From an optimization exercise on the open Yosys and OpenROAD flow, aimed at small area, a short achievable clock period and few clock cycles; shortcuts taken in it are not production practice. RTL that was checked went through simulation tests only; none was proved equivalent to the original. Not every run is shown, and edits may drop behaviour that the tests do not exercise. Only the layout flow was run in runs 1 to 3 and 15 to 20; the RTL was not checked for function there. Power figures rest on the tool's default switching activity, not on a simulated workload.

==> flow/run.sh <==
#!/bin/bash
# Own flow: the standard layout (standard synthesis, floorplan, placement,
# CTS, routing); only the timing repair is asked to leave a setup margin,
# and port buffers use another buffer cell. Clock and constraints unchanged.
set -e
bash standard.sh SETUP_SLACK_MARGIN=21.5 "BUFFER_PORTS_ARGS=-buffer_cell sky130_fd_sc_hd__buf_1" finish > standard_finish.log 2>&1
==> standard.sh <==
#!/bin/bash
# synth_recipe.tcl (not shown) runs the flow's synth.tcl, then flattens the netlist and writes it again
# the make line also repeats each setting of config.mk as NAME=value (left out here)
make -C /OpenROAD-flow-scripts/flow DESIGN_CONFIG=/design/flow/config.mk WORK_HOME=/design/flow/orfs CLKGATE_MAP_FILE= SYNTH_SCRIPT=/design/flow/synth_recipe.tcl "${@:-finish}"
==> config.mk <==
export PLATFORM = sky130hd
export DESIGN_NAME = divider1
export DESIGN_NICKNAME = divider1
export VERILOG_FILES = /design/flow/design.v
export SDC_FILE = /design/flow/constraint.sdc
export NUM_CORES = 8
export LEC_CHECK = 0
export CAP_MARGIN = 20
export CORE_MARGIN = 2
export CORE_UTILIZATION = 50
export PLACE_DENSITY = 0.7
export SLEW_MARGIN = 20
export SYNTH_HIERARCHICAL = 1
==> constraint.sdc <==
create_clock -name core_clock -period 32.0 [get_ports {clk}]
set_input_delay 6.4000 -clock core_clock [delete_from_list [all_inputs] [get_ports {clk}]]
set_output_delay 6.4000 -clock core_clock [all_outputs]
set_load 0.01 [all_outputs]
==> design.v <==
module D_FF (q, d, reset, clk);
	output logic q;
	input logic d, reset, clk;
	always_ff @(posedge clk)
		if (reset)
			q <= 0;  
		else
			q <= d;  
endmodule
module FF_en(q, d, en, reset, clk);
	output q;
	input d, en, reset, clk;
	wire dat;
	D_FF ff(.q, .d(dat), .reset, .clk);
	NAND_MUX_2x1 muxs(.out(dat), .select(en), .invSelect(~en), .in({d, q}));
endmodule
module NAND_MUX_2x1(out, select, invSelect, in);
	output out;
	input select, invSelect;
	input [1:0] in;
	wire one, zero;
	nand oneNand(one, select, in[1]);
	nand zeroNand(zero, invSelect, in[0]);
	nand sumNand(out, one, zero);
endmodule
module NAND_MUX_4x1(out, select, invSelect, in);
	output out;
	input [1:0] select, invSelect;
	input [3:0] in;
	wire three, two, one, zero;
	nand zeroNand(zero, in[0], invSelect[1], invSelect[0]);
	nand oneNand(one, in[1], invSelect[1], select[0]);
	nand twoNand(two, in[2], select[1], invSelect[0]);
	nand threeNand(three, in[3], select[1], select[0]);
	nand sumNand(out, three, two, one, zero);
endmodule
module adderC65 (val1, val2, Cin, valOut);
	input logic [64:0] val1, val2;
	input logic Cin;
	output logic [64:0] valOut; 
	logic [64:0] cinToCout;
	genvar i;
	generate
		for(i=0; i<64; i++) begin : eachAdder
			full_adder adder(.S(valOut[i+1]), .Cout(cinToCout[i+1]), .A(val1[i+1]), .B(val2[i+1]), .Cin(cinToCout[i]));
		end
	endgenerate
	full_adder startAdder(.S(valOut[0]), .Cout(cinToCout[0]), .A(val1[0]), .B(val2[0]), .Cin);
endmodule
module divider1(quotient, valid_out, divisor, dividend, valid_in, rst, clk);
  output [63:0] quotient;
  output valid_out;
  input [63:0] divisor, dividend;
  input valid_in, rst, clk;
  localparam int K  = 3;                     
  localparam int DW = 67 + K;                
  localparam int JW = 5;                     
  logic          busy;
  logic          first;   
  logic          vo;
  logic [63:0]   rr;      
  logic [DW-1:0] nd;      
  logic          sbn;     
  logic [63:0]   rq;      
  logic          neg;     
  logic [JW-1:0] cnt;     
  assign valid_out = vo | quick;
  div_inc u_inc(.q(rq), .inc(neg), .y(quotient));
  wire        sa = dividend[63];
  wire        sb = divisor[63];
  wire [63:0] ma = sa ? (64'd0 - dividend) : dividend;
  wire [7:0]  t;
  wire        az, bz;
  div_len u_len(.a(dividend), .b(divisor), .t(t), .az(az), .bz(bz));
  wire        nneg = bz ? ~sa : (sa ^ sb);
  logic [7:0]   tr;          
  logic         azr, bzr;    
  wire        zq = azr | (tr[7] & (tr != 8'hff));     
  wire        quick = first & (zq | bzr);              
  function automatic logic [JW-1:0] ncyc(input logic [6:0] x);   
    ncyc = '0;
    for (int i = 0; i < 128; i++) if (x == 7'(i)) ncyc = JW'((((i + 1) % 128) + 1) / K);
  endfunction
  wire [JW-1:0] j0 = ncyc(tr[6:0]);
  logic [DW-1:0] dsh;
  always_comb begin
    dsh = nd;
    for (int k = 0; k < JW; k++) if (first & j0[k]) dsh = (dsh << (K << k)) | ~({DW{1'b1}} << (K << k));
  end
  wire [DW-1:0] ndeff = dsh ^ {DW{first & sbn}};    
  function automatic logic [64:0] addc(input logic [DW-1:0] a, input logic [DW-1:0] b, input logic cin);
    logic [DW:0] g, p, G, P;
    g = {a & b, cin};
    p = {a ^ b, 1'b0};
    G = g; P = p;
    for (int l = 0; (1 << l) < DW + 1; l++) begin
      logic [DW:0] G2, P2;
      G2 = G; P2 = P;
      for (int i = 0; i < DW + 1; i++) begin
        if ((i >> l) & 1) begin
          G2[i] = G[i] | (P[i] & G[((i >> l) << l) - 1]);
          P2[i] = P[i] & P[((i >> l) << l) - 1];
        end
      end
      G = G2; P = P2;
    end
    addc[64] = G[DW];
    for (int i = 0; i < 64; i++) addc[i] = p[i+1] ^ G[i];
  endfunction
  logic [63:0]   rnext;
  logic [K-1:0]  qb;
  always_comb begin
    logic [63:0]   r;
    logic [64:0]   t;
    r = rr;
    for (int j = 0; j < K; j++) begin
      if (j == 0) t = addc({{(DW-64){1'b0}}, r}, nd, ~sbn);
      else        t = addc({{(DW-64){1'b0}}, r}, ~(~ndeff >> j), ~sbn);
      qb[K-1-j] = t[64] & ~(j == 0 && first);
      if (qb[K-1-j]) r = t[63:0];
    end
    rnext = r;
  end
  wire last = ((first ? j0 : cnt) == '0);
  always_ff @(posedge clk) begin
    if (rst) begin
      busy  <= 1'b0;
      first <= 1'b0;
      vo    <= 1'b0;
    end else if (!busy) begin
      busy  <= valid_in;
      first <= valid_in;
      vo    <= 1'b0;
    end else begin
      busy  <= ~last & ~quick;
      first <= 1'b0;
      vo    <= last & ~quick;
    end
  end
  always_ff @(posedge clk) begin
    if (!busy) begin
      rr    <= ma;
      nd    <= ~({{(DW-64){sb}}, divisor} << (K - 1));
      tr    <= t;
      azr   <= az;
      bzr   <= bz;
      sbn   <= sb;
      rq    <= {{63{nneg}}, bz ^ nneg};
      neg   <= nneg;
    end else begin
      rr    <= rnext;
      nd    <= ~(~ndeff >> K);
      cnt   <= (first ? j0 : cnt) - 1'b1;
      rq    <= {rq[63-K:0], qb ^ {K{neg}}};
    end
  end
endmodule
module div_inc(input [63:0] q, input inc, output [63:0] y);
  assign y = q + {63'd0, inc};
endmodule
module div_len(input [63:0] a, input [63:0] b, output [7:0] t, output az, output bz);
  function automatic logic [6:0] msb(input logic [63:0] x);
    logic [63:0] v; logic [5:0] p [64];
    for (int i = 0; i < 64; i++) begin v[i] = x[i]; p[i] = 6'(i); end
    for (int l = 0; l < 6; l++) begin
      for (int i = 0; i < (32 >> l); i++) begin
        p[i] = v[2*i+1] ? p[2*i+1] : p[2*i];
        v[i] = v[2*i+1] | v[2*i];
      end
    end
    msb = {v[0], p[0]};
  endfunction
  wire [6:0]  ta = msb({1'b0, a[62:0] ^ a[63:1]});
  wire [6:0]  tb = msb({1'b0, b[62:0] ^ b[63:1]});
  wire [7:0]  ia = ta[6] ? {2'b0, ta[5:0]} : 8'hff;
  wire [7:0]  nib = tb[6] ? ~{2'b0, tb[5:0]} : 8'h00;    
  wire [8:0]  tt = {ia, 1'b1} + {nib, a[63]};
  assign t  = tt[8:1];
  assign bz = ~tb[6] & ~b[63];
  assign az = ~ta[6] & ~a[63];
endmodule
module full_adder(S, Cout, A, B, Cin);
	output S, Cout;
	input A, B, Cin;
	wire AB, AC, BC;
	xor sum(S, A, B, Cin);
	nand ab(AB, A, B);
	nand ac(AC, A, Cin);
	nand bc(BC, B, Cin);
	nand abc(Cout, AB, AC, BC);
endmodule
module mux_2x1_X65(outs, select, invSelect, ins);
	output [64:0] outs;
	input select, invSelect;
	input [1:0][64:0] ins;
		NAND_MUX_2x1 m7(.out(outs[7]), .select, .invSelect, .in({ins[1][7], ins[0][7]}));
	NAND_MUX_2x1 m6(.out(outs[6]), .select, .invSelect, .in({ins[1][6], ins[0][6]}));
	NAND_MUX_2x1 m5(.out(outs[5]), .select, .invSelect, .in({ins[1][5], ins[0][5]}));
	NAND_MUX_2x1 m4(.out(outs[4]), .select, .invSelect, .in({ins[1][4], ins[0][4]}));
	NAND_MUX_2x1 m3(.out(outs[3]), .select, .invSelect, .in({ins[1][3], ins[0][3]}));
	NAND_MUX_2x1 m2(.out(outs[2]), .select, .invSelect, .in({ins[1][2], ins[0][2]}));
	NAND_MUX_2x1 m1(.out(outs[1]), .select, .invSelect, .in({ins[1][1], ins[0][1]}));
	NAND_MUX_2x1 m0(.out(outs[0]), .select, .invSelect, .in({ins[1][0], ins[0][0]}));
		NAND_MUX_2x1 m15(.out(outs[15]), .select, .invSelect, .in({ins[1][15], ins[0][15]}));
	NAND_MUX_2x1 m14(.out(outs[14]), .select, .invSelect, .in({ins[1][14], ins[0][14]}));
	NAND_MUX_2x1 m13(.out(outs[13]), .select, .invSelect, .in({ins[1][13], ins[0][13]}));
	NAND_MUX_2x1 m12(.out(outs[12]), .select, .invSelect, .in({ins[1][12], ins[0][12]}));
	NAND_MUX_2x1 m11(.out(outs[11]), .select, .invSelect, .in({ins[1][11], ins[0][11]}));
	NAND_MUX_2x1 m10(.out(outs[10]), .select, .invSelect, .in({ins[1][10], ins[0][10]}));
	NAND_MUX_2x1 m9(.out(outs[9]), .select, .invSelect, .in({ins[1][9], ins[0][9]}));
	NAND_MUX_2x1 m8(.out(outs[8]), .select, .invSelect, .in({ins[1][8], ins[0][8]}));
		NAND_MUX_2x1 m23(.out(outs[23]), .select, .invSelect, .in({ins[1][23], ins[0][23]}));
	NAND_MUX_2x1 m22(.out(outs[22]), .select, .invSelect, .in({ins[1][22], ins[0][22]}));
	NAND_MUX_2x1 m21(.out(outs[21]), .select, .invSelect, .in({ins[1][21], ins[0][21]}));
	NAND_MUX_2x1 m20(.out(outs[20]), .select, .invSelect, .in({ins[1][20], ins[0][20]}));
	NAND_MUX_2x1 m19(.out(outs[19]), .select, .invSelect, .in({ins[1][19], ins[0][19]}));
	NAND_MUX_2x1 m18(.out(outs[18]), .select, .invSelect, .in({ins[1][18], ins[0][18]}));
	NAND_MUX_2x1 m17(.out(outs[17]), .select, .invSelect, .in({ins[1][17], ins[0][17]}));
	NAND_MUX_2x1 m16(.out(outs[16]), .select, .invSelect, .in({ins[1][16], ins[0][16]}));
		NAND_MUX_2x1 m31(.out(outs[31]), .select, .invSelect, .in({ins[1][31], ins[0][31]}));
	NAND_MUX_2x1 m30(.out(outs[30]), .select, .invSelect, .in({ins[1][30], ins[0][30]}));
	NAND_MUX_2x1 m29(.out(outs[29]), .select, .invSelect, .in({ins[1][29], ins[0][29]}));
	NAND_MUX_2x1 m28(.out(outs[28]), .select, .invSelect, .in({ins[1][28], ins[0][28]}));
	NAND_MUX_2x1 m27(.out(outs[27]), .select, .invSelect, .in({ins[1][27], ins[0][27]}));
	NAND_MUX_2x1 m26(.out(outs[26]), .select, .invSelect, .in({ins[1][26], ins[0][26]}));
	NAND_MUX_2x1 m25(.out(outs[25]), .select, .invSelect, .in({ins[1][25], ins[0][25]}));
	NAND_MUX_2x1 m24(.out(outs[24]), .select, .invSelect, .in({ins[1][24], ins[0][24]}));
		NAND_MUX_2x1 m39(.out(outs[39]), .select, .invSelect, .in({ins[1][39], ins[0][39]}));
	NAND_MUX_2x1 m38(.out(outs[38]), .select, .invSelect, .in({ins[1][38], ins[0][38]}));
	NAND_MUX_2x1 m37(.out(outs[37]), .select, .invSelect, .in({ins[1][37], ins[0][37]}));
	NAND_MUX_2x1 m36(.out(outs[36]), .select, .invSelect, .in({ins[1][36], ins[0][36]}));
	NAND_MUX_2x1 m35(.out(outs[35]), .select, .invSelect, .in({ins[1][35], ins[0][35]}));
	NAND_MUX_2x1 m34(.out(outs[34]), .select, .invSelect, .in({ins[1][34], ins[0][34]}));
	NAND_MUX_2x1 m33(.out(outs[33]), .select, .invSelect, .in({ins[1][33], ins[0][33]}));
	NAND_MUX_2x1 m32(.out(outs[32]), .select, .invSelect, .in({ins[1][32], ins[0][32]}));
		NAND_MUX_2x1 m47(.out(outs[47]), .select, .invSelect, .in({ins[1][47], ins[0][47]}));
	NAND_MUX_2x1 m46(.out(outs[46]), .select, .invSelect, .in({ins[1][46], ins[0][46]}));
	NAND_MUX_2x1 m45(.out(outs[45]), .select, .invSelect, .in({ins[1][45], ins[0][45]}));
	NAND_MUX_2x1 m44(.out(outs[44]), .select, .invSelect, .in({ins[1][44], ins[0][44]}));
	NAND_MUX_2x1 m43(.out(outs[43]), .select, .invSelect, .in({ins[1][43], ins[0][43]}));
	NAND_MUX_2x1 m42(.out(outs[42]), .select, .invSelect, .in({ins[1][42], ins[0][42]}));
	NAND_MUX_2x1 m41(.out(outs[41]), .select, .invSelect, .in({ins[1][41], ins[0][41]}));
	NAND_MUX_2x1 m40(.out(outs[40]), .select, .invSelect, .in({ins[1][40], ins[0][40]}));
		NAND_MUX_2x1 m55(.out(outs[55]), .select, .invSelect, .in({ins[1][55], ins[0][55]}));
	NAND_MUX_2x1 m54(.out(outs[54]), .select, .invSelect, .in({ins[1][54], ins[0][54]}));
	NAND_MUX_2x1 m53(.out(outs[53]), .select, .invSelect, .in({ins[1][53], ins[0][53]}));
	NAND_MUX_2x1 m52(.out(outs[52]), .select, .invSelect, .in({ins[1][52], ins[0][52]}));
	NAND_MUX_2x1 m51(.out(outs[51]), .select, .invSelect, .in({ins[1][51], ins[0][51]}));
	NAND_MUX_2x1 m50(.out(outs[50]), .select, .invSelect, .in({ins[1][50], ins[0][50]}));
	NAND_MUX_2x1 m49(.out(outs[49]), .select, .invSelect, .in({ins[1][49], ins[0][49]}));
	NAND_MUX_2x1 m48(.out(outs[48]), .select, .invSelect, .in({ins[1][48], ins[0][48]}));
		NAND_MUX_2x1 m63(.out(outs[63]), .select, .invSelect, .in({ins[1][63], ins[0][63]}));
	NAND_MUX_2x1 m62(.out(outs[62]), .select, .invSelect, .in({ins[1][62], ins[0][62]}));
	NAND_MUX_2x1 m61(.out(outs[61]), .select, .invSelect, .in({ins[1][61], ins[0][61]}));
	NAND_MUX_2x1 m60(.out(outs[60]), .select, .invSelect, .in({ins[1][60], ins[0][60]}));
	NAND_MUX_2x1 m59(.out(outs[59]), .select, .invSelect, .in({ins[1][59], ins[0][59]}));
	NAND_MUX_2x1 m58(.out(outs[58]), .select, .invSelect, .in({ins[1][58], ins[0][58]}));
	NAND_MUX_2x1 m57(.out(outs[57]), .select, .invSelect, .in({ins[1][57], ins[0][57]}));
	NAND_MUX_2x1 m56(.out(outs[56]), .select, .invSelect, .in({ins[1][56], ins[0][56]}));
		NAND_MUX_2x1 m64(.out(outs[64]), .select, .invSelect, .in({ins[1][64], ins[0][64]}));
endmodule
module mux_4x1_X65(outs, select, invSelect, ins);
	output [64:0] outs;
	input [1:0] select, invSelect;
	input [3:0][64:0] ins;
		NAND_MUX_4x1 m7(.out(outs[7]), .select, .invSelect, .in({ins[3][7], ins[2][7], ins[1][7], ins[0][7]}));
	NAND_MUX_4x1 m6(.out(outs[6]), .select, .invSelect, .in({ins[3][6], ins[2][6], ins[1][6], ins[0][6]}));
	NAND_MUX_4x1 m5(.out(outs[5]), .select, .invSelect, .in({ins[3][5], ins[2][5], ins[1][5], ins[0][5]}));
	NAND_MUX_4x1 m4(.out(outs[4]), .select, .invSelect, .in({ins[3][4], ins[2][4], ins[1][4], ins[0][4]}));
	NAND_MUX_4x1 m3(.out(outs[3]), .select, .invSelect, .in({ins[3][3], ins[2][3], ins[1][3], ins[0][3]}));
	NAND_MUX_4x1 m2(.out(outs[2]), .select, .invSelect, .in({ins[3][2], ins[2][2], ins[1][2], ins[0][2]}));
	NAND_MUX_4x1 m1(.out(outs[1]), .select, .invSelect, .in({ins[3][1], ins[2][1], ins[1][1], ins[0][1]}));
	NAND_MUX_4x1 m0(.out(outs[0]), .select, .invSelect, .in({ins[3][0], ins[2][0], ins[1][0], ins[0][0]}));
		NAND_MUX_4x1 m15(.out(outs[15]), .select, .invSelect, .in({ins[3][15], ins[2][15], ins[1][7], ins[0][15]}));
	NAND_MUX_4x1 m14(.out(outs[14]), .select, .invSelect, .in({ins[3][14], ins[2][14], ins[1][7], ins[0][14]}));
	NAND_MUX_4x1 m13(.out(outs[13]), .select, .invSelect, .in({ins[3][13], ins[2][13], ins[1][7], ins[0][13]}));
	NAND_MUX_4x1 m12(.out(outs[12]), .select, .invSelect, .in({ins[3][12], ins[2][12], ins[1][7], ins[0][12]}));
	NAND_MUX_4x1 m11(.out(outs[11]), .select, .invSelect, .in({ins[3][11], ins[2][11], ins[1][7], ins[0][11]}));
	NAND_MUX_4x1 m10(.out(outs[10]), .select, .invSelect, .in({ins[3][10], ins[2][10], ins[1][7], ins[0][10]}));
	NAND_MUX_4x1 m9(.out(outs[9]), .select, .invSelect, .in({ins[3][9], ins[2][9], ins[1][7], ins[0][9]}));
	NAND_MUX_4x1 m8(.out(outs[8]), .select, .invSelect, .in({ins[3][8], ins[2][8], ins[1][7], ins[0][8]}));
		NAND_MUX_4x1 m23(.out(outs[23]), .select, .invSelect, .in({ins[3][23], ins[2][23], ins[1][23], ins[0][23]}));
	NAND_MUX_4x1 m22(.out(outs[22]), .select, .invSelect, .in({ins[3][22], ins[2][22], ins[1][22], ins[0][22]}));
	NAND_MUX_4x1 m21(.out(outs[21]), .select, .invSelect, .in({ins[3][21], ins[2][21], ins[1][21], ins[0][21]}));
	NAND_MUX_4x1 m20(.out(outs[20]), .select, .invSelect, .in({ins[3][20], ins[2][20], ins[1][20], ins[0][20]}));
	NAND_MUX_4x1 m19(.out(outs[19]), .select, .invSelect, .in({ins[3][19], ins[2][19], ins[1][19], ins[0][19]}));
	NAND_MUX_4x1 m18(.out(outs[18]), .select, .invSelect, .in({ins[3][18], ins[2][18], ins[1][18], ins[0][18]}));
	NAND_MUX_4x1 m17(.out(outs[17]), .select, .invSelect, .in({ins[3][17], ins[2][17], ins[1][17], ins[0][17]}));
	NAND_MUX_4x1 m16(.out(outs[16]), .select, .invSelect, .in({ins[3][16], ins[2][16], ins[1][16], ins[0][16]}));
		NAND_MUX_4x1 m31(.out(outs[31]), .select, .invSelect, .in({ins[3][31], ins[2][31], ins[1][31], ins[0][31]}));
	NAND_MUX_4x1 m30(.out(outs[30]), .select, .invSelect, .in({ins[3][30], ins[2][30], ins[1][30], ins[0][30]}));
	NAND_MUX_4x1 m29(.out(outs[29]), .select, .invSelect, .in({ins[3][29], ins[2][29], ins[1][29], ins[0][29]}));
	NAND_MUX_4x1 m28(.out(outs[28]), .select, .invSelect, .in({ins[3][28], ins[2][28], ins[1][28], ins[0][28]}));
	NAND_MUX_4x1 m27(.out(outs[27]), .select, .invSelect, .in({ins[3][27], ins[2][27], ins[1][27], ins[0][27]}));
	NAND_MUX_4x1 m26(.out(outs[26]), .select, .invSelect, .in({ins[3][26], ins[2][26], ins[1][26], ins[0][26]}));
	NAND_MUX_4x1 m25(.out(outs[25]), .select, .invSelect, .in({ins[3][25], ins[2][25], ins[1][25], ins[0][25]}));
	NAND_MUX_4x1 m24(.out(outs[24]), .select, .invSelect, .in({ins[3][24], ins[2][24], ins[1][24], ins[0][24]}));
		NAND_MUX_4x1 m39(.out(outs[39]), .select, .invSelect, .in({ins[3][39], ins[2][39], ins[1][39], ins[0][39]}));
	NAND_MUX_4x1 m38(.out(outs[38]), .select, .invSelect, .in({ins[3][38], ins[2][38], ins[1][38], ins[0][38]}));
	NAND_MUX_4x1 m37(.out(outs[37]), .select, .invSelect, .in({ins[3][37], ins[2][37], ins[1][37], ins[0][37]}));
	NAND_MUX_4x1 m36(.out(outs[36]), .select, .invSelect, .in({ins[3][36], ins[2][36], ins[1][36], ins[0][36]}));
	NAND_MUX_4x1 m35(.out(outs[35]), .select, .invSelect, .in({ins[3][35], ins[2][35], ins[1][35], ins[0][35]}));
	NAND_MUX_4x1 m34(.out(outs[34]), .select, .invSelect, .in({ins[3][34], ins[2][34], ins[1][34], ins[0][34]}));
	NAND_MUX_4x1 m33(.out(outs[33]), .select, .invSelect, .in({ins[3][33], ins[2][33], ins[1][33], ins[0][33]}));
	NAND_MUX_4x1 m32(.out(outs[32]), .select, .invSelect, .in({ins[3][32], ins[2][32], ins[1][32], ins[0][32]}));
		NAND_MUX_4x1 m47(.out(outs[47]), .select, .invSelect, .in({ins[3][47], ins[2][47], ins[1][47], ins[0][47]}));
	NAND_MUX_4x1 m46(.out(outs[46]), .select, .invSelect, .in({ins[3][46], ins[2][46], ins[1][46], ins[0][46]}));
	NAND_MUX_4x1 m45(.out(outs[45]), .select, .invSelect, .in({ins[3][45], ins[2][45], ins[1][45], ins[0][45]}));
	NAND_MUX_4x1 m44(.out(outs[44]), .select, .invSelect, .in({ins[3][44], ins[2][44], ins[1][44], ins[0][44]}));
	NAND_MUX_4x1 m43(.out(outs[43]), .select, .invSelect, .in({ins[3][43], ins[2][43], ins[1][43], ins[0][43]}));
	NAND_MUX_4x1 m42(.out(outs[42]), .select, .invSelect, .in({ins[3][42], ins[2][42], ins[1][42], ins[0][42]}));
	NAND_MUX_4x1 m41(.out(outs[41]), .select, .invSelect, .in({ins[3][41], ins[2][41], ins[1][41], ins[0][41]}));
	NAND_MUX_4x1 m40(.out(outs[40]), .select, .invSelect, .in({ins[3][40], ins[2][40], ins[1][40], ins[0][40]}));
		NAND_MUX_4x1 m55(.out(outs[55]), .select, .invSelect, .in({ins[3][55], ins[2][55], ins[1][55], ins[0][55]}));
	NAND_MUX_4x1 m54(.out(outs[54]), .select, .invSelect, .in({ins[3][54], ins[2][54], ins[1][54], ins[0][54]}));
	NAND_MUX_4x1 m53(.out(outs[53]), .select, .invSelect, .in({ins[3][53], ins[2][53], ins[1][53], ins[0][53]}));
	NAND_MUX_4x1 m52(.out(outs[52]), .select, .invSelect, .in({ins[3][52], ins[2][52], ins[1][52], ins[0][52]}));
	NAND_MUX_4x1 m51(.out(outs[51]), .select, .invSelect, .in({ins[3][51], ins[2][51], ins[1][51], ins[0][51]}));
	NAND_MUX_4x1 m50(.out(outs[50]), .select, .invSelect, .in({ins[3][50], ins[2][50], ins[1][50], ins[0][50]}));
	NAND_MUX_4x1 m49(.out(outs[49]), .select, .invSelect, .in({ins[3][49], ins[2][49], ins[1][49], ins[0][49]}));
	NAND_MUX_4x1 m48(.out(outs[48]), .select, .invSelect, .in({ins[3][48], ins[2][48], ins[1][48], ins[0][48]}));
		NAND_MUX_4x1 m63(.out(outs[63]), .select, .invSelect, .in({ins[3][63], ins[2][63], ins[1][63], ins[0][63]}));
	NAND_MUX_4x1 m62(.out(outs[62]), .select, .invSelect, .in({ins[3][62], ins[2][62], ins[1][62], ins[0][62]}));
	NAND_MUX_4x1 m61(.out(outs[61]), .select, .invSelect, .in({ins[3][61], ins[2][61], ins[1][61], ins[0][61]}));
	NAND_MUX_4x1 m60(.out(outs[60]), .select, .invSelect, .in({ins[3][60], ins[2][60], ins[1][60], ins[0][60]}));
	NAND_MUX_4x1 m59(.out(outs[59]), .select, .invSelect, .in({ins[3][59], ins[2][59], ins[1][59], ins[0][59]}));
	NAND_MUX_4x1 m58(.out(outs[58]), .select, .invSelect, .in({ins[3][58], ins[2][58], ins[1][58], ins[0][58]}));
	NAND_MUX_4x1 m57(.out(outs[57]), .select, .invSelect, .in({ins[3][57], ins[2][57], ins[1][57], ins[0][57]}));
	NAND_MUX_4x1 m56(.out(outs[56]), .select, .invSelect, .in({ins[3][56], ins[2][56], ins[1][56], ins[0][56]}));
		NAND_MUX_4x1 m64(.out(outs[64]), .select, .invSelect, .in({ins[3][64], ins[2][64], ins[1][64], ins[0][64]}));
endmodule
module norifier(outs, ins1, ins0);
	output [63:0] outs;
	input [63:0] ins1, ins0;
		nor oa7(outs[7], ins1[7], ins0[7]);
	nor oa6(outs[6], ins1[6], ins0[6]);
	nor oa5(outs[5], ins1[5], ins0[5]);
	nor oa4(outs[4], ins1[4], ins0[4]);
	nor oa3(outs[3], ins1[3], ins0[3]);
	nor oa2(outs[2], ins1[2], ins0[2]);
	nor oa1(outs[1], ins1[1], ins0[1]);
	nor oa0(outs[0], ins1[0], ins0[0]);
		nor oa15(outs[15], ins1[15], ins0[15]);
	nor oa14(outs[14], ins1[14], ins0[14]);
	nor oa13(outs[13], ins1[13], ins0[13]);
	nor oa12(outs[12], ins1[12], ins0[12]);
	nor oa11(outs[11], ins1[11], ins0[11]);
	nor oa10(outs[10], ins1[10], ins0[10]);
	nor oa9(outs[9], ins1[9], ins0[9]);
	nor oa8(outs[8], ins1[8], ins0[8]);
		nor oa23(outs[23], ins1[23], ins0[23]);
	nor oa22(outs[22], ins1[22], ins0[22]);
	nor oa21(outs[21], ins1[21], ins0[21]);
	nor oa20(outs[20], ins1[20], ins0[20]);
	nor oa19(outs[19], ins1[19], ins0[19]);
	nor oa18(outs[18], ins1[18], ins0[18]);
	nor oa17(outs[17], ins1[17], ins0[17]);
	nor oa16(outs[16], ins1[16], ins0[16]);
		nor oa31(outs[31], ins1[31], ins0[31]);
	nor oa30(outs[30], ins1[30], ins0[30]);
	nor oa29(outs[29], ins1[29], ins0[29]);
	nor oa28(outs[28], ins1[28], ins0[28]);
	nor oa27(outs[27], ins1[27], ins0[27]);
	nor oa26(outs[26], ins1[26], ins0[26]);
	nor oa25(outs[25], ins1[25], ins0[25]);
	nor oa24(outs[24], ins1[24], ins0[24]);
		nor oa39(outs[39], ins1[39], ins0[39]);
	nor oa38(outs[38], ins1[38], ins0[38]);
	nor oa37(outs[37], ins1[37], ins0[37]);
	nor oa36(outs[36], ins1[36], ins0[36]);
	nor oa35(outs[35], ins1[35], ins0[35]);
	nor oa34(outs[34], ins1[34], ins0[34]);
	nor oa33(outs[33], ins1[33], ins0[33]);
	nor oa32(outs[32], ins1[32], ins0[32]);
		nor oa47(outs[47], ins1[47], ins0[47]);
	nor oa46(outs[46], ins1[46], ins0[46]);
	nor oa45(outs[45], ins1[45], ins0[45]);
	nor oa44(outs[44], ins1[44], ins0[44]);
	nor oa43(outs[43], ins1[43], ins0[43]);
	nor oa42(outs[42], ins1[42], ins0[42]);
	nor oa41(outs[41], ins1[41], ins0[41]);
	nor oa40(outs[40], ins1[40], ins0[40]);
		nor oa55(outs[55], ins1[55], ins0[55]);
	nor oa54(outs[54], ins1[54], ins0[54]);
	nor oa53(outs[53], ins1[53], ins0[53]);
	nor oa52(outs[52], ins1[52], ins0[52]);
	nor oa51(outs[51], ins1[51], ins0[51]);
	nor oa50(outs[50], ins1[50], ins0[50]);
	nor oa49(outs[49], ins1[49], ins0[49]);
	nor oa48(outs[48], ins1[48], ins0[48]);
		nor oa63(outs[63], ins1[63], ins0[63]);
	nor oa62(outs[62], ins1[62], ins0[62]);
	nor oa61(outs[61], ins1[61], ins0[61]);
	nor oa60(outs[60], ins1[60], ins0[60]);
	nor oa59(outs[59], ins1[59], ins0[59]);
	nor oa58(outs[58], ins1[58], ins0[58]);
	nor oa57(outs[57], ins1[57], ins0[57]);
	nor oa56(outs[56], ins1[56], ins0[56]);
endmodule
module registerX64(outs, ins, en, rst, clk);
	output [63:0] outs;
	input [63:0] ins;
	input en, rst, clk;
		FF_en r7(.q(outs[7]), .d(ins[7]), .en, .reset(rst), .clk);
	FF_en r6(.q(outs[6]), .d(ins[6]), .en, .reset(rst), .clk);
	FF_en r5(.q(outs[5]), .d(ins[5]), .en, .reset(rst), .clk);
	FF_en r4(.q(outs[4]), .d(ins[4]), .en, .reset(rst), .clk);
	FF_en r3(.q(outs[3]), .d(ins[3]), .en, .reset(rst), .clk);
	FF_en r2(.q(outs[2]), .d(ins[2]), .en, .reset(rst), .clk);
	FF_en r1(.q(outs[1]), .d(ins[1]), .en, .reset(rst), .clk);
	FF_en r0(.q(outs[0]), .d(ins[0]), .en, .reset(rst), .clk);
		FF_en r15(.q(outs[15]), .d(ins[15]), .en, .reset(rst), .clk);
	FF_en r14(.q(outs[14]), .d(ins[14]), .en, .reset(rst), .clk);
	FF_en r13(.q(outs[13]), .d(ins[13]), .en, .reset(rst), .clk);
	FF_en r12(.q(outs[12]), .d(ins[12]), .en, .reset(rst), .clk);
	FF_en r11(.q(outs[11]), .d(ins[11]), .en, .reset(rst), .clk);
	FF_en r10(.q(outs[10]), .d(ins[10]), .en, .reset(rst), .clk);
	FF_en r9(.q(outs[9]), .d(ins[9]), .en, .reset(rst), .clk);
	FF_en r8(.q(outs[8]), .d(ins[8]), .en, .reset(rst), .clk);
		FF_en r23(.q(outs[23]), .d(ins[23]), .en, .reset(rst), .clk);
	FF_en r22(.q(outs[22]), .d(ins[22]), .en, .reset(rst), .clk);
	FF_en r21(.q(outs[21]), .d(ins[21]), .en, .reset(rst), .clk);
	FF_en r20(.q(outs[20]), .d(ins[20]), .en, .reset(rst), .clk);
	FF_en r19(.q(outs[19]), .d(ins[19]), .en, .reset(rst), .clk);
	FF_en r18(.q(outs[18]), .d(ins[18]), .en, .reset(rst), .clk);
	FF_en r17(.q(outs[17]), .d(ins[17]), .en, .reset(rst), .clk);
	FF_en r16(.q(outs[16]), .d(ins[16]), .en, .reset(rst), .clk);
		FF_en r31(.q(outs[31]), .d(ins[31]), .en, .reset(rst), .clk);
	FF_en r30(.q(outs[30]), .d(ins[30]), .en, .reset(rst), .clk);
	FF_en r29(.q(outs[29]), .d(ins[29]), .en, .reset(rst), .clk);
	FF_en r28(.q(outs[28]), .d(ins[28]), .en, .reset(rst), .clk);
	FF_en r27(.q(outs[27]), .d(ins[27]), .en, .reset(rst), .clk);
	FF_en r26(.q(outs[26]), .d(ins[26]), .en, .reset(rst), .clk);
	FF_en r25(.q(outs[25]), .d(ins[25]), .en, .reset(rst), .clk);
	FF_en r24(.q(outs[24]), .d(ins[24]), .en, .reset(rst), .clk);
		FF_en r39(.q(outs[39]), .d(ins[39]), .en, .reset(rst), .clk);
	FF_en r38(.q(outs[38]), .d(ins[38]), .en, .reset(rst), .clk);
	FF_en r37(.q(outs[37]), .d(ins[37]), .en, .reset(rst), .clk);
	FF_en r36(.q(outs[36]), .d(ins[36]), .en, .reset(rst), .clk);
	FF_en r35(.q(outs[35]), .d(ins[35]), .en, .reset(rst), .clk);
	FF_en r34(.q(outs[34]), .d(ins[34]), .en, .reset(rst), .clk);
	FF_en r33(.q(outs[33]), .d(ins[33]), .en, .reset(rst), .clk);
	FF_en r32(.q(outs[32]), .d(ins[32]), .en, .reset(rst), .clk);
		FF_en r47(.q(outs[47]), .d(ins[47]), .en, .reset(rst), .clk);
	FF_en r46(.q(outs[46]), .d(ins[46]), .en, .reset(rst), .clk);
	FF_en r45(.q(outs[45]), .d(ins[45]), .en, .reset(rst), .clk);
	FF_en r44(.q(outs[44]), .d(ins[44]), .en, .reset(rst), .clk);
	FF_en r43(.q(outs[43]), .d(ins[43]), .en, .reset(rst), .clk);
	FF_en r42(.q(outs[42]), .d(ins[42]), .en, .reset(rst), .clk);
	FF_en r41(.q(outs[41]), .d(ins[41]), .en, .reset(rst), .clk);
	FF_en r40(.q(outs[40]), .d(ins[40]), .en, .reset(rst), .clk);
		FF_en r55(.q(outs[55]), .d(ins[55]), .en, .reset(rst), .clk);
	FF_en r54(.q(outs[54]), .d(ins[54]), .en, .reset(rst), .clk);
	FF_en r53(.q(outs[53]), .d(ins[53]), .en, .reset(rst), .clk);
	FF_en r52(.q(outs[52]), .d(ins[52]), .en, .reset(rst), .clk);
	FF_en r51(.q(outs[51]), .d(ins[51]), .en, .reset(rst), .clk);
	FF_en r50(.q(outs[50]), .d(ins[50]), .en, .reset(rst), .clk);
	FF_en r49(.q(outs[49]), .d(ins[49]), .en, .reset(rst), .clk);
	FF_en r48(.q(outs[48]), .d(ins[48]), .en, .reset(rst), .clk);
		FF_en r63(.q(outs[63]), .d(ins[63]), .en, .reset(rst), .clk);
	FF_en r62(.q(outs[62]), .d(ins[62]), .en, .reset(rst), .clk);
	FF_en r61(.q(outs[61]), .d(ins[61]), .en, .reset(rst), .clk);
	FF_en r60(.q(outs[60]), .d(ins[60]), .en, .reset(rst), .clk);
	FF_en r59(.q(outs[59]), .d(ins[59]), .en, .reset(rst), .clk);
	FF_en r58(.q(outs[58]), .d(ins[58]), .en, .reset(rst), .clk);
	FF_en r57(.q(outs[57]), .d(ins[57]), .en, .reset(rst), .clk);
	FF_en r56(.q(outs[56]), .d(ins[56]), .en, .reset(rst), .clk);
endmodule
module registerX65(outs, ins, en, rst, clk);
	output [64:0] outs;
	input [64:0] ins;
	input en, rst, clk;
		FF_en r7(.q(outs[7]), .d(ins[7]), .en, .reset(rst), .clk);
	FF_en r6(.q(outs[6]), .d(ins[6]), .en, .reset(rst), .clk);
	FF_en r5(.q(outs[5]), .d(ins[5]), .en, .reset(rst), .clk);
	FF_en r4(.q(outs[4]), .d(ins[4]), .en, .reset(rst), .clk);
	FF_en r3(.q(outs[3]), .d(ins[3]), .en, .reset(rst), .clk);
	FF_en r2(.q(outs[2]), .d(ins[2]), .en, .reset(rst), .clk);
	FF_en r1(.q(outs[1]), .d(ins[1]), .en, .reset(rst), .clk);
	FF_en r0(.q(outs[0]), .d(ins[0]), .en, .reset(rst), .clk);
		FF_en r15(.q(outs[15]), .d(ins[15]), .en, .reset(rst), .clk);
	FF_en r14(.q(outs[14]), .d(ins[14]), .en, .reset(rst), .clk);
	FF_en r13(.q(outs[13]), .d(ins[13]), .en, .reset(rst), .clk);
	FF_en r12(.q(outs[12]), .d(ins[12]), .en, .reset(rst), .clk);
	FF_en r11(.q(outs[11]), .d(ins[11]), .en, .reset(rst), .clk);
	FF_en r10(.q(outs[10]), .d(ins[10]), .en, .reset(rst), .clk);
	FF_en r9(.q(outs[9]), .d(ins[9]), .en, .reset(rst), .clk);
	FF_en r8(.q(outs[8]), .d(ins[8]), .en, .reset(rst), .clk);
		FF_en r23(.q(outs[23]), .d(ins[23]), .en, .reset(rst), .clk);
	FF_en r22(.q(outs[22]), .d(ins[22]), .en, .reset(rst), .clk);
	FF_en r21(.q(outs[21]), .d(ins[21]), .en, .reset(rst), .clk);
	FF_en r20(.q(outs[20]), .d(ins[20]), .en, .reset(rst), .clk);
	FF_en r19(.q(outs[19]), .d(ins[19]), .en, .reset(rst), .clk);
	FF_en r18(.q(outs[18]), .d(ins[18]), .en, .reset(rst), .clk);
	FF_en r17(.q(outs[17]), .d(ins[17]), .en, .reset(rst), .clk);
	FF_en r16(.q(outs[16]), .d(ins[16]), .en, .reset(rst), .clk);
		FF_en r31(.q(outs[31]), .d(ins[31]), .en, .reset(rst), .clk);
	FF_en r30(.q(outs[30]), .d(ins[30]), .en, .reset(rst), .clk);
	FF_en r29(.q(outs[29]), .d(ins[29]), .en, .reset(rst), .clk);
	FF_en r28(.q(outs[28]), .d(ins[28]), .en, .reset(rst), .clk);
	FF_en r27(.q(outs[27]), .d(ins[27]), .en, .reset(rst), .clk);
	FF_en r26(.q(outs[26]), .d(ins[26]), .en, .reset(rst), .clk);
	FF_en r25(.q(outs[25]), .d(ins[25]), .en, .reset(rst), .clk);
	FF_en r24(.q(outs[24]), .d(ins[24]), .en, .reset(rst), .clk);
		FF_en r39(.q(outs[39]), .d(ins[39]), .en, .reset(rst), .clk);
	FF_en r38(.q(outs[38]), .d(ins[38]), .en, .reset(rst), .clk);
	FF_en r37(.q(outs[37]), .d(ins[37]), .en, .reset(rst), .clk);
	FF_en r36(.q(outs[36]), .d(ins[36]), .en, .reset(rst), .clk);
	FF_en r35(.q(outs[35]), .d(ins[35]), .en, .reset(rst), .clk);
	FF_en r34(.q(outs[34]), .d(ins[34]), .en, .reset(rst), .clk);
	FF_en r33(.q(outs[33]), .d(ins[33]), .en, .reset(rst), .clk);
	FF_en r32(.q(outs[32]), .d(ins[32]), .en, .reset(rst), .clk);
		FF_en r47(.q(outs[47]), .d(ins[47]), .en, .reset(rst), .clk);
	FF_en r46(.q(outs[46]), .d(ins[46]), .en, .reset(rst), .clk);
	FF_en r45(.q(outs[45]), .d(ins[45]), .en, .reset(rst), .clk);
	FF_en r44(.q(outs[44]), .d(ins[44]), .en, .reset(rst), .clk);
	FF_en r43(.q(outs[43]), .d(ins[43]), .en, .reset(rst), .clk);
	FF_en r42(.q(outs[42]), .d(ins[42]), .en, .reset(rst), .clk);
	FF_en r41(.q(outs[41]), .d(ins[41]), .en, .reset(rst), .clk);
	FF_en r40(.q(outs[40]), .d(ins[40]), .en, .reset(rst), .clk);
		FF_en r55(.q(outs[55]), .d(ins[55]), .en, .reset(rst), .clk);
	FF_en r54(.q(outs[54]), .d(ins[54]), .en, .reset(rst), .clk);
	FF_en r53(.q(outs[53]), .d(ins[53]), .en, .reset(rst), .clk);
	FF_en r52(.q(outs[52]), .d(ins[52]), .en, .reset(rst), .clk);
	FF_en r51(.q(outs[51]), .d(ins[51]), .en, .reset(rst), .clk);
	FF_en r50(.q(outs[50]), .d(ins[50]), .en, .reset(rst), .clk);
	FF_en r49(.q(outs[49]), .d(ins[49]), .en, .reset(rst), .clk);
	FF_en r48(.q(outs[48]), .d(ins[48]), .en, .reset(rst), .clk);
		FF_en r63(.q(outs[63]), .d(ins[63]), .en, .reset(rst), .clk);
	FF_en r62(.q(outs[62]), .d(ins[62]), .en, .reset(rst), .clk);
	FF_en r61(.q(outs[61]), .d(ins[61]), .en, .reset(rst), .clk);
	FF_en r60(.q(outs[60]), .d(ins[60]), .en, .reset(rst), .clk);
	FF_en r59(.q(outs[59]), .d(ins[59]), .en, .reset(rst), .clk);
	FF_en r58(.q(outs[58]), .d(ins[58]), .en, .reset(rst), .clk);
	FF_en r57(.q(outs[57]), .d(ins[57]), .en, .reset(rst), .clk);
	FF_en r56(.q(outs[56]), .d(ins[56]), .en, .reset(rst), .clk);
		FF_en r64(.q(outs[64]), .d(ins[64]), .en, .reset(rst), .clk);
endmodule
module xnorifier(outs, ins1, ins0);
	output [63:0] outs;
	input [63:0] ins1, ins0;
		xnor  xoa7(outs[7], ins1[7], ins0[7]);
	xnor xoa6(outs[6], ins1[6], ins0[6]);
	xnor xoa5(outs[5], ins1[5], ins0[5]);
	xnor xoa4(outs[4], ins1[4], ins0[4]);
	xnor xoa3(outs[3], ins1[3], ins0[3]);
	xnor xoa2(outs[2], ins1[2], ins0[2]);
	xnor xoa1(outs[1], ins1[1], ins0[1]);
	xnor xoa0(outs[0], ins1[0], ins0[0]);
		xnor xoa15(outs[15], ins1[15], ins0[15]);
	xnor xoa14(outs[14], ins1[14], ins0[14]);
	xnor xoa13(outs[13], ins1[13], ins0[13]);
	xnor xoa12(outs[12], ins1[12], ins0[12]);
	xnor xoa11(outs[11], ins1[11], ins0[11]);
	xnor xoa10(outs[10], ins1[10], ins0[10]);
	xnor xoa9(outs[9], ins1[9], ins0[9]);
	xnor xoa8(outs[8], ins1[8], ins0[8]);
		xnor xoa23(outs[23], ins1[23], ins0[23]);
	xnor xoa22(outs[22], ins1[22], ins0[22]);
	xnor xoa21(outs[21], ins1[21], ins0[21]);
	xnor xoa20(outs[20], ins1[20], ins0[20]);
	xnor xoa19(outs[19], ins1[19], ins0[19]);
	xnor xoa18(outs[18], ins1[18], ins0[18]);
	xnor xoa17(outs[17], ins1[17], ins0[17]);
	xnor xoa16(outs[16], ins1[16], ins0[16]);
		xnor xoa31(outs[31], ins1[31], ins0[31]);
	xnor xoa30(outs[30], ins1[30], ins0[30]);
	xnor xoa29(outs[29], ins1[29], ins0[29]);
	xnor xoa28(outs[28], ins1[28], ins0[28]);
	xnor xoa27(outs[27], ins1[27], ins0[27]);
	xnor xoa26(outs[26], ins1[26], ins0[26]);
	xnor xoa25(outs[25], ins1[25], ins0[25]);
	xnor xoa24(outs[24], ins1[24], ins0[24]);
		xnor xoa39(outs[39], ins1[39], ins0[39]);
	xnor xoa38(outs[38], ins1[38], ins0[38]);
	xnor xoa37(outs[37], ins1[37], ins0[37]);
	xnor xoa36(outs[36], ins1[36], ins0[36]);
	xnor xoa35(outs[35], ins1[35], ins0[35]);
	xnor xoa34(outs[34], ins1[34], ins0[34]);
	xnor xoa33(outs[33], ins1[33], ins0[33]);
	xnor xoa32(outs[32], ins1[32], ins0[32]);
		xnor xoa47(outs[47], ins1[47], ins0[47]);
	xnor xoa46(outs[46], ins1[46], ins0[46]);
	xnor xoa45(outs[45], ins1[45], ins0[45]);
	xnor xoa44(outs[44], ins1[44], ins0[44]);
	xnor xoa43(outs[43], ins1[43], ins0[43]);
	xnor xoa42(outs[42], ins1[42], ins0[42]);
	xnor xoa41(outs[41], ins1[41], ins0[41]);
	xnor xoa40(outs[40], ins1[40], ins0[40]);
		xnor xoa55(outs[55], ins1[55], ins0[55]);
	xnor xoa54(outs[54], ins1[54], ins0[54]);
	xnor xoa53(outs[53], ins1[53], ins0[53]);
	xnor xoa52(outs[52], ins1[52], ins0[52]);
	xnor xoa51(outs[51], ins1[51], ins0[51]);
	xnor xoa50(outs[50], ins1[50], ins0[50]);
	xnor xoa49(outs[49], ins1[49], ins0[49]);
	xnor xoa48(outs[48], ins1[48], ins0[48]);
		xnor xoa63(outs[63], ins1[63], ins0[63]);
	xnor xoa62(outs[62], ins1[62], ins0[62]);
	xnor xoa61(outs[61], ins1[61], ins0[61]);
	xnor xoa60(outs[60], ins1[60], ins0[60]);
	xnor xoa59(outs[59], ins1[59], ins0[59]);
	xnor xoa58(outs[58], ins1[58], ins0[58]);
	xnor xoa57(outs[57], ins1[57], ins0[57]);
	xnor xoa56(outs[56], ins1[56], ins0[56]);
endmodule
Figure 1. PDN straps and rails (run 1).
Pins as bars on the die edge. Tap cells in gray.
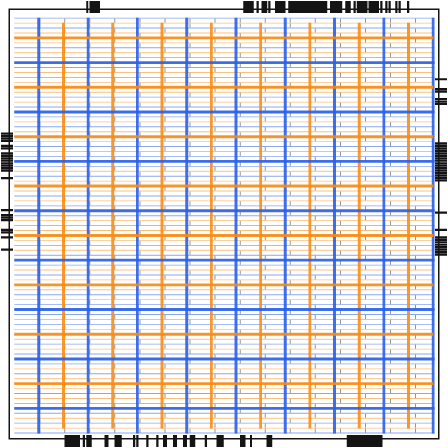
orange -> VDD
blue -> VSS
met1 rails = 85
met5 straps = 16
rows = 84
core area: 0.0528 mm2
Max IR drop VDD: 0.0000637 V

Figure 2. Cells colored by class (run 1).
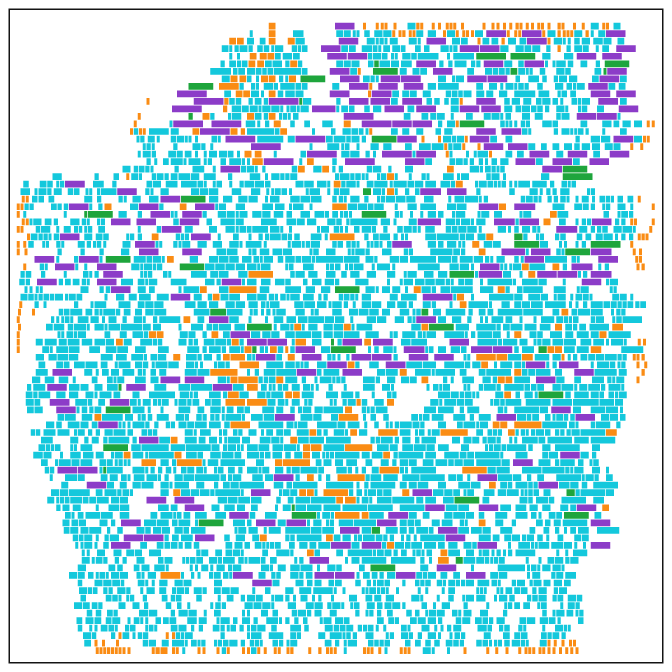
orange -> remaining buffers and delay cells  # cells 360, share of their area 7.7%
purple -> registers  # cells 216, share of their area 14%
green -> clock drivers and dummy loads  # cells 50, share of their area 2.9%
cyan -> remaining logic cells  # cells 3,065, share of their area 75%
sequential share of cell area: 14.1%
fin area: 0.0321 mm2
std cell rows: 84
Final Core Density: 60.7%

Figure 3. Clock distribution (run 1).
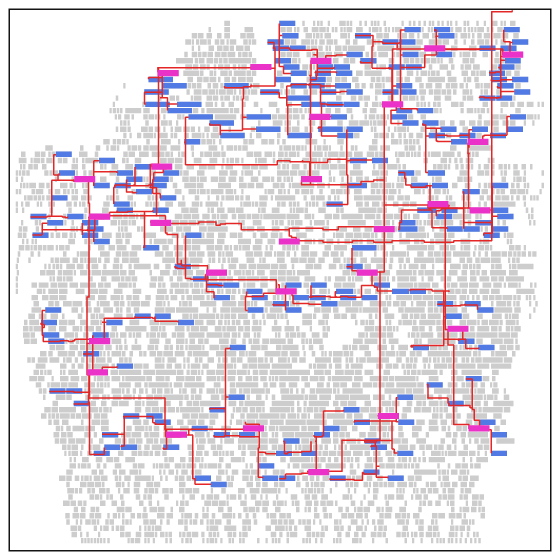
blue -> flip-flops  # count 216
magenta -> clock-net drivers  # count 28
red -> clock wires  # length 3,590 um
routed clock nets = 29
Clock Power: 326 uW
worst skew pair latency: 610 ps
part of the power in the clock network: 11.7%
Clock Skew: 52.1 ps

==> flow_summary.json, run 1 <==
{
  "slew_viol_final": 0,
  "clock.fmax_ghz": 0.0958,
  "synth_cells": 3440,
  "synth_edf_count": 17,
  "tns_ps": 0,
  "setup_viol_count_final": 0,
  "cts_tree": "built",
  "grt_pass1_wl_um": 150000,
  "timing.hold.ws_ps": 507,
  "max-slew-margin-rel_pct": 22.3,
  "r2r-start": "nd[0]",
  "htreeDepth": 1,
  "crit_path_start": "nd[0]",
  "drive_gt1_share_pct": 15.6,
  "drt_iter0_drc": 3411,
  "p_per_area_mw_per_mm2": 86.8,
  "grt_most_used_layer": "met2",
  "ys_seq_area_share_pct": 16.7,
  "r2r_cells": 46,
  "pre_cts_ws_ps": 17610,
  "grt_overflow_total": 0,
  "status": "complete, no violations",
  "ys_ff_latch": 216,
  "reg2reg_slack_ps": 21560,
  "grtUsageMet3_pct": 7.45,
  "cts-root-buf": "clkbuf_16",
  "n_fill_cell": 4702,
  "netSwitchingFraction_pct": 49.6,
  "clockBufferDepth": 3,
  "yosysWarnings": 10,
  "max_cap_viol_count": 0,
  "finalWorstSetupSlack_ps": 21560,
  "dr.pass1.iters": 7,
  "worst_slew_pin_slew_ps": 1130,
  "place.detailed.hpwl_um": 73900,
  "die_h_um": 236,
  "hp-class": "register to register",
  "grt_usage_pct": 34.3,
  "die_width_um": 236,
  "yosysUniqueCellTypes": 105
}
[run 1: state kept, by name, summed over array words and instances, names as in the netlist]
name and count:
neg 1, vo 1, azr 1, rr 64, tr 8, busy 1
nd 68, cnt 5, rq 64, first 1, bzr 1, sbn 1
[run 1: layer usage]
layer / wire length, um / vias up
li1: - / 13200
met2: 42800 / 1522
met1: 40800 / 13200
met3: 11200 / 365
met5: 45 / -
met4: 8150 / 2
[run 1: area by class of cell]
class	count	area [um2]	share of cell area (%)
antenna	4	10.0	0.0312
clock buffer	34	723	2.26
clock inverter	16	191	0.597
inverter	127	480	1.50
multi-input combinational	2938	22900	71.3
sequential	216	4520	14.1
tap	688	861	2.69
timing repair buffer	360	2410	7.53
[run 1: synthesized netlist by cell type (all sizes together) (69+ instances only)]
cell type	instances	area (um2)
dfxtp	199	3980
inv	126	473
nand3	109	546
clkbuf	95	358
nand2	262	986
nor3	80	452
a21o	120	901
xnor2	258	2260
mux2	105	1190
a21oi	199	996
mux2i	196	1970
xor2	97	850
nor2	294	1120
o21ai	197	986
buf	69	369
ha	201	2510
[run 1: stage by stage]
stage	area, um2	cells	util, %
after floorplan	26800	3440	-
after CTS	30000	4309	56.9
after global routing	32000	4380	60.7
after global placement	28100	4200	53.2
final	32100	4383	60.7
after detailed placement	28100	4200	53.2
[run 1: what timing repair did]
item / in CTS / in global routing
pin swaps: 19 / 65
cloned: 7 / 13
gates resized for setup: 85 / 234
setup endpoints to repair: 65 / 68
setup buffers: 52 / 57
[run 1: cell families (layout without fill, tap and decap cells)]
logic type      Yosys count  count (layout)  share of synthesized area (%)
simple gates           1088            1093                           20.5
fa+ha+maj               220             220                           10.8
mux                     301             301                           11.8
flops                   216             216                           16.7
buf+inv                 291             537                           4.49
xor+xnor                355             355                           11.6
other cells               0               4                              0
compound gates          969             969                           24.2
[run 1: worst max-delay path by stage]
stage                   to  slack, ps  cells past startpoint
floorplan           rr[58]      21600                     42
detailed placement  rr[44]      17610                     42
CTS                  rr[0]      21510                     45
global placement    rr[29]      17800                     41
global route        rr[25]      21290                     46
finish               rr[8]      21560                     46
[run 1: modules after synthesis, one instance, submodules excluded]
| module | times used | flops+latches | cells | area (um2) |
|---|---|---|---|---|
| div_len | 1 | 0 | 524 | 3120 |
| div_inc | 1 | 0 | 202 | 1430 |
| divider1 | 1 | 216 | 2714 | 22300 |
[run 1: power by group through the flow]
stage	Clock (mW)	Sequential, mW	Combinational [mW]
5_1_grt	0.337	0.405	2.22
6_report	0.326	0.403	2.05
4_1_cts	0.327	0.398	1.77
3_5_place_dp	0	0.408	1.67
2_1_floorplan	0	0.366	1.29
3_3_place_gp	0	0.409	1.67
[run 1: worst max-delay path, delay by kind of cell (launching register included)]
family	cells	cell delay [ps]
flip-flops	1	370
multiplexers	2	590
AND/OR/NAND/NOR	9	1500
buffers and inverters	8	1130
adder cells (fa/ha/maj)	3	850
AO/OA/AOI/OAI	24	5890
Figure 4. Final layout (run 1).
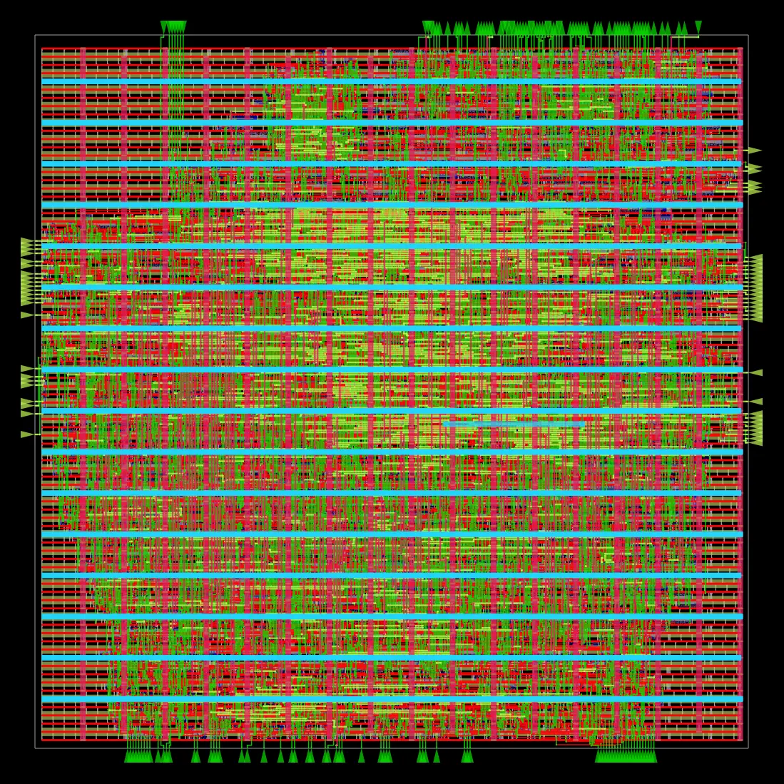

--- run 2 (diff from run 1) ---
--- a/design.v
+++ b/design.v
@@ -65,23 +65,19 @@
   logic          neg;     
   logic [JW-1:0] cnt;     
   assign valid_out = vo | quick;
-  div_inc u_inc(.q(rq), .inc(neg), .y(quotient));
+  div_neg u_neg(.q(rq), .neg(neg), .y(quotient));
   wire        sa = dividend[63];
   wire        sb = divisor[63];
   wire [63:0] ma = sa ? (64'd0 - dividend) : dividend;
   wire [7:0]  t;
   wire        az, bz;
   div_len u_len(.a(dividend), .b(divisor), .t(t), .az(az), .bz(bz));
-  wire        nneg = bz ? ~sa : (sa ^ sb);
   logic [7:0]   tr;          
   logic         azr, bzr;    
   wire        zq = azr | (tr[7] & (tr != 8'hff));     
   wire        quick = first & (zq | bzr);              
-  function automatic logic [JW-1:0] ncyc(input logic [6:0] x);   
-    ncyc = '0;
-    for (int i = 0; i < 128; i++) if (x == 7'(i)) ncyc = JW'((((i + 1) % 128) + 1) / K);
-  endfunction
-  wire [JW-1:0] j0 = ncyc(tr[6:0]);
+  wire [JW-1:0] j0;
+  div_ncyc #(.K(K), .JW(JW)) u_ncyc(.x(tr[6:0]), .j(j0));
   logic [DW-1:0] dsh;
   always_comb begin
     dsh = nd;
@@ -145,18 +141,18 @@
       azr   <= az;
       bzr   <= bz;
       sbn   <= sb;
-      rq    <= {{63{nneg}}, bz ^ nneg};
-      neg   <= nneg;
+      rq    <= {63'd0, bz};
+      neg   <= bz ? ~sa : (sa ^ sb);
     end else begin
       rr    <= rnext;
       nd    <= ~(~ndeff >> K);
       cnt   <= (first ? j0 : cnt) - 1'b1;
-      rq    <= {rq[63-K:0], qb ^ {K{neg}}};
+      rq    <= {rq[63-K:0], qb};
     end
   end
 endmodule
-module div_inc(input [63:0] q, input inc, output [63:0] y);
-  assign y = q + {63'd0, inc};
+module div_neg(input [63:0] q, input neg, output [63:0] y);
+  assign y = neg ? (64'd0 - q) : q;
 endmodule
 module div_len(input [63:0] a, input [63:0] b, output [7:0] t, output az, output bz);
   function automatic logic [6:0] msb(input logic [63:0] x);
@@ -179,6 +175,12 @@
   assign bz = ~tb[6] & ~b[63];
   assign az = ~ta[6] & ~a[63];
 endmodule
+module div_ncyc #(parameter int K = 3, parameter int JW = 5)(input [6:0] x, output logic [JW-1:0] j);
+  always_comb begin
+    j = '0;
+    for (int i = 0; i < 128; i++) if (x == 7'(i)) j = JW'((((i + 1) % 128) + 1) / K);
+  end
+endmodule
 module full_adder(S, Cout, A, B, Cin);
 	output S, Cout;
 	input A, B, Cin;
--- a/config.mk
+++ b/config.mk
@@ -7,7 +7,6 @@
 export LEC_CHECK = 0
 export CAP_MARGIN = 20
 export CORE_MARGIN = 2
-export CORE_UTILIZATION = 50
-export PLACE_DENSITY = 0.7
+export CORE_UTILIZATION = 40
 export SLEW_MARGIN = 20
 export SYNTH_HIERARCHICAL = 1
Figure 5. Final layout (run 2).
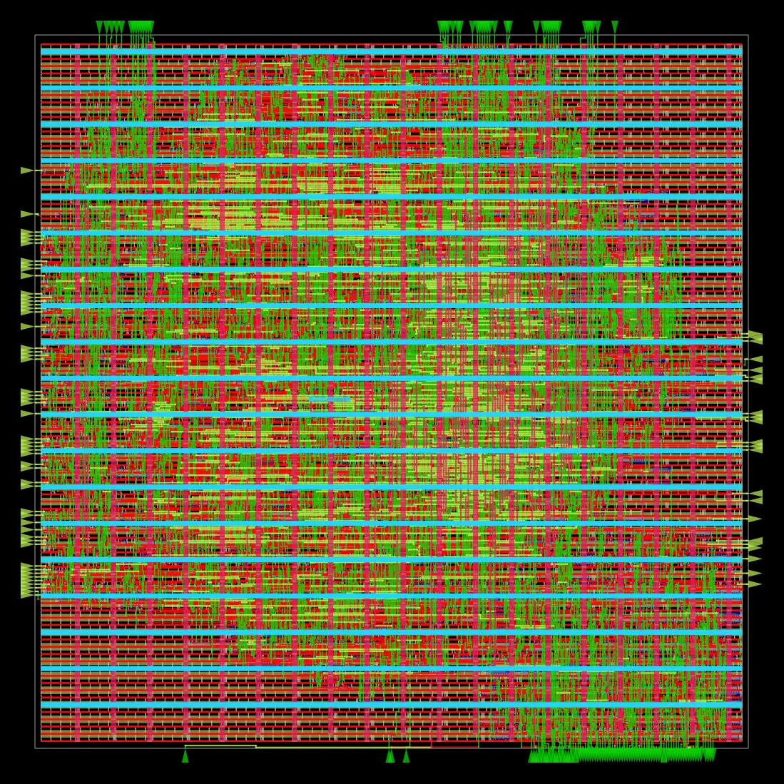
Final Core Density: 46.0%
final wirelength: 112,000 um
std cell rows: 96
Die X: 267 um

Figure 6. PDN straps and rails (run 2).
Pins as bars on the die edge. Tap cells in gray.
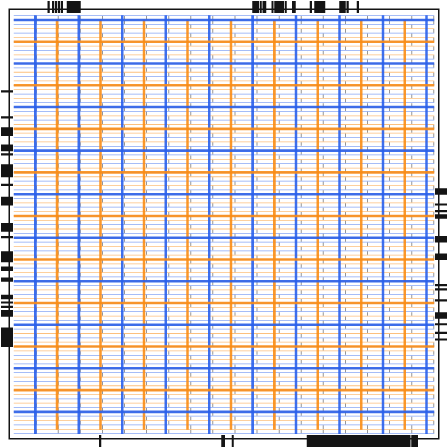
orange -> VDD
blue -> VSS
met4 straps = 19
met5 straps = 19
core area: 0.0686 mm2
Max IR drop VDD: 0.0000480 V
Die Span Y: 267 um

Figure 7. Cells colored by class (run 2).
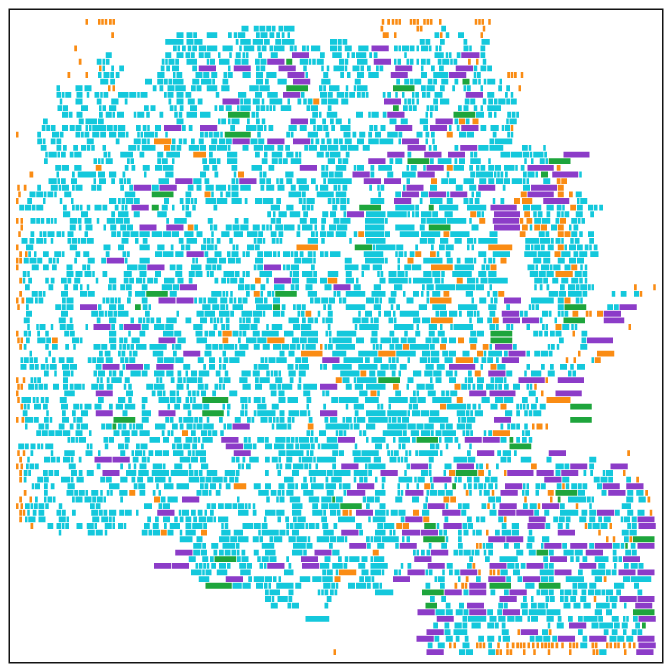
purple -> registers  # cells 216, share of their area 15%
green -> clock drivers and dummy loads  # cells 54, share of their area 3.4%
cyan -> remaining logic cells  # cells 3,176, share of their area 76%
orange -> remaining buffers and delay cells  # cells 310, share of their area 6.1%
sequential share of cell area: 14.3%
fin area: 0.0315 mm2

==> run 2 against run 1 <==
Against the previous run: register-to-register slack improved by 360 ps; cell count up 7.0%; still clean on timing, DRC and antenna; via count increased by 3.0%; flip-flop and latch count stayed put; critical path depth fell by 32; die area up 29%; critical path type is now primary input to register; global-route usage down 4.6 points; combinational power increased by 11%; synthesized cell count rose by 3.5%.
==> flow_summary.json, run 2 <==
{
  "wl_per_cell_um": 23.8,
  "cp_num_buf_inv": 1,
  "cts_tree": "built",
  "reg2reg_slack_ps": 21920,
  "clock.fmax_ghz": 0.0979,
  "reg_top3": "nd (68), rq (64), rr (64)",
  "final_cells": 4688,
  "drt-vias-per-instance": 6.21,
  "ys_ff_latch": 216,
  "netlist.area_leader.share_pct": 14.4,
  "yosysUniqueCellTypes": 124,
  "synth_cells": 3561,
  "tns_ps": 0,
  "dp.cells": 4574,
  "worst_slew_pin_slew_ps": 1360,
  "n_fill_cell": 6907,
  "yosysWarnings": 11,
  "synth_flop_cell": "dfxtp_1",
  "r2r_cells": 39,
  "required_ps": 32340,
  "place.detailed.hpwl_um": 84000,
  "max_cap_viol_count": 0,
  "drt_iter0_drc": 3248,
  "yosysTopAreaCell": "dfxtp_1",
  "largest_reg_flops": 68,
  "grt_pass1_wl_um": 163000,
  "holdBufCountCts": 0,
  "synth_edf_count": 17,
  "skew_ps": 13.8,
  "grt_usage_pct": 29.7,
  "drive_gt1_share_pct": 11.7,
  "synthTopCellsByCount": "nand2_1 (364), nor2_1 (282), xnor2_1 (252)",
  "ys_seq_area_share_pct": 16.2,
  "hp-class": "register to register",
  "max-slew-margin-rel_pct": 8.53,
  "insertion_delay_ps": 610,
  "regMostFlops": "nd",
  "p_per_area_mw_per_mm2": 96.8,
  "status": "complete, no violations",
  "grt_overflow_total": 0,
  "cts-root-buf": "clkbuf_16",
  "cts_sinks": 216,
  "slew_viol_final": 0,
  "clockBufferDepth": 3,
  "max_stage_delay_ps": 690,
  "dr.pass1.iters": 8,
  "setup_viol_count_final": 0,
  "port_buffers": 195,
  "final_antenna_net_count": 0,
  "crit_family": "compound AO/OA/AOI/OAI gates",
  "htreeDepth": 1,
  "placed_area_mm2": 0.0293,
  "critPathKind": "primary input to register",
  "r2r-start": "tr[6]",
  "routabilityCongestion": 1.00,
  "grt_start_max_net_pins": 137,
  "synthMostInstantiatedCell": "nand2_1",
  "p_leak_nw": 12.7,
  "netlist_top_cells_area": "dfxtp_1 (14%), ha_1 (9.0%), xnor2_1 (8.0%), nand2_1 (4.9%), mux4_2 (4.5%)"
}
run 2: changes by cell type after synthesis, sizes merged, moves of 28 or more:
cell   before  now
mux2i     196   87
nand2     262  368
mux2      105   33
and2       20   91
a21o      120   60
mux4        0   56
a21oi     199  233
a22oi       4   35
nand4      54   26
run 2: worst reg2reg max path, delay by kind of cell (launching register included):
kind                     cells  cell delay, ps
XOR/XNOR                     1             500
AND/OR/NAND/NOR             14            2680
adder cells (fa/ha/maj)      2             740
flip-flops                   1             550
AO/OA/AOI/OAI               17            4470
buffers and inverters        5            1020
run 2: cell type report:
class                           count  area [um2]  area share, %
Timing Repair Buffer              310        1840           5.84
Sequential cell                   216        4510           14.3
Inverter                          107         404           1.28
Clock inverter                     16         194          0.615
Tap cell                          931        1160           3.69
Clock buffer                       38         853           2.71
Multi-Input combinational cell   3069       22600           71.6
Antenna cell                        1        2.50        0.00793
run 2: report_power, final:
group	total [mW]	switching [mW]	leakage, nW	internal [mW]
sequential	0.415	0.0901	1.82	0.325
clock	0.361	0.147	0.509	0.214
combinational	2.28	1.35	10.3	0.926
run 2: kinds of logic (layout without fill, tap and decap cells):
family / count (synthesis) / count (layout) / share of synthesized area [%]
adder cells (fa/ha/maj): 218 / 218 / 10.3
other: 0 / 1 / 0
buffers and inverters: 280 / 471 / 4.46
AND/OR/NAND/NOR: 1271 / 1275 / 23.3
flip-flops: 216 / 216 / 16.2
multiplexers: 176 / 176 / 9.09
XOR/XNOR: 337 / 337 / 10.6
AO/OA/AOI/OAI: 1063 / 1063 / 26.0
run 2: how the worst max path moves through the flow:
| stage | start | to | slack (ps) | cells after the start |
|---|---|---|---|---|
| after floorplan | divisor[48] | tr[7] | 22200 | 14 |
| after global routing | tr[6] | rr[44] | 21420 | 41 |
| final | dividend[16] | tr[6] | 21790 | 14 |
| after detailed placement | tr[5] | rr[44] | 19410 | 36 |
| after CTS | nd[0] | rr[44] | 21500 | 46 |
| after global placement | tr[5] | rr[44] | 19570 | 37 |
run 2: per-module statistics from Yosys (local to each module, per instance), excerpt:
module,cells,area [um2],flops+latches
div_len,529,3140,0
div_neg,209,1660,0
divider1,2711,22200,216
run 2: metrics by stage:
stage               setup slack (ps)  hold slack [ps]
finish                         21790              495
detailed placement             19410              481
global route                   21420              509
CTS                            21500              495
floorplan                      22200              458
global placement               19570              483
run 2: layer usage:
layer	global-route usage, %	part of all wire (%)	up-vias
met5	0	0.012	-
met4	10.2	4.0	2
met3	6.79	11	236
met2	45.1	43	1463
met1	41.1	42	13700
li1	-	-	13700
run 2: timing repair:
| item | CTS | global route |
|---|---|---|
| gates resized for setup | 41 | 85 |
| setup endpoints to repair | 65 | 67 |
| buffers inserted | 19 | 31 |
| hold endpoints to repair | 0 | 0 |
| gates cloned | 4 | 5 |
| pin swaps | 9 | 17 |
Figure 8. Clock distribution (run 2).
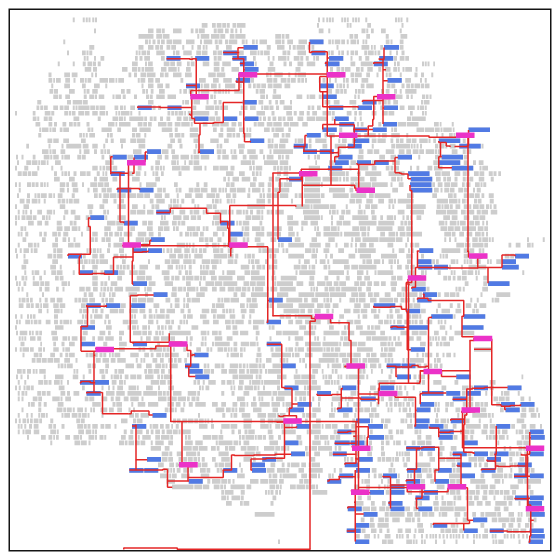

--- run 3 (diff from run 2) ---
==> flow/run.sh (replaced) <==
#!/bin/bash
# Own flow: the standard layout (standard synthesis, floorplan, placement,
# CTS, routing); only the timing repair is asked to leave a setup margin,
# and port buffers use another buffer cell. Clock and constraints unchanged.
set -e
bash standard.sh SETUP_SLACK_MARGIN=22 "BUFFER_PORTS_ARGS=-buffer_cell sky130_fd_sc_hd__buf_1" finish > standard_finish.log 2>&1
Figure 9. Clock distribution (run 3).
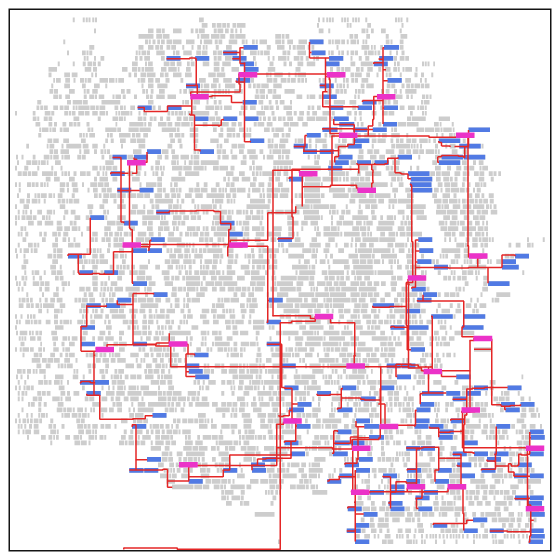
red -> clock wires  # length 4,040 um
blue -> flip-flops  # count 216
magenta -> clock-net drivers  # count 29
flops lie = spread over the die
Clock Power: 363 uW
worst skew pair latency: 630 ps
part of the power in the clock network: 11.5%
Clock Skew: 21.8 ps

Figure 10. Cells colored by class (run 3).
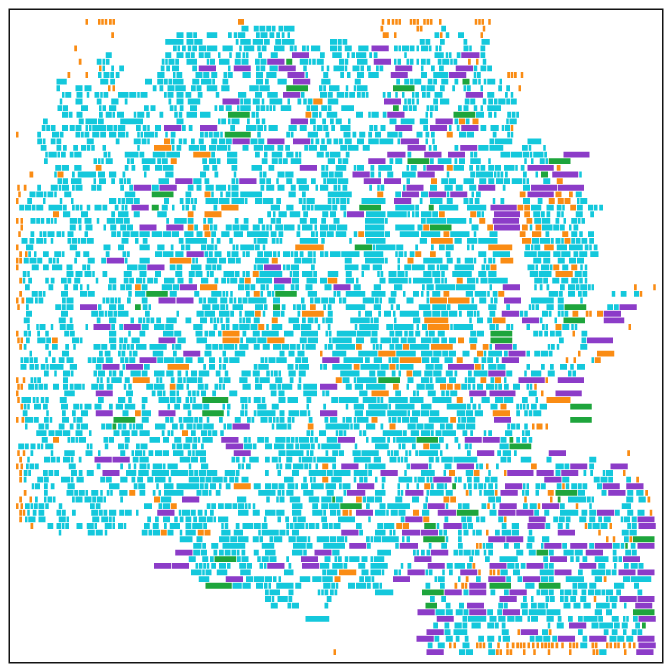
cyan -> remaining logic cells  # cells 3,178, share of their area 75%
purple -> registers  # cells 216, share of their area 14%
orange -> remaining buffers and delay cells  # cells 350, share of their area 7.5%
green -> clock drivers and dummy loads  # cells 54, share of their area 3.3%
Final Core Density: 47.6%
sequential share of cell area: 13.8%
fin area: 0.0326 mm2

==> run 3 against run 2 <==
Against the previous run: cell area increased by 3.5%; maximum frequency up 2.2%; critical endpoint unchanged; core utilization up 1.6 points; setup slack better by 220 ps; first-iteration DRC count decreased by 0.65%.
==> flow_summary.json, run 3 <==
{
  "status": "complete, no violations",
  "finalCriticalPeriod_ps": 9990,
  "hp-class": "register to register",
  "finalWorstSetupSlack_ps": 22010,
  "cts_tree": "built",
  "timing.hold.ws_ps": 493,
  "netlist_top_cells_area": "dfxtp_1 (14%), ha_1 (9.0%), xnor2_1 (8.0%), nand2_1 (4.9%), mux4_2 (4.5%)",
  "ys_seq_area_share_pct": 16.2,
  "drt_iter0_drc": 3227,
  "die_width_um": 267,
  "r2r-start": "tr[3]",
  "max-slew-margin-rel_pct": 25.6,
  "pre_cts_ws_ps": 19410,
  "max_cap_viol_count": 0,
  "place.detailed.hpwl_um": 84000,
  "setup_viol_count_final": 0,
  "required_ps": 32350,
  "netlist.area_leader.share_pct": 14.4,
  "cts_sinks": 216,
  "routabilityCongestion": 1.00,
  "synth_edf_count": 17,
  "tns_ps": 0,
  "synth_cells": 3561,
  "yosysUniqueCellTypes": 124,
  "grt_start_max_net_pins": 137,
  "drt-vias-per-instance": 6.24,
  "p_per_area_mw_per_mm2": 97.2,
  "placed_area_mm2": 0.0293,
  "die_h_um": 267,
  "largest_reg_flops": 68,
  "ir_drop_v": 0.0000486,
  "dp.cells": 4574,
  "synthMostInstantiatedCell": "nand2_1",
  "crit_path_start": "dividend[16]",
  "dr.pass1.iters": 8,
  "htreeDepth": 1,
  "p_leak_nw": 13.1,
  "cts-root-buf": "clkbuf_16",
  "regMostFlops": "nd",
  "slew_viol_final": 0,
  "synth_flop_cell": "dfxtp_1",
  "ys_ff_latch": 216,
  "rows": 96,
  "reg_top3": "nd (68), rq (64), rr (64)",
  "grt_pass1_wl_um": 165000,
  "core_mm2": 0.0686,
  "port_buffers": 195,
  "drive_gt1_share_pct": 14.7,
  "critPathKind": "primary input to register",
  "holdBufCountCts": 0,
  "final_antenna_net_count": 0,
  "synthTopCellsByCount": "nand2_1 (364), nor2_1 (282), xnor2_1 (252)",
  "wl_per_cell_um": 24.2,
  "worst_slew_pin_slew_ps": 1120,
  "clockBufferDepth": 3,
  "yosysTopAreaCell": "dfxtp_1",
  "grt_usage_pct": 30.0
}
Figure 11. Final layout (run 3).
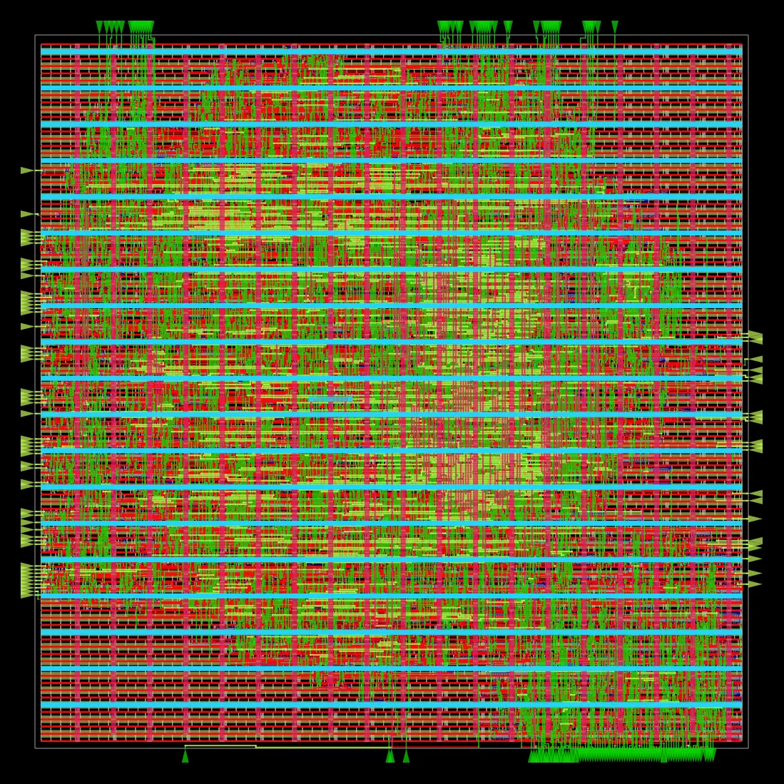
Die Area: 0.0715 mm2
IO Pins: 196
Final Instance Count excl. Fillers: 4,730
final wirelength: 114,000 um

[run 3: critical path, stage by stage]
cell      delay (ps)
buf_1            240
or4_1            570
o22ai_1          280
nand4_1          310
nor3_1           220
buf_4            170
nor2b_1           70
inv_2            210
o31a_1           430
ha_1             310
a21o_1           160
a21oi_1          220
nand2b_1         130
a21boi_0         170
o41ai_2          340
xnor2_1          110
[run 3: layout make-up]
type                       count  area, um2
inverter                     107        404
clock buffer                  38        853
timing repair buffer         350       2360
tap                          931       1160
antenna                        1       2.50
fill                        6805      36000
clock inverter                16        194
sequential                   216       4510
multi-input combinational   3071      23100
[run 3: modules after synthesis (local to each module, per instance), a selection]
module    copies in the design  cells inside
divider1                     1          2711
div_len                      1           529
div_neg                      1           209
[run 3: final timing paths]
check | end | slack (ps) | cells past startpoint
max | tr[6] | 22010 | 16
min reg2reg | rq[4] | 490 | 1
min | rq[4] | 490 | 1
max reg2reg | rr[45] | 22160 | 40
[run 3: power breakdown]
group	switching, mW	total, mW	internal, mW
combinational	1.40	2.39	0.990
sequential	0.0907	0.416	0.325
clock	0.149	0.363	0.214
[run 3: repair_timing]
action                     4_1_cts  5_1_grt
setup endpoints to repair       68       68
gates resized for setup         85      170
pin swaps                       14       32
gates cloned                     6       10
buffers inserted                37       48
[run 3: kinds of logic (layout without fill, tap and decap cells)]
kind of cell    Yosys count  after routing  synth area share [%]
mux                     176            176                  9.09
fa+ha+maj               218            218                  10.3
other cells               0              1                     0
compound gates         1063           1063                  26.0
simple gates           1271           1277                  23.3
buf+inv                 280            511                  4.46
xor+xnor                337            337                  10.6
flops                   216            216                  16.2
[run 3: routing by layer]
metal,part of all wire [%],global-route usage (%),vias up
met5,0.012,0,-
met4,4.5,10.8,2
met3,11,7.09,288
met2,43,45.5,1510
met1,42,41.3,14000
li1,-,-,13700
Figure 12. Routed metal, one color a layer (run 3).
The bar under the picture is 100 um long. Two of the layers only.
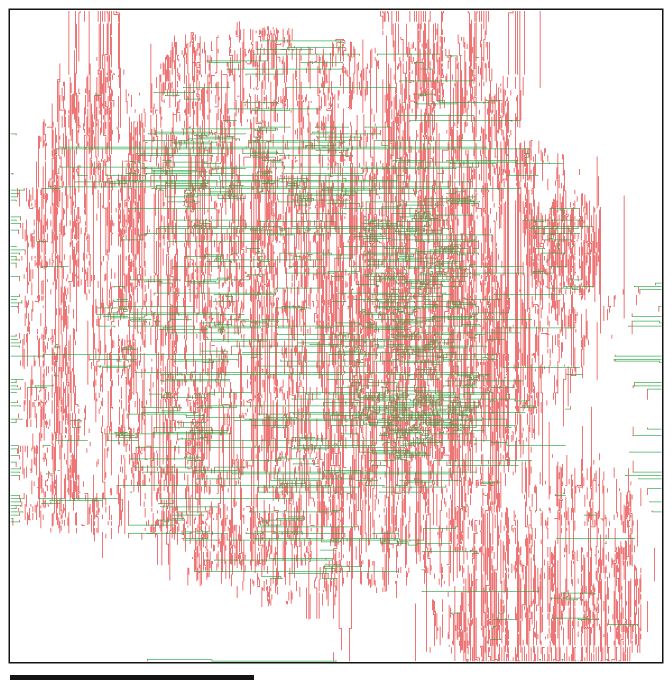

--- run 4 (diff from run 3) ---
--- a/design.v
+++ b/design.v
@@ -68,7 +68,8 @@
   div_neg u_neg(.q(rq), .neg(neg), .y(quotient));
   wire        sa = dividend[63];
   wire        sb = divisor[63];
-  wire [63:0] ma = sa ? (64'd0 - dividend) : dividend;
+  wire [63:0] ma;
+  div_abs u_abs(.a(dividend), .y(ma));
   wire [7:0]  t;
   wire        az, bz;
   div_len u_len(.a(dividend), .b(divisor), .t(t), .az(az), .bz(bz));
@@ -181,6 +182,9 @@
     for (int i = 0; i < 128; i++) if (x == 7'(i)) j = JW'((((i + 1) % 128) + 1) / K);
   end
 endmodule
+module div_abs(input [63:0] a, output [63:0] y);
+  assign y = a[63] ? (64'd0 - a) : a;
+endmodule
 module full_adder(S, Cout, A, B, Cin);
 	output S, Cout;
 	input A, B, Cin;
Figure 13. Routed metal, one color a layer (run 4).
The bar under the picture is 100 um long. Two of the layers only.
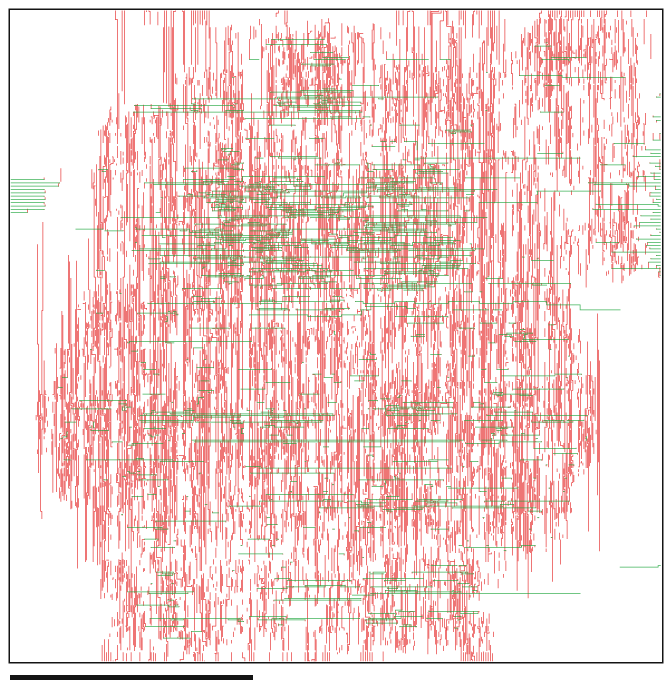
green -> M3  # wire length 8,880 um
red -> M2  # wire length 49.4 mm
Vias: 29,100
WL per Instance: 23.6 um

Figure 14. Cells colored by class (run 4).
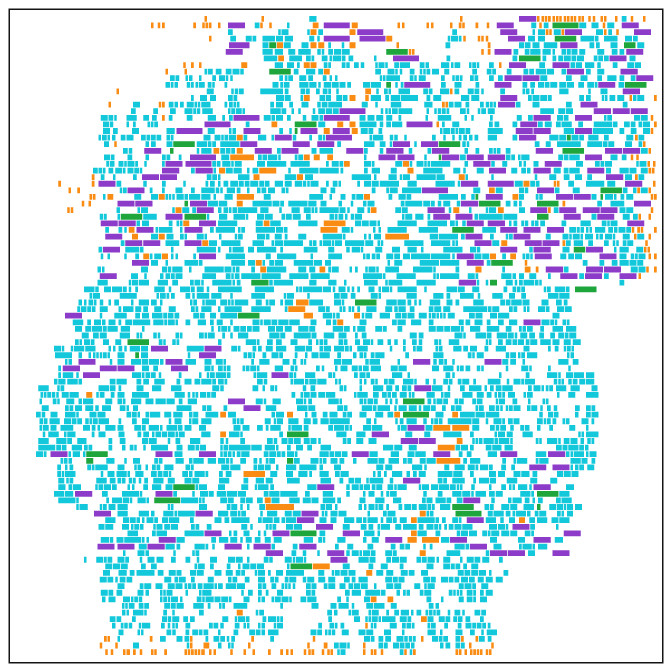
cyan -> remaining logic cells  # cells 3,197, share of their area 76%
green -> clock drivers and dummy loads  # cells 50, share of their area 3.2%
purple -> registers  # cells 216, share of their area 15%
orange -> remaining buffers and delay cells  # cells 297, share of their area 5.7%
Final Core Density: 45.5%
fin area: 0.0318 mm2
std cell rows: 97
sequential share of cell area: 14.2%
core area: 0.0698 mm2

Figure 15. Final layout (run 4).
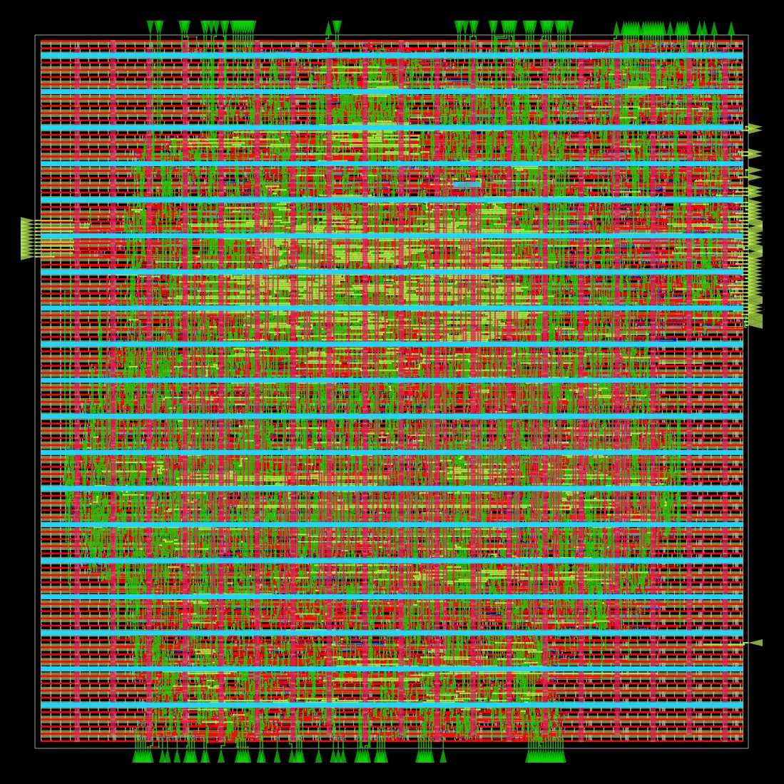
Die Area: 0.0723 mm2
final wirelength: 111,000 um
Die Span Y: 269 um

==> run 4 against run 3 <==
Against the previous run: sequential power barely moved; cell count fell by 0.63%; combinational power fell by 3%; maximum frequency rose by 2.3%; cell area fell by 2.6%; global-route usage fell by 0.53 points; setup slack improved by 220 ps; synthesized area rose by 1.1%; via count fell by 1.3%; critical path type unchanged; critical endpoint unchanged; largest cell class unchanged; largest power group unchanged; highest routed layer unchanged.
==> flow_summary.json, run 4 <==
{
  "insertion_delay_ps": 600,
  "pre_cts_ws_ps": 19690,
  "drive_gt1_share_pct": 12.8,
  "place.detailed.hpwl_um": 83700,
  "cts-root-buf": "clkbuf_16",
  "skew_ps": 15.9,
  "synth_edf_count": 17,
  "min_path_cells": 1,
  "yosysUniqueCellTypes": 135,
  "r2r_cells": 36,
  "multi_input_area_mm2": 0.0230,
  "r2r-end": "rr[9]",
  "netlist_top_cells_area": "dfxtp_1 (14%), ha_1 (8.9%), xnor2_1 (7.5%), nand2_1 (4.9%), mux4_2 (4.6%)",
  "finalCriticalPeriod_ps": 9770,
  "routabilityCongestion": 1.02,
  "dp.cells": 4593,
  "cts_sinks": 216,
  "worst_slew_pin_slew_ps": 1130,
  "regArea_mm2": 0.00450,
  "ir_drop_v": 0.0000502,
  "max_cap_viol_count": 0,
  "min_to": "rq[24]",
  "port_buffers": 195,
  "synth_flop_cell": "dfxtp_1",
  "final_antenna_net_count": 0,
  "grt_start_max_net_pins": 105,
  "regMostFlops": "nd",
  "dr.pass1.iters": 6,
  "yosysTopAreaCell": "dfxtp_1",
  "synth_cells": 3587,
  "ys_ff_latch": 216,
  "clock.fmax_ghz": 0.102,
  "grt_usage_pct": 29.5,
  "drt_iter0_drc": 2922,
  "p_per_area_mw_per_mm2": 97.3,
  "pin_count": 196,
  "placed_area_mm2": 0.0295,
  "p_leak_nw": 12.7,
  "r2r-start": "tr[5]",
  "grt_pass1_wl_um": 163000,
  "yosysWarnings": 11,
  "final_cells": 4700,
  "largest_reg_flops": 68,
  "hp-class": "register to register",
  "synthMostInstantiatedCell": "nand2_1",
  "netlist.area_leader.share_pct": 14.2,
  "finalWorstSetupSlack_ps": 22230,
  "timing.hold.ws_ps": 513,
  "synthTopCellsByCount": "nand2_1 (365), nor2_1 (310), xnor2_1 (239)",
  "die_width_um": 269,
  "slew_viol_final": 0,
  "status": "complete, no violations",
  "required_ps": 32320,
  "grt_overflow_total": 0,
  "drt-vias-per-instance": 6.20,
  "setup_viol_count_final": 0,
  "n_fill_cell": 6998
}
Testbench counts for the RTL of run 4, summed over its fixed seeds: cycles 6,098.
-- run 4: layout make-up --
type | count | share of cell area, %
sequential | 216 | 14.2
inverter | 116 | 1.39
tap | 940 | 3.70
clock inverter | 16 | 0.740
multi-input combinational | 3081 | 72.2
timing repair buffer | 297 | 5.50
clock buffer | 34 | 2.30
-- run 4: modules after synthesis, one instance, submodules excluded, excerpt --
module | flops+latches | times used | cell area (um2) | cells
divider1 | 216 | 1 | 21000 | 2528
div_abs | 0 | 1 | 1500 | 212
div_neg | 0 | 1 | 1650 | 206
div_len | 0 | 1 | 3140 | 529
-- run 4: where the power goes --
part	internal, mW	switching, mW	leakage (nW)
Clock	0.204	0.139	0.476
Sequential	0.326	0.0927	1.82
Combinational	0.956	1.37	10.4
Total	1.49	1.61	12.7
-- run 4: kinds of logic (layout without fill, tap and decap cells) --
kind of cell,Yosys count,after routing,share of synthesized area (%)
buffers and inverters,292,463,4.74
AO/OA/AOI/OAI,1025,1026,25.8
flip-flops,216,216,16.0
multiplexers,150,150,8.03
XOR/XNOR,327,327,10.2
AND/OR/NAND/NOR,1358,1359,25.0
adder cells (fa/ha/maj),219,219,10.2
-- run 4: timing repair --
action,CTS,global route
buffers inserted,31,20
pin swaps,9,22
resized for setup,79,82
gates cloned,4,2
hold buffers,0,0
setup endpoints to repair,69,69
-- run 4: worst max path at each step --
stage,depth (start not counted),to,startpoint,slack [ps]
2_1_floorplan,44,rr[41],tr[3],22150
3_3_place_gp,35,rr[58],tr[2],19710
3_5_place_dp,35,rr[55],tr[2],19690
4_1_cts,40,rr[43],tr[3],22000
5_1_grt,39,rr[1],tr[6],21940
6_report,15,tr[6],dividend[48],22230
-- run 4: layer usage --
layer | vias to the layer above | share of wire, % | global-route usage, %
met4 | 2 | 8.0 | 19.4
met1 | 13700 | 39 | 36.6
met2 | 1356 | 45 | 47.3
li1 | 13700 | - | -
met3 | 321 | 8.0 | 4.83
met5 | - | 0.0072 | 0
-- run 4: critical path, stage by stage --
cell,delay (ps)
buf_1,230
or4_1,570
o22a_1,250
nand4b_1,310
nor3_4,230
nor2b_2,230
inv_2,140
o31a_4,390
ha_1,320
a21o_1,160
a21oi_1,210
nand2b_1,130
a21boi_0,130
o41ai_2,250
xnor2_1,150
Figure 16. Clock distribution (run 4).
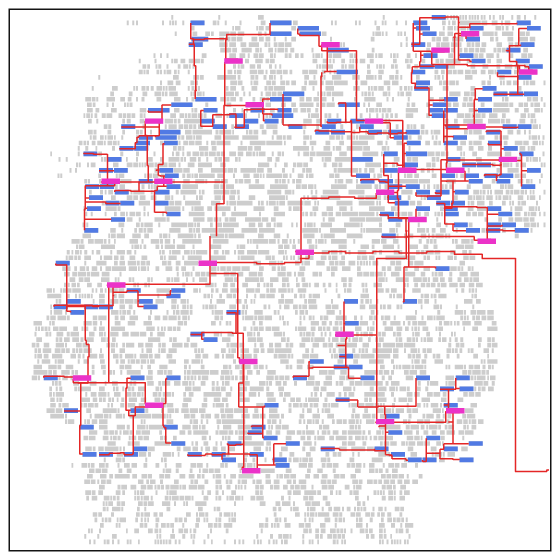

--- run 5 (diff from run 4) ---
--- a/config.mk
+++ b/config.mk
@@ -5,6 +5,7 @@
 export SDC_FILE = /design/flow/constraint.sdc
 export NUM_CORES = 8
 export LEC_CHECK = 0
+export ABC_AREA = 1
 export CAP_MARGIN = 20
 export CORE_MARGIN = 2
 export CORE_UTILIZATION = 40
Figure 17. Clock distribution (run 5).
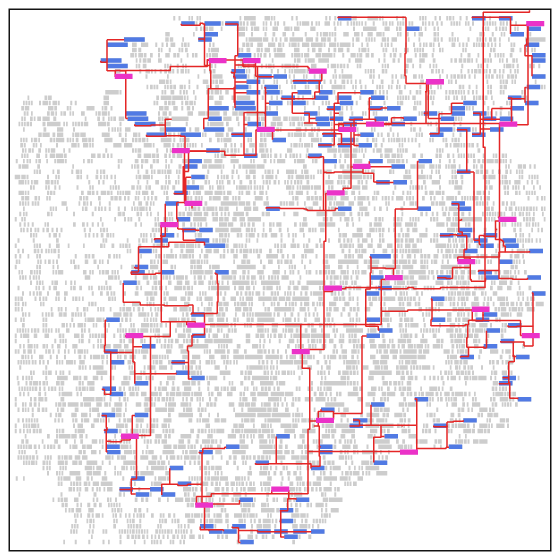
blue -> flip-flops  # count 216
magenta -> clock-net drivers  # count 29
red -> clock wires  # length 4,320 um
routed clock nets = 30
flops lie = spread over the die
part of the power in the clock network: 11.2%
Clock Power: 368 uW

Figure 18. PDN straps and rails (run 5).
Pins as bars on the die edge. Tap cells in gray.
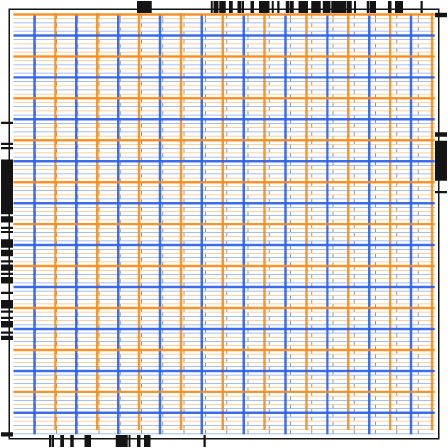
orange -> VDD
blue -> VSS
signal pins = 196
met4 straps = 20
Die Span Y: 278 um
Die X: 278 um
Max IR drop VDD: 0.0000572 V

==> run 5 against run 4 <==
Against the previous run: cell count grew 36%; sequential power decreased by 6.9%; critical path depth rose by 60; global-route usage increased by 1.9 points; synthesized area is 6.7% higher; sequential share of layout area down 1.3 points; setup slack worse by 49 ps; register-to-register slack worse by 97 ps; worst hold slack got worse by 61 ps; flip-flop and latch count is the same; largest cell class unchanged.
==> flow_summary.json, run 5 <==
{
  "status": "complete, no violations",
  "worst_slew_pin_slew_ps": 1080,
  "final_antenna_net_count": 0,
  "port_buffers": 195,
  "grt_start_max_net_pins": 183,
  "setup_viol_count_final": 0,
  "yosysWarnings": 11,
  "netlist.area_leader.share_pct": 21.0,
  "max_stage_delay_ps": 500,
  "n_fill_cell": 8103,
  "cp_num_buf_inv": 12,
  "grt_usage_pct": 31.4,
  "wl_per_cell_um": 20.4,
  "reg_top3": "nd (68), rq (64), rr (64)",
  "p_leak_nw": 18.4,
  "regMostFlops": "nd",
  "grt_overflow_total": 0,
  "synth_flop_cell": "dfxtp_1",
  "ys_ff_latch": 216,
  "synthTopCellsByCount": "nand2_1 (1,674), inv_1 (650), nor2_1 (464)",
  "cts-root-buf": "clkbuf_16",
  "p_per_area_mw_per_mm2": 93.5,
  "holdBufCountCts": 0,
  "cts_sinks": 216,
  "insertion_delay_ps": 620,
  "drt_iter0_drc": 3475,
  "placed_area_mm2": 0.0314
}
Figure 19. Cells colored by class (run 5).
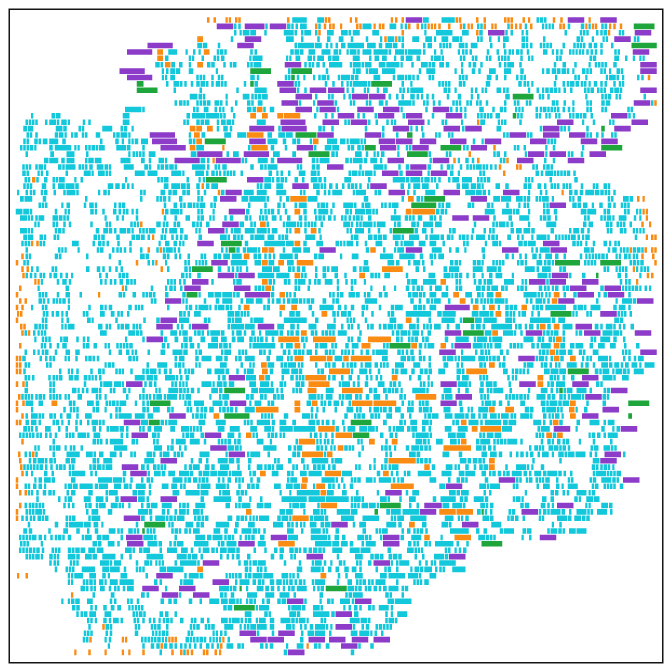
cyan -> remaining logic cells  # cells 4,794, share of their area 76%
orange -> remaining buffers and delay cells  # cells 340, share of their area 7.2%
purple -> registers  # cells 216, share of their area 13%
green -> clock drivers and dummy loads  # cells 54, share of their area 3.1%
std cell rows: 100
Final Core Density: 47.1%

[run 5: path summary, 6_finish.rpt]
path	from	endpoint	slack (ps)	cells after the start
min reg2reg	rq[1]	rq[4]	450	2
max reg2reg	tr[3]	rr[39]	22180	75
min	rq[1]	rq[4]	450	2
max	tr[3]	rr[39]	22180	75
[run 5: kinds of logic after synthesis]
family / Yosys count / synth area share, %
simple gates: 2773 / 39.8
buf+inv: 838 / 11.0
compound gates: 782 / 15.1
xor+xnor: 301 / 8.83
fa+ha+maj: 218 / 9.56
flops: 216 / 15.0
mux: 20 / 0.668
[run 5: per-stage QoR]
stage | utilization (%) | power, mW | setup WS (ps) | hold WS (ps) | cells
finish | 47.1 | 3.28 | 22180 | 451 | 6382
global route | 47.1 | 3.53 | 21640 | 480 | 6380
CTS | 44.9 | 2.98 | 22010 | 456 | 6285
detailed placement | 42.3 | 2.50 | 18310 | 445 | 6188
global placement | 42.3 | 2.51 | 18660 | 442 | 6188
floorplan | - | 1.97 | 22900 | 429 | 5148
[run 5: area by class of cell]
| cell class | count | area (um2) | share of cell area [%] |
|---|---|---|---|
| diodes | 9 | 22.5 | 0.0643 |
| clock buffers | 39 | 846 | 2.42 |
| clock inverters | 15 | 200 | 0.572 |
| inverters | 691 | 2680 | 7.66 |
| multi-input cells | 4099 | 23100 | 65.9 |
| flip-flops and latches | 216 | 4500 | 12.8 |
| well taps | 969 | 1210 | 3.46 |
| repair buffers | 340 | 2420 | 6.91 |
| repair inverters | 4 | 46.3 | 0.132 |
[run 5: per-module statistics from Yosys, one instance, submodules excluded, a selection]
| module | flops+latches | cells | times used | area, um2 |
|---|---|---|---|---|
| div_abs | 0 | 479 | 1 | 2420 |
| divider1 | 216 | 3241 | 1 | 20800 |
| div_neg | 0 | 498 | 1 | 2470 |
| div_len | 0 | 804 | 1 | 3700 |
[run 5: repair_timing]
item,4_1_cts,5_1_grt
setup endpoints to repair,65,65
pin swaps,9,76
resized for setup,100,182
setup buffers,33,69
cloned,10,19
[run 5: metal layers]
| metal | wire (um) | vias up | global-route usage [%] |
|---|---|---|---|
| met5 | 116 | - | 0 |
| met4 | 7590 | 16 | 15.0 |
| met3 | 12300 | 322 | 4.51 |
| met2 | 55900 | 1531 | 49.6 |
| met1 | 54000 | 15700 | 41.9 |
| li1 | - | 16900 | - |
[run 5: power breakdown]
part,switching [mW],total [mW],internal [mW]
combinational,1.59,2.52,0.925
clock,0.149,0.368,0.218
sequential,0.0617,0.390,0.328
total,1.80,3.28,1.47
[run 5: worst reg2reg max path, delay by kind of cell (launching register included)]
kind	cells	cell delay, ps
AND/OR/NAND/NOR	46	4720
AO/OA/AOI/OAI	13	2060
buffers and inverters	12	1420
flip-flops	1	500
adder cells (fa/ha/maj)	2	500
XOR/XNOR	1	310
multiplexers	1	180
Figure 20. Routed metal, one color a layer (run 5).
The bar under the picture is 100 um long. Two of the layers only.
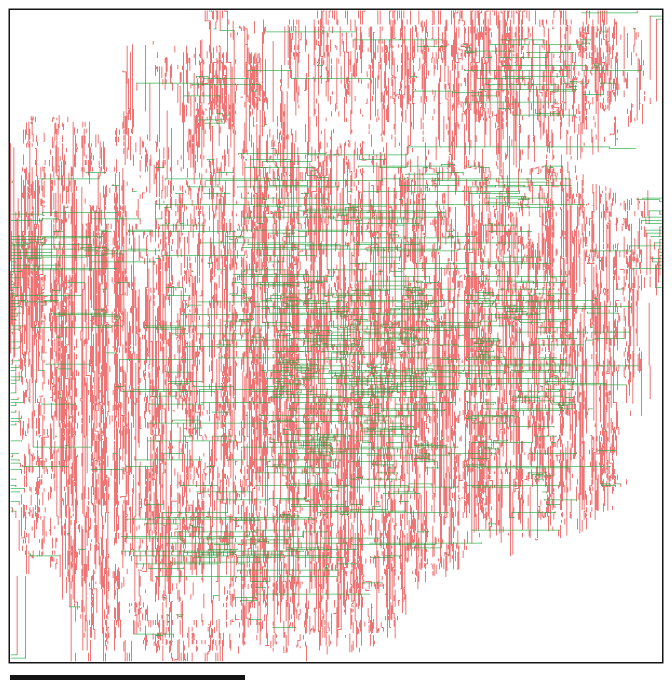

--- run 6 (diff from run 5) ---
==> flow/run.sh (replaced) <==
#!/bin/bash
# Own flow: the standard layout (standard synthesis, floorplan, placement,
# CTS, routing); only the timing repair is asked to leave a setup margin,
# and port buffers use another buffer cell. Clock and constraints unchanged.
set -e
bash standard.sh SETUP_SLACK_MARGIN=22.7 "BUFFER_PORTS_ARGS=-buffer_cell sky130_fd_sc_hd__buf_1" finish > standard_finish.log 2>&1
Figure 21. Routed metal, one color a layer (run 6).
The bar under the picture is 100 um long. Two of the layers only.
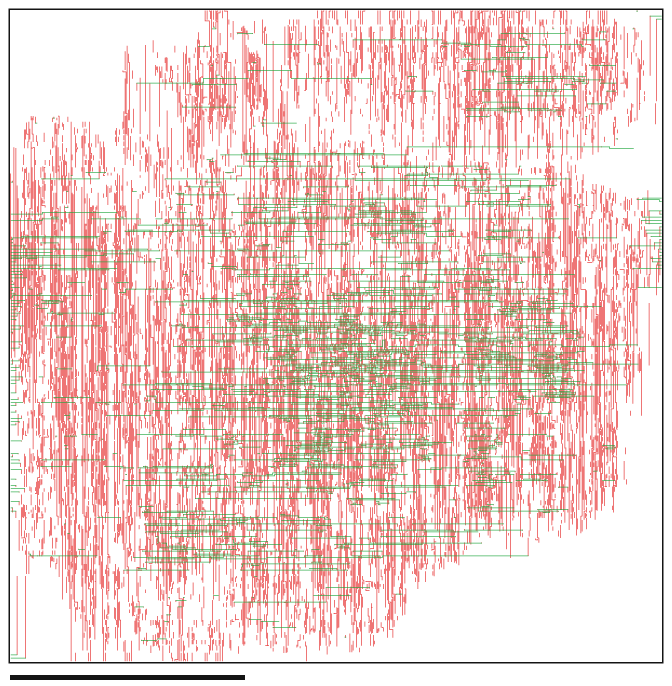
green -> M3  # wire length 14,000 um
red -> M2  # wire length 56.1 mm
WL per Instance: 20.8 um
final wirelength: 134,000 um
All-Layer GR Usage: 33.1%
Vias: 35,000

Figure 22. Final layout (run 6).
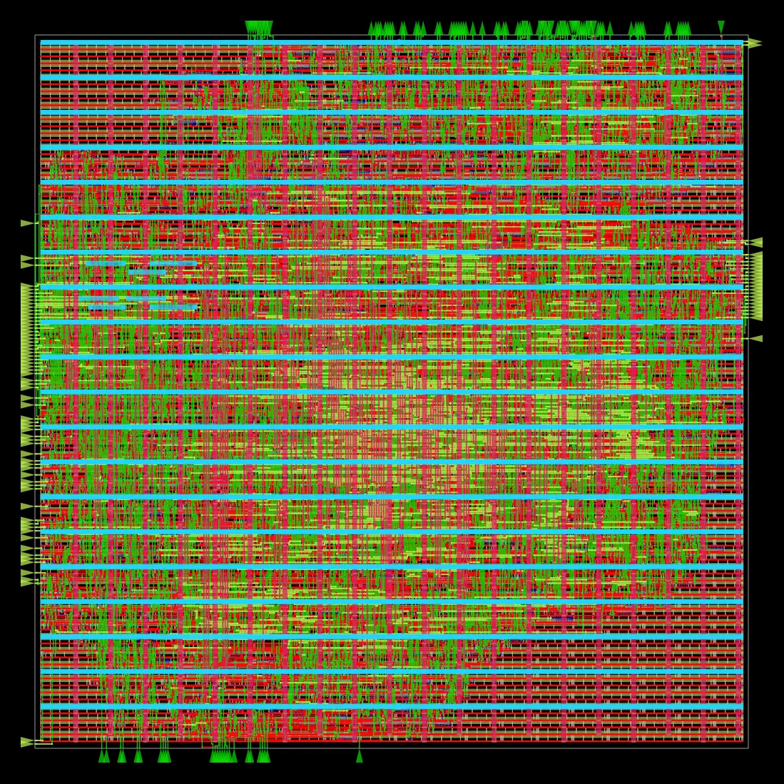
fin area: 0.0360 mm2
Final Instance Count excl. Fillers: 6,441
Final Core Density: 48.4%
Die Area: 0.0771 mm2

==> run 6 against run 5 <==
Against the previous run: combinational power grew 5%; flip-flop and latch count is the same; first-iteration DRC count grew 1.3%; clock skew increased by 4.9 ps; cell count increased by 0.92%; power increased by 3.6%; still clean on timing, DRC and antenna; register-to-register slack gained 30 ps; maximum frequency increased by 0.32%.
==> flow_summary.json, run 6 <==
{
  "min_to": "rq[4]",
  "status": "complete, no violations",
  "placed_area_mm2": 0.0314,
  "reg_top3": "nd (68), rq (64), rr (64)",
  "grt_start_max_net_pins": 183,
  "cts_tree": "built",
  "pre_cts_ws_ps": 18310,
  "worst_slew_pin_slew_ps": 1120,
  "ys_ff_latch": 216,
  "finalWorstSetupSlack_ps": 22220,
  "max_cap_viol_count": 0,
  "cts_sinks": 216,
  "setup_viol_count_final": 0,
  "rows": 100,
  "reg2reg_slack_ps": 22220,
  "critPathKind": "register to register",
  "regMostFlops": "nd",
  "core_mm2": 0.0743,
  "port_buffers": 195,
  "pin_count": 196,
  "clock.fmax_ghz": 0.102,
  "path_common_cell": "buf_4",
  "grt_pass1_wl_um": 195000,
  "timing.hold.ws_ps": 451,
  "dp.cells": 6188,
  "place.detailed.hpwl_um": 96600,
  "crit_family": "simple AND/OR/NAND/NOR gates",
  "n_fill_cell": 7945,
  "max_stage_delay_ps": 550,
  "cts-root-buf": "clkbuf_16",
  "required_ps": 32560,
  "netlist.area_leader.share_pct": 21.0,
  "drt-vias-per-instance": 5.44,
  "yosysWarnings": 11,
  "ys_seq_area_share_pct": 15.0,
  "r2r_cells": 71,
  "htreeDepth": 1,
  "largest_reg_flops": 68,
  "min-delay-start": "rq[1]"
}
Figure 23. Clock distribution (run 6).
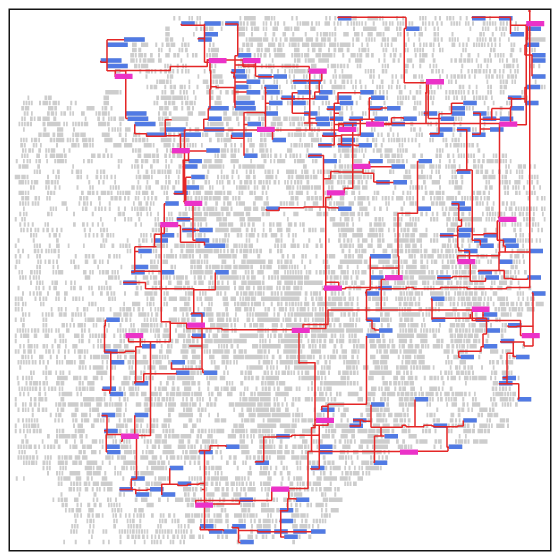
magenta -> clock-net drivers  # count 29
blue -> flip-flops  # count 216
red -> clock wires  # length 4,270 um
flops lie = spread over the die
routed clock nets = 30
Clock Power: 367 uW
Clock Skew: 34.2 ps
part of the power in the clock network: 10.8%

-- run 6: kinds of logic after synthesis --
kind of cell | synth area share [%]
xor gates and xnor gates | 8.83
AOI/OAI and AO/OA | 15.1
muxes | 0.668
and+or+nand+nor | 39.8
buffers and inverters | 11.0
DFF | 15.0
adders and majority gates | 9.56
-- run 6: tightest hold or removal path: stages (launching register included) --
cell and delay, ps:
dfxtp_1 320, nand2_1 60, inv_1 30
-- run 6: worst max path at each step --
stage | start | endpoint | slack (ps) | cells past startpoint
after floorplan | tr[2] | rr[23] | 22900 | 65
after global placement | tr[1] | rr[54] | 18660 | 67
after detailed placement | tr[1] | rr[54] | 18310 | 65
after CTS | tr[3] | rr[31] | 22630 | 76
after global routing | tr[3] | rr[58] | 21750 | 77
final | tr[3] | rr[1] | 22220 | 71
-- run 6: Yosys stat by module, one instance, submodules excluded, a selection --
| module | area [um2] | cells |
|---|---|---|
| div_len | 3700 | 804 |
| div_neg | 2470 | 498 |
| div_abs | 2420 | 479 |
| divider1 | 20800 | 3241 |
-- run 6: final cells by class --
type	count	area, um2	area share, %
antenna	9	22.5	0.0626
clock buffer	39	846	2.35
clock inverter	15	200	0.556
inverter	691	2680	7.45
multi-input combinational	4097	23200	64.4
sequential	216	4500	12.5
tap	969	1210	3.37
timing repair buffer	400	3300	9.18
timing repair inverter	5	60.1	0.167
-- run 6: per-layer routing --
| metal | track usage [%] | up-vias | part of all wire, % |
|---|---|---|---|
| li1 | - | 17100 | - |
| met1 | 42.5 | 15800 | 40 |
| met2 | 51.5 | 1711 | 42 |
| met3 | 6.70 | 421 | 10 |
| met4 | 18.8 | 14 | 7.2 |
| met5 | 0.250 | - | 0.075 |
-- run 6: power by group --
| group | leakage [nW] | internal (mW) | switching [mW] |
|---|---|---|---|
| clock | 0.518 | 0.218 | 0.149 |
| sequential | 1.82 | 0.328 | 0.0632 |
| combinational | 16.6 | 0.990 | 1.64 |
-- run 6: metrics by stage --
step | utilization, % | total power, mW
after global routing | 48.4 | 3.64
after floorplan | - | 1.97
after global placement | 42.3 | 2.51
after CTS | 47.2 | 3.18
after detailed placement | 42.3 | 2.50
final | 48.4 | 3.39
-- run 6: timing repair --
action,4_1_cts,5_1_grt
setup endpoints to repair,68,70
buffers inserted,116,36
pin swaps,39,51
resized for setup,227,162
gates cloned,31,7
Figure 24. Cells colored by class (run 6).
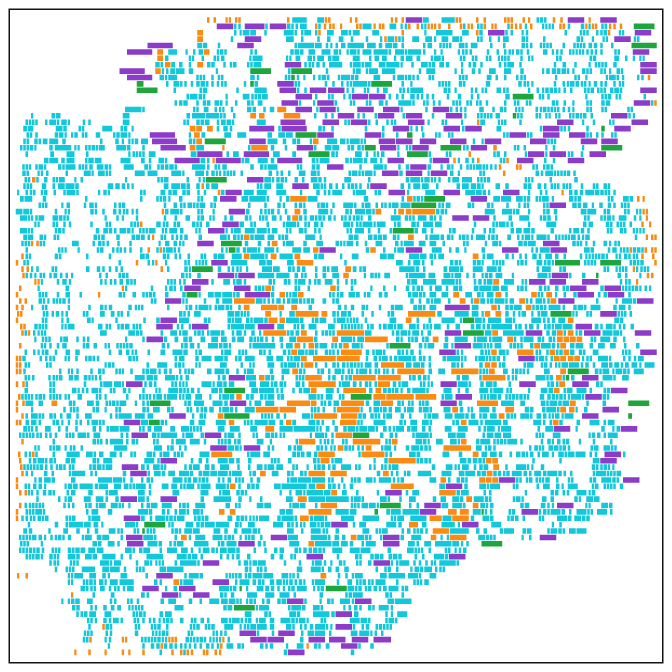

--- run 7 (diff from run 6) ---
==> flow/run.sh (replaced) <==
#!/bin/bash
# Own flow: the standard layout (standard synthesis, floorplan, placement,
# CTS, routing); only the timing repair is asked to leave a setup margin,
# and port buffers use another buffer cell. Clock and constraints unchanged.
set -e
bash standard.sh SETUP_SLACK_MARGIN=22.5 "BUFFER_PORTS_ARGS=-buffer_cell sky130_fd_sc_hd__buf_1" finish > standard_finish.log 2>&1
--- a/config.mk
+++ b/config.mk
@@ -5,7 +5,6 @@
 export SDC_FILE = /design/flow/constraint.sdc
 export NUM_CORES = 8
 export LEC_CHECK = 0
-export ABC_AREA = 1
 export CAP_MARGIN = 20
 export CORE_MARGIN = 2
 export CORE_UTILIZATION = 40
Figure 25. Cells colored by class (run 7).
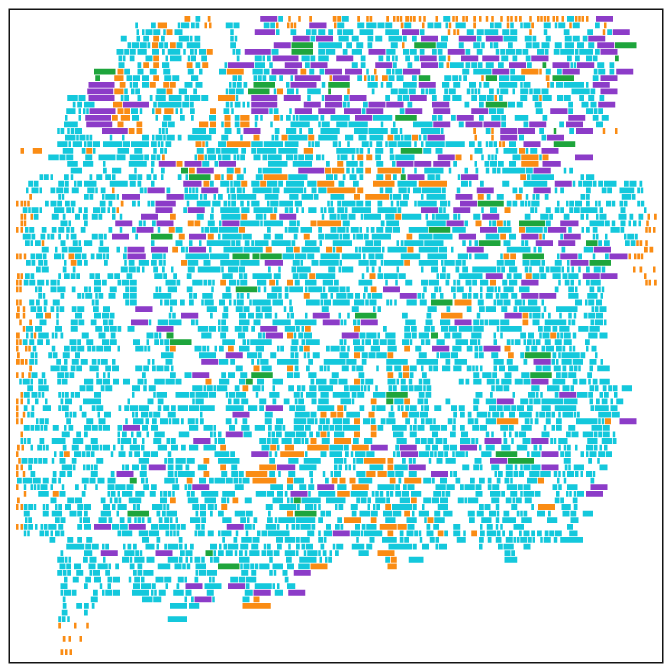
green -> clock drivers and dummy loads  # cells 54, share of their area 3.2%
purple -> registers  # cells 216, share of their area 14%
cyan -> remaining logic cells  # cells 3,200, share of their area 74%
orange -> remaining buffers and delay cells  # cells 417, share of their area 9.1%
fin area: 0.0344 mm2
std cell rows: 97
Final Core Density: 49.3%

Figure 26. Final layout (run 7).
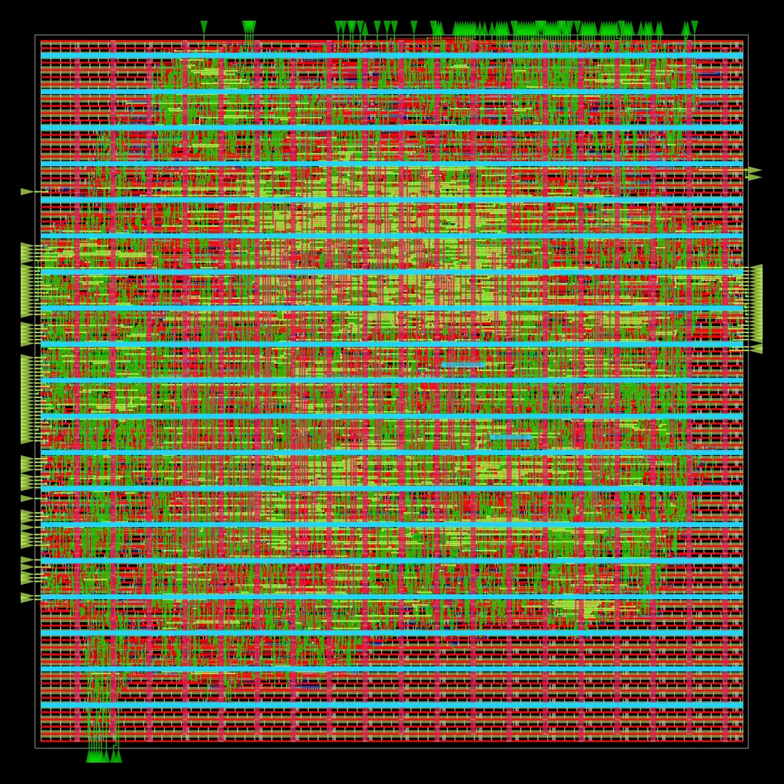
Die X: 269 um
final wirelength: 122,000 um
Final Instance Count excl. Fillers: 4,833
Die Span Y: 269 um
Die Area: 0.0723 mm2

==> run 7 against run 6 <==
Against the previous run: power increased by 0.90%; count of clock-buffer cells in the layout down 3; setup slack improved by 310 ps; still clean.
==> flow_summary.json, run 7 <==
{
  "netSwitchingFraction_pct": 51.3,
  "place.detailed.hpwl_um": 88300,
  "grt_pass1_wl_um": 173000,
  "routabilityCongestion": 1.01,
  "p_int_mw": 1.67,
  "crit_family": "compound AO/OA/AOI/OAI gates",
  "cp_num_buf_inv": 1,
  "synth_edf_count": 17,
  "regArea_mm2": 0.00452,
  "synthTopCellsByCount": "nand2_1 (365), nor2_1 (310), xnor2_1 (239)",
  "min_path_cells": 1,
  "pwr-share-clk_pct": 10.8,
  "max-slew-margin-rel_pct": 30.1,
  "drt_iter0_drc": 3426,
  "hp-class": "register to register",
  "pwr-share-comb_pct": 77.1,
  "finalWorstSetupSlack_ps": 22530,
  "yosysUniqueCellTypes": 135,
  "r2r_cells": 41,
  "finalCriticalPeriod_ps": 9470,
  "status": "complete, no violations",
  "cts_tree": "built",
  "reg_top3": "nd (68), rq (64), rr (64)",
  "grt_start_max_net_pins": 92,
  "synth_compound_area_share_pct": 25.8,
  "worst_slew_pin_slew_ps": 1040,
  "yosysTopAreaCell": "dfxtp_1",
  "path_common_cell": "nor2_1",
  "switching_power_mw": 1.76,
  "insertion_delay_ps": 610,
  "max_stage_delay_ps": 800,
  "crit_slowest_cell": "a2bb2oi_1",
  "timing.hold.ws_ps": 494,
  "cts-root-buf": "clkbuf_16",
  "largest_reg_flops": 68,
  "synth_cells": 3587,
  "total_power_mw": 3.42,
  "htreeDepth": 1,
  "dp.cells": 4602,
  "grt_overflow_total": 0,
  "synthAdderAreaFrac_pct": 10.2,
  "synth_flop_cell": "dfxtp_1",
  "p_seq_share_pct": 12.0,
  "reg2reg_slack_ps": 22570
}
Figure 27. Routed metal, one color a layer (run 7).
The bar under the picture is 100 um long. Two of the layers only.
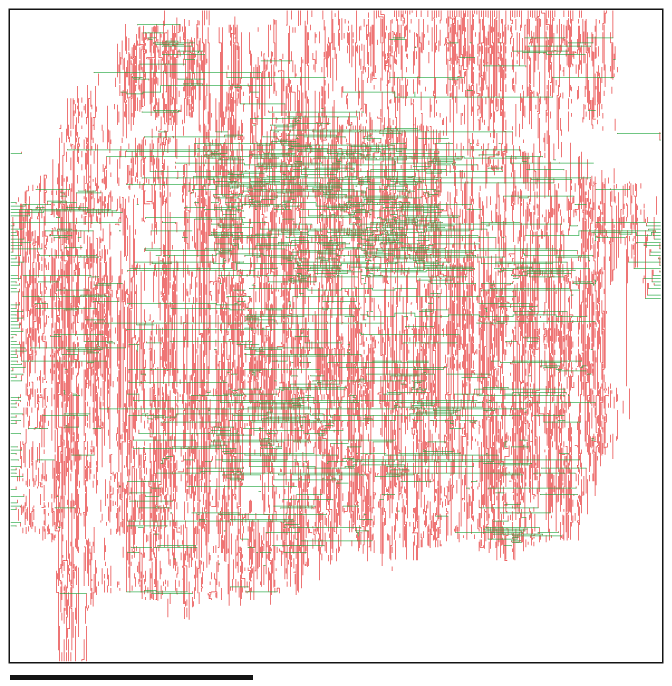
red -> M2  # wire length 51.1 mm
green -> M3  # wire length 12,900 um
WL per Instance: 25.2 um
Vias: 30,500
All-Layer GR Usage: 31.8%

[run 7: per-layer routing]
metal | up-vias | GRT usage [%] | share of wire (%)
li1 | 14000 | - | -
met1 | 14500 | 43.1 | 41
met3 | 322 | 7.18 | 11
met5 | - | 0 | 0.023
met2 | 1679 | 46.7 | 42
met4 | 4 | 17.0 | 6.4
[run 7: cell families after synthesis]
logic type                 count (synthesis)
muxes                                    150
xor gates and xnor gates                 327
buffers and inverters                    292
DFF                                      216
and+or+nand+nor                         1358
adders and majority gates                219
AOI/OAI and AO/OA                       1025
[run 7: cell type report]
type / count / area share, %
Timing Repair Buffer: 417 / 8.78
Clock buffer: 36 / 2.40
Sequential cell: 216 / 13.1
Clock inverter: 18 / 0.702
Multi-Input combinational cell: 3084 / 70.2
Tap cell: 940 / 3.42
Inverter: 116 / 1.29
Antenna cell: 6 / 0.0437
[run 7: Yosys stat by module (local to each module, per instance), excerpt]
module | times used | area, um2 | cells | flops+latches
div_abs | 1 | 1500 | 212 | 0
div_len | 1 | 3140 | 529 | 0
div_neg | 1 | 1650 | 206 | 0
divider1 | 1 | 21000 | 2528 | 216
[run 7: worst max-delay path by stage]
stage | startpoint | end | cells after the start
after floorplan | divisor[40] | tr[6] | 14
final | divisor[63] | tr[6] | 14
after CTS | divisor[39] | tr[6] | 13
after global routing | tr[5] | rr[9] | 44
after global placement | tr[2] | rr[30] | 35
after detailed placement | tr[2] | rr[27] | 36
[run 7: metrics by stage]
| step | area (um2) | utilization [%] |
|---|---|---|
| finish | 34400 | 49.3 |
| floorplan | 28100 | - |
| CTS | 32600 | 46.8 |
| global placement | 29600 | 42.4 |
| detailed placement | 29600 | 42.4 |
| global route | 34400 | 49.2 |
[run 7: timing repair]
item / CTS / global route
hold endpoints to repair: 0 / 0
cloned: 14 / 6
hold buffers: 0 / 0
pin swaps: 50 / 99
endpoints found under the setup margin: 71 / 92
buffers inserted: 69 / 82
resized for setup: 229 / 183
[run 7: power by group through the flow]
| stage | Sequential [mW] | Combinational [mW] | Clock, mW |
|---|---|---|---|
| after floorplan | 0.361 | 1.64 | 0 |
| after global placement | 0.420 | 2.16 | 0 |
| after detailed placement | 0.419 | 2.15 | 0 |
| after CTS | 0.405 | 2.37 | 0.372 |
| after global routing | 0.410 | 2.83 | 0.383 |
| final | 0.412 | 2.64 | 0.371 |
Figure 28. Clock distribution (run 7).
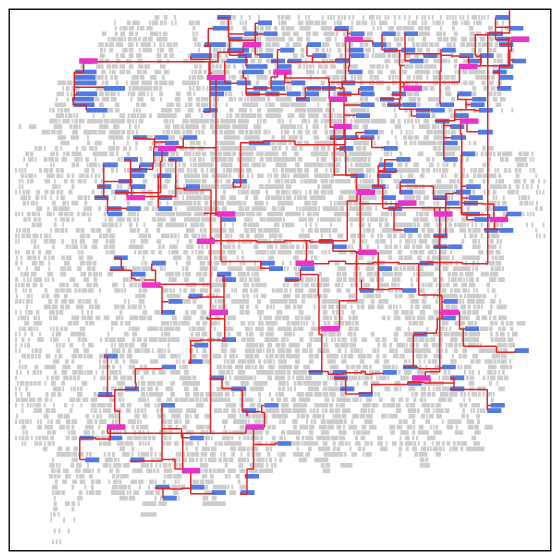

--- run 8 (diff from run 7) ---
==> flow/run.sh (replaced) <==
#!/bin/bash
# Own flow: the standard layout (standard synthesis, floorplan, placement,
# CTS, routing); only the timing repair is asked to leave a setup margin,
# and port buffers use another buffer cell. Clock and constraints unchanged.
set -e
bash standard.sh SETUP_SLACK_MARGIN=21.7 "BUFFER_PORTS_ARGS=-buffer_cell sky130_fd_sc_hd__buf_1" finish > standard_finish.log 2>&1
Figure 29. Clock distribution (run 8).
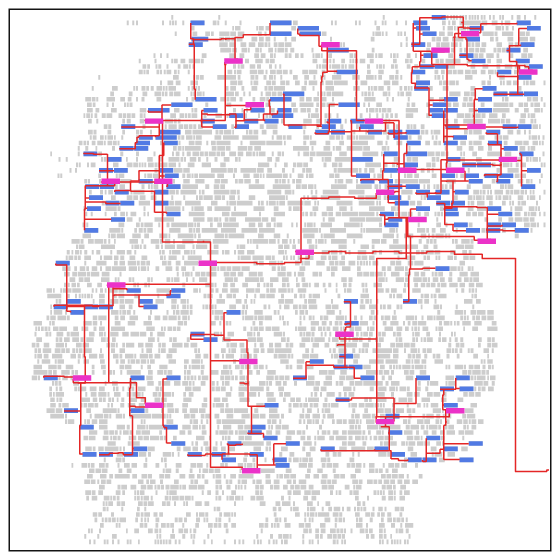
red -> clock wires  # length 3,840 um
blue -> flip-flops  # count 216
magenta -> clock-net drivers  # count 27
routed clock nets = 28
flops lie = spread over the die
worst skew pair latency: 600 ps
Clock Power: 343 uW
Clock Skew: 20.2 ps

Figure 30. PDN straps and rails (run 8).
Pins as bars on the die edge. Tap cells in gray.
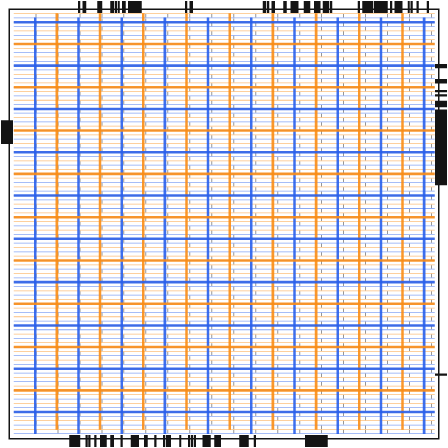
orange -> VDD
blue -> VSS
met1 rails = 98
met4 straps = 19
rows = 97
Max IR drop VDD: 0.0000503 V

==> run 8 against run 7 <==
Against the previous run: still clean on timing, DRC and antenna; synthesized cell count is the same; cell count shrank 2.9%; critical path depth rose by 1; register-to-register slack worse by 560 ps; power decreased by 11%; setup slack got worse by 620 ps; count of clock-buffer cells in the layout down 2; sequential power increased by 1%; clock power is 7.5% lower; largest power group unchanged; highest routed layer unchanged.
==> flow_summary.json, run 8 <==
{
  "synth_cells": 3587,
  "reg2reg_slack_ps": 22010,
  "pwr-share-comb_pct": 75.1,
  "cp_num_buf_inv": 2,
  "netSwitchingFraction_pct": 51.9,
  "max-slew-margin-rel_pct": 27.8,
  "cts_sinks": 216,
  "pwr-share-clk_pct": 11.2,
  "p_int_mw": 1.47,
  "max_cap_viol_count": 0,
  "p_per_area_mw_per_mm2": 97.0,
  "reg_top3": "nd (68), rq (64), rr (64)",
  "vias": 29100,
  "slew_viol_final": 0,
  "switching_power_mw": 1.58,
  "worst_slew_pin_slew_ps": 1080,
  "netlist.area_leader.share_pct": 14.2,
  "r2r-start": "tr[3]",
  "grtUsageMet3_pct": 4.90,
  "cts-root-buf": "clkbuf_16",
  "pin_count": 196,
  "r2r_cells": 39,
  "use_met1_pct": 36.4,
  "rows": 97,
  "die-area_mm2": 0.0723,
  "crit_chain": "buf_1 > or4_1 > o22a_1 > nand4b_1 > nor3_4 > nor2b_2 > clkinvlp_4 > o31a_2 > ha_1 > a21o_1 > a21oi_1 > nand2b_1 > a21boi_0 > o41ai_1 > xnor2_1",
  "status": "complete, no violations",
  "synthMostInstantiatedCell": "nand2_1",
  "crit_slowest_cell": "or4_1",
  "min-delay-start": "rq[21]",
  "timing.hold.ws_ps": 512,
  "port_buffers": 195,
  "drt_iter0_drc": 3029,
  "hp-class": "register to register",
  "path_depth": 15,
  "endpoint": "tr[6]",
  "htreeDepth": 1,
  "netlist_top_cells_area": "dfxtp_1 (14%), ha_1 (8.9%), xnor2_1 (7.5%), nand2_1 (4.9%), mux4_2 (4.6%)",
  "crit_family": "simple AND/OR/NAND/NOR gates",
  "tns_ps": 0,
  "wl_um": 110000,
  "critPathKind": "primary input to register",
  "synth_flop_cell": "dfxtp_1",
  "ys_ff_latch": 216,
  "finalCriticalPeriod_ps": 10100,
  "largest_reg_flops": 68,
  "max_stage_delay_ps": 580,
  "ys_seq_area_share_pct": 16.0,
  "synth_edf_count": 17,
  "die_h_um": 269,
  "regMostFlops": "nd",
  "final_antenna_net_count": 0,
  "yosysWarnings": 11,
  "synthTopCellsByCount": "nand2_1 (365), nor2_1 (310), xnor2_1 (239)",
  "dr.pass1.iters": 6
}
Figure 31. Cells colored by class (run 8).
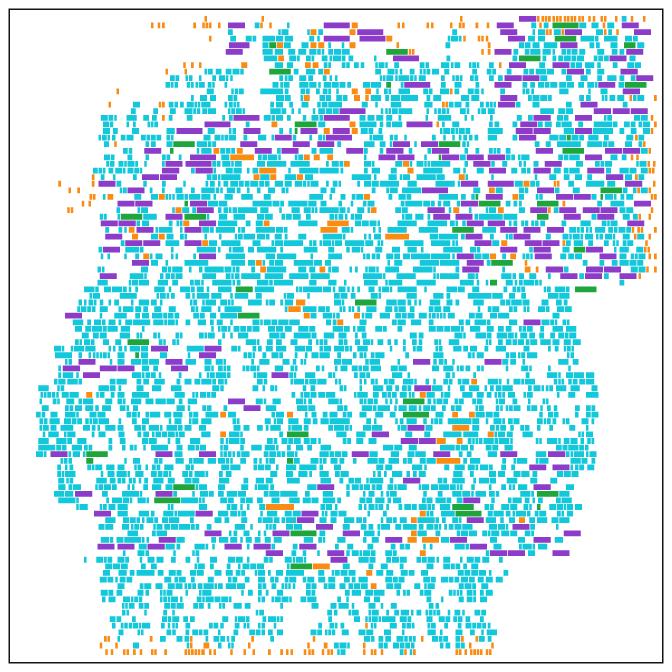
orange -> remaining buffers and delay cells  # cells 288, share of their area 5.3%
purple -> registers  # cells 216, share of their area 15%
cyan -> remaining logic cells  # cells 3,197, share of their area 77%
green -> clock drivers and dummy loads  # cells 50, share of their area 3.2%
Final Core Density: 45.2%
sequential share of cell area: 14.3%
fin area: 0.0315 mm2

==> run 8: changes by cell type in the layout (fill, tap and decap cells not counted), moves of 13 or more <==
cell / previous run / this run
o21ai_0: 151 / 164
ha_1: 177 / 200
a21oi_2: 27 / 7
buf_4: 171 / 78
a21oi_1: 204 / 226
buf_6: 16 / 3
mux2i_1: 45 / 59
ha_4: 15 / 0
==> run 8: worst min path at each step <==
| stage | slack, ps | endpoint |
|---|---|---|
| 2_1_floorplan | 470 | rq[16] |
| 3_3_place_gp | 500 | rq[57] |
| 3_5_place_dp | 500 | rq[24] |
| 4_1_cts | 520 | rq[24] |
| 5_1_grt | 540 | rq[63] |
| 6_report | 510 | rq[24] |
==> run 8: worst reg2reg max path: cells and delay by family (launching register included) <==
kind                       cells  cell delay [ps]
DFF                            1              530
adders and majority gates      2              700
xor gates and xnor gates       1              320
buffers and inverters          5             1040
muxes                          2              790
and+or+nand+nor               10             2200
AOI/OAI and AO/OA             19             4280
==> run 8: area by class of cell <==
cell class | count | area (um2)
Multi-Input combinational cell | 3081 | 22800
Timing Repair Buffer | 288 | 1610
Tap cell | 940 | 1180
Inverter | 116 | 444
Fill cell | 7028 | 38300
Sequential cell | 216 | 4500
Clock buffer | 34 | 732
Clock inverter | 16 | 235
==> run 8: what timing repair did <==
action,in CTS,in global routing
gates resized for setup,45,81
pin swaps,7,8
buffers inserted,27,16
cloned,4,1
setup endpoints to repair,66,69
==> run 8: power groups by stage <==
stage                     registers [mW]  logic, mW  clock network, mW
after floorplan                    0.361       1.64                  0
after global placement             0.427       2.14                  0
after detailed placement           0.425       2.13                  0
after CTS                          0.413       2.19              0.346
after global routing               0.415       2.50              0.356
final                              0.417       2.30              0.343
==> run 8: cell families (layout without fill, tap and decap cells) <==
kind of cell	Yosys count	after routing	synth area share [%]
AND/OR/NAND/NOR	1358	1359	25.0
buffers and inverters	292	454	4.74
XOR/XNOR	327	327	10.2
AO/OA/AOI/OAI	1025	1026	25.8
multiplexers	150	150	8.03
adder cells (fa/ha/maj)	219	219	10.2
flip-flops	216	216	16.0
==> run 8: per-layer routing <==
layer  share of wire, %  routed length (um)
met4                8.3                9090
met5             0.0073                   8
met1                 39               42900
met2                 44               48600
met3                8.4                9190
==> run 8: stage by stage <==
stage          std cells  cell area, um2  total power, mW  setup slack (ps)
6_report            4691           31500             3.06             21900
5_1_grt             4691           31500             3.27             21640
4_1_cts             4674           31000             2.95             21710
3_5_place_dp        4593           29500             2.55             19690
3_3_place_gp        4593           29500             2.56             19710
2_1_floorplan       3587           28100             2.00             22150
==> run 8: Yosys stat by module (local to each module, per instance), excerpt <==
module    flops+latches  cells  cell area [um2]
div_len               0    529             3140
divider1            216   2528            21000
div_abs               0    212             1500
div_neg               0    206             1650
Figure 32. Final layout (run 8).
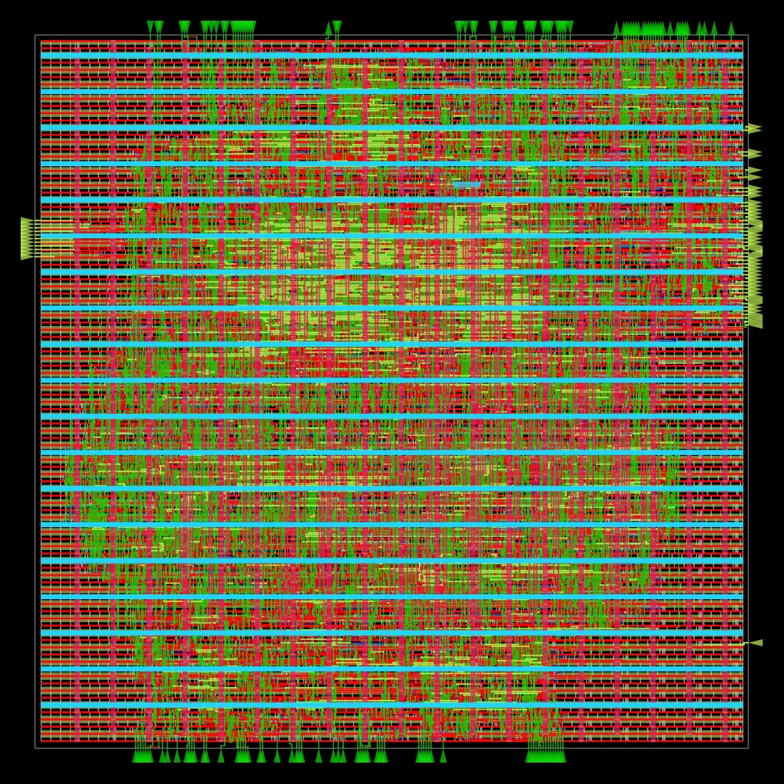

--- run 9 (diff from run 8) ---
==> flow/run.sh (replaced) <==
#!/bin/bash
# Own flow: the standard layout (standard synthesis, floorplan, placement,
# CTS, routing); only the timing repair is asked to leave a setup margin,
# and port buffers use another buffer cell. Clock and constraints unchanged.
set -e
bash standard.sh SETUP_SLACK_MARGIN=22.2 "BUFFER_PORTS_ARGS=-buffer_cell sky130_fd_sc_hd__buf_1" finish > standard_finish.log 2>&1
Figure 33. Final layout (run 9).
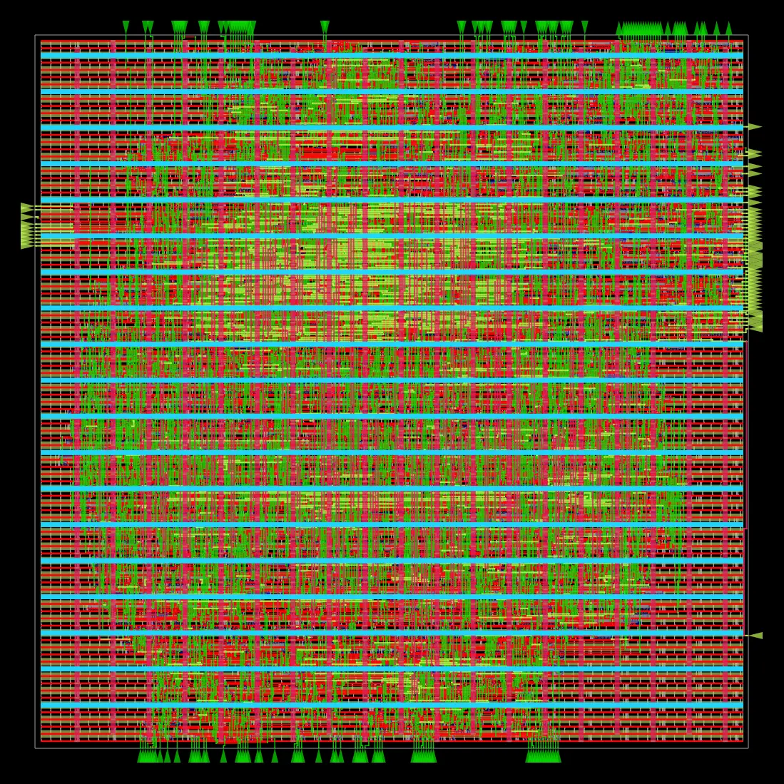
Final Instance Count excl. Fillers: 4,752
Final Core Density: 46.5%

Figure 34. Routed metal, one color a layer (run 9).
The bar under the picture is 100 um long. Two of the layers only.
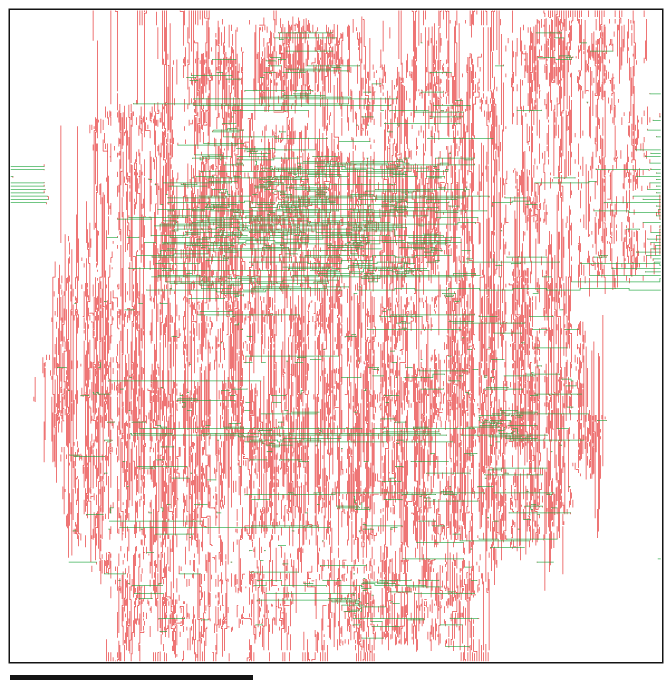
green -> M3  # wire length 9,070 um
red -> M2  # wire length 50.9 mm
All-Layer GR Usage: 29.8%
final wirelength: 113,000 um
WL per Instance: 23.9 um

Figure 35. PDN straps and rails (run 9).
Pins as bars on the die edge. Tap cells in gray.
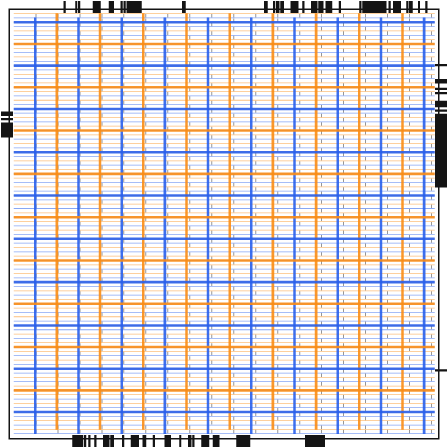
blue -> VSS
orange -> VDD
tap cells = 940
rows = 97
met4 straps = 19
Max IR drop VDD: 0.0000517 V

==> run 9 against run 8 <==
Against the previous run: clock power about the same; die area unchanged; power up 3.7%; core utilization up 1.4 points; synthesized cell count unchanged; register-to-register slack better by 390 ps; critical path depth unchanged; critical path type unchanged.
==> flow_summary.json, run 9 <==
{
  "insertion_delay_ps": 610,
  "vias": 29600,
  "finalCriticalPeriod_ps": 9760,
  "netlist.area_leader.share_pct": 14.2,
  "drt_iter0_drc": 3131,
  "path_depth": 15,
  "cp_num_buf_inv": 2,
  "status": "complete, no violations",
  "dp.cells": 4599,
  "timing.hold.ws_ps": 509,
  "core_mm2": 0.0698,
  "setup_viol_count_final": 0,
  "netSwitchingFraction_pct": 51.9,
  "crit_family": "compound AO/OA/AOI/OAI gates",
  "required_ps": 32350,
  "crit_chain": "clkbuf_2 > or4_4 > o22ai_4 > nand4_1 > nor3_4 > nor2b_4 > inv_2 > o31a_1 > ha_1 > a21o_1 > a21oi_2 > nand2b_1 > a21boi_0 > o41ai_1 > xnor2_1",
  "max_stage_delay_ps": 600,
  "synthTopCellsByCount": "nand2_1 (365), nor2_1 (310), xnor2_1 (239)",
  "grt_pass1_wl_um": 165000,
  "port_buffers": 195,
  "multi_input_area_mm2": 0.0232,
  "p_seq_share_pct": 13.2,
  "drt-vias-per-instance": 6.23,
  "switching_power_mw": 1.64,
  "die_h_um": 269,
  "antenna_cells": 0,
  "yosysUniqueCellTypes": 135,
  "yosysTopAreaCell": "dfxtp_1",
  "critPathKind": "primary input to register",
  "largest_reg_flops": 68,
  "die_width_um": 269,
  "cts_sinks": 216,
  "p_int_mw": 1.52,
  "cts-root-buf": "clkbuf_16"
}
## run 9: cell counts after synthesis
Identical to the previous run, type by type.
## run 9: layer usage
| metal | vias up | GRT usage, % | share of wire, % |
|---|---|---|---|
| li1 | 13800 | - | - |
| met1 | 14100 | 36.7 | 40 |
| met2 | 1373 | 48.3 | 45 |
| met3 | 329 | 5.38 | 8.0 |
| met4 | 0 | 18.3 | 7.6 |
| met5 | - | 0 | 0 |
## run 9: final timing paths
path                            slack, ps          from      to
worst max-delay path                22240  dividend[16]   tr[6]
worst max register to register      22400         tr[4]  rr[63]
worst min register to register        510        rq[60]  rq[63]
worst min-delay path                  510        rq[60]  rq[63]
## run 9: what timing repair did
| item | 4_1_cts | 5_1_grt |
|---|---|---|
| pin swaps | 18 | 43 |
| setup endpoints to repair | 69 | 69 |
| gates resized for setup | 100 | 131 |
| cloned | 7 | 4 |
| setup buffers | 36 | 54 |
| endpoints found under the hold margin | 0 | 0 |
| hold buffers | 0 | 0 |
## run 9: stage by stage
stage	total power, mW	setup slack (ps)
3_5_place_dp	2.57	19740
5_1_grt	3.37	22050
2_1_floorplan	2.00	22200
3_3_place_gp	2.58	19990
4_1_cts	3.00	22200
6_report	3.17	22240
## run 9: Yosys stat by module (local to each module, per instance), a selection
module | cells inside | flip-flops and latches | times used | cell area (um2)
div_abs | 212 | 0 | 1 | 1500
div_len | 529 | 0 | 1 | 3140
div_neg | 206 | 0 | 1 | 1650
divider1 | 2528 | 216 | 1 | 21000
## run 9: power groups by stage
stage          sequential, mW  clock [mW]  combinational, mW
6_report                0.418       0.342               2.41
5_1_grt                 0.416       0.354               2.60
4_1_cts                 0.412       0.345               2.24
3_5_place_dp            0.427           0               2.14
3_3_place_gp            0.429           0               2.15
2_1_floorplan           0.361           0               1.64
## run 9: worst register-to-register path: cells and delay by family (launching register included)
kind                       cells  cell delay (ps)
and+or+nand+nor               11             2470
muxes                          3             1180
buffers and inverters          5             1080
DFF                            1              610
adders and majority gates      2              700
AOI/OAI and AO/OA             16             3160
xor gates and xnor gates       1              310
## run 9: cell type report
type / instances / area share (%)
inverter: 116 / 1.36
clock inverter: 12 / 0.397
timing repair buffer: 344 / 6.56
multi-input combinational: 3084 / 71.6
sequential: 216 / 13.9
clock buffer: 40 / 2.64
tap: 940 / 3.62
## run 9: kinds of logic after synthesis
group	after synthesis	synth area share, %
multiplexers	150	8.03
buffers and inverters	292	4.74
AO/OA/AOI/OAI	1025	25.8
AND/OR/NAND/NOR	1358	25.0
XOR/XNOR	327	10.2
flip-flops	216	16.0
adder cells (fa/ha/maj)	219	10.2
Figure 36. Clock distribution (run 9).
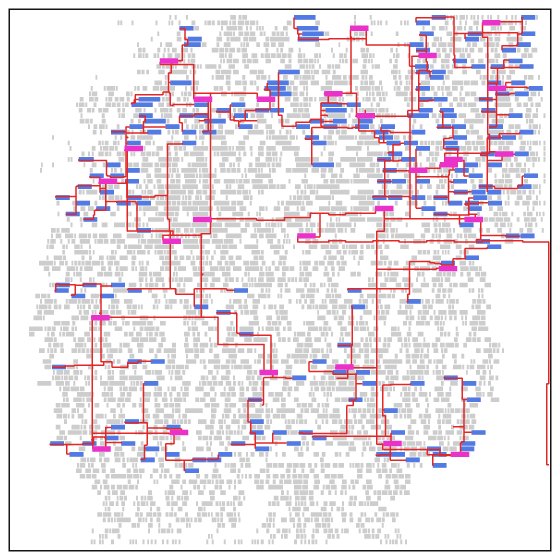

--- run 10 (diff from run 9) ---
--- a/design.v
+++ b/design.v
@@ -79,12 +79,8 @@
   wire        quick = first & (zq | bzr);              
   wire [JW-1:0] j0;
   div_ncyc #(.K(K), .JW(JW)) u_ncyc(.x(tr[6:0]), .j(j0));
-  logic [DW-1:0] dsh;
-  always_comb begin
-    dsh = nd;
-    for (int k = 0; k < JW; k++) if (first & j0[k]) dsh = (dsh << (K << k)) | ~({DW{1'b1}} << (K << k));
-  end
-  wire [DW-1:0] ndeff = dsh ^ {DW{first & sbn}};    
+  wire [DW-1:0] ndeff;    
+  div_shift #(.K(K), .DW(DW), .JW(JW)) u_sh(.nd(nd), .amt(j0), .first(first), .sbn(sbn), .y(ndeff));
   function automatic logic [64:0] addc(input logic [DW-1:0] a, input logic [DW-1:0] b, input logic cin);
     logic [DW:0] g, p, G, P;
     g = {a & b, cin};
@@ -185,6 +181,15 @@
 module div_abs(input [63:0] a, output [63:0] y);
   assign y = a[63] ? (64'd0 - a) : a;
 endmodule
+module div_shift #(parameter int K = 3, parameter int DW = 70, parameter int JW = 5)
+  (input [DW-1:0] nd, input [JW-1:0] amt, input first, input sbn, output [DW-1:0] y);
+  logic [DW-1:0] dsh;
+  always_comb begin
+    dsh = nd;
+    for (int k = 0; k < JW; k++) if (first & amt[k]) dsh = (dsh << (K << k)) | ~({DW{1'b1}} << (K << k));
+  end
+  assign y = dsh ^ {DW{first & sbn}};
+endmodule
 module full_adder(S, Cout, A, B, Cin);
 	output S, Cout;
 	input A, B, Cin;
==> flow/run.sh (replaced) <==
#!/bin/bash
# Own flow: the standard layout (standard synthesis, floorplan, placement,
# CTS, routing); only the timing repair is asked to leave a setup margin,
# and port buffers use another buffer cell. Clock and constraints unchanged.
set -e
bash standard.sh SETUP_SLACK_MARGIN=22 "BUFFER_PORTS_ARGS=-buffer_cell sky130_fd_sc_hd__buf_1" finish > standard_finish.log 2>&1
Figure 37. Clock distribution (run 10).
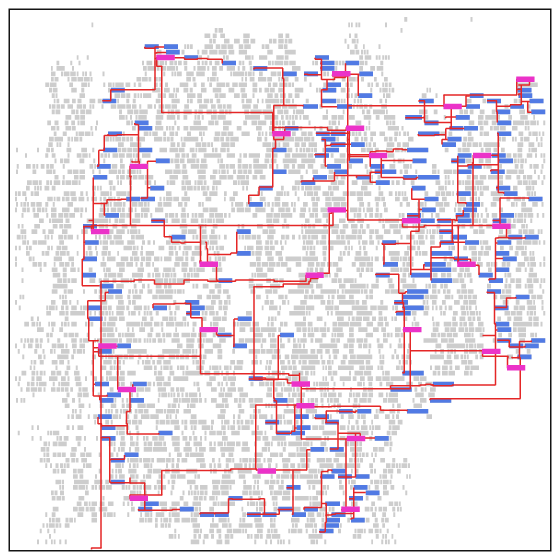
blue -> flip-flops  # count 216
magenta -> clock-net drivers  # count 28
red -> clock wires  # length 4,040 um
flops lie = spread over the die
Clock Power: 351 uW
part of the power in the clock network: 11.5%
Clock Skew: 28.4 ps

Figure 38. PDN straps and rails (run 10).
Pins as bars on the die edge. Tap cells in gray.
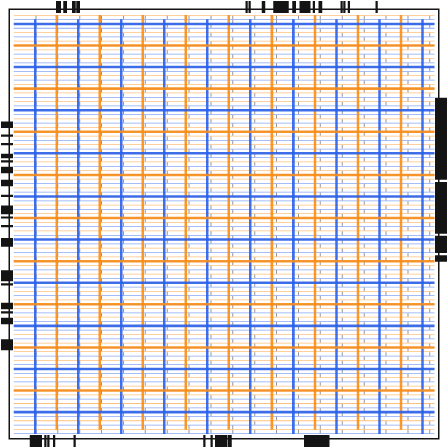
orange -> VDD
blue -> VSS
signal pins = 196
met1 rails = 98
tap cells = 940
met5 straps = 19
met4 straps = 19
Die X: 270 um
Die Span Y: 270 um
core area: 0.0700 mm2
Max IR drop VDD: 0.0000427 V

==> run 10 against run 9 <==
Against the previous run: clock power is 3% higher; setup slack worse by 130 ps; largest power group unchanged; global-route usage is 1.2 points lower; critical endpoint unchanged; combinational power is 5% lower; synthesized area is 0.80% higher; synthesized cell count is 3.9% higher; power is 3.9% lower.
==> flow_summary.json, run 10 <==
{
  "r2r_cells": 40,
  "dr.pass1.iters": 9,
  "status": "complete, no violations",
  "worst_slew_pin_slew_ps": 935,
  "crit_slowest_cell": "or4_1",
  "netSwitchingFraction_pct": 51.5,
  "vias": 29800,
  "wl_um": 110000,
  "grt_start_max_net_pins": 108,
  "reg2reg_slack_ps": 22290,
  "setup_viol_count_final": 0,
  "die-area_mm2": 0.0729,
  "yosysWarnings": 12,
  "clockBufferDepth": 3,
  "hp-class": "register to register",
  "grt_overflow_total": 0,
  "cts_tree": "built",
  "p_per_area_mw_per_mm2": 95.3,
  "final_antenna_net_count": 0,
  "cp_num_buf_inv": 2,
  "pin_count": 196,
  "synth_cells": 3726,
  "cts-root-buf": "clkbuf_16",
  "insertion_delay_ps": 620,
  "min-delay-start": "rq[58]",
  "drt-vias-per-instance": 6.15,
  "drt_iter0_drc": 3196,
  "n_fill_cell": 7210,
  "drive_gt1_share_pct": 11.8,
  "max_stage_delay_ps": 560,
  "p_int_mw": 1.48,
  "grt_pass1_wl_um": 164000,
  "p_leak_nw": 12.9,
  "cts_sinks": 216,
  "routabilityCongestion": 1.00,
  "antenna_cells": 0,
  "htreeDepth": 1,
  "holdBufCountCts": 0,
  "max_cap_viol_count": 0,
  "regMostFlops": "nd",
  "crit_chain": "buf_1 > or4_1 > o22a_1 > nand4b_1 > nor3_4 > nor2b_2 > inv_2 > o31a_1 > ha_1 > a21o_1 > a21oi_1 > nand2b_1 > a21boi_0 > o41ai_1 > xnor2_1",
  "grt_usage_pct": 28.6,
  "rows": 97,
  "r2r-end": "rr[10]",
  "wl_per_cell_um": 22.8,
  "multi_input_area_mm2": 0.0230,
  "switching_power_mw": 1.57,
  "regArea_mm2": 0.00451,
  "crit_family": "compound AO/OA/AOI/OAI gates",
  "p_seq_share_pct": 13.7,
  "port_buffers": 195,
  "reg_top3": "nd (68), rq (64), rr (64)",
  "r2r-start": "tr[2]",
  "slew_viol_final": 0,
  "finalCriticalPeriod_ps": 9890
}
Testbench counts for the RTL of run 10, summed over its fixed seeds: cycles 6,098.
Figure 39. Cells colored by class (run 10).
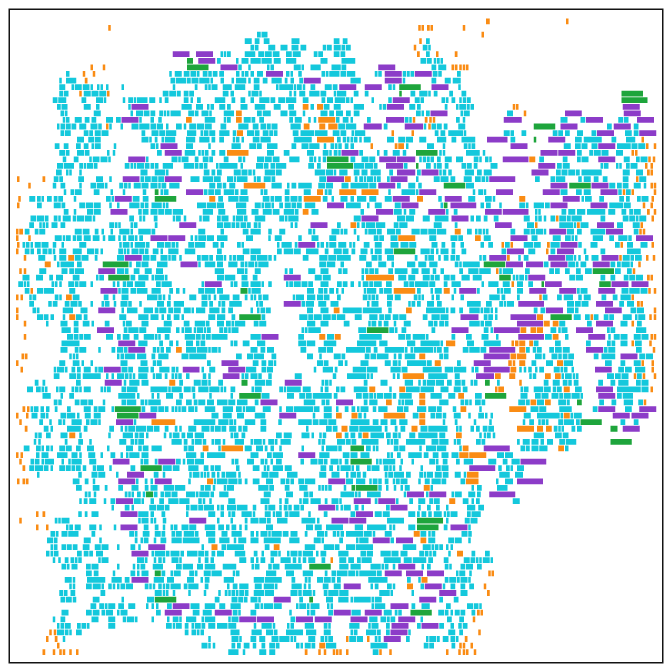
orange -> remaining buffers and delay cells  # cells 308, share of their area 6.1%
green -> clock drivers and dummy loads  # cells 52, share of their area 3.2%
purple -> registers  # cells 216, share of their area 15%
cyan -> remaining logic cells  # cells 3,320, share of their area 76%
Final Core Density: 45.6%
sequential share of cell area: 14.1%
fin area: 0.0319 mm2

-- run 10: changes by cell type in the layout (fill, tap and decap cells not counted), sizes merged, moves of 18 or more --
cell   change
o22ai     +26
a31oi     +47
a21o      +18
mux4      -39
buf       -31
o21ai     +27
nor3      -18
a221o     -34
xnor2     +33
mux2i     +28
nand2     +58
mux2      +33
-- run 10: how the worst max path moves through the flow --
stage / cells after the start / startpoint / endpoint
after global placement: 38 / tr[2] / rr[10]
after CTS: 15 / dividend[16] / tr[6]
after floorplan: 14 / divisor[48] / tr[7]
after detailed placement: 38 / tr[3] / rr[10]
final: 15 / dividend[48] / tr[6]
after global routing: 39 / tr[6] / rr[31]
-- run 10: routing by layer --
metal	vias to the layer above	wire (um)	track usage (%)
met1	13800	46500	38.3
met4	4	5490	11.8
met2	1490	47000	44.1
met5	-	27	0
met3	324	11400	6.38
li1	14100	-	-
-- run 10: power groups by stage --
| stage | Combinational (mW) | Sequential [mW] | Clock, mW |
|---|---|---|---|
| after floorplan | 1.62 | 0.363 | 0 |
| after global placement | 2.06 | 0.425 | 0 |
| after detailed placement | 2.05 | 0.423 | 0 |
| after CTS | 2.14 | 0.410 | 0.356 |
| after global routing | 2.48 | 0.419 | 0.367 |
| final | 2.28 | 0.418 | 0.351 |
-- run 10: repair_timing --
action,in CTS,in global routing
buffers inserted,32,29
cloned,5,7
setup endpoints to repair,69,68
gates resized for setup,88,72
pin swaps,8,17
-- run 10: layout make-up --
class                   instances  area share (%)
multi-input cells            3212            72.0
repair buffers                308            5.85
inverters                     108            1.27
clock inverters                18           0.776
flip-flops and latches        216            14.1
clock buffers                  34            2.33
well taps                     940            3.68
-- run 10: metrics by stage --
stage	setup WS (ps)	instances	power [mW]	instance area [um2]	hold WS, ps
3_5_place_dp	18960	4711	2.48	29500	502
4_1_cts	22010	4800	2.91	31200	516
2_1_floorplan	22200	3726	1.98	28300	469
6_report	22110	4836	3.04	31900	513
3_3_place_gp	19000	4711	2.48	29500	499
5_1_grt	21890	4836	3.27	31900	542
Figure 40. Final layout (run 10).
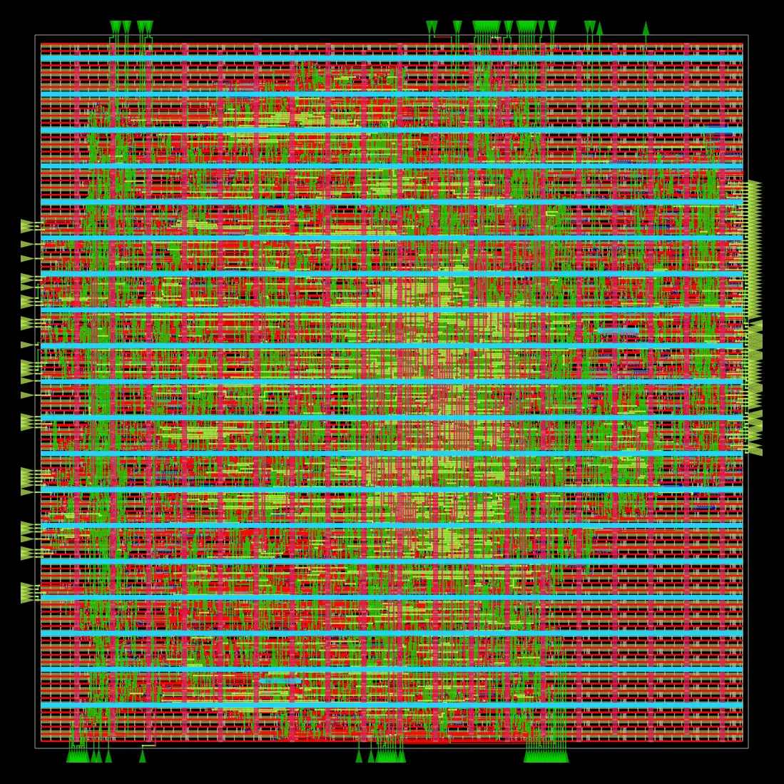

--- run 11 (diff from run 10) ---
==> flow/run.sh (replaced) <==
#!/bin/bash
# Own flow: the standard layout (standard synthesis, floorplan, placement,
# CTS, routing); only the timing repair is asked to leave a setup margin,
# and port buffers use another buffer cell. Clock and constraints unchanged.
set -e
bash standard.sh SETUP_SLACK_MARGIN=23 "BUFFER_PORTS_ARGS=-buffer_cell sky130_fd_sc_hd__buf_1" finish > standard_finish.log 2>&1
Figure 41. Final layout (run 11).
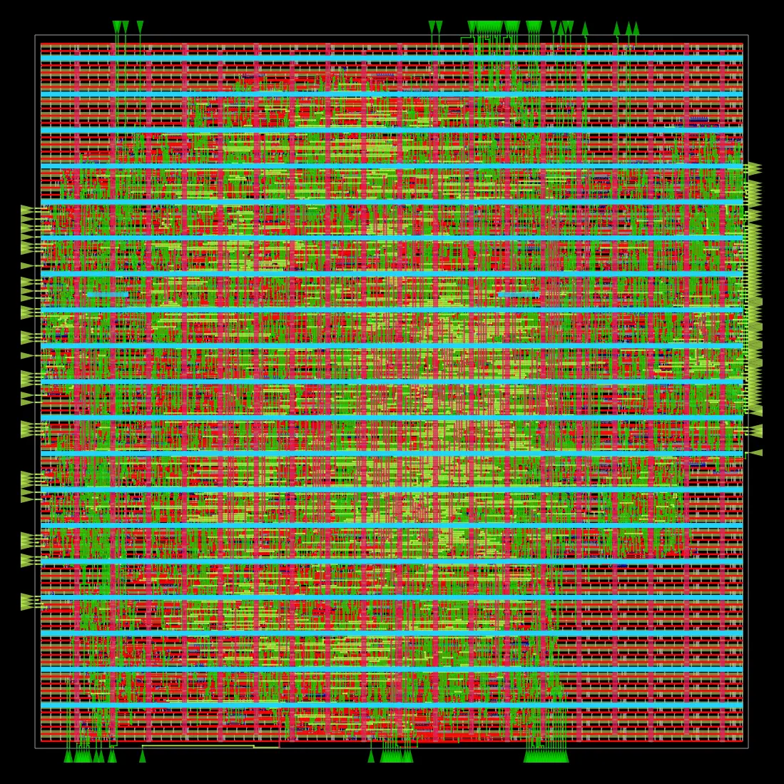
final wirelength: 125,000 um
Final Instance Count excl. Fillers: 5,064

Figure 42. Routed metal, one color a layer (run 11).
The bar under the picture is 100 um long. Two of the layers only.
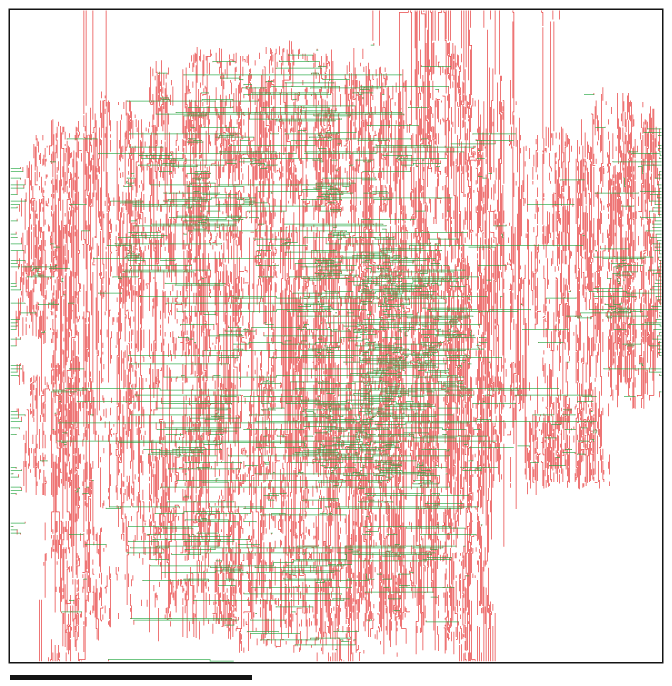
green -> M3  # wire length 12,900 um
red -> M2  # wire length 54.8 mm
WL per Instance: 24.7 um
All-Layer GR Usage: 30.4%
Vias: 32,100

==> run 11 against run 10 <==
Against the previous run: combinational power increased by 18%; non-clock buffer count increased by 224; routed wire length increased by 13%; highest routed layer unchanged; sequential share of layout area decreased by 1.9 points; count of clock-buffer cells in the layout unchanged; sequential power increased by 1%; largest power group unchanged; core utilization increased by 7.8 points; first-iteration DRC count increased by 6.9%; critical path type is now register to primary output; clock power increased by 6.8%; maximum frequency increased by 6.1%; global-route usage increased by 1.8 points.
==> flow_summary.json, run 11 <==
{
  "status": "complete, no violations",
  "finalWorstSetupSlack_ps": 22680,
  "rows": 97,
  "max_cap_viol_count": 0,
  "drt-vias-per-instance": 6.34,
  "timing.hold.ws_ps": 485,
  "port_buffers": 195,
  "placed_area_mm2": 0.0296,
  "required_ps": 25600,
  "htreeDepth": 1,
  "clock.fmax_ghz": 0.107,
  "max_stage_delay_ps": 560,
  "drt_iter0_drc": 3418,
  "final_antenna_net_count": 0,
  "cp_num_buf_inv": 2,
  "crit_chain": "or4_4 > nor4_4 > buf_4 > nand4_4 > o41ai_4 > xnor2_1 > buf_2",
  "dr.pass1.iters": 6,
  "crit_slowest_cell": "or4_4",
  "yosysWarnings": 12,
  "hp-class": "register to register",
  "crit_family": "simple AND/OR/NAND/NOR gates",
  "ir_drop_v": 0.0000423,
  "worst_slew_pin_slew_ps": 1210,
  "p_per_area_mw_per_mm2": 93.3,
  "routabilityCongestion": 0.988,
  "insertion_delay_ps": 610,
  "setup_viol_count_final": 0,
  "die_h_um": 270,
  "pre_cts_ws_ps": 19140,
  "die_width_um": 270,
  "grt_start_max_net_pins": 91,
  "cts_sinks": 216,
  "place.detailed.hpwl_um": 81000,
  "drive_gt1_share_pct": 27.5,
  "largest_reg_flops": 68,
  "regMostFlops": "nd",
  "cts_tree": "built",
  "synth_cells": 3726,
  "finalCriticalPeriod_ps": 9320,
  "skew_ps": 28.8,
  "critPathKind": "register to primary output",
  "die-area_mm2": 0.0729
}
Figure 43. Cells colored by class (run 11).
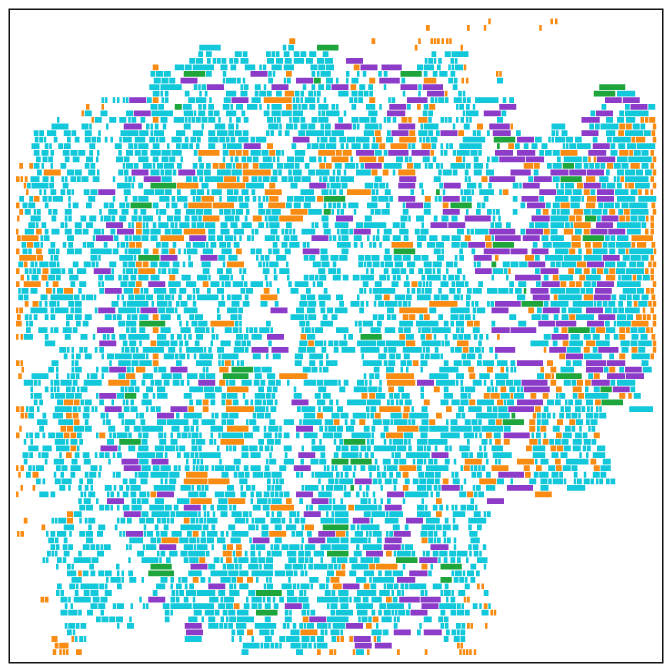
cyan -> remaining logic cells  # cells 3,325, share of their area 72%
green -> clock drivers and dummy loads  # cells 50, share of their area 2.9%
purple -> registers  # cells 216, share of their area 13%
orange -> remaining buffers and delay cells  # cells 532, share of their area 13%
Final Core Density: 53.4%
fin area: 0.0374 mm2
sequential share of cell area: 12.2%

==> run 11: path summary, 6_finish.rpt <==
path / start / end / slack, ps / depth (start not counted)
min reg2reg: rq[58] / rq[61] / 480 / 1
max: rq[10] / quotient[62] / 22680 / 7
min: rq[58] / rq[61] / 480 / 1
max reg2reg: tr[2] / rr[10] / 22900 / 39
==> run 11: layer usage <==
| layer | up-vias | global-route usage [%] | routed length (um) |
|---|---|---|---|
| met5 | - | 0 | 27 |
| met1 | 15300 | 40.6 | 49900 |
| met2 | 1859 | 47.6 | 54800 |
| met3 | 377 | 5.73 | 12900 |
| li1 | 14600 | - | - |
| met4 | 4 | 13.5 | 7090 |
==> run 11: power by group <==
part / total, mW / switching, mW / internal, mW
clock: 0.375 / 0.144 / 0.232
sequential: 0.422 / 0.0955 / 0.326
combinational: 2.69 / 1.52 / 1.17
total: 3.49 / 1.76 / 1.73
==> run 11: worst reg2reg max path: cells and delay by family, from the launching register on <==
family | cells | cell delay, ps
AOI/OAI and AO/OA | 16 | 3290
muxes | 3 | 740
and+or+nand+nor | 10 | 2150
DFF | 1 | 340
buffers and inverters | 7 | 1400
adders and majority gates | 2 | 640
xor gates and xnor gates | 1 | 470
==> run 11: final cells by class <==
cell class / instances / area (um2)
fill: 6462 / 32600
inverter: 108 / 408
sequential: 216 / 4580
clock inverter: 16 / 308
timing repair buffer: 532 / 4650
multi-input combinational: 3217 / 25500
antenna: 1 / 2.50
clock buffer: 34 / 752
tap: 940 / 1180
==> run 11: repair_timing <==
item                       4_1_cts  5_1_grt
pin swaps                      109      200
setup buffers                  145      109
setup endpoints to repair      126      129
cloned                          24       20
resized for setup              445      419
==> run 11: metrics by stage <==
step / instances / power (mW)
2_1_floorplan: 3726 / 1.99
3_3_place_gp: 4715 / 2.49
3_5_place_dp: 4715 / 2.48
4_1_cts: 4934 / 3.11
5_1_grt: 5064 / 3.69
6_report: 5064 / 3.49
Figure 44. Clock distribution (run 11).
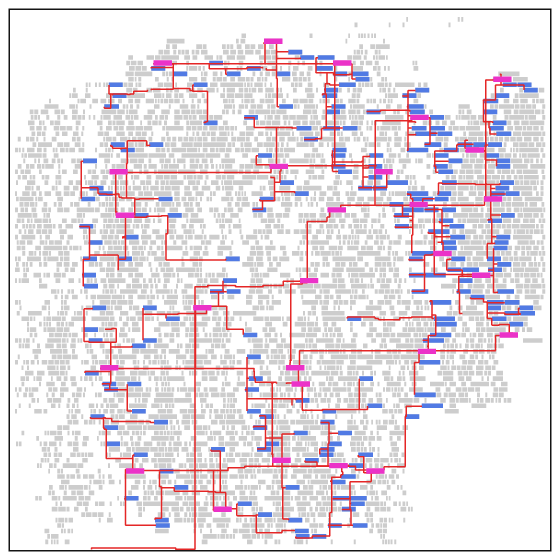

--- run 12 (diff from run 11) ---
==> flow/run.sh (replaced) <==
#!/bin/bash
# Own flow: the standard layout (standard synthesis, floorplan, placement,
# CTS, routing); only the timing repair is asked to leave a setup margin,
# and port buffers use another buffer cell. Clock and constraints unchanged.
set -e
bash standard.sh SETUP_SLACK_MARGIN=22.8 "BUFFER_PORTS_ARGS=-buffer_cell sky130_fd_sc_hd__buf_1" finish > standard_finish.log 2>&1
Figure 45. Clock distribution (run 12).
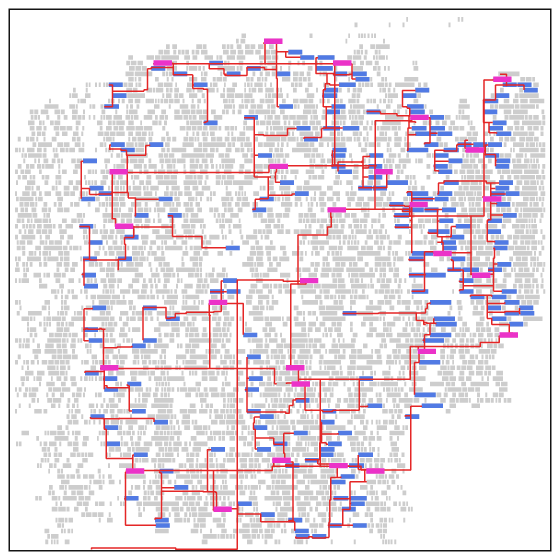
red -> clock wires  # length 3,970 um
magenta -> clock-net drivers  # count 27
blue -> flip-flops  # count 216
flops lie = spread over the die
routed clock nets = 28
part of the power in the clock network: 11.2%
Clock Skew: 25.5 ps

Figure 46. Routed metal, one color a layer (run 12).
The bar under the picture is 100 um long. Two of the layers only.
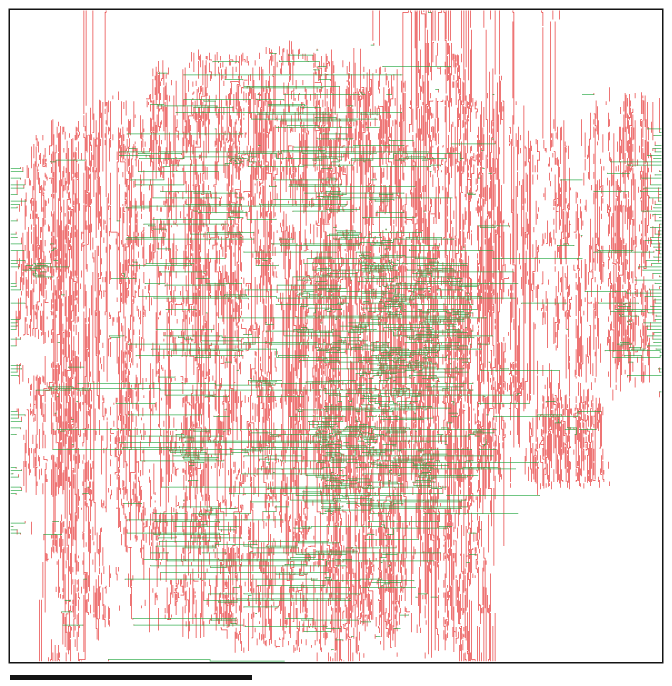
red -> M2  # wire length 51.6 mm
green -> M3  # wire length 12,000 um
final wirelength: 119,000 um
All-Layer GR Usage: 29.6%

Figure 47. Final layout (run 12).
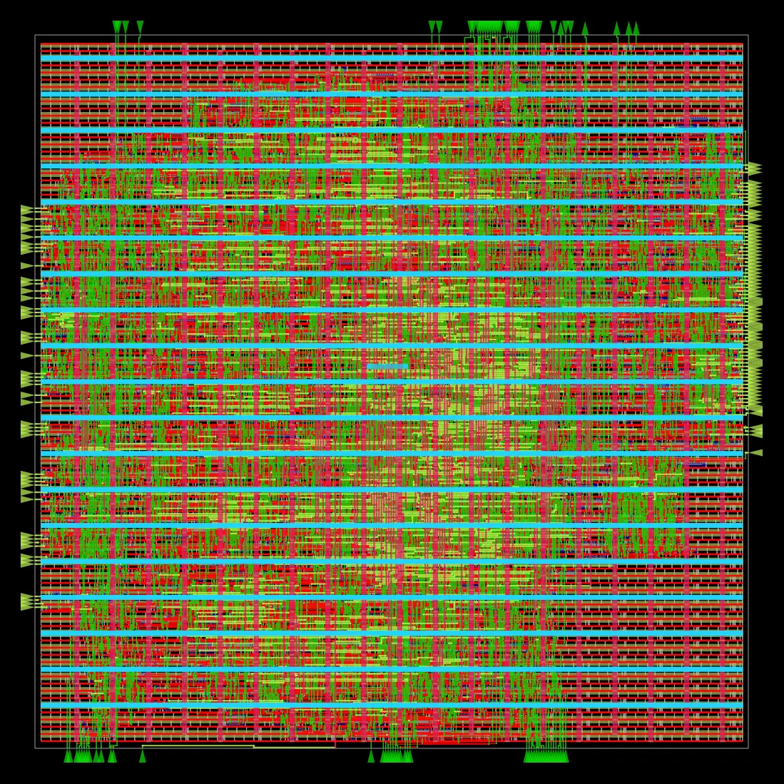
fin area: 0.0358 mm2
Final Core Density: 51.1%

==> run 12 against run 11 <==
Against the previous run: flip-flop and latch count is the same; sequential share of layout area grew 0.49 points; power shrank 4.0%; via count shrank 2.9%; count of clock-buffer cells in the layout is the same; core utilization shrank 2.3 points; largest cell class unchanged; clock power is essentially flat; critical path type is now primary input to register.
==> flow_summary.json, run 12 <==
{
  "status": "complete, no violations",
  "required_ps": 32330,
  "critPathKind": "primary input to register",
  "n_fill_cell": 6683,
  "holdBufCountCts": 0,
  "clock.fmax_ghz": 0.107,
  "setup_viol_count_final": 0,
  "routabilityCongestion": 0.988,
  "grt_start_max_net_pins": 91,
  "pre_cts_ws_ps": 19140,
  "drt_iter0_drc": 3590,
  "cts-root-buf": "clkbuf_16",
  "insertion_delay_ps": 610,
  "cts_tree": "built",
  "max_stage_delay_ps": 530,
  "slew_viol_final": 0,
  "hp-class": "register to register",
  "ir_drop_v": 0.0000454,
  "wl_per_cell_um": 23.8,
  "p_leak_nw": 14.7,
  "regMostFlops": "nd",
  "die_width_um": 270,
  "final_antenna_net_count": 0,
  "max-slew-margin-rel_pct": 22.4,
  "finalWorstSetupSlack_ps": 22620,
  "die_h_um": 270,
  "clockBufferDepth": 3,
  "htreeDepth": 1,
  "yosysWarnings": 12,
  "endpoint_kind": "register",
  "grt_pass1_wl_um": 169000,
  "multi_input_area_mm2": 0.0248,
  "dr.pass1.iters": 6,
  "place.detailed.hpwl_um": 81000,
  "pin_count": 196,
  "drt-vias-per-instance": 6.24,
  "p_per_area_mw_per_mm2": 93.5,
  "reg_top3": "nd (68), rq (64), rr (64)",
  "crit_chain": "buf_12 > or4_4 > o22a_1 > buf_4 > a211o_1 > o211ai_1 > a311oi_4 > a22oi_2 > ha_4 > a21oi_2 > nand2b_4 > a21boi_2 > o41ai_2 > xnor2_1",
  "rows": 97,
  "cts_sinks": 216,
  "finalCriticalPeriod_ps": 9380,
  "core_mm2": 0.0700,
  "max_cap_viol_count": 0,
  "worst_slew_pin_slew_ps": 1160,
  "tns_ps": 0,
  "vias": 31200,
  "largest_reg_flops": 68,
  "regArea_mm2": 0.00456,
  "cts_made_buffers": 27,
  "mostFrequentLayoutCell": "nand2_1",
  "drive_gt1_share_pct": 22.8,
  "antenna_found_initial": 4,
  "grt_overflow_total": 0,
  "port_buffers": 195,
  "crit_slowest_cell": "a22oi_2",
  "synth_cells": 3726,
  "die-area_mm2": 0.0729
}
## run 12: timing repair
| item | 4_1_cts | 5_1_grt |
|---|---|---|
| buffers inserted | 103 | 99 |
| endpoints found under the setup margin | 117 | 116 |
| pin swaps | 75 | 124 |
| cloned | 17 | 10 |
| gates resized for setup | 311 | 338 |
## run 12: cell type report
class,instances,area share (%)
diodes,1,0.00699
clock buffers,34,2.10
clock inverters,16,0.859
inverters,108,1.14
multi-input cells,3212,69.1
flip-flops and latches,216,12.7
well taps,940,3.28
repair buffers,468,10.8
## run 12: final timing paths
path / start / end / slack, ps / cells after the start
worst max-delay path: dividend[46] / tr[6] / 22620 / 14
worst min-delay path: rq[5] / rq[8] / 480 / 1
worst max register to register: sbn / rr[55] / 22820 / 40
worst min register to register: rq[5] / rq[8] / 480 / 1
## run 12: worst max-delay path: cells and delay by family
family / cells / cell delay, ps
adders and majority gates: 1 / 310
and+or+nand+nor: 2 / 650
buffers and inverters: 2 / 270
xor gates and xnor gates: 1 / 130
AOI/OAI and AO/OA: 8 / 1950
## run 12: power breakdown
group          switching, mW  internal, mW  leakage [nW]
combinational           1.45          1.11          12.3
sequential            0.0941         0.327          1.83
clock                  0.143         0.232         0.522
## run 12: layer usage
layer  vias up  global-route usage (%)  part of all wire (%)
met5         -                       0                 0.011
met4         2                    12.1                   5.3
met3       359                    5.34                    10
met2      1609                    46.3                    43
met1     14700                    40.0                    41
li1      14400                       -                     -
## run 12: metrics by stage
step / hold slack, ps / cell area [um2] / total power, mW / utilization, % / std cells
floorplan: 469 / 28400 / 1.99 / - / 3726
global placement: 498 / 29600 / 2.49 / 42.3 / 4715
detailed placement: 494 / 29600 / 2.48 / 42.3 / 4715
CTS: 491 / 33200 / 3.04 / 47.4 / 4885
global route: 491 / 35800 / 3.56 / 51.1 / 4995
finish: 481 / 35800 / 3.35 / 51.1 / 4995
Figure 48. PDN straps and rails (run 12).
Pins as bars on the die edge. Tap cells in gray.
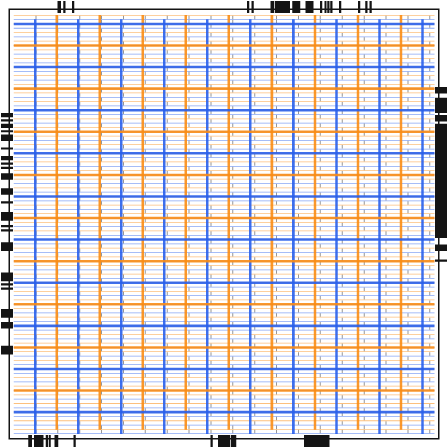

--- run 13 (diff from run 12) ---
==> flow/run.sh (replaced) <==
#!/bin/bash
# Own flow: the standard layout (standard synthesis, floorplan, placement,
# CTS, routing); only the timing repair is asked to leave a setup margin,
# and port buffers use another buffer cell. Clock and constraints unchanged.
set -e
bash standard.sh SETUP_SLACK_MARGIN=22.5 "BUFFER_PORTS_ARGS=-buffer_cell sky130_fd_sc_hd__buf_1" finish > standard_finish.log 2>&1
Figure 49. PDN straps and rails (run 13).
Pins as bars on the die edge. Tap cells in gray.
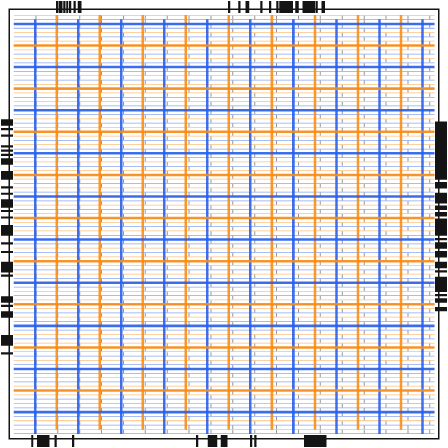
blue -> VSS
orange -> VDD
rows = 97
signal pins = 196
met5 straps = 19
tap cells = 940
Max IR drop VDD: 0.0000394 V

Figure 50. Clock distribution (run 13).
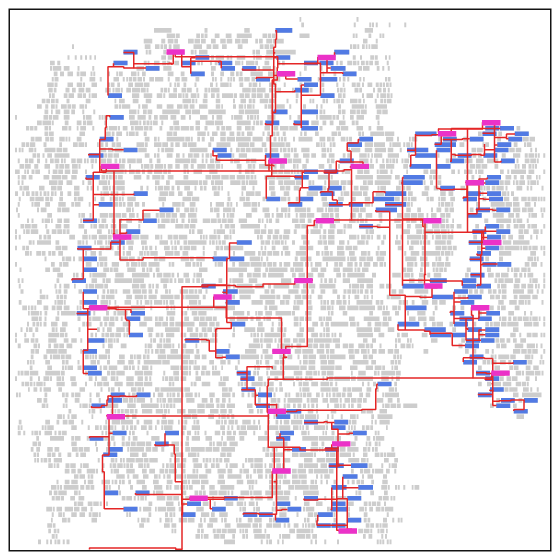
blue -> flip-flops  # count 216
magenta -> clock-net drivers  # count 26
red -> clock wires  # length 3,850 um
routed clock nets = 27
flops lie = spread over the die
Clock Skew: 19.1 ps
worst skew pair latency: 590 ps

==> run 13 against run 12 <==
Against the previous run: still clean on timing, DRC and antenna; maximum frequency is 0.23% lower; cell area is 7.9% lower; non-clock buffer count is 132 lower; clock power is 15% lower; combinational power is 7.8% lower; largest cell class unchanged; largest power group unchanged.
==> flow_summary.json, run 13 <==
{
  "regMostFlops": "nd",
  "grt_usage_pct": 28.8,
  "wl_per_cell_um": 23.0,
  "final_antenna_net_count": 0,
  "routabilityCongestion": 0.997,
  "regArea_mm2": 0.00454,
  "reg_top3": "nd (68), rq (64), rr (64)",
  "total_power_mw": 3.10,
  "p_int_mw": 1.50,
  "pin_count": 196,
  "synth_cells": 3726,
  "finalCriticalPeriod_ps": 9400,
  "setup_viol_count_final": 0,
  "holdBufCountCts": 0,
  "die_h_um": 270,
  "clockBufferDepth": 3,
  "status": "complete, no violations",
  "grt_pass1_wl_um": 166000,
  "cp-start-kind": "primary input",
  "r2r_cells": 39,
  "p_per_area_mw_per_mm2": 93.9,
  "max_cap_viol_count": 0,
  "worst_slew_pin_slew_ps": 998,
  "clock.fmax_ghz": 0.106,
  "grt_overflow_total": 0,
  "cts_sinks": 216,
  "dr.pass1.iters": 7,
  "n_fill_cell": 7001,
  "multi_input_area_mm2": 0.0237,
  "cts_made_buffers": 26,
  "mostFrequentLayoutCell": "nand2_1",
  "core_mm2": 0.0700,
  "drt-vias-per-instance": 6.21,
  "antenna_found_initial": 3,
  "switching_power_mw": 1.60,
  "required_ps": 32330,
  "cts-root-buf": "clkbuf_16",
  "pwr-share-clk_pct": 10.3,
  "rows": 97,
  "drt_iter0_drc": 3483,
  "arrival_ps": 9720,
  "p_seq_share_pct": 13.6,
  "hp-class": "register to register",
  "die_width_um": 270,
  "tns_ps": 0,
  "min_path_cells": 1,
  "vias": 30200,
  "cts_tree": "built",
  "port_buffers": 195,
  "crit_slowest_cell": "or4_4",
  "slew_viol_final": 0,
  "max_stage_delay_ps": 560,
  "yosysWarnings": 12,
  "p_leak_nw": 13.3,
  "largest_reg_flops": 68,
  "crit_chain": "buf_2 > or4_1 > o22a_2 > or2_4 > or4_4 > nand2_4 > o31ai_2 > ha_1 > a21o_1 > a21oi_2 > nand2b_4 > a21boi_2 > o41ai_2 > xnor2_1",
  "htreeDepth": 1,
  "critPathKind": "primary input to register",
  "netSwitchingFraction_pct": 51.5
}
Figure 51. Final layout (run 13).
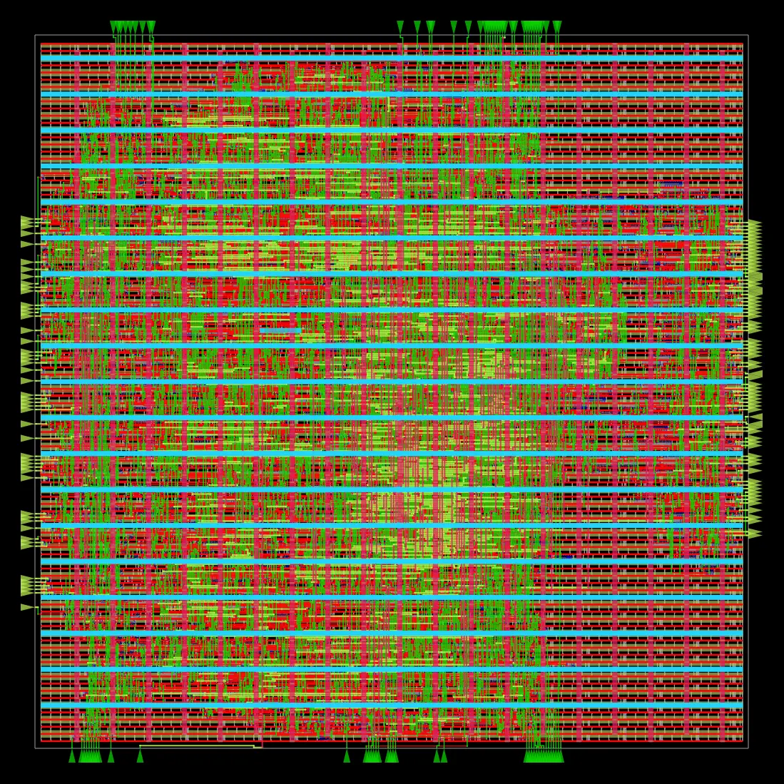
fin area: 0.0330 mm2
Die Area: 0.0729 mm2
Final Core Density: 47.1%
final wirelength: 112,000 um

-- run 13: layer usage --
layer	part of all wire [%]	up-vias	routed length (um)	GRT usage, %
met1	42	14100	46700	38.8
met3	10	358	11300	5.34
li1	-	14100	-	-
met2	42	1587	47400	43.8
met4	5.8	2	6450	14.6
met5	0.012	-	13	0
-- run 13: cell type report --
cell class	instances	area share [%]
inverter	108	1.24
antenna	1	0.00758
clock buffer	31	2.12
timing repair buffer	336	6.96
clock inverter	16	0.550
multi-input combinational	3213	71.8
sequential	216	13.8
tap	940	3.56
-- run 13: through the flow --
step / instances / hold WS, ps / cell area, um2 / worst slack [ps] / util, %
after floorplan: 3726 / 469 / 28300 / 22440 / -
final: 4861 / 511 / 33000 / 22600 / 47.1
after global placement: 4710 / 495 / 29600 / 19180 / 42.3
after global routing: 4860 / 527 / 33000 / 22390 / 47.1
after CTS: 4809 / 510 / 31700 / 22510 / 45.3
after detailed placement: 4710 / 495 / 29600 / 19020 / 42.3
-- run 13: power groups by stage --
stage	Sequential [mW]	Combinational, mW	Clock, mW
2_1_floorplan	0.363	1.62	0
3_3_place_gp	0.424	2.05	0
3_5_place_dp	0.422	2.05	0
4_1_cts	0.410	2.17	0.322
5_1_grt	0.421	2.56	0.332
6_report	0.420	2.36	0.318
-- run 13: critical path: cells and delay by family --
family | cells | cell delay, ps
XOR/XNOR | 1 | 120
AND/OR/NAND/NOR | 5 | 1680
adder cells (fa/ha/maj) | 1 | 290
buffers and inverters | 1 | 200
AO/OA/AOI/OAI | 6 | 1020
-- run 13: path summary, 6_finish.rpt --
| check | startpoint | endpoint | slack (ps) |
|---|---|---|---|
| max | divisor[32] | tr[6] | 22600 |
| max reg2reg | tr[4] | rr[13] | 22660 |
| min | rq[58] | rq[61] | 510 |
| min reg2reg | rq[58] | rq[61] | 510 |
-- run 13: repair_timing --
action                                  in CTS  in global routing
pin swaps                                   23                 48
resized for setup                          163                166
gates cloned                                11                  7
endpoints found under the setup margin      75                 81
buffers inserted                            41                 44
Figure 52. Routed metal, one color a layer (run 13).
The bar under the picture is 100 um long. Two of the layers only.
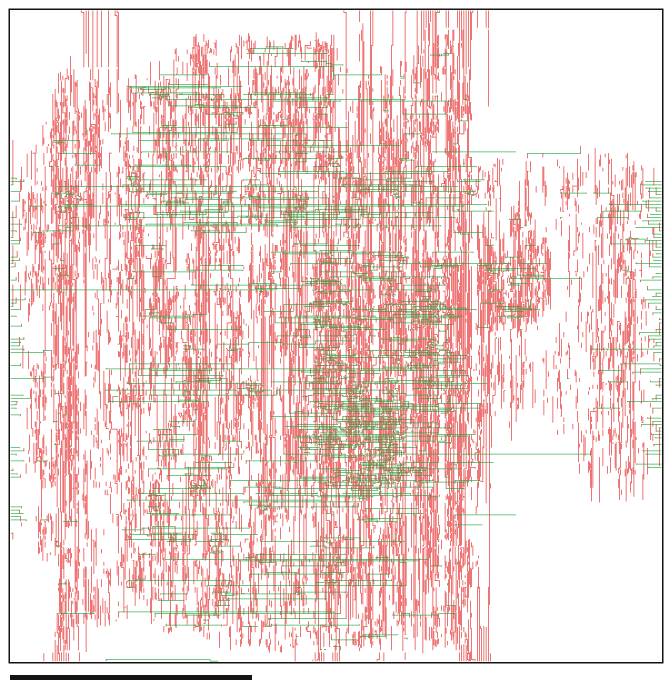

--- run 14 (diff from run 13) ---
==> flow/run.sh (replaced) <==
#!/bin/bash
# Own flow: the standard layout (standard synthesis, floorplan, placement,
# CTS, routing); only the timing repair is asked to leave a setup margin,
# and port buffers use another buffer cell. Clock and constraints unchanged.
set -e
bash standard.sh SETUP_SLACK_MARGIN=22.5 "BUFFER_PORTS_ARGS=-buffer_cell sky130_fd_sc_hd__buf_1" "RECOVER_POWER=50" finish > standard_finish.log 2>&1
Figure 53. Routed metal, one color a layer (run 14).
The bar under the picture is 100 um long. Two of the layers only.
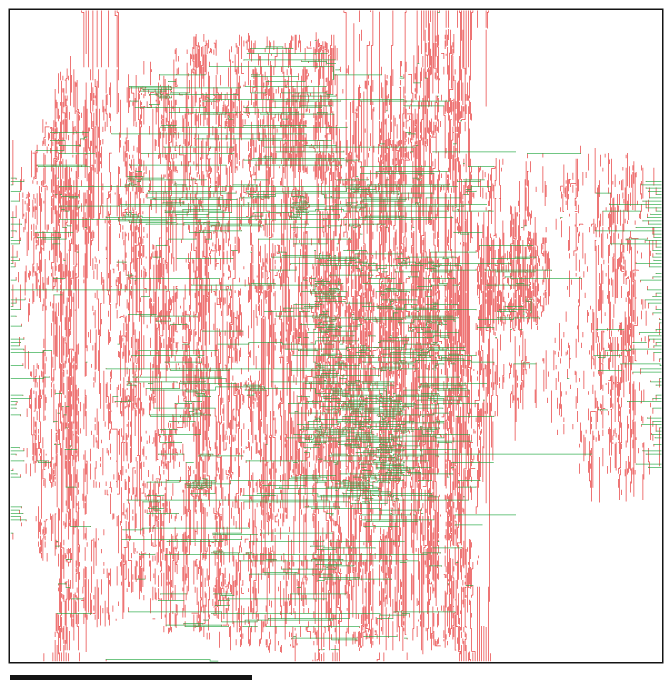
red -> M2  # wire length 47.4 mm
green -> M3  # wire length 11,200 um
All-Layer GR Usage: 28.8%
WL per Instance: 23.0 um

Figure 54. Clock distribution (run 14).
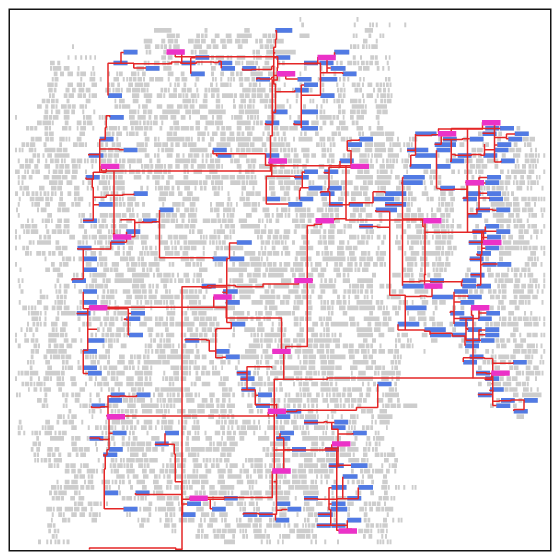
red -> clock wires  # length 3,840 um
magenta -> clock-net drivers  # count 26
blue -> flip-flops  # count 216
flops lie = spread over the die
routed clock nets = 27
Clock Skew: 17.5 ps
part of the power in the clock network: 10.3%
Clock Power: 317 uW

==> run 14 against run 13 <==
Against the previous run: the layout now fails its checks (capacitance limit, slew limit); cell count is essentially flat; synthesized area unchanged; first-iteration DRC count up 1.6%; core utilization fell by 0.13 points; power shrank 0.20%; worst hold slack hardly changed; non-clock buffer count stayed put; critical endpoint is now rr[13]; largest power group unchanged.
==> flow_summary.json, run 14 <==
{
  "status": "failed layout checks",
  "failed_checks": "capacitance limit, slew limit",
  "critPathKind": "register to register",
  "insertion_delay_ps": 590,
  "synth_cells": 3726,
  "drt-vias-per-instance": 6.23,
  "r2r_cells": 38,
  "finalWorstSetupSlack_ps": 21980,
  "p_per_area_mw_per_mm2": 93.9,
  "wl_um": 112000,
  "worst_slew_pin_slew_ps": 3240,
  "drt_iter0_drc": 3539,
  "p_leak_nw": 13.2,
  "final_antenna_net_count": 0,
  "place.detailed.hpwl_um": 80600,
  "max-slew-margin-rel_pct": -116,
  "pre_cts_ws_ps": 19020,
  "pin_count": 196,
  "crit_path_start": "tr[5]",
  "hp-class": "register to register",
  "cts_tree": "built",
  "grt_overflow_total": 0,
  "ir_drop_v": 0.0000392,
  "htreeDepth": 1,
  "dr.pass1.iters": 6,
  "dp.cells": 4710,
  "required_ps": 32500,
  "crit_slowest_cell": "clkbuf_1",
  "r2r-start": "tr[5]",
  "antenna_found_initial": 2,
  "largest_reg_flops": 68,
  "total_power_mw": 3.09,
  "cp-start-kind": "register",
  "reg2reg_slack_ps": 21980,
  "die_width_um": 270,
  "port_buffers": 195,
  "drive_gt1_share_pct": 14.9,
  "yosysWarnings": 12,
  "clock.fmax_ghz": 0.0998,
  "slew_viol_final": 197,
  "die_h_um": 270,
  "tns_ps": 0,
  "grt_pass1_wl_um": 166000,
  "arrival_ps": 10520,
  "routabilityCongestion": 0.997,
  "holdBufCountCts": 0,
  "regMostFlops": "nd",
  "max_cap_viol_count": 3,
  "vias": 30300,
  "rows": 97,
  "cts-root-buf": "clkbuf_16",
  "endpoint": "rr[13]",
  "clockBufferDepth": 3,
  "finalCriticalPeriod_ps": 10020,
  "reg_top3": "nd (68), rq (64), rr (64)",
  "path_common_cell": "clkbuf_1",
  "cts_made_buffers": 26
}
Figure 55. Final layout (run 14).
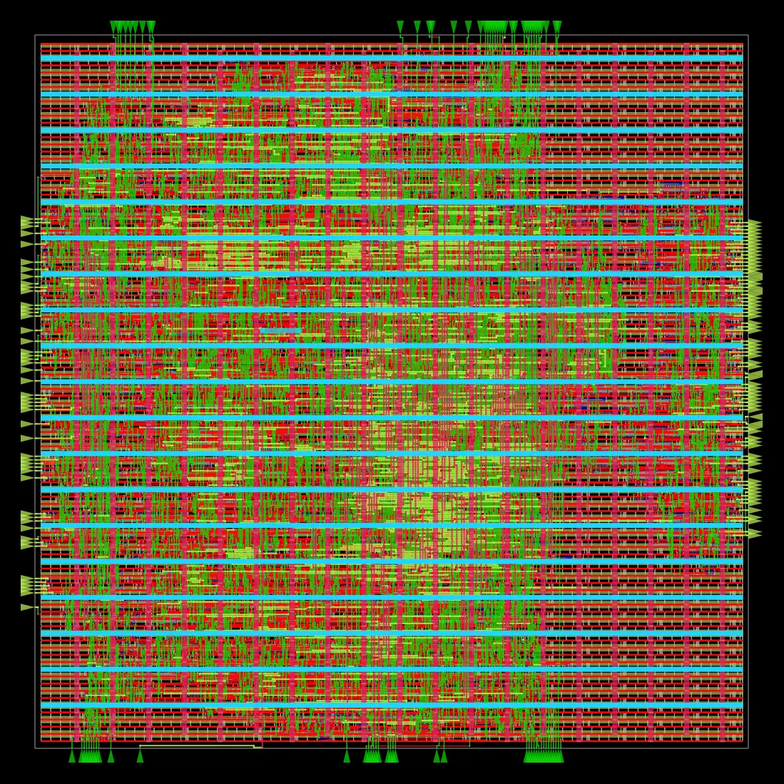
Final Instance Count excl. Fillers: 4,862
fin area: 0.0329 mm2

[run 14: cell type report]
type	count	area, um2
antenna	2	5.00
sequential	216	4540
clock inverter	16	181
clock buffer	31	699
fill	7018	37100
tap	940	1180
inverter	108	410
timing repair buffer	336	2250
multi-input combinational	3213	23600
[run 14: repair_timing]
action                     in CTS  in global routing
buffers inserted               41                 44
gates resized for setup       163                166
gates cloned                   11                  7
setup endpoints to repair      75                 81
pin swaps                      23                 48
[run 14: worst min path at each step]
stage	start	end	cells after the start
2_1_floorplan	rq[13]	rq[16]	1
3_3_place_gp	rq[11]	rq[14]	1
3_5_place_dp	rq[60]	rq[63]	1
4_1_cts	rq[60]	rq[63]	1
5_1_grt	rq[11]	rq[14]	1
6_report	rq[58]	rq[61]	1
[run 14: metrics by stage]
stage                     hold slack, ps  utilization (%)
final                                511             47.0
after global routing                 527             47.0
after CTS                            510             45.3
after detailed placement             495             42.3
after global placement               495             42.3
after floorplan                      469                -
[run 14: critical path: cells and delay by family (launching register included)]
| family | cells | cell delay, ps |
|---|---|---|
| adders and majority gates | 2 | 760 |
| muxes | 2 | 860 |
| and+or+nand+nor | 8 | 1630 |
| xor gates and xnor gates | 1 | 180 |
| buffers and inverters | 6 | 2040 |
| DFF | 1 | 390 |
| AOI/OAI and AO/OA | 19 | 3970 |
[run 14: metal layers]
metal	share of wire, %	vias to the layer above	track usage (%)
met2	42	1549	43.8
met3	10	361	5.34
met1	42	14200	38.8
li1	-	14200	-
met4	5.8	2	14.6
met5	0.012	-	0
[run 14: power by group]
group	internal (mW)	total [mW]	switching, mW
combinational	0.990	2.35	1.36
sequential	0.327	0.421	0.0937
clock	0.181	0.317	0.137
total	1.50	3.09	1.59
Figure 56. Cells colored by class (run 14).
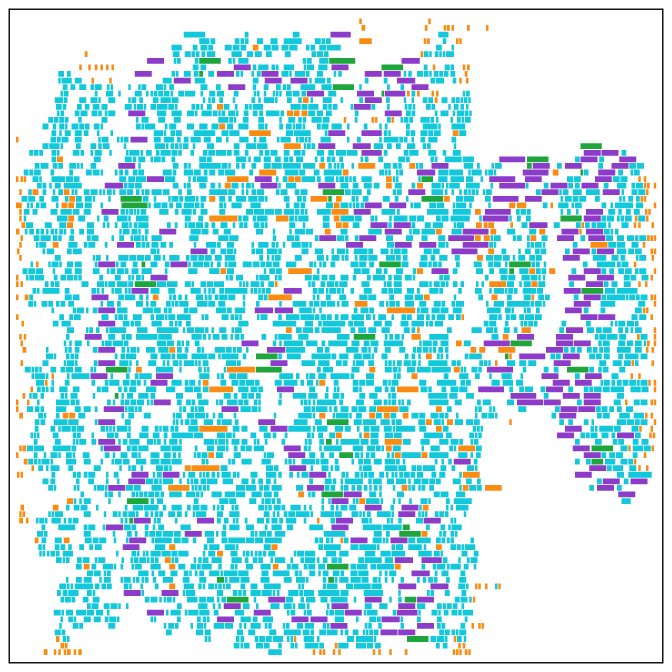

--- run 15 (diff from run 14) ---
--- a/design.v
+++ b/design.v
@@ -52,7 +52,7 @@
   output valid_out;
   input [63:0] divisor, dividend;
   input valid_in, rst, clk;
-  localparam int K  = 3;                     
+  localparam int K  = 4;                     
   localparam int DW = 67 + K;                
   localparam int JW = 5;                     
   logic          busy;
==> flow/run.sh (replaced) <==
#!/bin/bash
# Own flow: the standard layout (standard synthesis, floorplan, placement,
# CTS, routing); only the timing repair is asked to leave a setup margin,
# and port buffers use another buffer cell. Clock and constraints unchanged.
set -e
bash standard.sh SETUP_SLACK_MARGIN=21 "BUFFER_PORTS_ARGS=-buffer_cell sky130_fd_sc_hd__buf_1" finish > standard_finish.log 2>&1
Figure 57. Cells colored by class (run 15).
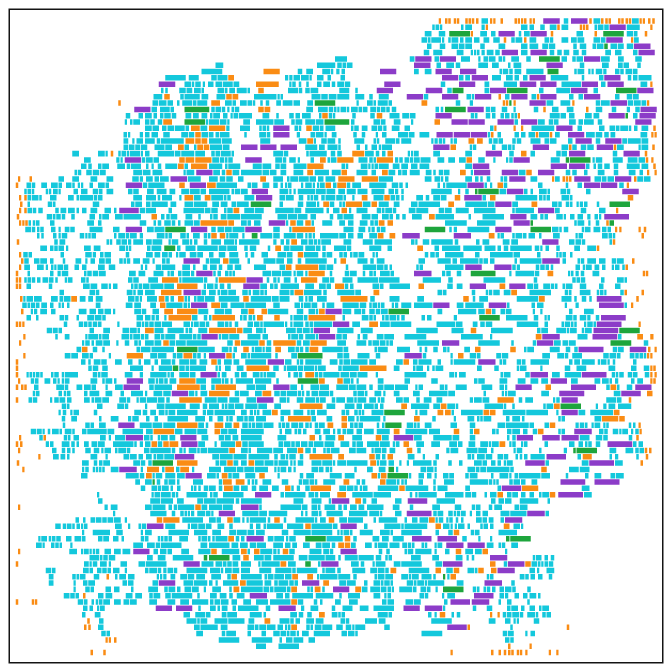
cyan -> remaining logic cells  # cells 3,504, share of their area 75%
purple -> registers  # cells 216, share of their area 12%
orange -> remaining buffers and delay cells  # cells 474, share of their area 10%
green -> clock drivers and dummy loads  # cells 54, share of their area 2.7%
Final Core Density: 51.0%
fin area: 0.0388 mm2

Figure 58. Routed metal, one color a layer (run 15).
The bar under the picture is 100 um long. Two of the layers only.
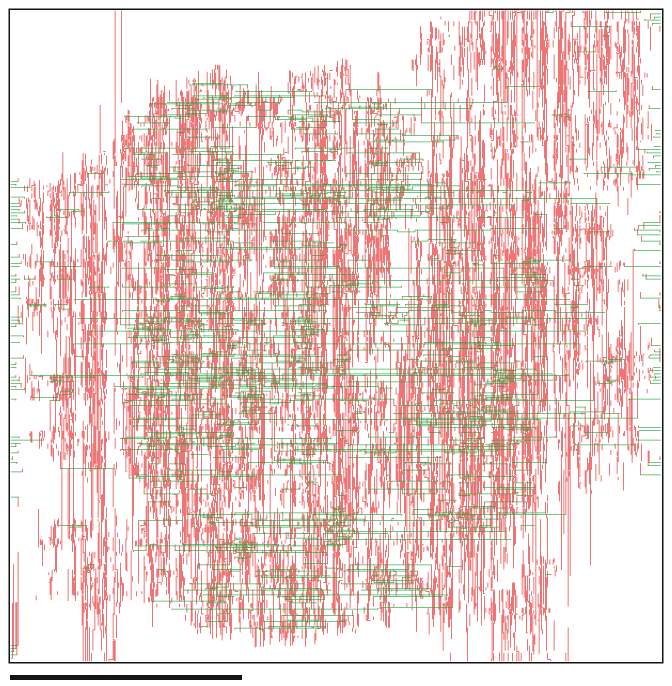
green -> M3  # wire length 14,100 um
red -> M2  # wire length 54.4 mm
Vias: 33,000
All-Layer GR Usage: 31.0%
WL per Instance: 24.8 um

Figure 59. PDN straps and rails (run 15).
Pins as bars on the die edge. Tap cells in gray.
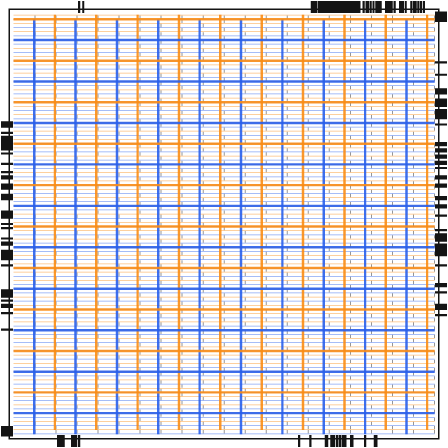
orange -> VDD
blue -> VSS
met4 straps = 20
met1 rails = 102
core area: 0.0759 mm2
Max IR drop VDD: 0.0000467 V

==> run 15 against run 14 <==
Against the previous run: now clean on timing, DRC and antenna; synthesized area increased by 8.4%; routed wire length increased by 17%; count of clock-buffer cells in the layout increased by 8; worst hold slack improved by 5.7 ps; die area increased by 8.2%.
==> flow_summary.json, run 15 <==
{
  "cts_made_buffers": 29,
  "die-area_mm2": 0.0789,
  "arrival_ps": 11710,
  "holdBufCountCts": 0,
  "finalCriticalPeriod_ps": 11210,
  "drt_iter0_drc": 3594,
  "clock.fmax_ghz": 0.0892,
  "p_per_area_mw_per_mm2": 109,
  "grt_overflow_total": 0,
  "skew_ps": 15.8,
  "pre_cts_ws_ps": 17250,
  "pin_count": 196,
  "required_ps": 32510,
  "critPathKind": "register to register",
  "grt_start_max_net_pins": 106,
  "cts_sinks": 216,
  "wl_um": 131000,
  "grt_pass1_wl_um": 186000,
  "insertion_delay_ps": 610,
  "post-route-drc-count": 0,
  "antenna_found_initial": 5,
  "reg_top3": "nd (68), rq (64), rr (64)",
  "total_power_mw": 4.22,
  "cp-start-kind": "register",
  "place.detailed.hpwl_um": 91900,
  "cts_tree": "built",
  "die_width_um": 281,
  "mostFrequentLayoutCell": "nand2_1",
  "clockBufferDepth": 3,
  "crit_slowest_cell": "a2111oi_4",
  "cts-root-buf": "clkbuf_16",
  "max-slew-margin-rel_pct": 23.1,
  "port_buffers": 195,
  "max_stage_delay_ps": 450,
  "status": "complete, no violations",
  "synth_cells": 3893,
  "post-route-period-util_pct": 35.0,
  "worst_slew_pin_slew_ps": 1150,
  "die_h_um": 281,
  "slew_viol_final": 0,
  "n_fill_cell": 7126,
  "tns_ps": 0,
  "routabilityCongestion": 0.956,
  "yosysWarnings": 12,
  "max_cap_viol_count": 0,
  "regMostFlops": "nd",
  "hp-class": "register to register",
  "drive_gt1_share_pct": 21.9,
  "dr.pass1.iters": 6,
  "p_leak_nw": 15.2,
  "path_common_cell": "buf_4",
  "rows": 101,
  "final_antenna_net_count": 0,
  "drt-vias-per-instance": 6.25,
  "endpoint_kind": "register",
  "finalWorstSetupSlack_ps": 20790,
  "setup_viol_count_final": 0,
  "largest_reg_flops": 68,
  "htreeDepth": 1
}
[run 15: critical path: cells and delay by family, from the launching register on]
kind | cells | cell delay, ps
buffers and inverters | 10 | 1530
AND/OR/NAND/NOR | 13 | 2430
AO/OA/AOI/OAI | 22 | 4750
flip-flops | 1 | 350
multiplexers | 2 | 620
adder cells (fa/ha/maj) | 4 | 1380
[run 15: what timing repair did]
| action | 4_1_cts | 5_1_grt |
|---|---|---|
| buffers inserted | 104 | 68 |
| pin swaps | 94 | 144 |
| endpoints found under the setup margin | 65 | 65 |
| cloned | 26 | 13 |
| resized for setup | 329 | 290 |
[run 15: layout make-up]
type,count,area [um2],area share (%)
multi-input cells,3361,27600,71.1
inverters,143,541,1.39
diodes,3,7.51,0.0194
repair buffers,474,3740,9.66
well taps,1030,1290,3.32
clock buffers,39,815,2.10
clock inverters,15,200,0.516
flip-flops and latches,216,4590,11.8
[run 15: power breakdown]
group	switching [mW]	internal (mW)	total, mW
sequential	0.103	0.332	0.436
combinational	1.90	1.52	3.42
clock	0.147	0.211	0.358
total	2.15	2.07	4.22
[run 15: path summary, 6_finish.rpt]
| path | to | startpoint | slack (ps) | depth (start not counted) |
|---|---|---|---|---|
| hold reg to reg | rq[27] | rq[23] | 520 | 1 |
| setup / recovery | rr[58] | rr[0] | 20790 | 51 |
| hold / removal | rq[27] | rq[23] | 520 | 1 |
| setup reg to reg | rr[58] | rr[0] | 20790 | 51 |
[run 15: per-stage QoR]
stage	area [um2]	std cells	utilization, %	hold slack (ps)
4_1_cts	36600	5197	48.1	514
5_1_grt	38800	5280	51.0	530
3_5_place_dp	32400	5013	42.7	484
3_3_place_gp	32400	5013	42.7	482
6_report	38800	5281	51.0	516
2_1_floorplan	30800	3893	-	469
[run 15: metal layers]
| layer | track usage, % | share of wire [%] | wire length (um) | vias to the layer above |
|---|---|---|---|---|
| li1 | - | - | - | 15300 |
| met5 | 0 | 0.014 | 18 | - |
| met3 | 6.27 | 11 | 14100 | 355 |
| met2 | 45.8 | 42 | 54400 | 1734 |
| met4 | 12.8 | 5.6 | 7270 | 2 |
| met1 | 43.6 | 42 | 55000 | 15600 |
Figure 60. Clock distribution (run 15).
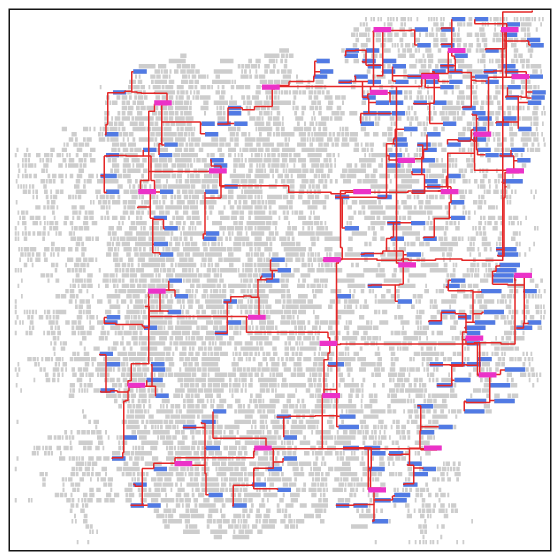

--- run 16 (diff from run 15) ---
==> flow/run.sh (replaced) <==
#!/bin/bash
# Own flow: the standard layout (standard synthesis, floorplan, placement,
# CTS, routing); only the timing repair is asked to leave a setup margin,
# and port buffers use another buffer cell. Clock and constraints unchanged.
set -e
bash standard.sh SETUP_SLACK_MARGIN=21.5 "BUFFER_PORTS_ARGS=-buffer_cell sky130_fd_sc_hd__buf_1" finish > standard_finish.log 2>&1
Figure 61. Clock distribution (run 16).
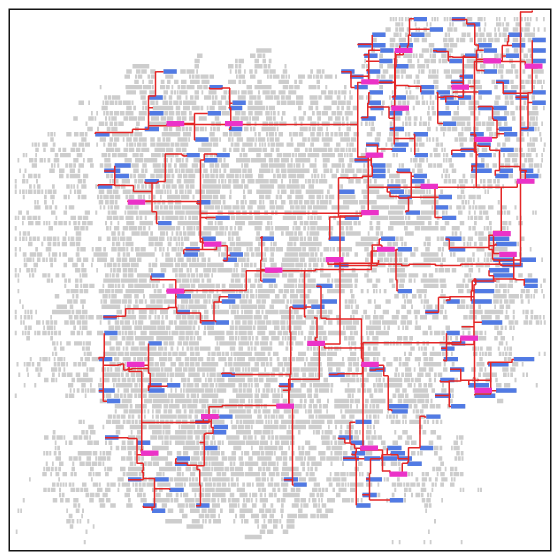
red -> clock wires  # length 4,110 um
magenta -> clock-net drivers  # count 31
blue -> flip-flops  # count 216
flops lie = spread over the die
Clock Power: 386 uW
worst skew pair latency: 630 ps
Clock Skew: 17.5 ps
part of the power in the clock network: 9.0%

Figure 62. Final layout (run 16).
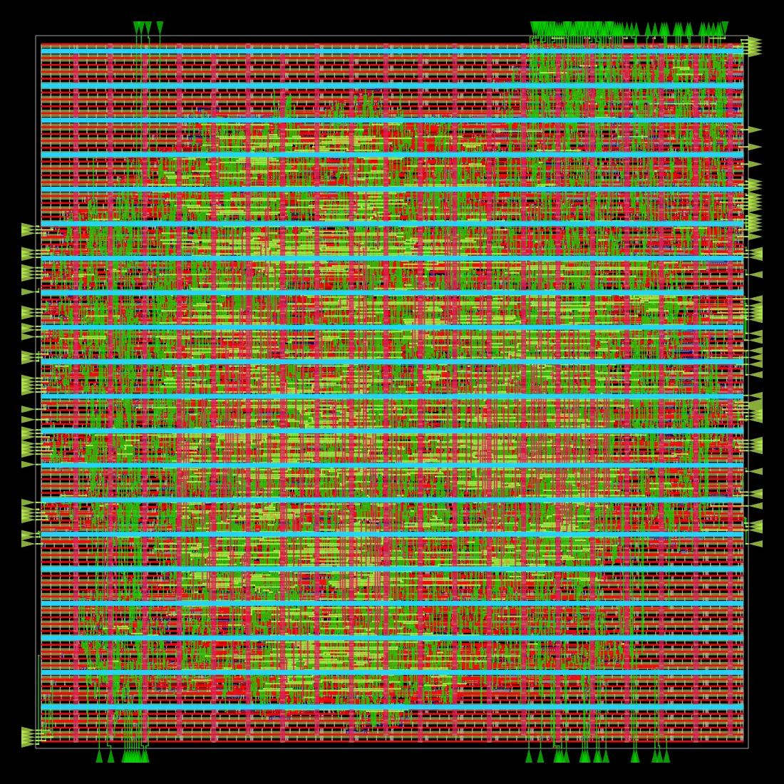
Final Core Density: 51.3%
Die X: 281 um

Figure 63. PDN straps and rails (run 16).
Pins as bars on the die edge. Tap cells in gray.
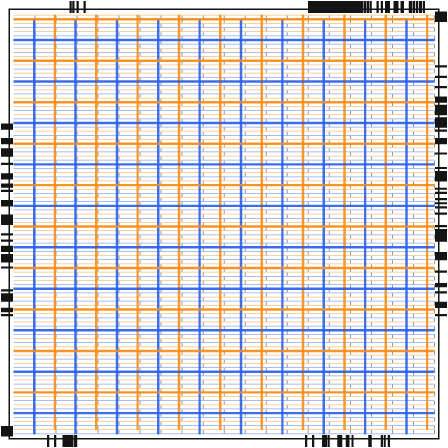
blue -> VSS
orange -> VDD
signal pins = 196
met5 straps = 20
Die Span Y: 281 um
Max IR drop VDD: 0.0000450 V

==> run 16 against run 15 <==
Against the previous run: synthesized cell count did not move; routed wire length rose by 0.11%; non-clock buffer count rose by 8; power rose by 1.5%; clock power rose by 7.8%; clock skew rose by 1.8 ps; die area did not move; core utilization rose by 0.22 points; still clean on timing, DRC and antenna; global-route usage barely moved; sequential share of layout area barely moved; combinational power rose by 1%; critical path type unchanged; critical path depth did not move.
==> flow_summary.json, run 16 <==
{
  "drt-vias-per-instance": 6.29,
  "pin_count": 196,
  "port_buffers": 195,
  "use_met1_pct": 43.3,
  "core_mm2": 0.0759,
  "wl_per_cell_um": 24.7,
  "holdBufCountCts": 0,
  "post-route-drc-count": 0,
  "yosysWarnings": 12,
  "pre_cts_ws_ps": 17410,
  "regMostFlops": "nd",
  "min-delay-start": "rq[23]",
  "r2r_cells": 51,
  "routabilityCongestion": 0.984,
  "dp.cells": 5010,
  "cts-root-buf": "clkbuf_16",
  "mostFrequentLayoutCell": "nand2_1",
  "cp-start-kind": "register",
  "met2_usage_pct": 46.8,
  "grt_usage_pct": 30.9,
  "path_common_cell": "buf_12",
  "p_seq_share_pct": 10.1,
  "netSwitchingFraction_pct": 50.7,
  "n_fill_cell": 7086,
  "total_power_mw": 4.28,
  "grt_pass1_wl_um": 187000,
  "r2r-end": "rr[33]",
  "grtUsageMet3_pct": 5.89,
  "grt_start_max_net_pins": 94,
  "p_per_area_mw_per_mm2": 110,
  "p_int_mw": 2.11,
  "min_path_cells": 1,
  "hp-class": "register to register",
  "final_cells": 5299,
  "worst_slew_pin_slew_ps": 1070,
  "endpoint_kind": "register",
  "clock.fmax_ghz": 0.0889,
  "setup_viol_count_final": 0,
  "cts_tree": "built",
  "pwr-share-comb_pct": 80.8,
  "antenna_found_initial": 7,
  "slew_viol_final": 0,
  "drive_gt1_share_pct": 22.5,
  "vias": 33300,
  "reg2reg_slack_ps": 20750,
  "max-slew-margin-rel_pct": 28.4,
  "drt_iter0_drc": 3521,
  "max_stage_delay_ps": 470,
  "status": "complete, no violations",
  "reg_top3": "nd (68), rq (64), rr (64)",
  "finalWorstSetupSlack_ps": 20750,
  "tns_ps": 0
}
## run 16: worst max path at each step
stage          slack, ps    from      to  cells past startpoint
3_3_place_gp       17550   nd[6]   rr[2]                     48
2_1_floorplan      21550     sbn  rr[31]                     55
4_1_cts            20900     sbn  rr[31]                     50
3_5_place_dp       17410  nd[33]  rr[58]                     48
6_report           20750  rr[35]  rr[33]                     51
5_1_grt            20480  nd[21]  rr[33]                     53
## run 16: critical path, delay by kind of cell, from the launching register on
kind                       cells  cell delay [ps]
AOI/OAI and AO/OA             22             4900
adders and majority gates      4             1120
buffers and inverters         12             1740
DFF                            1              450
muxes                          3              850
and+or+nand+nor               10             2070
## run 16: final cells by class
type                    instances  area [um2]  area share [%]
diodes                          5        12.5          0.0321
multi-input cells            3365       27600            70.8
inverters                     143         541            1.39
clock inverters                11         160           0.411
flip-flops and latches        216        4620            11.9
well taps                    1030        1290            3.31
repair buffers                482        3780            9.71
clock buffers                  47         968            2.49
## run 16: power by group through the flow
stage / sequential (mW) / combinational, mW / clock [mW]
2_1_floorplan: 0.367 / 2.05 / 0
3_3_place_gp: 0.422 / 2.63 / 0
3_5_place_dp: 0.420 / 2.62 / 0
4_1_cts: 0.418 / 3.01 / 0.388
5_1_grt: 0.433 / 3.69 / 0.398
6_report: 0.434 / 3.46 / 0.386
## run 16: repair_timing
item | CTS | global route
pin swaps | 74 | 115
setup buffers | 105 | 81
gates cloned | 27 | 13
endpoints found under the setup margin | 66 | 68
resized for setup | 309 | 302
## run 16: routing by layer
layer / routed length [um] / vias to the layer above
li1: - / 15300
met1: 53800 / 15800
met2: 55700 / 1839
met3: 14500 / 363
met4: 6930 / 0
met5: 0 / -
## run 16: through the flow
stage | utilization [%] | instance area [um2] | hold WS, ps
4_1_cts | 48.2 | 36600 | 503
6_report | 51.3 | 38900 | 505
3_5_place_dp | 42.8 | 32500 | 489
5_1_grt | 51.3 | 38900 | 518
3_3_place_gp | 42.8 | 32500 | 487
2_1_floorplan | - | 31000 | 469
Figure 64. Routed metal, one color a layer (run 16).
The bar under the picture is 100 um long. Two of the layers only.
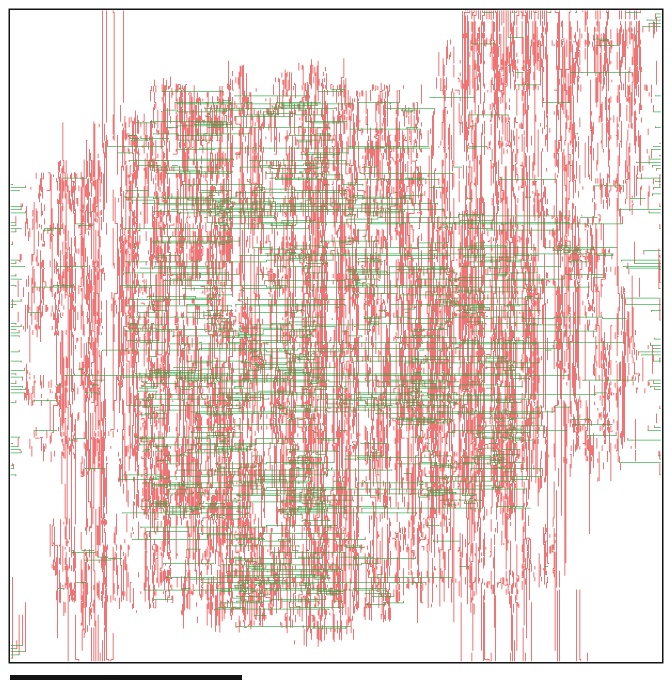

--- run 17 (diff from run 16) ---
--- a/design.v
+++ b/design.v
@@ -52,35 +52,41 @@
   output valid_out;
   input [63:0] divisor, dividend;
   input valid_in, rst, clk;
-  localparam int K  = 4;                     
+  localparam int K  = 3;                     
   localparam int DW = 67 + K;                
   localparam int JW = 5;                     
   logic          busy;
   logic          first;   
-  logic          vo;
+  logic          vo;      
   logic [63:0]   rr;      
   logic [DW-1:0] nd;      
+  logic [7:0]    tr;      
+  logic          azr;     
+  logic          bzr;     
   logic          sbn;     
   logic [63:0]   rq;      
   logic          neg;     
-  logic [JW-1:0] cnt;     
-  assign valid_out = vo | quick;
-  div_neg u_neg(.q(rq), .neg(neg), .y(quotient));
   wire        sa = dividend[63];
   wire        sb = divisor[63];
   wire [63:0] ma;
-  div_abs u_abs(.a(dividend), .y(ma));
   wire [7:0]  t;
   wire        az, bz;
+  div_abs u_abs(.a(dividend), .y(ma));
   div_len u_len(.a(dividend), .b(divisor), .t(t), .az(az), .bz(bz));
-  logic [7:0]   tr;          
-  logic         azr, bzr;    
-  wire        zq = azr | (tr[7] & (tr != 8'hff));     
-  wire        quick = first & (zq | bzr);              
+  wire zq = azr | (tr[7] & (tr != 8'hff));      
+  wire quick = first & (zq | bzr);              
   wire [JW-1:0] j0;
   div_ncyc #(.K(K), .JW(JW)) u_ncyc(.x(tr[6:0]), .j(j0));
-  wire [DW-1:0] ndeff;    
-  div_shift #(.K(K), .DW(DW), .JW(JW)) u_sh(.nd(nd), .amt(j0), .first(first), .sbn(sbn), .y(ndeff));
+  wire [JW-1:0] cnow = first ? j0 : tr[JW-1:0];
+  wire          last = (cnow == '0);
+  assign valid_out = vo | quick;
+  div_neg u_neg(.q(rq), .neg(neg), .y(quotient));
+  logic [DW-1:0] dsh;
+  always_comb begin
+    dsh = nd;
+    for (int k = 0; k < JW; k++) if (first & j0[k]) dsh = (dsh << (K << k)) | ~({DW{1'b1}} << (K << k));
+  end
+  wire [DW-1:0] ndeff = dsh ^ {DW{first & sbn}};    
   function automatic logic [64:0] addc(input logic [DW-1:0] a, input logic [DW-1:0] b, input logic cin);
     logic [DW:0] g, p, G, P;
     g = {a & b, cin};
@@ -104,17 +110,16 @@
   logic [K-1:0]  qb;
   always_comb begin
     logic [63:0]   r;
-    logic [64:0]   t;
+    logic [64:0]   s;
     r = rr;
     for (int j = 0; j < K; j++) begin
-      if (j == 0) t = addc({{(DW-64){1'b0}}, r}, nd, ~sbn);
-      else        t = addc({{(DW-64){1'b0}}, r}, ~(~ndeff >> j), ~sbn);
-      qb[K-1-j] = t[64] & ~(j == 0 && first);
-      if (qb[K-1-j]) r = t[63:0];
+      if (j == 0) s = addc({{(DW-64){1'b0}}, r}, nd, ~sbn);
+      else        s = addc({{(DW-64){1'b0}}, r}, ~(~ndeff >> j), ~sbn);
+      qb[K-1-j] = s[64] & ~(j == 0 && first);
+      if (qb[K-1-j]) r = s[63:0];
     end
     rnext = r;
   end
-  wire last = ((first ? j0 : cnt) == '0);
   always_ff @(posedge clk) begin
     if (rst) begin
       busy  <= 1'b0;
@@ -143,13 +148,13 @@
     end else begin
       rr    <= rnext;
       nd    <= ~(~ndeff >> K);
-      cnt   <= (first ? j0 : cnt) - 1'b1;
+      tr    <= 8'(cnow - 1'b1);
       rq    <= {rq[63-K:0], qb};
     end
   end
 endmodule
-module div_neg(input [63:0] q, input neg, output [63:0] y);
-  assign y = neg ? (64'd0 - q) : q;
+module div_abs(input [63:0] a, output [63:0] y);
+  assign y = a[63] ? (64'd0 - a) : a;
 endmodule
 module div_len(input [63:0] a, input [63:0] b, output [7:0] t, output az, output bz);
   function automatic logic [6:0] msb(input logic [63:0] x);
@@ -178,17 +183,8 @@
     for (int i = 0; i < 128; i++) if (x == 7'(i)) j = JW'((((i + 1) % 128) + 1) / K);
   end
 endmodule
-module div_abs(input [63:0] a, output [63:0] y);
-  assign y = a[63] ? (64'd0 - a) : a;
-endmodule
-module div_shift #(parameter int K = 3, parameter int DW = 70, parameter int JW = 5)
-  (input [DW-1:0] nd, input [JW-1:0] amt, input first, input sbn, output [DW-1:0] y);
-  logic [DW-1:0] dsh;
-  always_comb begin
-    dsh = nd;
-    for (int k = 0; k < JW; k++) if (first & amt[k]) dsh = (dsh << (K << k)) | ~({DW{1'b1}} << (K << k));
-  end
-  assign y = dsh ^ {DW{first & sbn}};
+module div_neg(input [63:0] q, input neg, output [63:0] y);
+  assign y = neg ? (64'd0 - q) : q;
 endmodule
 module full_adder(S, Cout, A, B, Cin);
 	output S, Cout;
==> flow/run.sh (replaced) <==
#!/bin/bash
# Own flow: the standard layout (standard synthesis, floorplan, placement,
# CTS, routing); only the timing repair is asked to leave a setup margin,
# and port buffers use another buffer cell. Clock and constraints unchanged.
set -e
bash standard.sh SETUP_SLACK_MARGIN=22 "BUFFER_PORTS_ARGS=-buffer_cell sky130_fd_sc_hd__buf_1" finish > standard_finish.log 2>&1
Figure 65. Routed metal, one color a layer (run 17).
The bar under the picture is 100 um long. Two of the layers only.
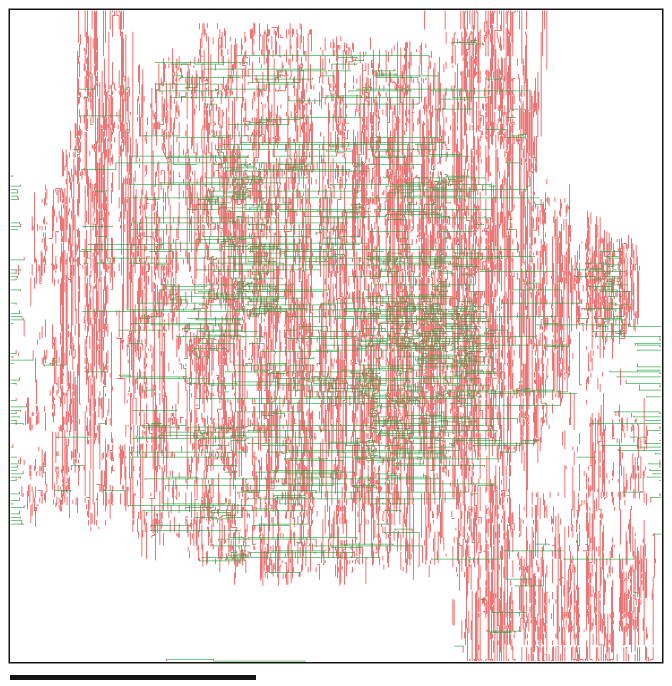
red -> M2  # wire length 48.3 mm
green -> M3  # wire length 12,100 um
Vias: 29,600
All-Layer GR Usage: 29.3%

Figure 66. PDN straps and rails (run 17).
Pins as bars on the die edge. Tap cells in gray.
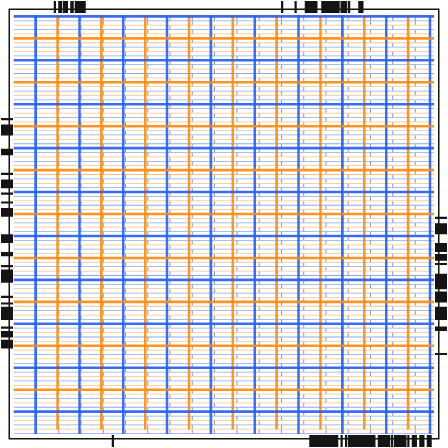
orange -> VDD
blue -> VSS
rows = 95
signal pins = 196
Die Span Y: 265 um
Die X: 265 um

==> run 17 against run 16 <==
Against the previous run: sequential share of layout area up 0.90 points; clock power down 12%; worst hold slack better by 10 ps; highest routed layer is now met5.
==> flow_summary.json, run 17 <==
{
  "post-route-drc-count": 0,
  "core_mm2": 0.0673,
  "netlist_top_cells_area": "dfxtp_1 (15%), ha_1 (9.1%), xnor2_1 (8.4%), nand2_1 (4.8%), mux2i_1 (4.5%)",
  "ys_ff_latch": 211,
  "min-delay-start": "rq[13]",
  "port_buffers": 195,
  "ir_drop_v": 0.0000547,
  "max-slew-margin-rel_pct": 16.8,
  "drt_iter0_drc": 3532,
  "synthTopCellsByCount": "nand2_1 (347), xnor2_1 (263), nor2_1 (222)",
  "required_ps": 32480,
  "antenna_found_initial": 7,
  "drt-vias-per-instance": 6.26,
  "crit_slowest_cell": "mux4_2",
  "largest_reg_flops": 68,
  "r2r-start": "tr[3]",
  "r2r_cells": 45,
  "cts_sinks": 211,
  "status": "complete, no violations",
  "regMostFlops": "nd",
  "cts-root-buf": "clkbuf_16",
  "setup_viol_count_final": 0,
  "rows": 95,
  "routabilityCongestion": 0.997,
  "finalCriticalPeriod_ps": 10100,
  "cts_tree": "built",
  "die-area_mm2": 0.0703,
  "wl_per_cell_um": 23.9,
  "endpoint_kind": "register",
  "tns_ps": 0
}
Figure 67. Clock distribution (run 17).
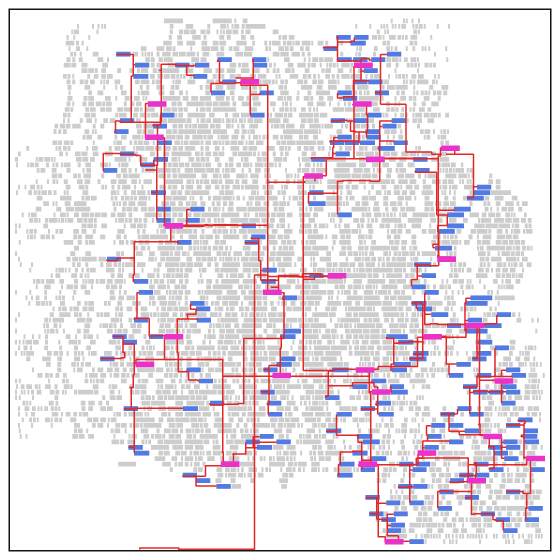
blue -> flip-flops  # count 211
red -> clock wires  # length 3,740 um
magenta -> clock-net drivers  # count 27
flops lie = spread over the die
worst skew pair latency: 600 ps
Clock Skew: 14.8 ps
Clock Power: 338 uW

## run 17: per-layer routing
layer	global-route usage, %	vias to the layer above	share of wire [%]
li1	-	13700	-
met1	41.0	13900	41
met2	44.6	1596	43
met3	4.68	361	11
met4	12.1	4	5.3
met5	0	-	0.028
## run 17: per-stage QoR
stage / instance area (um2) / instances / hold WS, ps / power, mW / worst slack, ps
final: 34200 / 4722 / 515 / 3.89 / 21900
after global routing: 34200 / 4722 / 535 / 4.11 / 21740
after CTS: 31300 / 4591 / 521 / 3.37 / 22000
after detailed placement: 28600 / 4460 / 504 / 2.82 / 18390
after global placement: 28600 / 4460 / 495 / 2.82 / 18660
after floorplan: 27300 / 3524 / 469 / 2.22 / 22040
## run 17: worst max path at each step
stage / startpoint / endpoint / slack, ps / depth (start not counted)
6_report: tr[3] / rr[4] / 21900 / 45
5_1_grt: tr[3] / rr[34] / 21740 / 46
4_1_cts: sbn / rr[59] / 22000 / 44
3_5_place_dp: tr[2] / rr[34] / 18390 / 41
3_3_place_gp: tr[2] / rr[34] / 18660 / 41
2_1_floorplan: tr[2] / rr[34] / 22040 / 47
## run 17: worst max-delay path, delay by kind of cell, from the launching register on
kind,cells,cell delay (ps)
compound gates,15,3300
flops,1,430
mux,3,1240
fa+ha+maj,3,960
xor+xnor,1,180
simple gates,12,2210
buf+inv,11,1620
## run 17: kinds of logic (layout without fill, tap and decap cells)
kind of cell    Yosys count  count (layout)  synth area share (%)
simple gates           1228            1233                  23.5
mux                     184             184                  7.90
fa+ha+maj               218             218                  10.5
buf+inv                 310             626                  5.09
compound gates         1019            1020                  26.0
xor+xnor                354             354                  11.4
flops                   211             211                  15.6
other cells               0               3                     0
## run 17: area by class of cell
class | instances | area (um2)
Sequential cell | 211 | 4370
Multi-Input combinational cell | 3009 | 24000
Antenna cell | 3 | 7.51
Fill cell | 6421 | 33100
Clock buffer | 30 | 697
Timing Repair Buffer | 440 | 3230
Inverter | 136 | 522
Tap cell | 873 | 1090
Clock inverter | 20 | 253
## run 17: timing repair
item	CTS	global route
gates resized for setup	227	328
hold buffers	0	0
hold endpoints to repair	0	0
endpoints found under the setup margin	70	69
pin swaps	39	100
cloned	15	8
setup buffers	66	120
## run 17: Yosys stat by module (local to each module, per instance), a selection
| module | times used | area (um2) | flops+latches |
|---|---|---|---|
| divider1 | 1 | 20200 | 211 |
| div_len | 1 | 3140 | 0 |
| div_neg | 1 | 1650 | 0 |
| div_abs | 1 | 1500 | 0 |
## run 17: where the power goes
part	leakage (nW)	internal [mW]	switching (mW)	total, mW
sequential	1.77	0.328	0.109	0.437
combinational	11.5	1.37	1.75	3.12
clock	0.454	0.198	0.139	0.338
total	13.7	1.90	2.00	3.89
Figure 68. Cells colored by class (run 17).
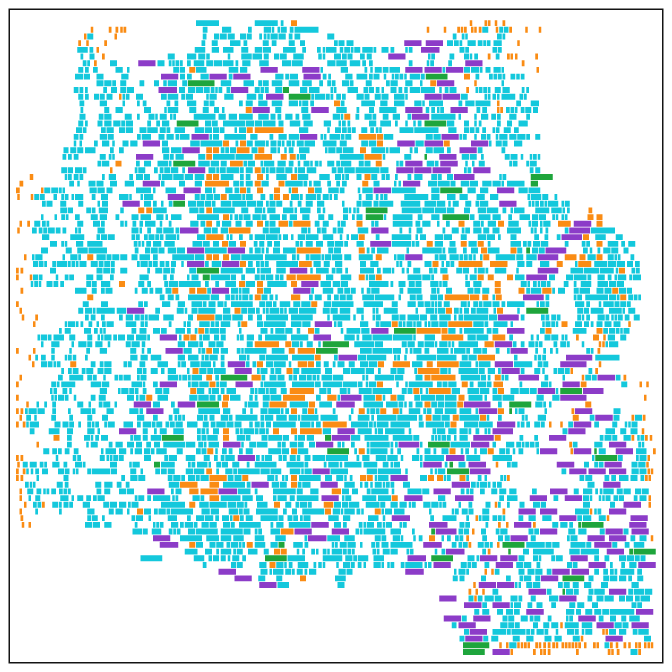

--- run 18 (diff from run 17) ---
==> flow/run.sh (replaced) <==
#!/bin/bash
# Own flow: the standard layout (standard synthesis, floorplan, placement,
# CTS, routing); only the timing repair is asked to leave a setup margin,
# and port buffers use another buffer cell. Clock and constraints unchanged.
set -e
bash standard.sh SETUP_SLACK_MARGIN=21.7 "BUFFER_PORTS_ARGS=-buffer_cell sky130_fd_sc_hd__buf_1" finish > standard_finish.log 2>&1
Figure 69. Cells colored by class (run 18).
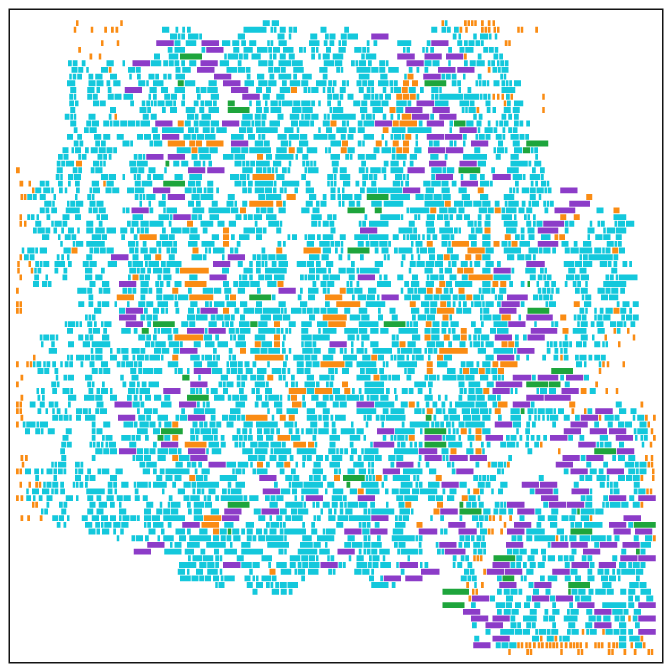
cyan -> remaining logic cells  # cells 3,146, share of their area 75%
green -> clock drivers and dummy loads  # cells 50, share of their area 2.8%
orange -> remaining buffers and delay cells  # cells 370, share of their area 8.2%
purple -> registers  # cells 211, share of their area 14%
Final Core Density: 48.1%
sequential share of cell area: 13.3%
core area: 0.0673 mm2
std cell rows: 95

Figure 70. Clock distribution (run 18).
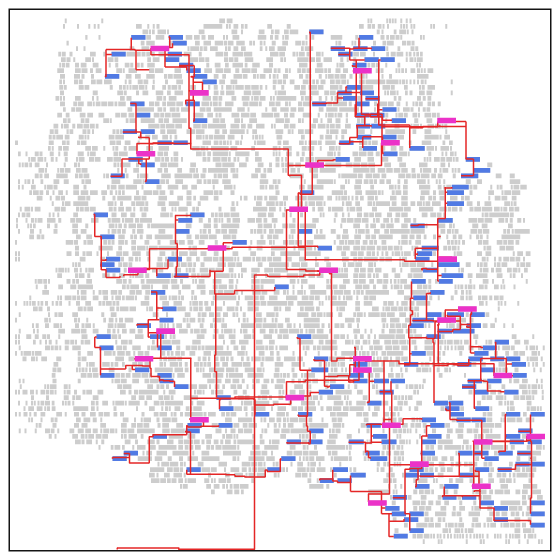
magenta -> clock-net drivers  # count 27
blue -> flip-flops  # count 211
red -> clock wires  # length 3,870 um
routed clock nets = 28
worst skew pair latency: 610 ps
Clock Skew: 42.4 ps
part of the power in the clock network: 8.7%
Clock Power: 316 uW

==> run 18 against run 17 <==
Against the previous run: setup slack got worse by 40 ps; via count fell by 1.5%; largest cell class unchanged; worst hold slack got worse by 7.6 ps; still clean; count of clock-buffer cells in the layout rose by 3; combinational power fell by 7.4%.
==> flow_summary.json, run 18 <==
{
  "holdBufCountCts": 0,
  "pre_cts_ws_ps": 18550,
  "regMostFlops": "nd",
  "post-route-drc-count": 0,
  "yosysWarnings": 11,
  "r2r-start": "nd[11]",
  "yosysUniqueCellTypes": 126,
  "ir_drop_v": 0.0000519,
  "drt_iter0_drc": 3456,
  "post-route-period-util_pct": 31.7,
  "largest_reg_flops": 68,
  "antenna_found_initial": 6,
  "grt_start_max_net_pins": 98,
  "die_h_um": 265,
  "reg_top3": "nd (68), rq (64), rr (64)",
  "cts_made_buffers": 27,
  "mostFrequentLayoutCell": "nand2_1",
  "synth_flop_cell": "dfxtp_1",
  "setup_viol_count_final": 0,
  "p_leak_nw": 13.2,
  "stdcell_area_mm2": 0.0324,
  "synth_edf_count": 4,
  "dp.cells": 4459,
  "clock.fmax_ghz": 0.0986,
  "place.detailed.hpwl_um": 82300,
  "crit_path_start": "nd[11]",
  "required_ps": 32450,
  "final_antenna_net_count": 0,
  "hp-class": "register to register",
  "routabilityCongestion": 1.00,
  "max-slew-margin-rel_pct": 33.7,
  "netlist.area_leader.share_pct": 15.2,
  "ys_seq_area_share_pct": 15.6,
  "worst_slew_pin_slew_ps": 995,
  "cts_sinks": 211,
  "cts-root-buf": "clkbuf_16",
  "port_buffers": 195,
  "placed_area_mm2": 0.0286,
  "status": "complete, no violations",
  "die-area_mm2": 0.0703
}
Figure 71. Routed metal, one color a layer (run 18).
The bar under the picture is 100 um long. Two of the layers only.
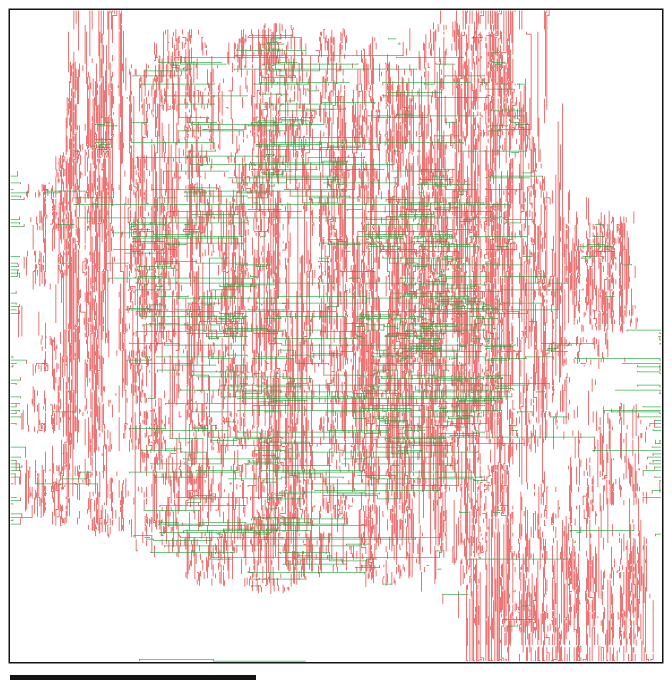
green -> M3  # wire length 11,500 um
red -> M2  # wire length 48.2 mm
WL per Instance: 24.1 um
final wirelength: 112,000 um
Vias: 29,100

[run 18: changes by cell type in the layout (fill, tap and decap cells not counted), moves of 11 or more]
cell,before,now
buf_4,187,136
mux2i_1,74,104
mux2i_2,32,12
ha_4,46,14
a21oi_1,187,198
dfxtp_2,27,10
ha_1,147,181
dfxtp_1,162,188
[run 18: repair_timing]
action                                  CTS  global route
setup buffers                            58            63
pin swaps                                25            48
gates cloned                             16             4
endpoints found under the setup margin   68            68
gates resized for setup                 158           168
[run 18: report_power, final]
| part | switching [mW] | internal, mW | total, mW | leakage [nW] |
|---|---|---|---|---|
| clock network | 0.143 | 0.173 | 0.316 | 0.432 |
| registers | 0.111 | 0.324 | 0.435 | 1.77 |
| logic | 1.67 | 1.22 | 2.89 | 11.0 |
| total | 1.92 | 1.71 | 3.64 | 13.2 |
[run 18: Yosys stat by module (local to each module, per instance), a selection]
| module | cells | flops+latches |
|---|---|---|
| divider1 | 2465 | 211 |
| div_neg | 206 | 0 |
| div_len | 529 | 0 |
| div_abs | 212 | 0 |
[run 18: critical path, delay by kind of cell, from the launching register on]
| kind | cells | cell delay (ps) |
|---|---|---|
| AOI/OAI and AO/OA | 20 | 5380 |
| adders and majority gates | 4 | 1400 |
| and+or+nand+nor | 8 | 1060 |
| buffers and inverters | 6 | 1060 |
| DFF | 1 | 560 |
| muxes | 1 | 310 |
| xor gates and xnor gates | 1 | 180 |
[run 18: final cells by class]
type,instances,area (um2)
repair buffers,370,2570
multi-input cells,3010,23000
clock inverters,17,155
flip-flops and latches,211,4310
diodes,4,10.0
fillers,6680,34900
inverters,136,515
well taps,873,1090
clock buffers,33,728
[run 18: how the worst min path moves through the flow]
stage / to / from / slack (ps) / depth (start not counted)
final: rq[63] / rq[60] / 510 / 1
after global routing: rq[63] / rq[60] / 540 / 1
after CTS: rq[63] / rq[60] / 510 / 1
after detailed placement: rq[63] / rq[60] / 500 / 1
after global placement: rq[63] / rq[60] / 500 / 1
after floorplan: rq[16] / rq[13] / 470 / 1
[run 18: cell families (layout without fill, tap and decap cells)]
logic type	count (synthesis)	in the layout	synth area share [%]
xor+xnor	354	354	11.4
buf+inv	310	556	5.09
fa+ha+maj	218	218	10.5
other cells	0	4	0
compound gates	1019	1019	26.0
simple gates	1228	1235	23.5
flops	211	211	15.6
mux	184	184	7.90
[run 18: per-stage QoR]
stage / hold WS, ps / util (%)
floorplan: 469 / -
global placement: 499 / 42.5
detailed placement: 497 / 42.5
CTS: 511 / 46.0
global route: 536 / 48.1
finish: 508 / 48.1
[run 18: per-layer routing]
layer | up-vias | global-route usage (%) | share of wire (%)
met5 | - | 0.693 | 0.058
met2 | 1525 | 46.3 | 43
met3 | 295 | 6.50 | 10
met1 | 13700 | 41.2 | 42
met4 | 2 | 12.8 | 5.1
li1 | 13600 | - | -
Figure 72. Final layout (run 18).
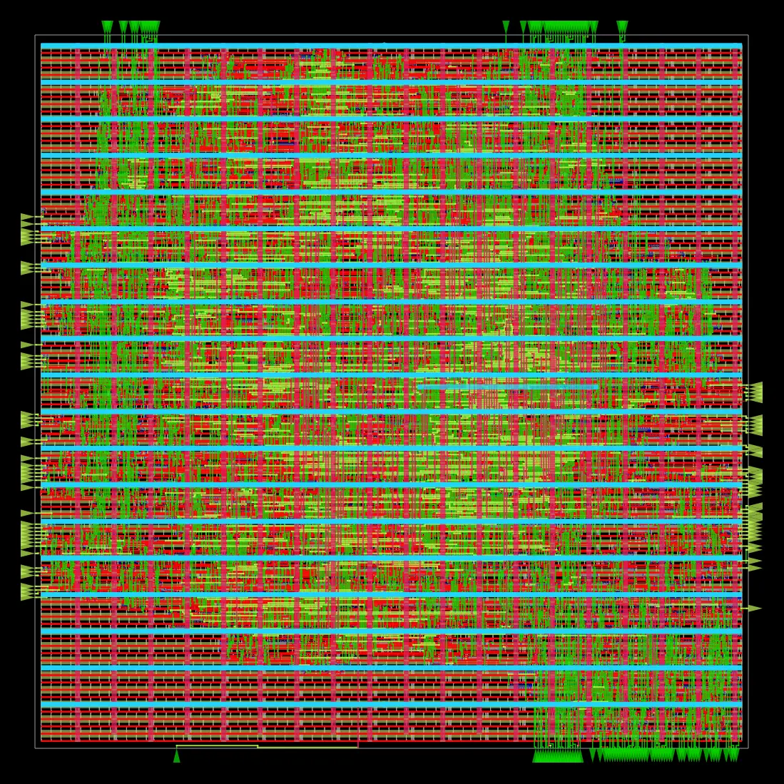

--- run 19 (diff from run 18) ---
--- a/design.v
+++ b/design.v
@@ -58,68 +58,57 @@
   logic          busy;
   logic          first;   
   logic          vo;      
-  logic [63:0]   rr;      
-  logic [DW-1:0] nd;      
-  logic [7:0]    tr;      
-  logic          azr;     
   logic          bzr;     
+  logic [63:0]   rr;      
+  logic [DW-1:0] rd;      
+  logic [7:0]    sr;      
   logic          sbn;     
   logic [63:0]   rq;      
   logic          neg;     
+  logic [JW-1:0] cnt;     
+  function automatic logic [6:0] bitlen(input logic [63:0] x, input logic inc);
+    logic [63:0] v; logic [6:0] p [64];
+    for (int i = 0; i < 64; i++) begin v[i] = x[i]; p[i] = inc ? 7'(i + 2) : 7'(i + 1); end
+    for (int l = 0; l < 6; l++) begin
+      for (int i = 0; i < (32 >> l); i++) begin
+        p[i] = v[2*i+1] ? p[2*i+1] : p[2*i];
+        v[i] = v[2*i+1] | v[2*i];
+      end
+    end
+    bitlen = v[0] ? p[0] : {6'd0, inc};
+  endfunction
   wire        sa = dividend[63];
   wire        sb = divisor[63];
-  wire [63:0] ma;
-  wire [7:0]  t;
-  wire        az, bz;
-  div_abs u_abs(.a(dividend), .y(ma));
-  div_len u_len(.a(dividend), .b(divisor), .t(t), .az(az), .bz(bz));
-  wire zq = azr | (tr[7] & (tr != 8'hff));      
-  wire quick = first & (zq | bzr);              
-  wire [JW-1:0] j0;
-  div_ncyc #(.K(K), .JW(JW)) u_ncyc(.x(tr[6:0]), .j(j0));
-  wire [JW-1:0] cnow = first ? j0 : tr[JW-1:0];
-  wire          last = (cnow == '0);
+  wire [63:0] ma = sa ? (64'd0 - dividend) : dividend;
+  wire [6:0]  la = bitlen({1'b0, dividend[62:0] ^ dividend[63:1]}, sa);
+  wire [6:0]  lb = bitlen({1'b0, divisor[62:0] ^ divisor[63:1]}, 1'b0);
+  wire        bz = (divisor == 64'd0);
+  wire [7:0]  sdiff = {1'b0, la} - {1'b0, lb};
+  wire [7:0]  s = (la == 7'd0) ? 8'hff : sdiff;
+  wire zq = sr[7];
+  wire quick = first & (zq | bzr);
   assign valid_out = vo | quick;
-  div_neg u_neg(.q(rq), .neg(neg), .y(quotient));
-  logic [DW-1:0] dsh;
+  logic [JW-1:0] j0;
   always_comb begin
-    dsh = nd;
-    for (int k = 0; k < JW; k++) if (first & j0[k]) dsh = (dsh << (K << k)) | ~({DW{1'b1}} << (K << k));
+    j0 = '0;
+    for (int i = 0; i < 128; i++) if (sr[6:0] == 7'(i)) j0 = JW'((i + 1) / K);
   end
-  wire [DW-1:0] ndeff = dsh ^ {DW{first & sbn}};    
-  function automatic logic [64:0] addc(input logic [DW-1:0] a, input logic [DW-1:0] b, input logic cin);
-    logic [DW:0] g, p, G, P;
-    g = {a & b, cin};
-    p = {a ^ b, 1'b0};
-    G = g; P = p;
-    for (int l = 0; (1 << l) < DW + 1; l++) begin
-      logic [DW:0] G2, P2;
-      G2 = G; P2 = P;
-      for (int i = 0; i < DW + 1; i++) begin
-        if ((i >> l) & 1) begin
-          G2[i] = G[i] | (P[i] & G[((i >> l) << l) - 1]);
-          P2[i] = P[i] & P[((i >> l) << l) - 1];
-        end
-      end
-      G = G2; P = P2;
-    end
-    addc[64] = G[DW];
-    for (int i = 0; i < 64; i++) addc[i] = p[i+1] ^ G[i];
-  endfunction
-  logic [63:0]   rnext;
-  logic [K-1:0]  qb;
+  logic [DW-1:0] deff;
   always_comb begin
-    logic [63:0]   r;
-    logic [64:0]   s;
-    r = rr;
-    for (int j = 0; j < K; j++) begin
-      if (j == 0) s = addc({{(DW-64){1'b0}}, r}, nd, ~sbn);
-      else        s = addc({{(DW-64){1'b0}}, r}, ~(~ndeff >> j), ~sbn);
-      qb[K-1-j] = s[64] & ~(j == 0 && first);
-      if (qb[K-1-j]) r = s[63:0];
-    end
-    rnext = r;
+    deff = rd;
+    for (int k = 0; k < JW; k++)
+      if (first & j0[k]) deff = (deff << (K << k)) | ~({DW{1'b1}} << (K << k)) & {DW{sbn}};
+  end
+  wire [63:0] r [K+1];
+  wire [K-1:0] qb;
+  assign r[0] = rr;
+  for (genvar j = 0; j < K; j++) begin : g_it
+    div_iter #(.DW(DW)) u_it(.r(r[j]), .d(j == 0 ? rd : (deff >> j)), .cin(~sbn),
+                             .skip(j == 0 ? first : 1'b0), .y(r[j+1]), .q(qb[K-1-j]));
   end
+  assign quotient = neg ? (64'd0 - rq) : rq;
+  wire [JW-1:0] cnow = first ? j0 : cnt;
+  wire last = (cnow == '0);
   always_ff @(posedge clk) begin
     if (rst) begin
       busy  <= 1'b0;
@@ -137,54 +126,26 @@
   end
   always_ff @(posedge clk) begin
     if (!busy) begin
-      rr    <= ma;
-      nd    <= ~({{(DW-64){sb}}, divisor} << (K - 1));
-      tr    <= t;
-      azr   <= az;
       bzr   <= bz;
+      rr    <= ma;
+      rd    <= (DW'(divisor ^ {64{sb}}) << (K - 1)) | DW'({(K-1){sb}});
+      sr    <= s;
       sbn   <= sb;
       rq    <= {63'd0, bz};
       neg   <= bz ? ~sa : (sa ^ sb);
     end else begin
-      rr    <= rnext;
-      nd    <= ~(~ndeff >> K);
-      tr    <= 8'(cnow - 1'b1);
+      rr    <= r[K];
+      rd    <= deff >> K;
+      cnt   <= cnow - 1'b1;
       rq    <= {rq[63-K:0], qb};
     end
   end
 endmodule
-module div_abs(input [63:0] a, output [63:0] y);
-  assign y = a[63] ? (64'd0 - a) : a;
-endmodule
-module div_len(input [63:0] a, input [63:0] b, output [7:0] t, output az, output bz);
-  function automatic logic [6:0] msb(input logic [63:0] x);
-    logic [63:0] v; logic [5:0] p [64];
-    for (int i = 0; i < 64; i++) begin v[i] = x[i]; p[i] = 6'(i); end
-    for (int l = 0; l < 6; l++) begin
-      for (int i = 0; i < (32 >> l); i++) begin
-        p[i] = v[2*i+1] ? p[2*i+1] : p[2*i];
-        v[i] = v[2*i+1] | v[2*i];
-      end
-    end
-    msb = {v[0], p[0]};
-  endfunction
-  wire [6:0]  ta = msb({1'b0, a[62:0] ^ a[63:1]});
-  wire [6:0]  tb = msb({1'b0, b[62:0] ^ b[63:1]});
-  wire [7:0]  ia = ta[6] ? {2'b0, ta[5:0]} : 8'hff;
-  wire [7:0]  nib = tb[6] ? ~{2'b0, tb[5:0]} : 8'h00;    
-  wire [8:0]  tt = {ia, 1'b1} + {nib, a[63]};
-  assign t  = tt[8:1];
-  assign bz = ~tb[6] & ~b[63];
-  assign az = ~ta[6] & ~a[63];
-endmodule
-module div_ncyc #(parameter int K = 3, parameter int JW = 5)(input [6:0] x, output logic [JW-1:0] j);
-  always_comb begin
-    j = '0;
-    for (int i = 0; i < 128; i++) if (x == 7'(i)) j = JW'((((i + 1) % 128) + 1) / K);
-  end
-endmodule
-module div_neg(input [63:0] q, input neg, output [63:0] y);
-  assign y = neg ? (64'd0 - q) : q;
+module div_iter #(parameter int DW = 70)
+  (input [63:0] r, input [DW-1:0] d, input cin, input skip, output [63:0] y, output q);
+  wire [DW+1:0] t = {{(DW-64){1'b0}}, r, 1'b1} + {~d, cin};
+  assign q = t[DW+1] & ~skip;
+  assign y = q ? t[64:1] : r;
 endmodule
 module full_adder(S, Cout, A, B, Cin);
 	output S, Cout;
==> run.sh (new file) <==
#!/bin/bash
# synth_recipe.tcl (not shown) runs the flow's synth.tcl, then flattens the netlist and writes it again
# the make line also repeats each setting of config.mk as NAME=value (left out here)
make -C /OpenROAD-flow-scripts/flow DESIGN_CONFIG=/design/flow/config.mk WORK_HOME=/design/flow/orfs CLKGATE_MAP_FILE= SYNTH_SCRIPT=/design/flow/synth_recipe.tcl finish
--- a/config.mk
+++ b/config.mk
@@ -5,8 +5,8 @@
 export SDC_FILE = /design/flow/constraint.sdc
 export NUM_CORES = 8
 export LEC_CHECK = 0
-export CAP_MARGIN = 20
+export CAP_MARGIN = 50
 export CORE_MARGIN = 2
 export CORE_UTILIZATION = 40
-export SLEW_MARGIN = 20
+export SLEW_MARGIN = 50
 export SYNTH_HIERARCHICAL = 1
removed: flow/run.sh
removed: standard.sh
Figure 73. Final layout (run 19).
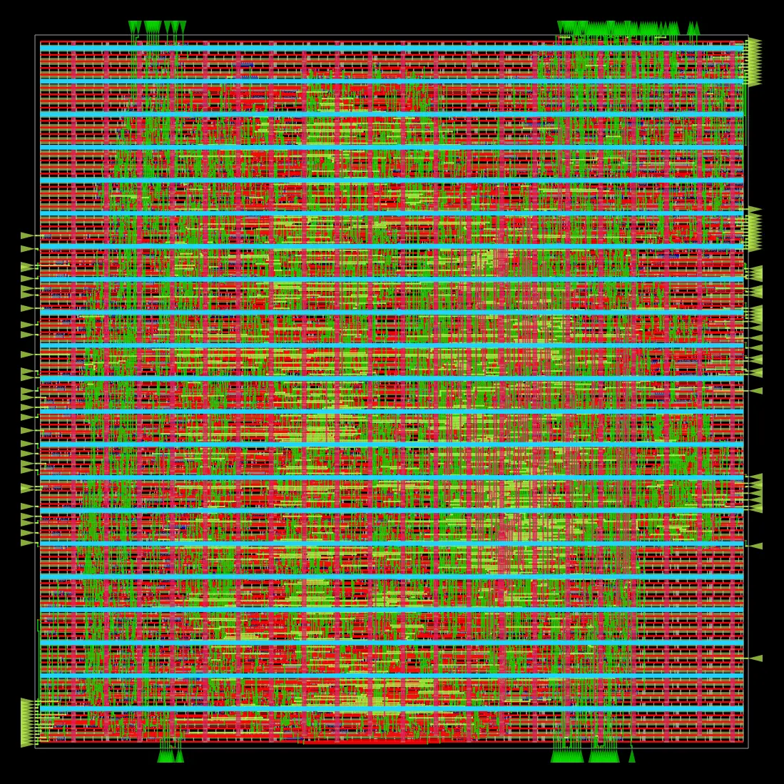
Final Core Density: 45.0%
Die Span Y: 294 um
Final Instance Count excl. Fillers: 5,909
std cell rows: 106
Die Area: 0.0863 mm2

Figure 74. Clock distribution (run 19).
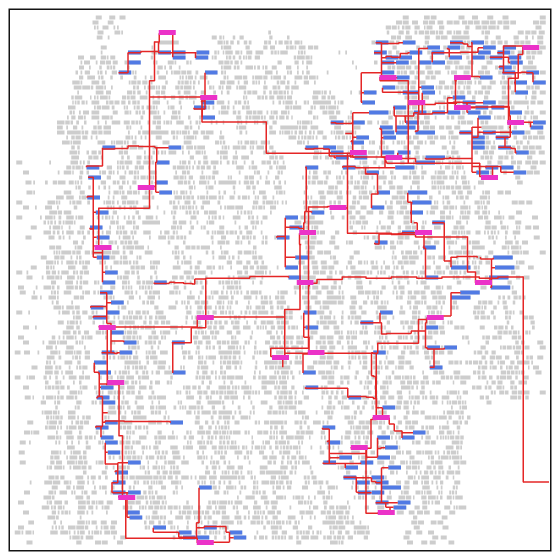
magenta -> clock-net drivers  # count 29
blue -> flip-flops  # count 214
red -> clock wires  # length 3,990 um
flops lie = spread over the die
routed clock nets = 30
Clock Skew: 24.8 ps
worst skew pair latency: 630 ps
Clock Power: 360 uW

==> run 19 against run 18 <==
Against the previous run: flip-flop and latch count is 3 higher; worst hold slack worse by 2.9 ps; routed wire length is 18% higher; clock power is 14% higher; cell count is 27% higher; via count is 20% higher; combinational power is 7% higher; synthesized cell count is 35% higher; critical path type unchanged; still clean on timing, DRC and antenna; critical path depth is 1 higher.
==> flow_summary.json, run 19 <==
{
  "r2r-start": "sr[0]",
  "synth_flop_cell": "dfxtp_1",
  "critPathKind": "register to register",
  "p_per_area_mw_per_mm2": 103,
  "max-slew-margin-rel_pct": 46.2,
  "status": "complete, no violations",
  "wl_per_cell_um": 22.4,
  "max_cap_viol_count": 0,
  "endpoint": "rr[50]",
  "pre_cts_ws_ps": 19690,
  "grt_overflow_total": 0,
  "post-route-period-util_pct": 39.2,
  "clockBufferDepth": 3,
  "routabilityCongestion": 1.04,
  "reg_top3": "rd (67), rq (64), rr (64)",
  "holdBufCountCts": 0,
  "arrival_ps": 13100,
  "ir_drop_v": 0.0000572,
  "finalWorstSetupSlack_ps": 19450,
  "drt-vias-per-instance": 5.92,
  "met2_wirelength_um": 55000,
  "post_cts_buffers": 0,
  "synthMostInstantiatedCell": "nand2_1",
  "slew_viol_final": 0,
  "reg2reg_slack_ps": 19450,
  "yosysWarnings": 11,
  "r2r-end": "rr[50]",
  "met1_length_um": 59800,
  "post_cts_resized": 0,
  "ys_ff_latch": 214,
  "vias": 35000,
  "die_width_um": 294,
  "clock.fmax_ghz": 0.0797,
  "ys_seq_area_share_pct": 13.2,
  "grt_pass1_wl_um": 198000,
  "grt_usage_pct": 29.6,
  "synth_edf_count": 16,
  "p_leak_nw": 16.7,
  "place.detailed.hpwl_um": 107000,
  "regMostFlops": "rd",
  "post-route-drc-count": 0,
  "cts_sinks": 214
}
Figure 75. Cells colored by class (run 19).
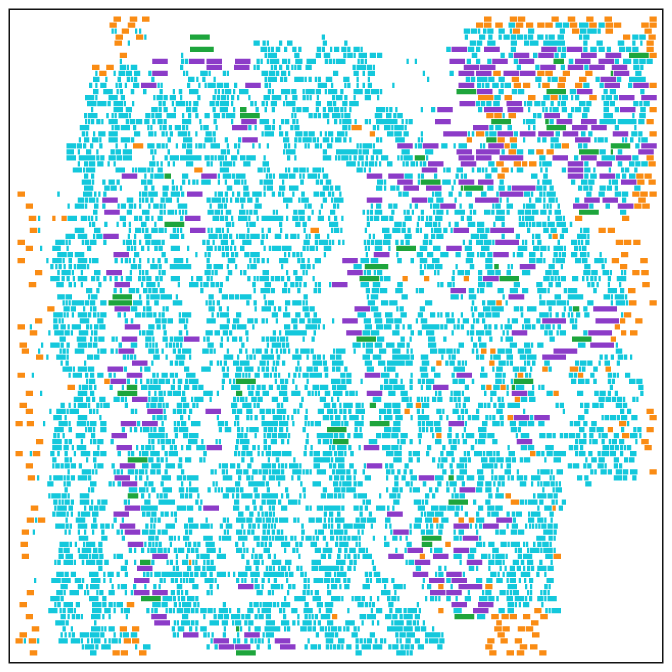
cyan -> remaining logic cells  # cells 4,312, share of their area 78%
purple -> registers  # cells 214, share of their area 12%
green -> clock drivers and dummy loads  # cells 54, share of their area 2.9%
orange -> remaining buffers and delay cells  # cells 247, share of their area 6.6%
fin area: 0.0375 mm2
sequential share of cell area: 11.9%
core area: 0.0834 mm2

run 19: stage by stage:
stage | hold slack [ps] | area, um2 | std cells | util, % | power, mW
after floorplan | 462 | 33600 | 4768 | - | 2.60
after detailed placement | 490 | 36400 | 5852 | 43.6 | 3.39
after global routing | 532 | 37500 | 5909 | 45.0 | 4.16
after global placement | 489 | 36200 | 5846 | 43.4 | 3.40
after CTS | 504 | 37400 | 5906 | 44.9 | 3.77
final | 505 | 37500 | 5909 | 45.0 | 3.87
run 19: routing by layer:
metal	GRT usage, %	vias up
li1	-	17000
met1	42.2	16200
met2	44.9	1579
met3	4.70	263
met4	10.3	0
met5	0	-
run 19: report_power, final:
group          switching, mW  internal [mW]
clock network          0.147          0.213
logic                   1.94           1.15
registers             0.0977          0.327
total                   2.18           1.69
run 19: worst max-delay path: cells and delay by family, from the launching register on:
kind | cells | cell delay (ps)
compound gates | 23 | 6660
buf+inv | 7 | 2480
simple gates | 9 | 1810
fa+ha+maj | 2 | 750
flops | 1 | 610
run 19: worst min path at each step:
stage / start / to / cells past startpoint
floorplan: rq[1] / rq[4] / 2
global placement: rq[47] / rq[50] / 1
detailed placement: rq[47] / rq[50] / 1
CTS: rq[47] / rq[50] / 1
global route: rq[0] / rq[3] / 2
finish: rq[47] / rq[50] / 1
run 19: cells by family (layout without fill, tap and decap cells):
logic type                 after synthesis  after routing  synth area share [%]
buffers and inverters                  697            756                  8.36
muxes                                  198            198                  6.26
AOI/OAI and AO/OA                     1477           1477                  28.8
other                                    1             10                0.0112
adders and majority gates              339            339                  12.7
xor gates and xnor gates               406            406                  10.6
and+or+nand+nor                       1429           1429                  20.1
DFF                                    214            214                  13.2
run 19: cell type report:
cell class,instances,area (um2),area share (%)
diodes,2,5.00,0.0133
clock buffers,40,858,2.29
clock inverters,14,183,0.487
inverters,455,1710,4.55
multi-input cells,3857,26600,70.9
flip-flops and latches,214,4450,11.9
well taps,1080,1350,3.60
repair buffers,247,2370,6.32
Figure 76. Routed metal, one color a layer (run 19).
The bar under the picture is 100 um long. Two of the layers only.
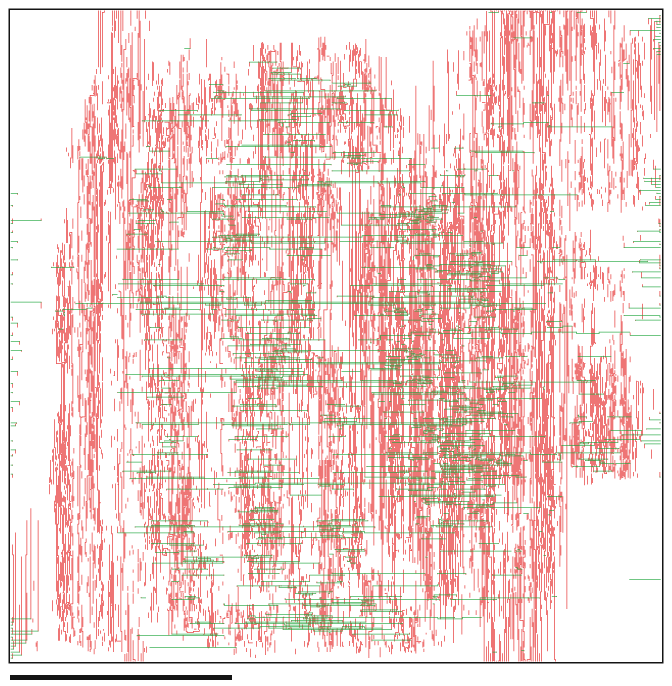

--- run 20 (diff from run 19) ---
--- a/design.v
+++ b/design.v
@@ -143,9 +143,26 @@
 endmodule
 module div_iter #(parameter int DW = 70)
   (input [63:0] r, input [DW-1:0] d, input cin, input skip, output [63:0] y, output q);
-  wire [DW+1:0] t = {{(DW-64){1'b0}}, r, 1'b1} + {~d, cin};
-  assign q = t[DW+1] & ~skip;
-  assign y = q ? t[64:1] : r;
+  logic [64:0] g, p, G, P;
+  logic [63:0] s;
+  always_comb begin
+    g = {r & ~d[63:0], cin};
+    p = {r ^ ~d[63:0], 1'b0};
+    G = g; P = p;
+    for (int l = 0; l < 7; l++)
+      for (int i = (2 << l) - 1; i < 65; i += (2 << l)) begin
+        G[i] = G[i] | (P[i] & G[i - (1 << l)]);
+        P[i] = P[i] & P[i - (1 << l)];
+      end
+    for (int l = 5; l >= 0; l--)
+      for (int i = (3 << l) - 1; i < 65; i += (2 << l)) begin
+        G[i] = G[i] | (P[i] & G[i - (1 << l)]);
+        P[i] = P[i] & P[i - (1 << l)];
+      end
+    for (int i = 0; i < 64; i++) s[i] = p[i+1] ^ G[i];
+  end
+  assign q = G[64] & ~(|d[DW-1:64]) & ~skip;
+  assign y = q ? s : r;
 endmodule
 module full_adder(S, Cout, A, B, Cin);
 	output S, Cout;
Figure 77. Routed metal, one color a layer (run 20).
The bar under the picture is 100 um long. Two of the layers only.
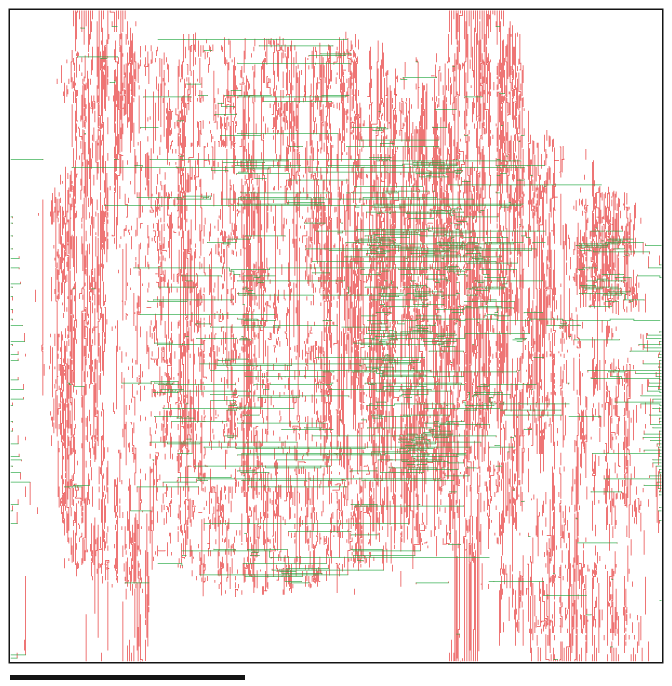
green -> M3  # wire length 8,850 um
red -> M2  # wire length 44.7 mm
WL per Instance: 20.6 um
All-Layer GR Usage: 26.7%
Vias: 28,700

Figure 78. Clock distribution (run 20).
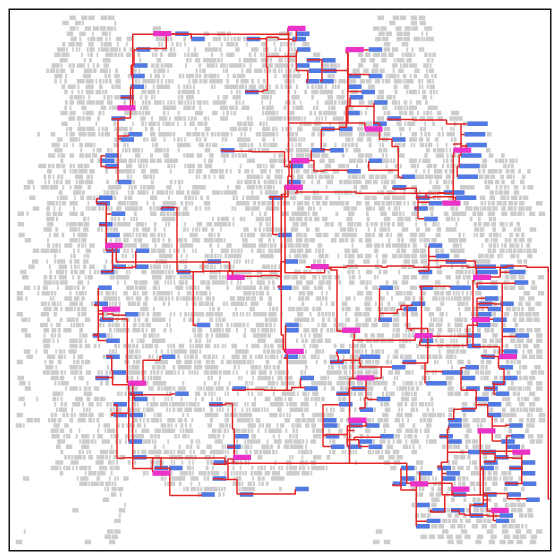
magenta -> clock-net drivers  # count 29
red -> clock wires  # length 4,100 um
blue -> flip-flops  # count 214
flops lie = spread over the die
worst skew pair latency: 620 ps
part of the power in the clock network: 12.3%
Clock Power: 350 uW
Clock Skew: 27.5 ps

==> run 20 against run 19 <==
Against the previous run: cell count down 13%; sequential share of layout area up 1.2 points; synthesized area down 11%; first-iteration DRC count down 24%.
==> flow_summary.json, run 20 <==
{
  "status": "complete, no violations",
  "final_antenna_net_count": 0,
  "ir_drop_v": 0.0000481,
  "n_fill_cell": 7629,
  "pin_count": 196,
  "slew_viol_final": 0,
  "netlist.area_leader.share_pct": 13.8,
  "die_h_um": 277,
  "dr.pass1.iters": 6,
  "grt_overflow_total": 0,
  "hp-class": "register to register",
  "clockBufferDepth": 3,
  "clock.fmax_ghz": 0.0691,
  "yosysUniqueCellTypes": 93,
  "drt-vias-per-instance": 5.61,
  "p_seq_share_pct": 14.7,
  "finalCriticalPeriod_ps": 14480,
  "ys_ff_latch": 214,
  "drive_gt1_share_pct": 6.29,
  "synthMostInstantiatedCell": "nand2_1",
  "htreeDepth": 1,
  "ys_seq_area_share_pct": 14.9,
  "die_width_um": 277,
  "timing.hold.ws_ps": 495,
  "max_stage_delay_ps": 740,
  "setup_viol_count_final": 0,
  "p_per_area_mw_per_mm2": 83.3,
  "routabilityCongestion": 1.01,
  "tns_ps": 0,
  "pwr-share-comb_pct": 73.0,
  "holdBufCountCts": 0,
  "p_leak_nw": 15.6,
  "endpoint_kind": "register",
  "cts_made_buffers": 29,
  "netlist_top_cells_area": "ha_1 (14%), dfxtp_1 (13%), nand2_1 (7.7%), fa_1 (6.7%), o21ai_0 (6.2%)",
  "max-slew-margin-rel_pct": 49.1,
  "synth_flop_cell": "dfxtp_1",
  "cts_tree": "built",
  "cts-root-buf": "clkbuf_16"
}
Figure 79. Cells colored by class (run 20).
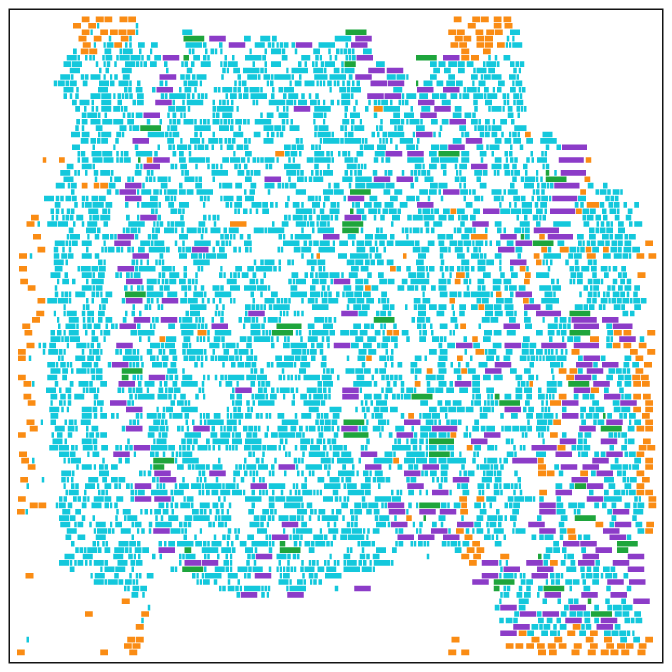
orange -> remaining buffers and delay cells  # cells 253, share of their area 7.4%
cyan -> remaining logic cells  # cells 3,627, share of their area 76%
green -> clock drivers and dummy loads  # cells 53, share of their area 3.0%
purple -> registers  # cells 214, share of their area 14%
std cell rows: 100
sequential share of cell area: 13.0%
Final Core Density: 46.0%
fin area: 0.0341 mm2
core area: 0.0742 mm2

-- run 20: kinds of logic (layout without fill, tap and decap cells) --
logic type / count (synthesis) / after routing / share of synthesized area (%)
and+or+nand+nor: 1234 / 1234 / 19.3
DFF: 214 / 214 / 14.9
adders and majority gates: 430 / 430 / 20.5
xor gates and xnor gates: 319 / 319 / 9.35
other: 1 / 9 / 0.0125
AOI/OAI and AO/OA: 943 / 943 / 19.8
buffers and inverters: 644 / 782 / 8.26
muxes: 217 / 217 / 7.93
-- run 20: layout make-up --
| type | count | area [um2] | area share, % |
|---|---|---|---|
| diodes | 1 | 2.50 | 0.00733 |
| clock buffers | 38 | 821 | 2.40 |
| clock inverters | 15 | 181 | 0.532 |
| inverters | 476 | 1790 | 5.23 |
| multi-input cells | 3151 | 23200 | 68.1 |
| flip-flops and latches | 214 | 4450 | 13.0 |
| well taps | 969 | 1210 | 3.55 |
| repair buffers | 253 | 2440 | 7.16 |
-- run 20: critical path: cells and delay by family (launching register included) --
kind,cells,cell delay (ps)
buf+inv,6,2900
compound gates,21,4870
simple gates,17,3860
fa+ha+maj,6,2060
flops,1,500
-- run 20: layer usage --
metal  vias to the layer above  share of wire (%)  wire (um)  global-route usage [%]
met3                       221                8.4       8850                    5.25
met5                         -                  0          0                       0
met4                         0                4.3       4510                    10.6
met1                     13300                 45      47200                    36.7
li1                      14100                  -          -                       -
met2                      1128                 42      44700                    40.8
-- run 20: power groups by stage --
stage | logic (mW) | registers [mW] | clock network, mW
floorplan | 1.47 | 0.367 | 0
global placement | 1.99 | 0.422 | 0
detailed placement | 2.00 | 0.418 | 0
CTS | 2.02 | 0.413 | 0.356
global route | 2.32 | 0.419 | 0.366
finish | 2.08 | 0.417 | 0.350
-- run 20: worst paths after layout --
path	slack (ps)	start	depth (start not counted)	endpoint
setup / recovery	17520	sbn	50	rr[8]
hold / removal	500	rq[1]	2	rq[4]
setup reg to reg	17520	sbn	50	rr[8]
hold reg to reg	500	rq[1]	2	rq[4]

what the ideal ports hide:
The flow's constraints put no driver on any port. The routed layouts listed below were extracted and timed again, unchanged, in two steps.
Step 1 assumes that a clkbuf_16 drives the clock port and a buf_2 every other input.
Step 2, shift: input delay + t, output delay - t, t = (earliest + latest rising clock arrival at the registers) / 2. This alone moves slack from input paths to output paths.
Three values: no drivers, after step 1, after step 2; two values: the first two.
run	t, ns	setup slack, ns	worst slew at a driven data input, ns	cell pins on the clock port's net
run 1	0.650	21.562 / 21.562 / 21.125	0.13	1
run 2	0.657	21.789 / 21.821 / 21.164	0.13	1
run 3	0.670	22.010 / 22.045 / 21.375	0.13	1
run 4	0.647	22.232 / 22.272 / 21.625	0.07	1
run 5	0.676	22.184 / 22.184 / 21.731	0.09	1
run 6	0.675	22.215 / 22.215 / 22.125	0.09	1
run 7	0.671	22.528 / 22.516 / 21.886	0.07	1
run 8	0.651	21.904 / 21.943 / 21.292	0.07	1
run 9	0.659	22.238 / 22.277 / 21.618	0.07	1
run 10	0.672	22.107 / 22.118 / 21.446	0.09	1
run 11	0.657	22.677 / 22.613 / 22.069	0.09	1
run 12	0.655	22.624 / 22.622 / 21.967	0.09	1
run 13	0.647	22.602 / 22.591 / 21.944	0.11	1
run 14	0.647	21.981 / 21.981 / 21.798	0.11	1
run 15	0.667	20.792 / 20.792 / 20.792	0.09	1
run 16	0.689	20.753 / 20.753 / 20.753	0.09	1
run 17	0.650	21.900 / 21.900 / 21.604	0.08	1
run 18	0.652	21.860 / 21.860 / 21.254	0.10	1
run 19	0.684	19.449 / 19.449 / 19.449	0.10	1
run 20	0.671	17.518 / 17.518 / 17.518	0.08	1
For run 10, which loses most, drivers alone change the setup slack by +0.011 ns; drivers and shift together by -0.661 ns.
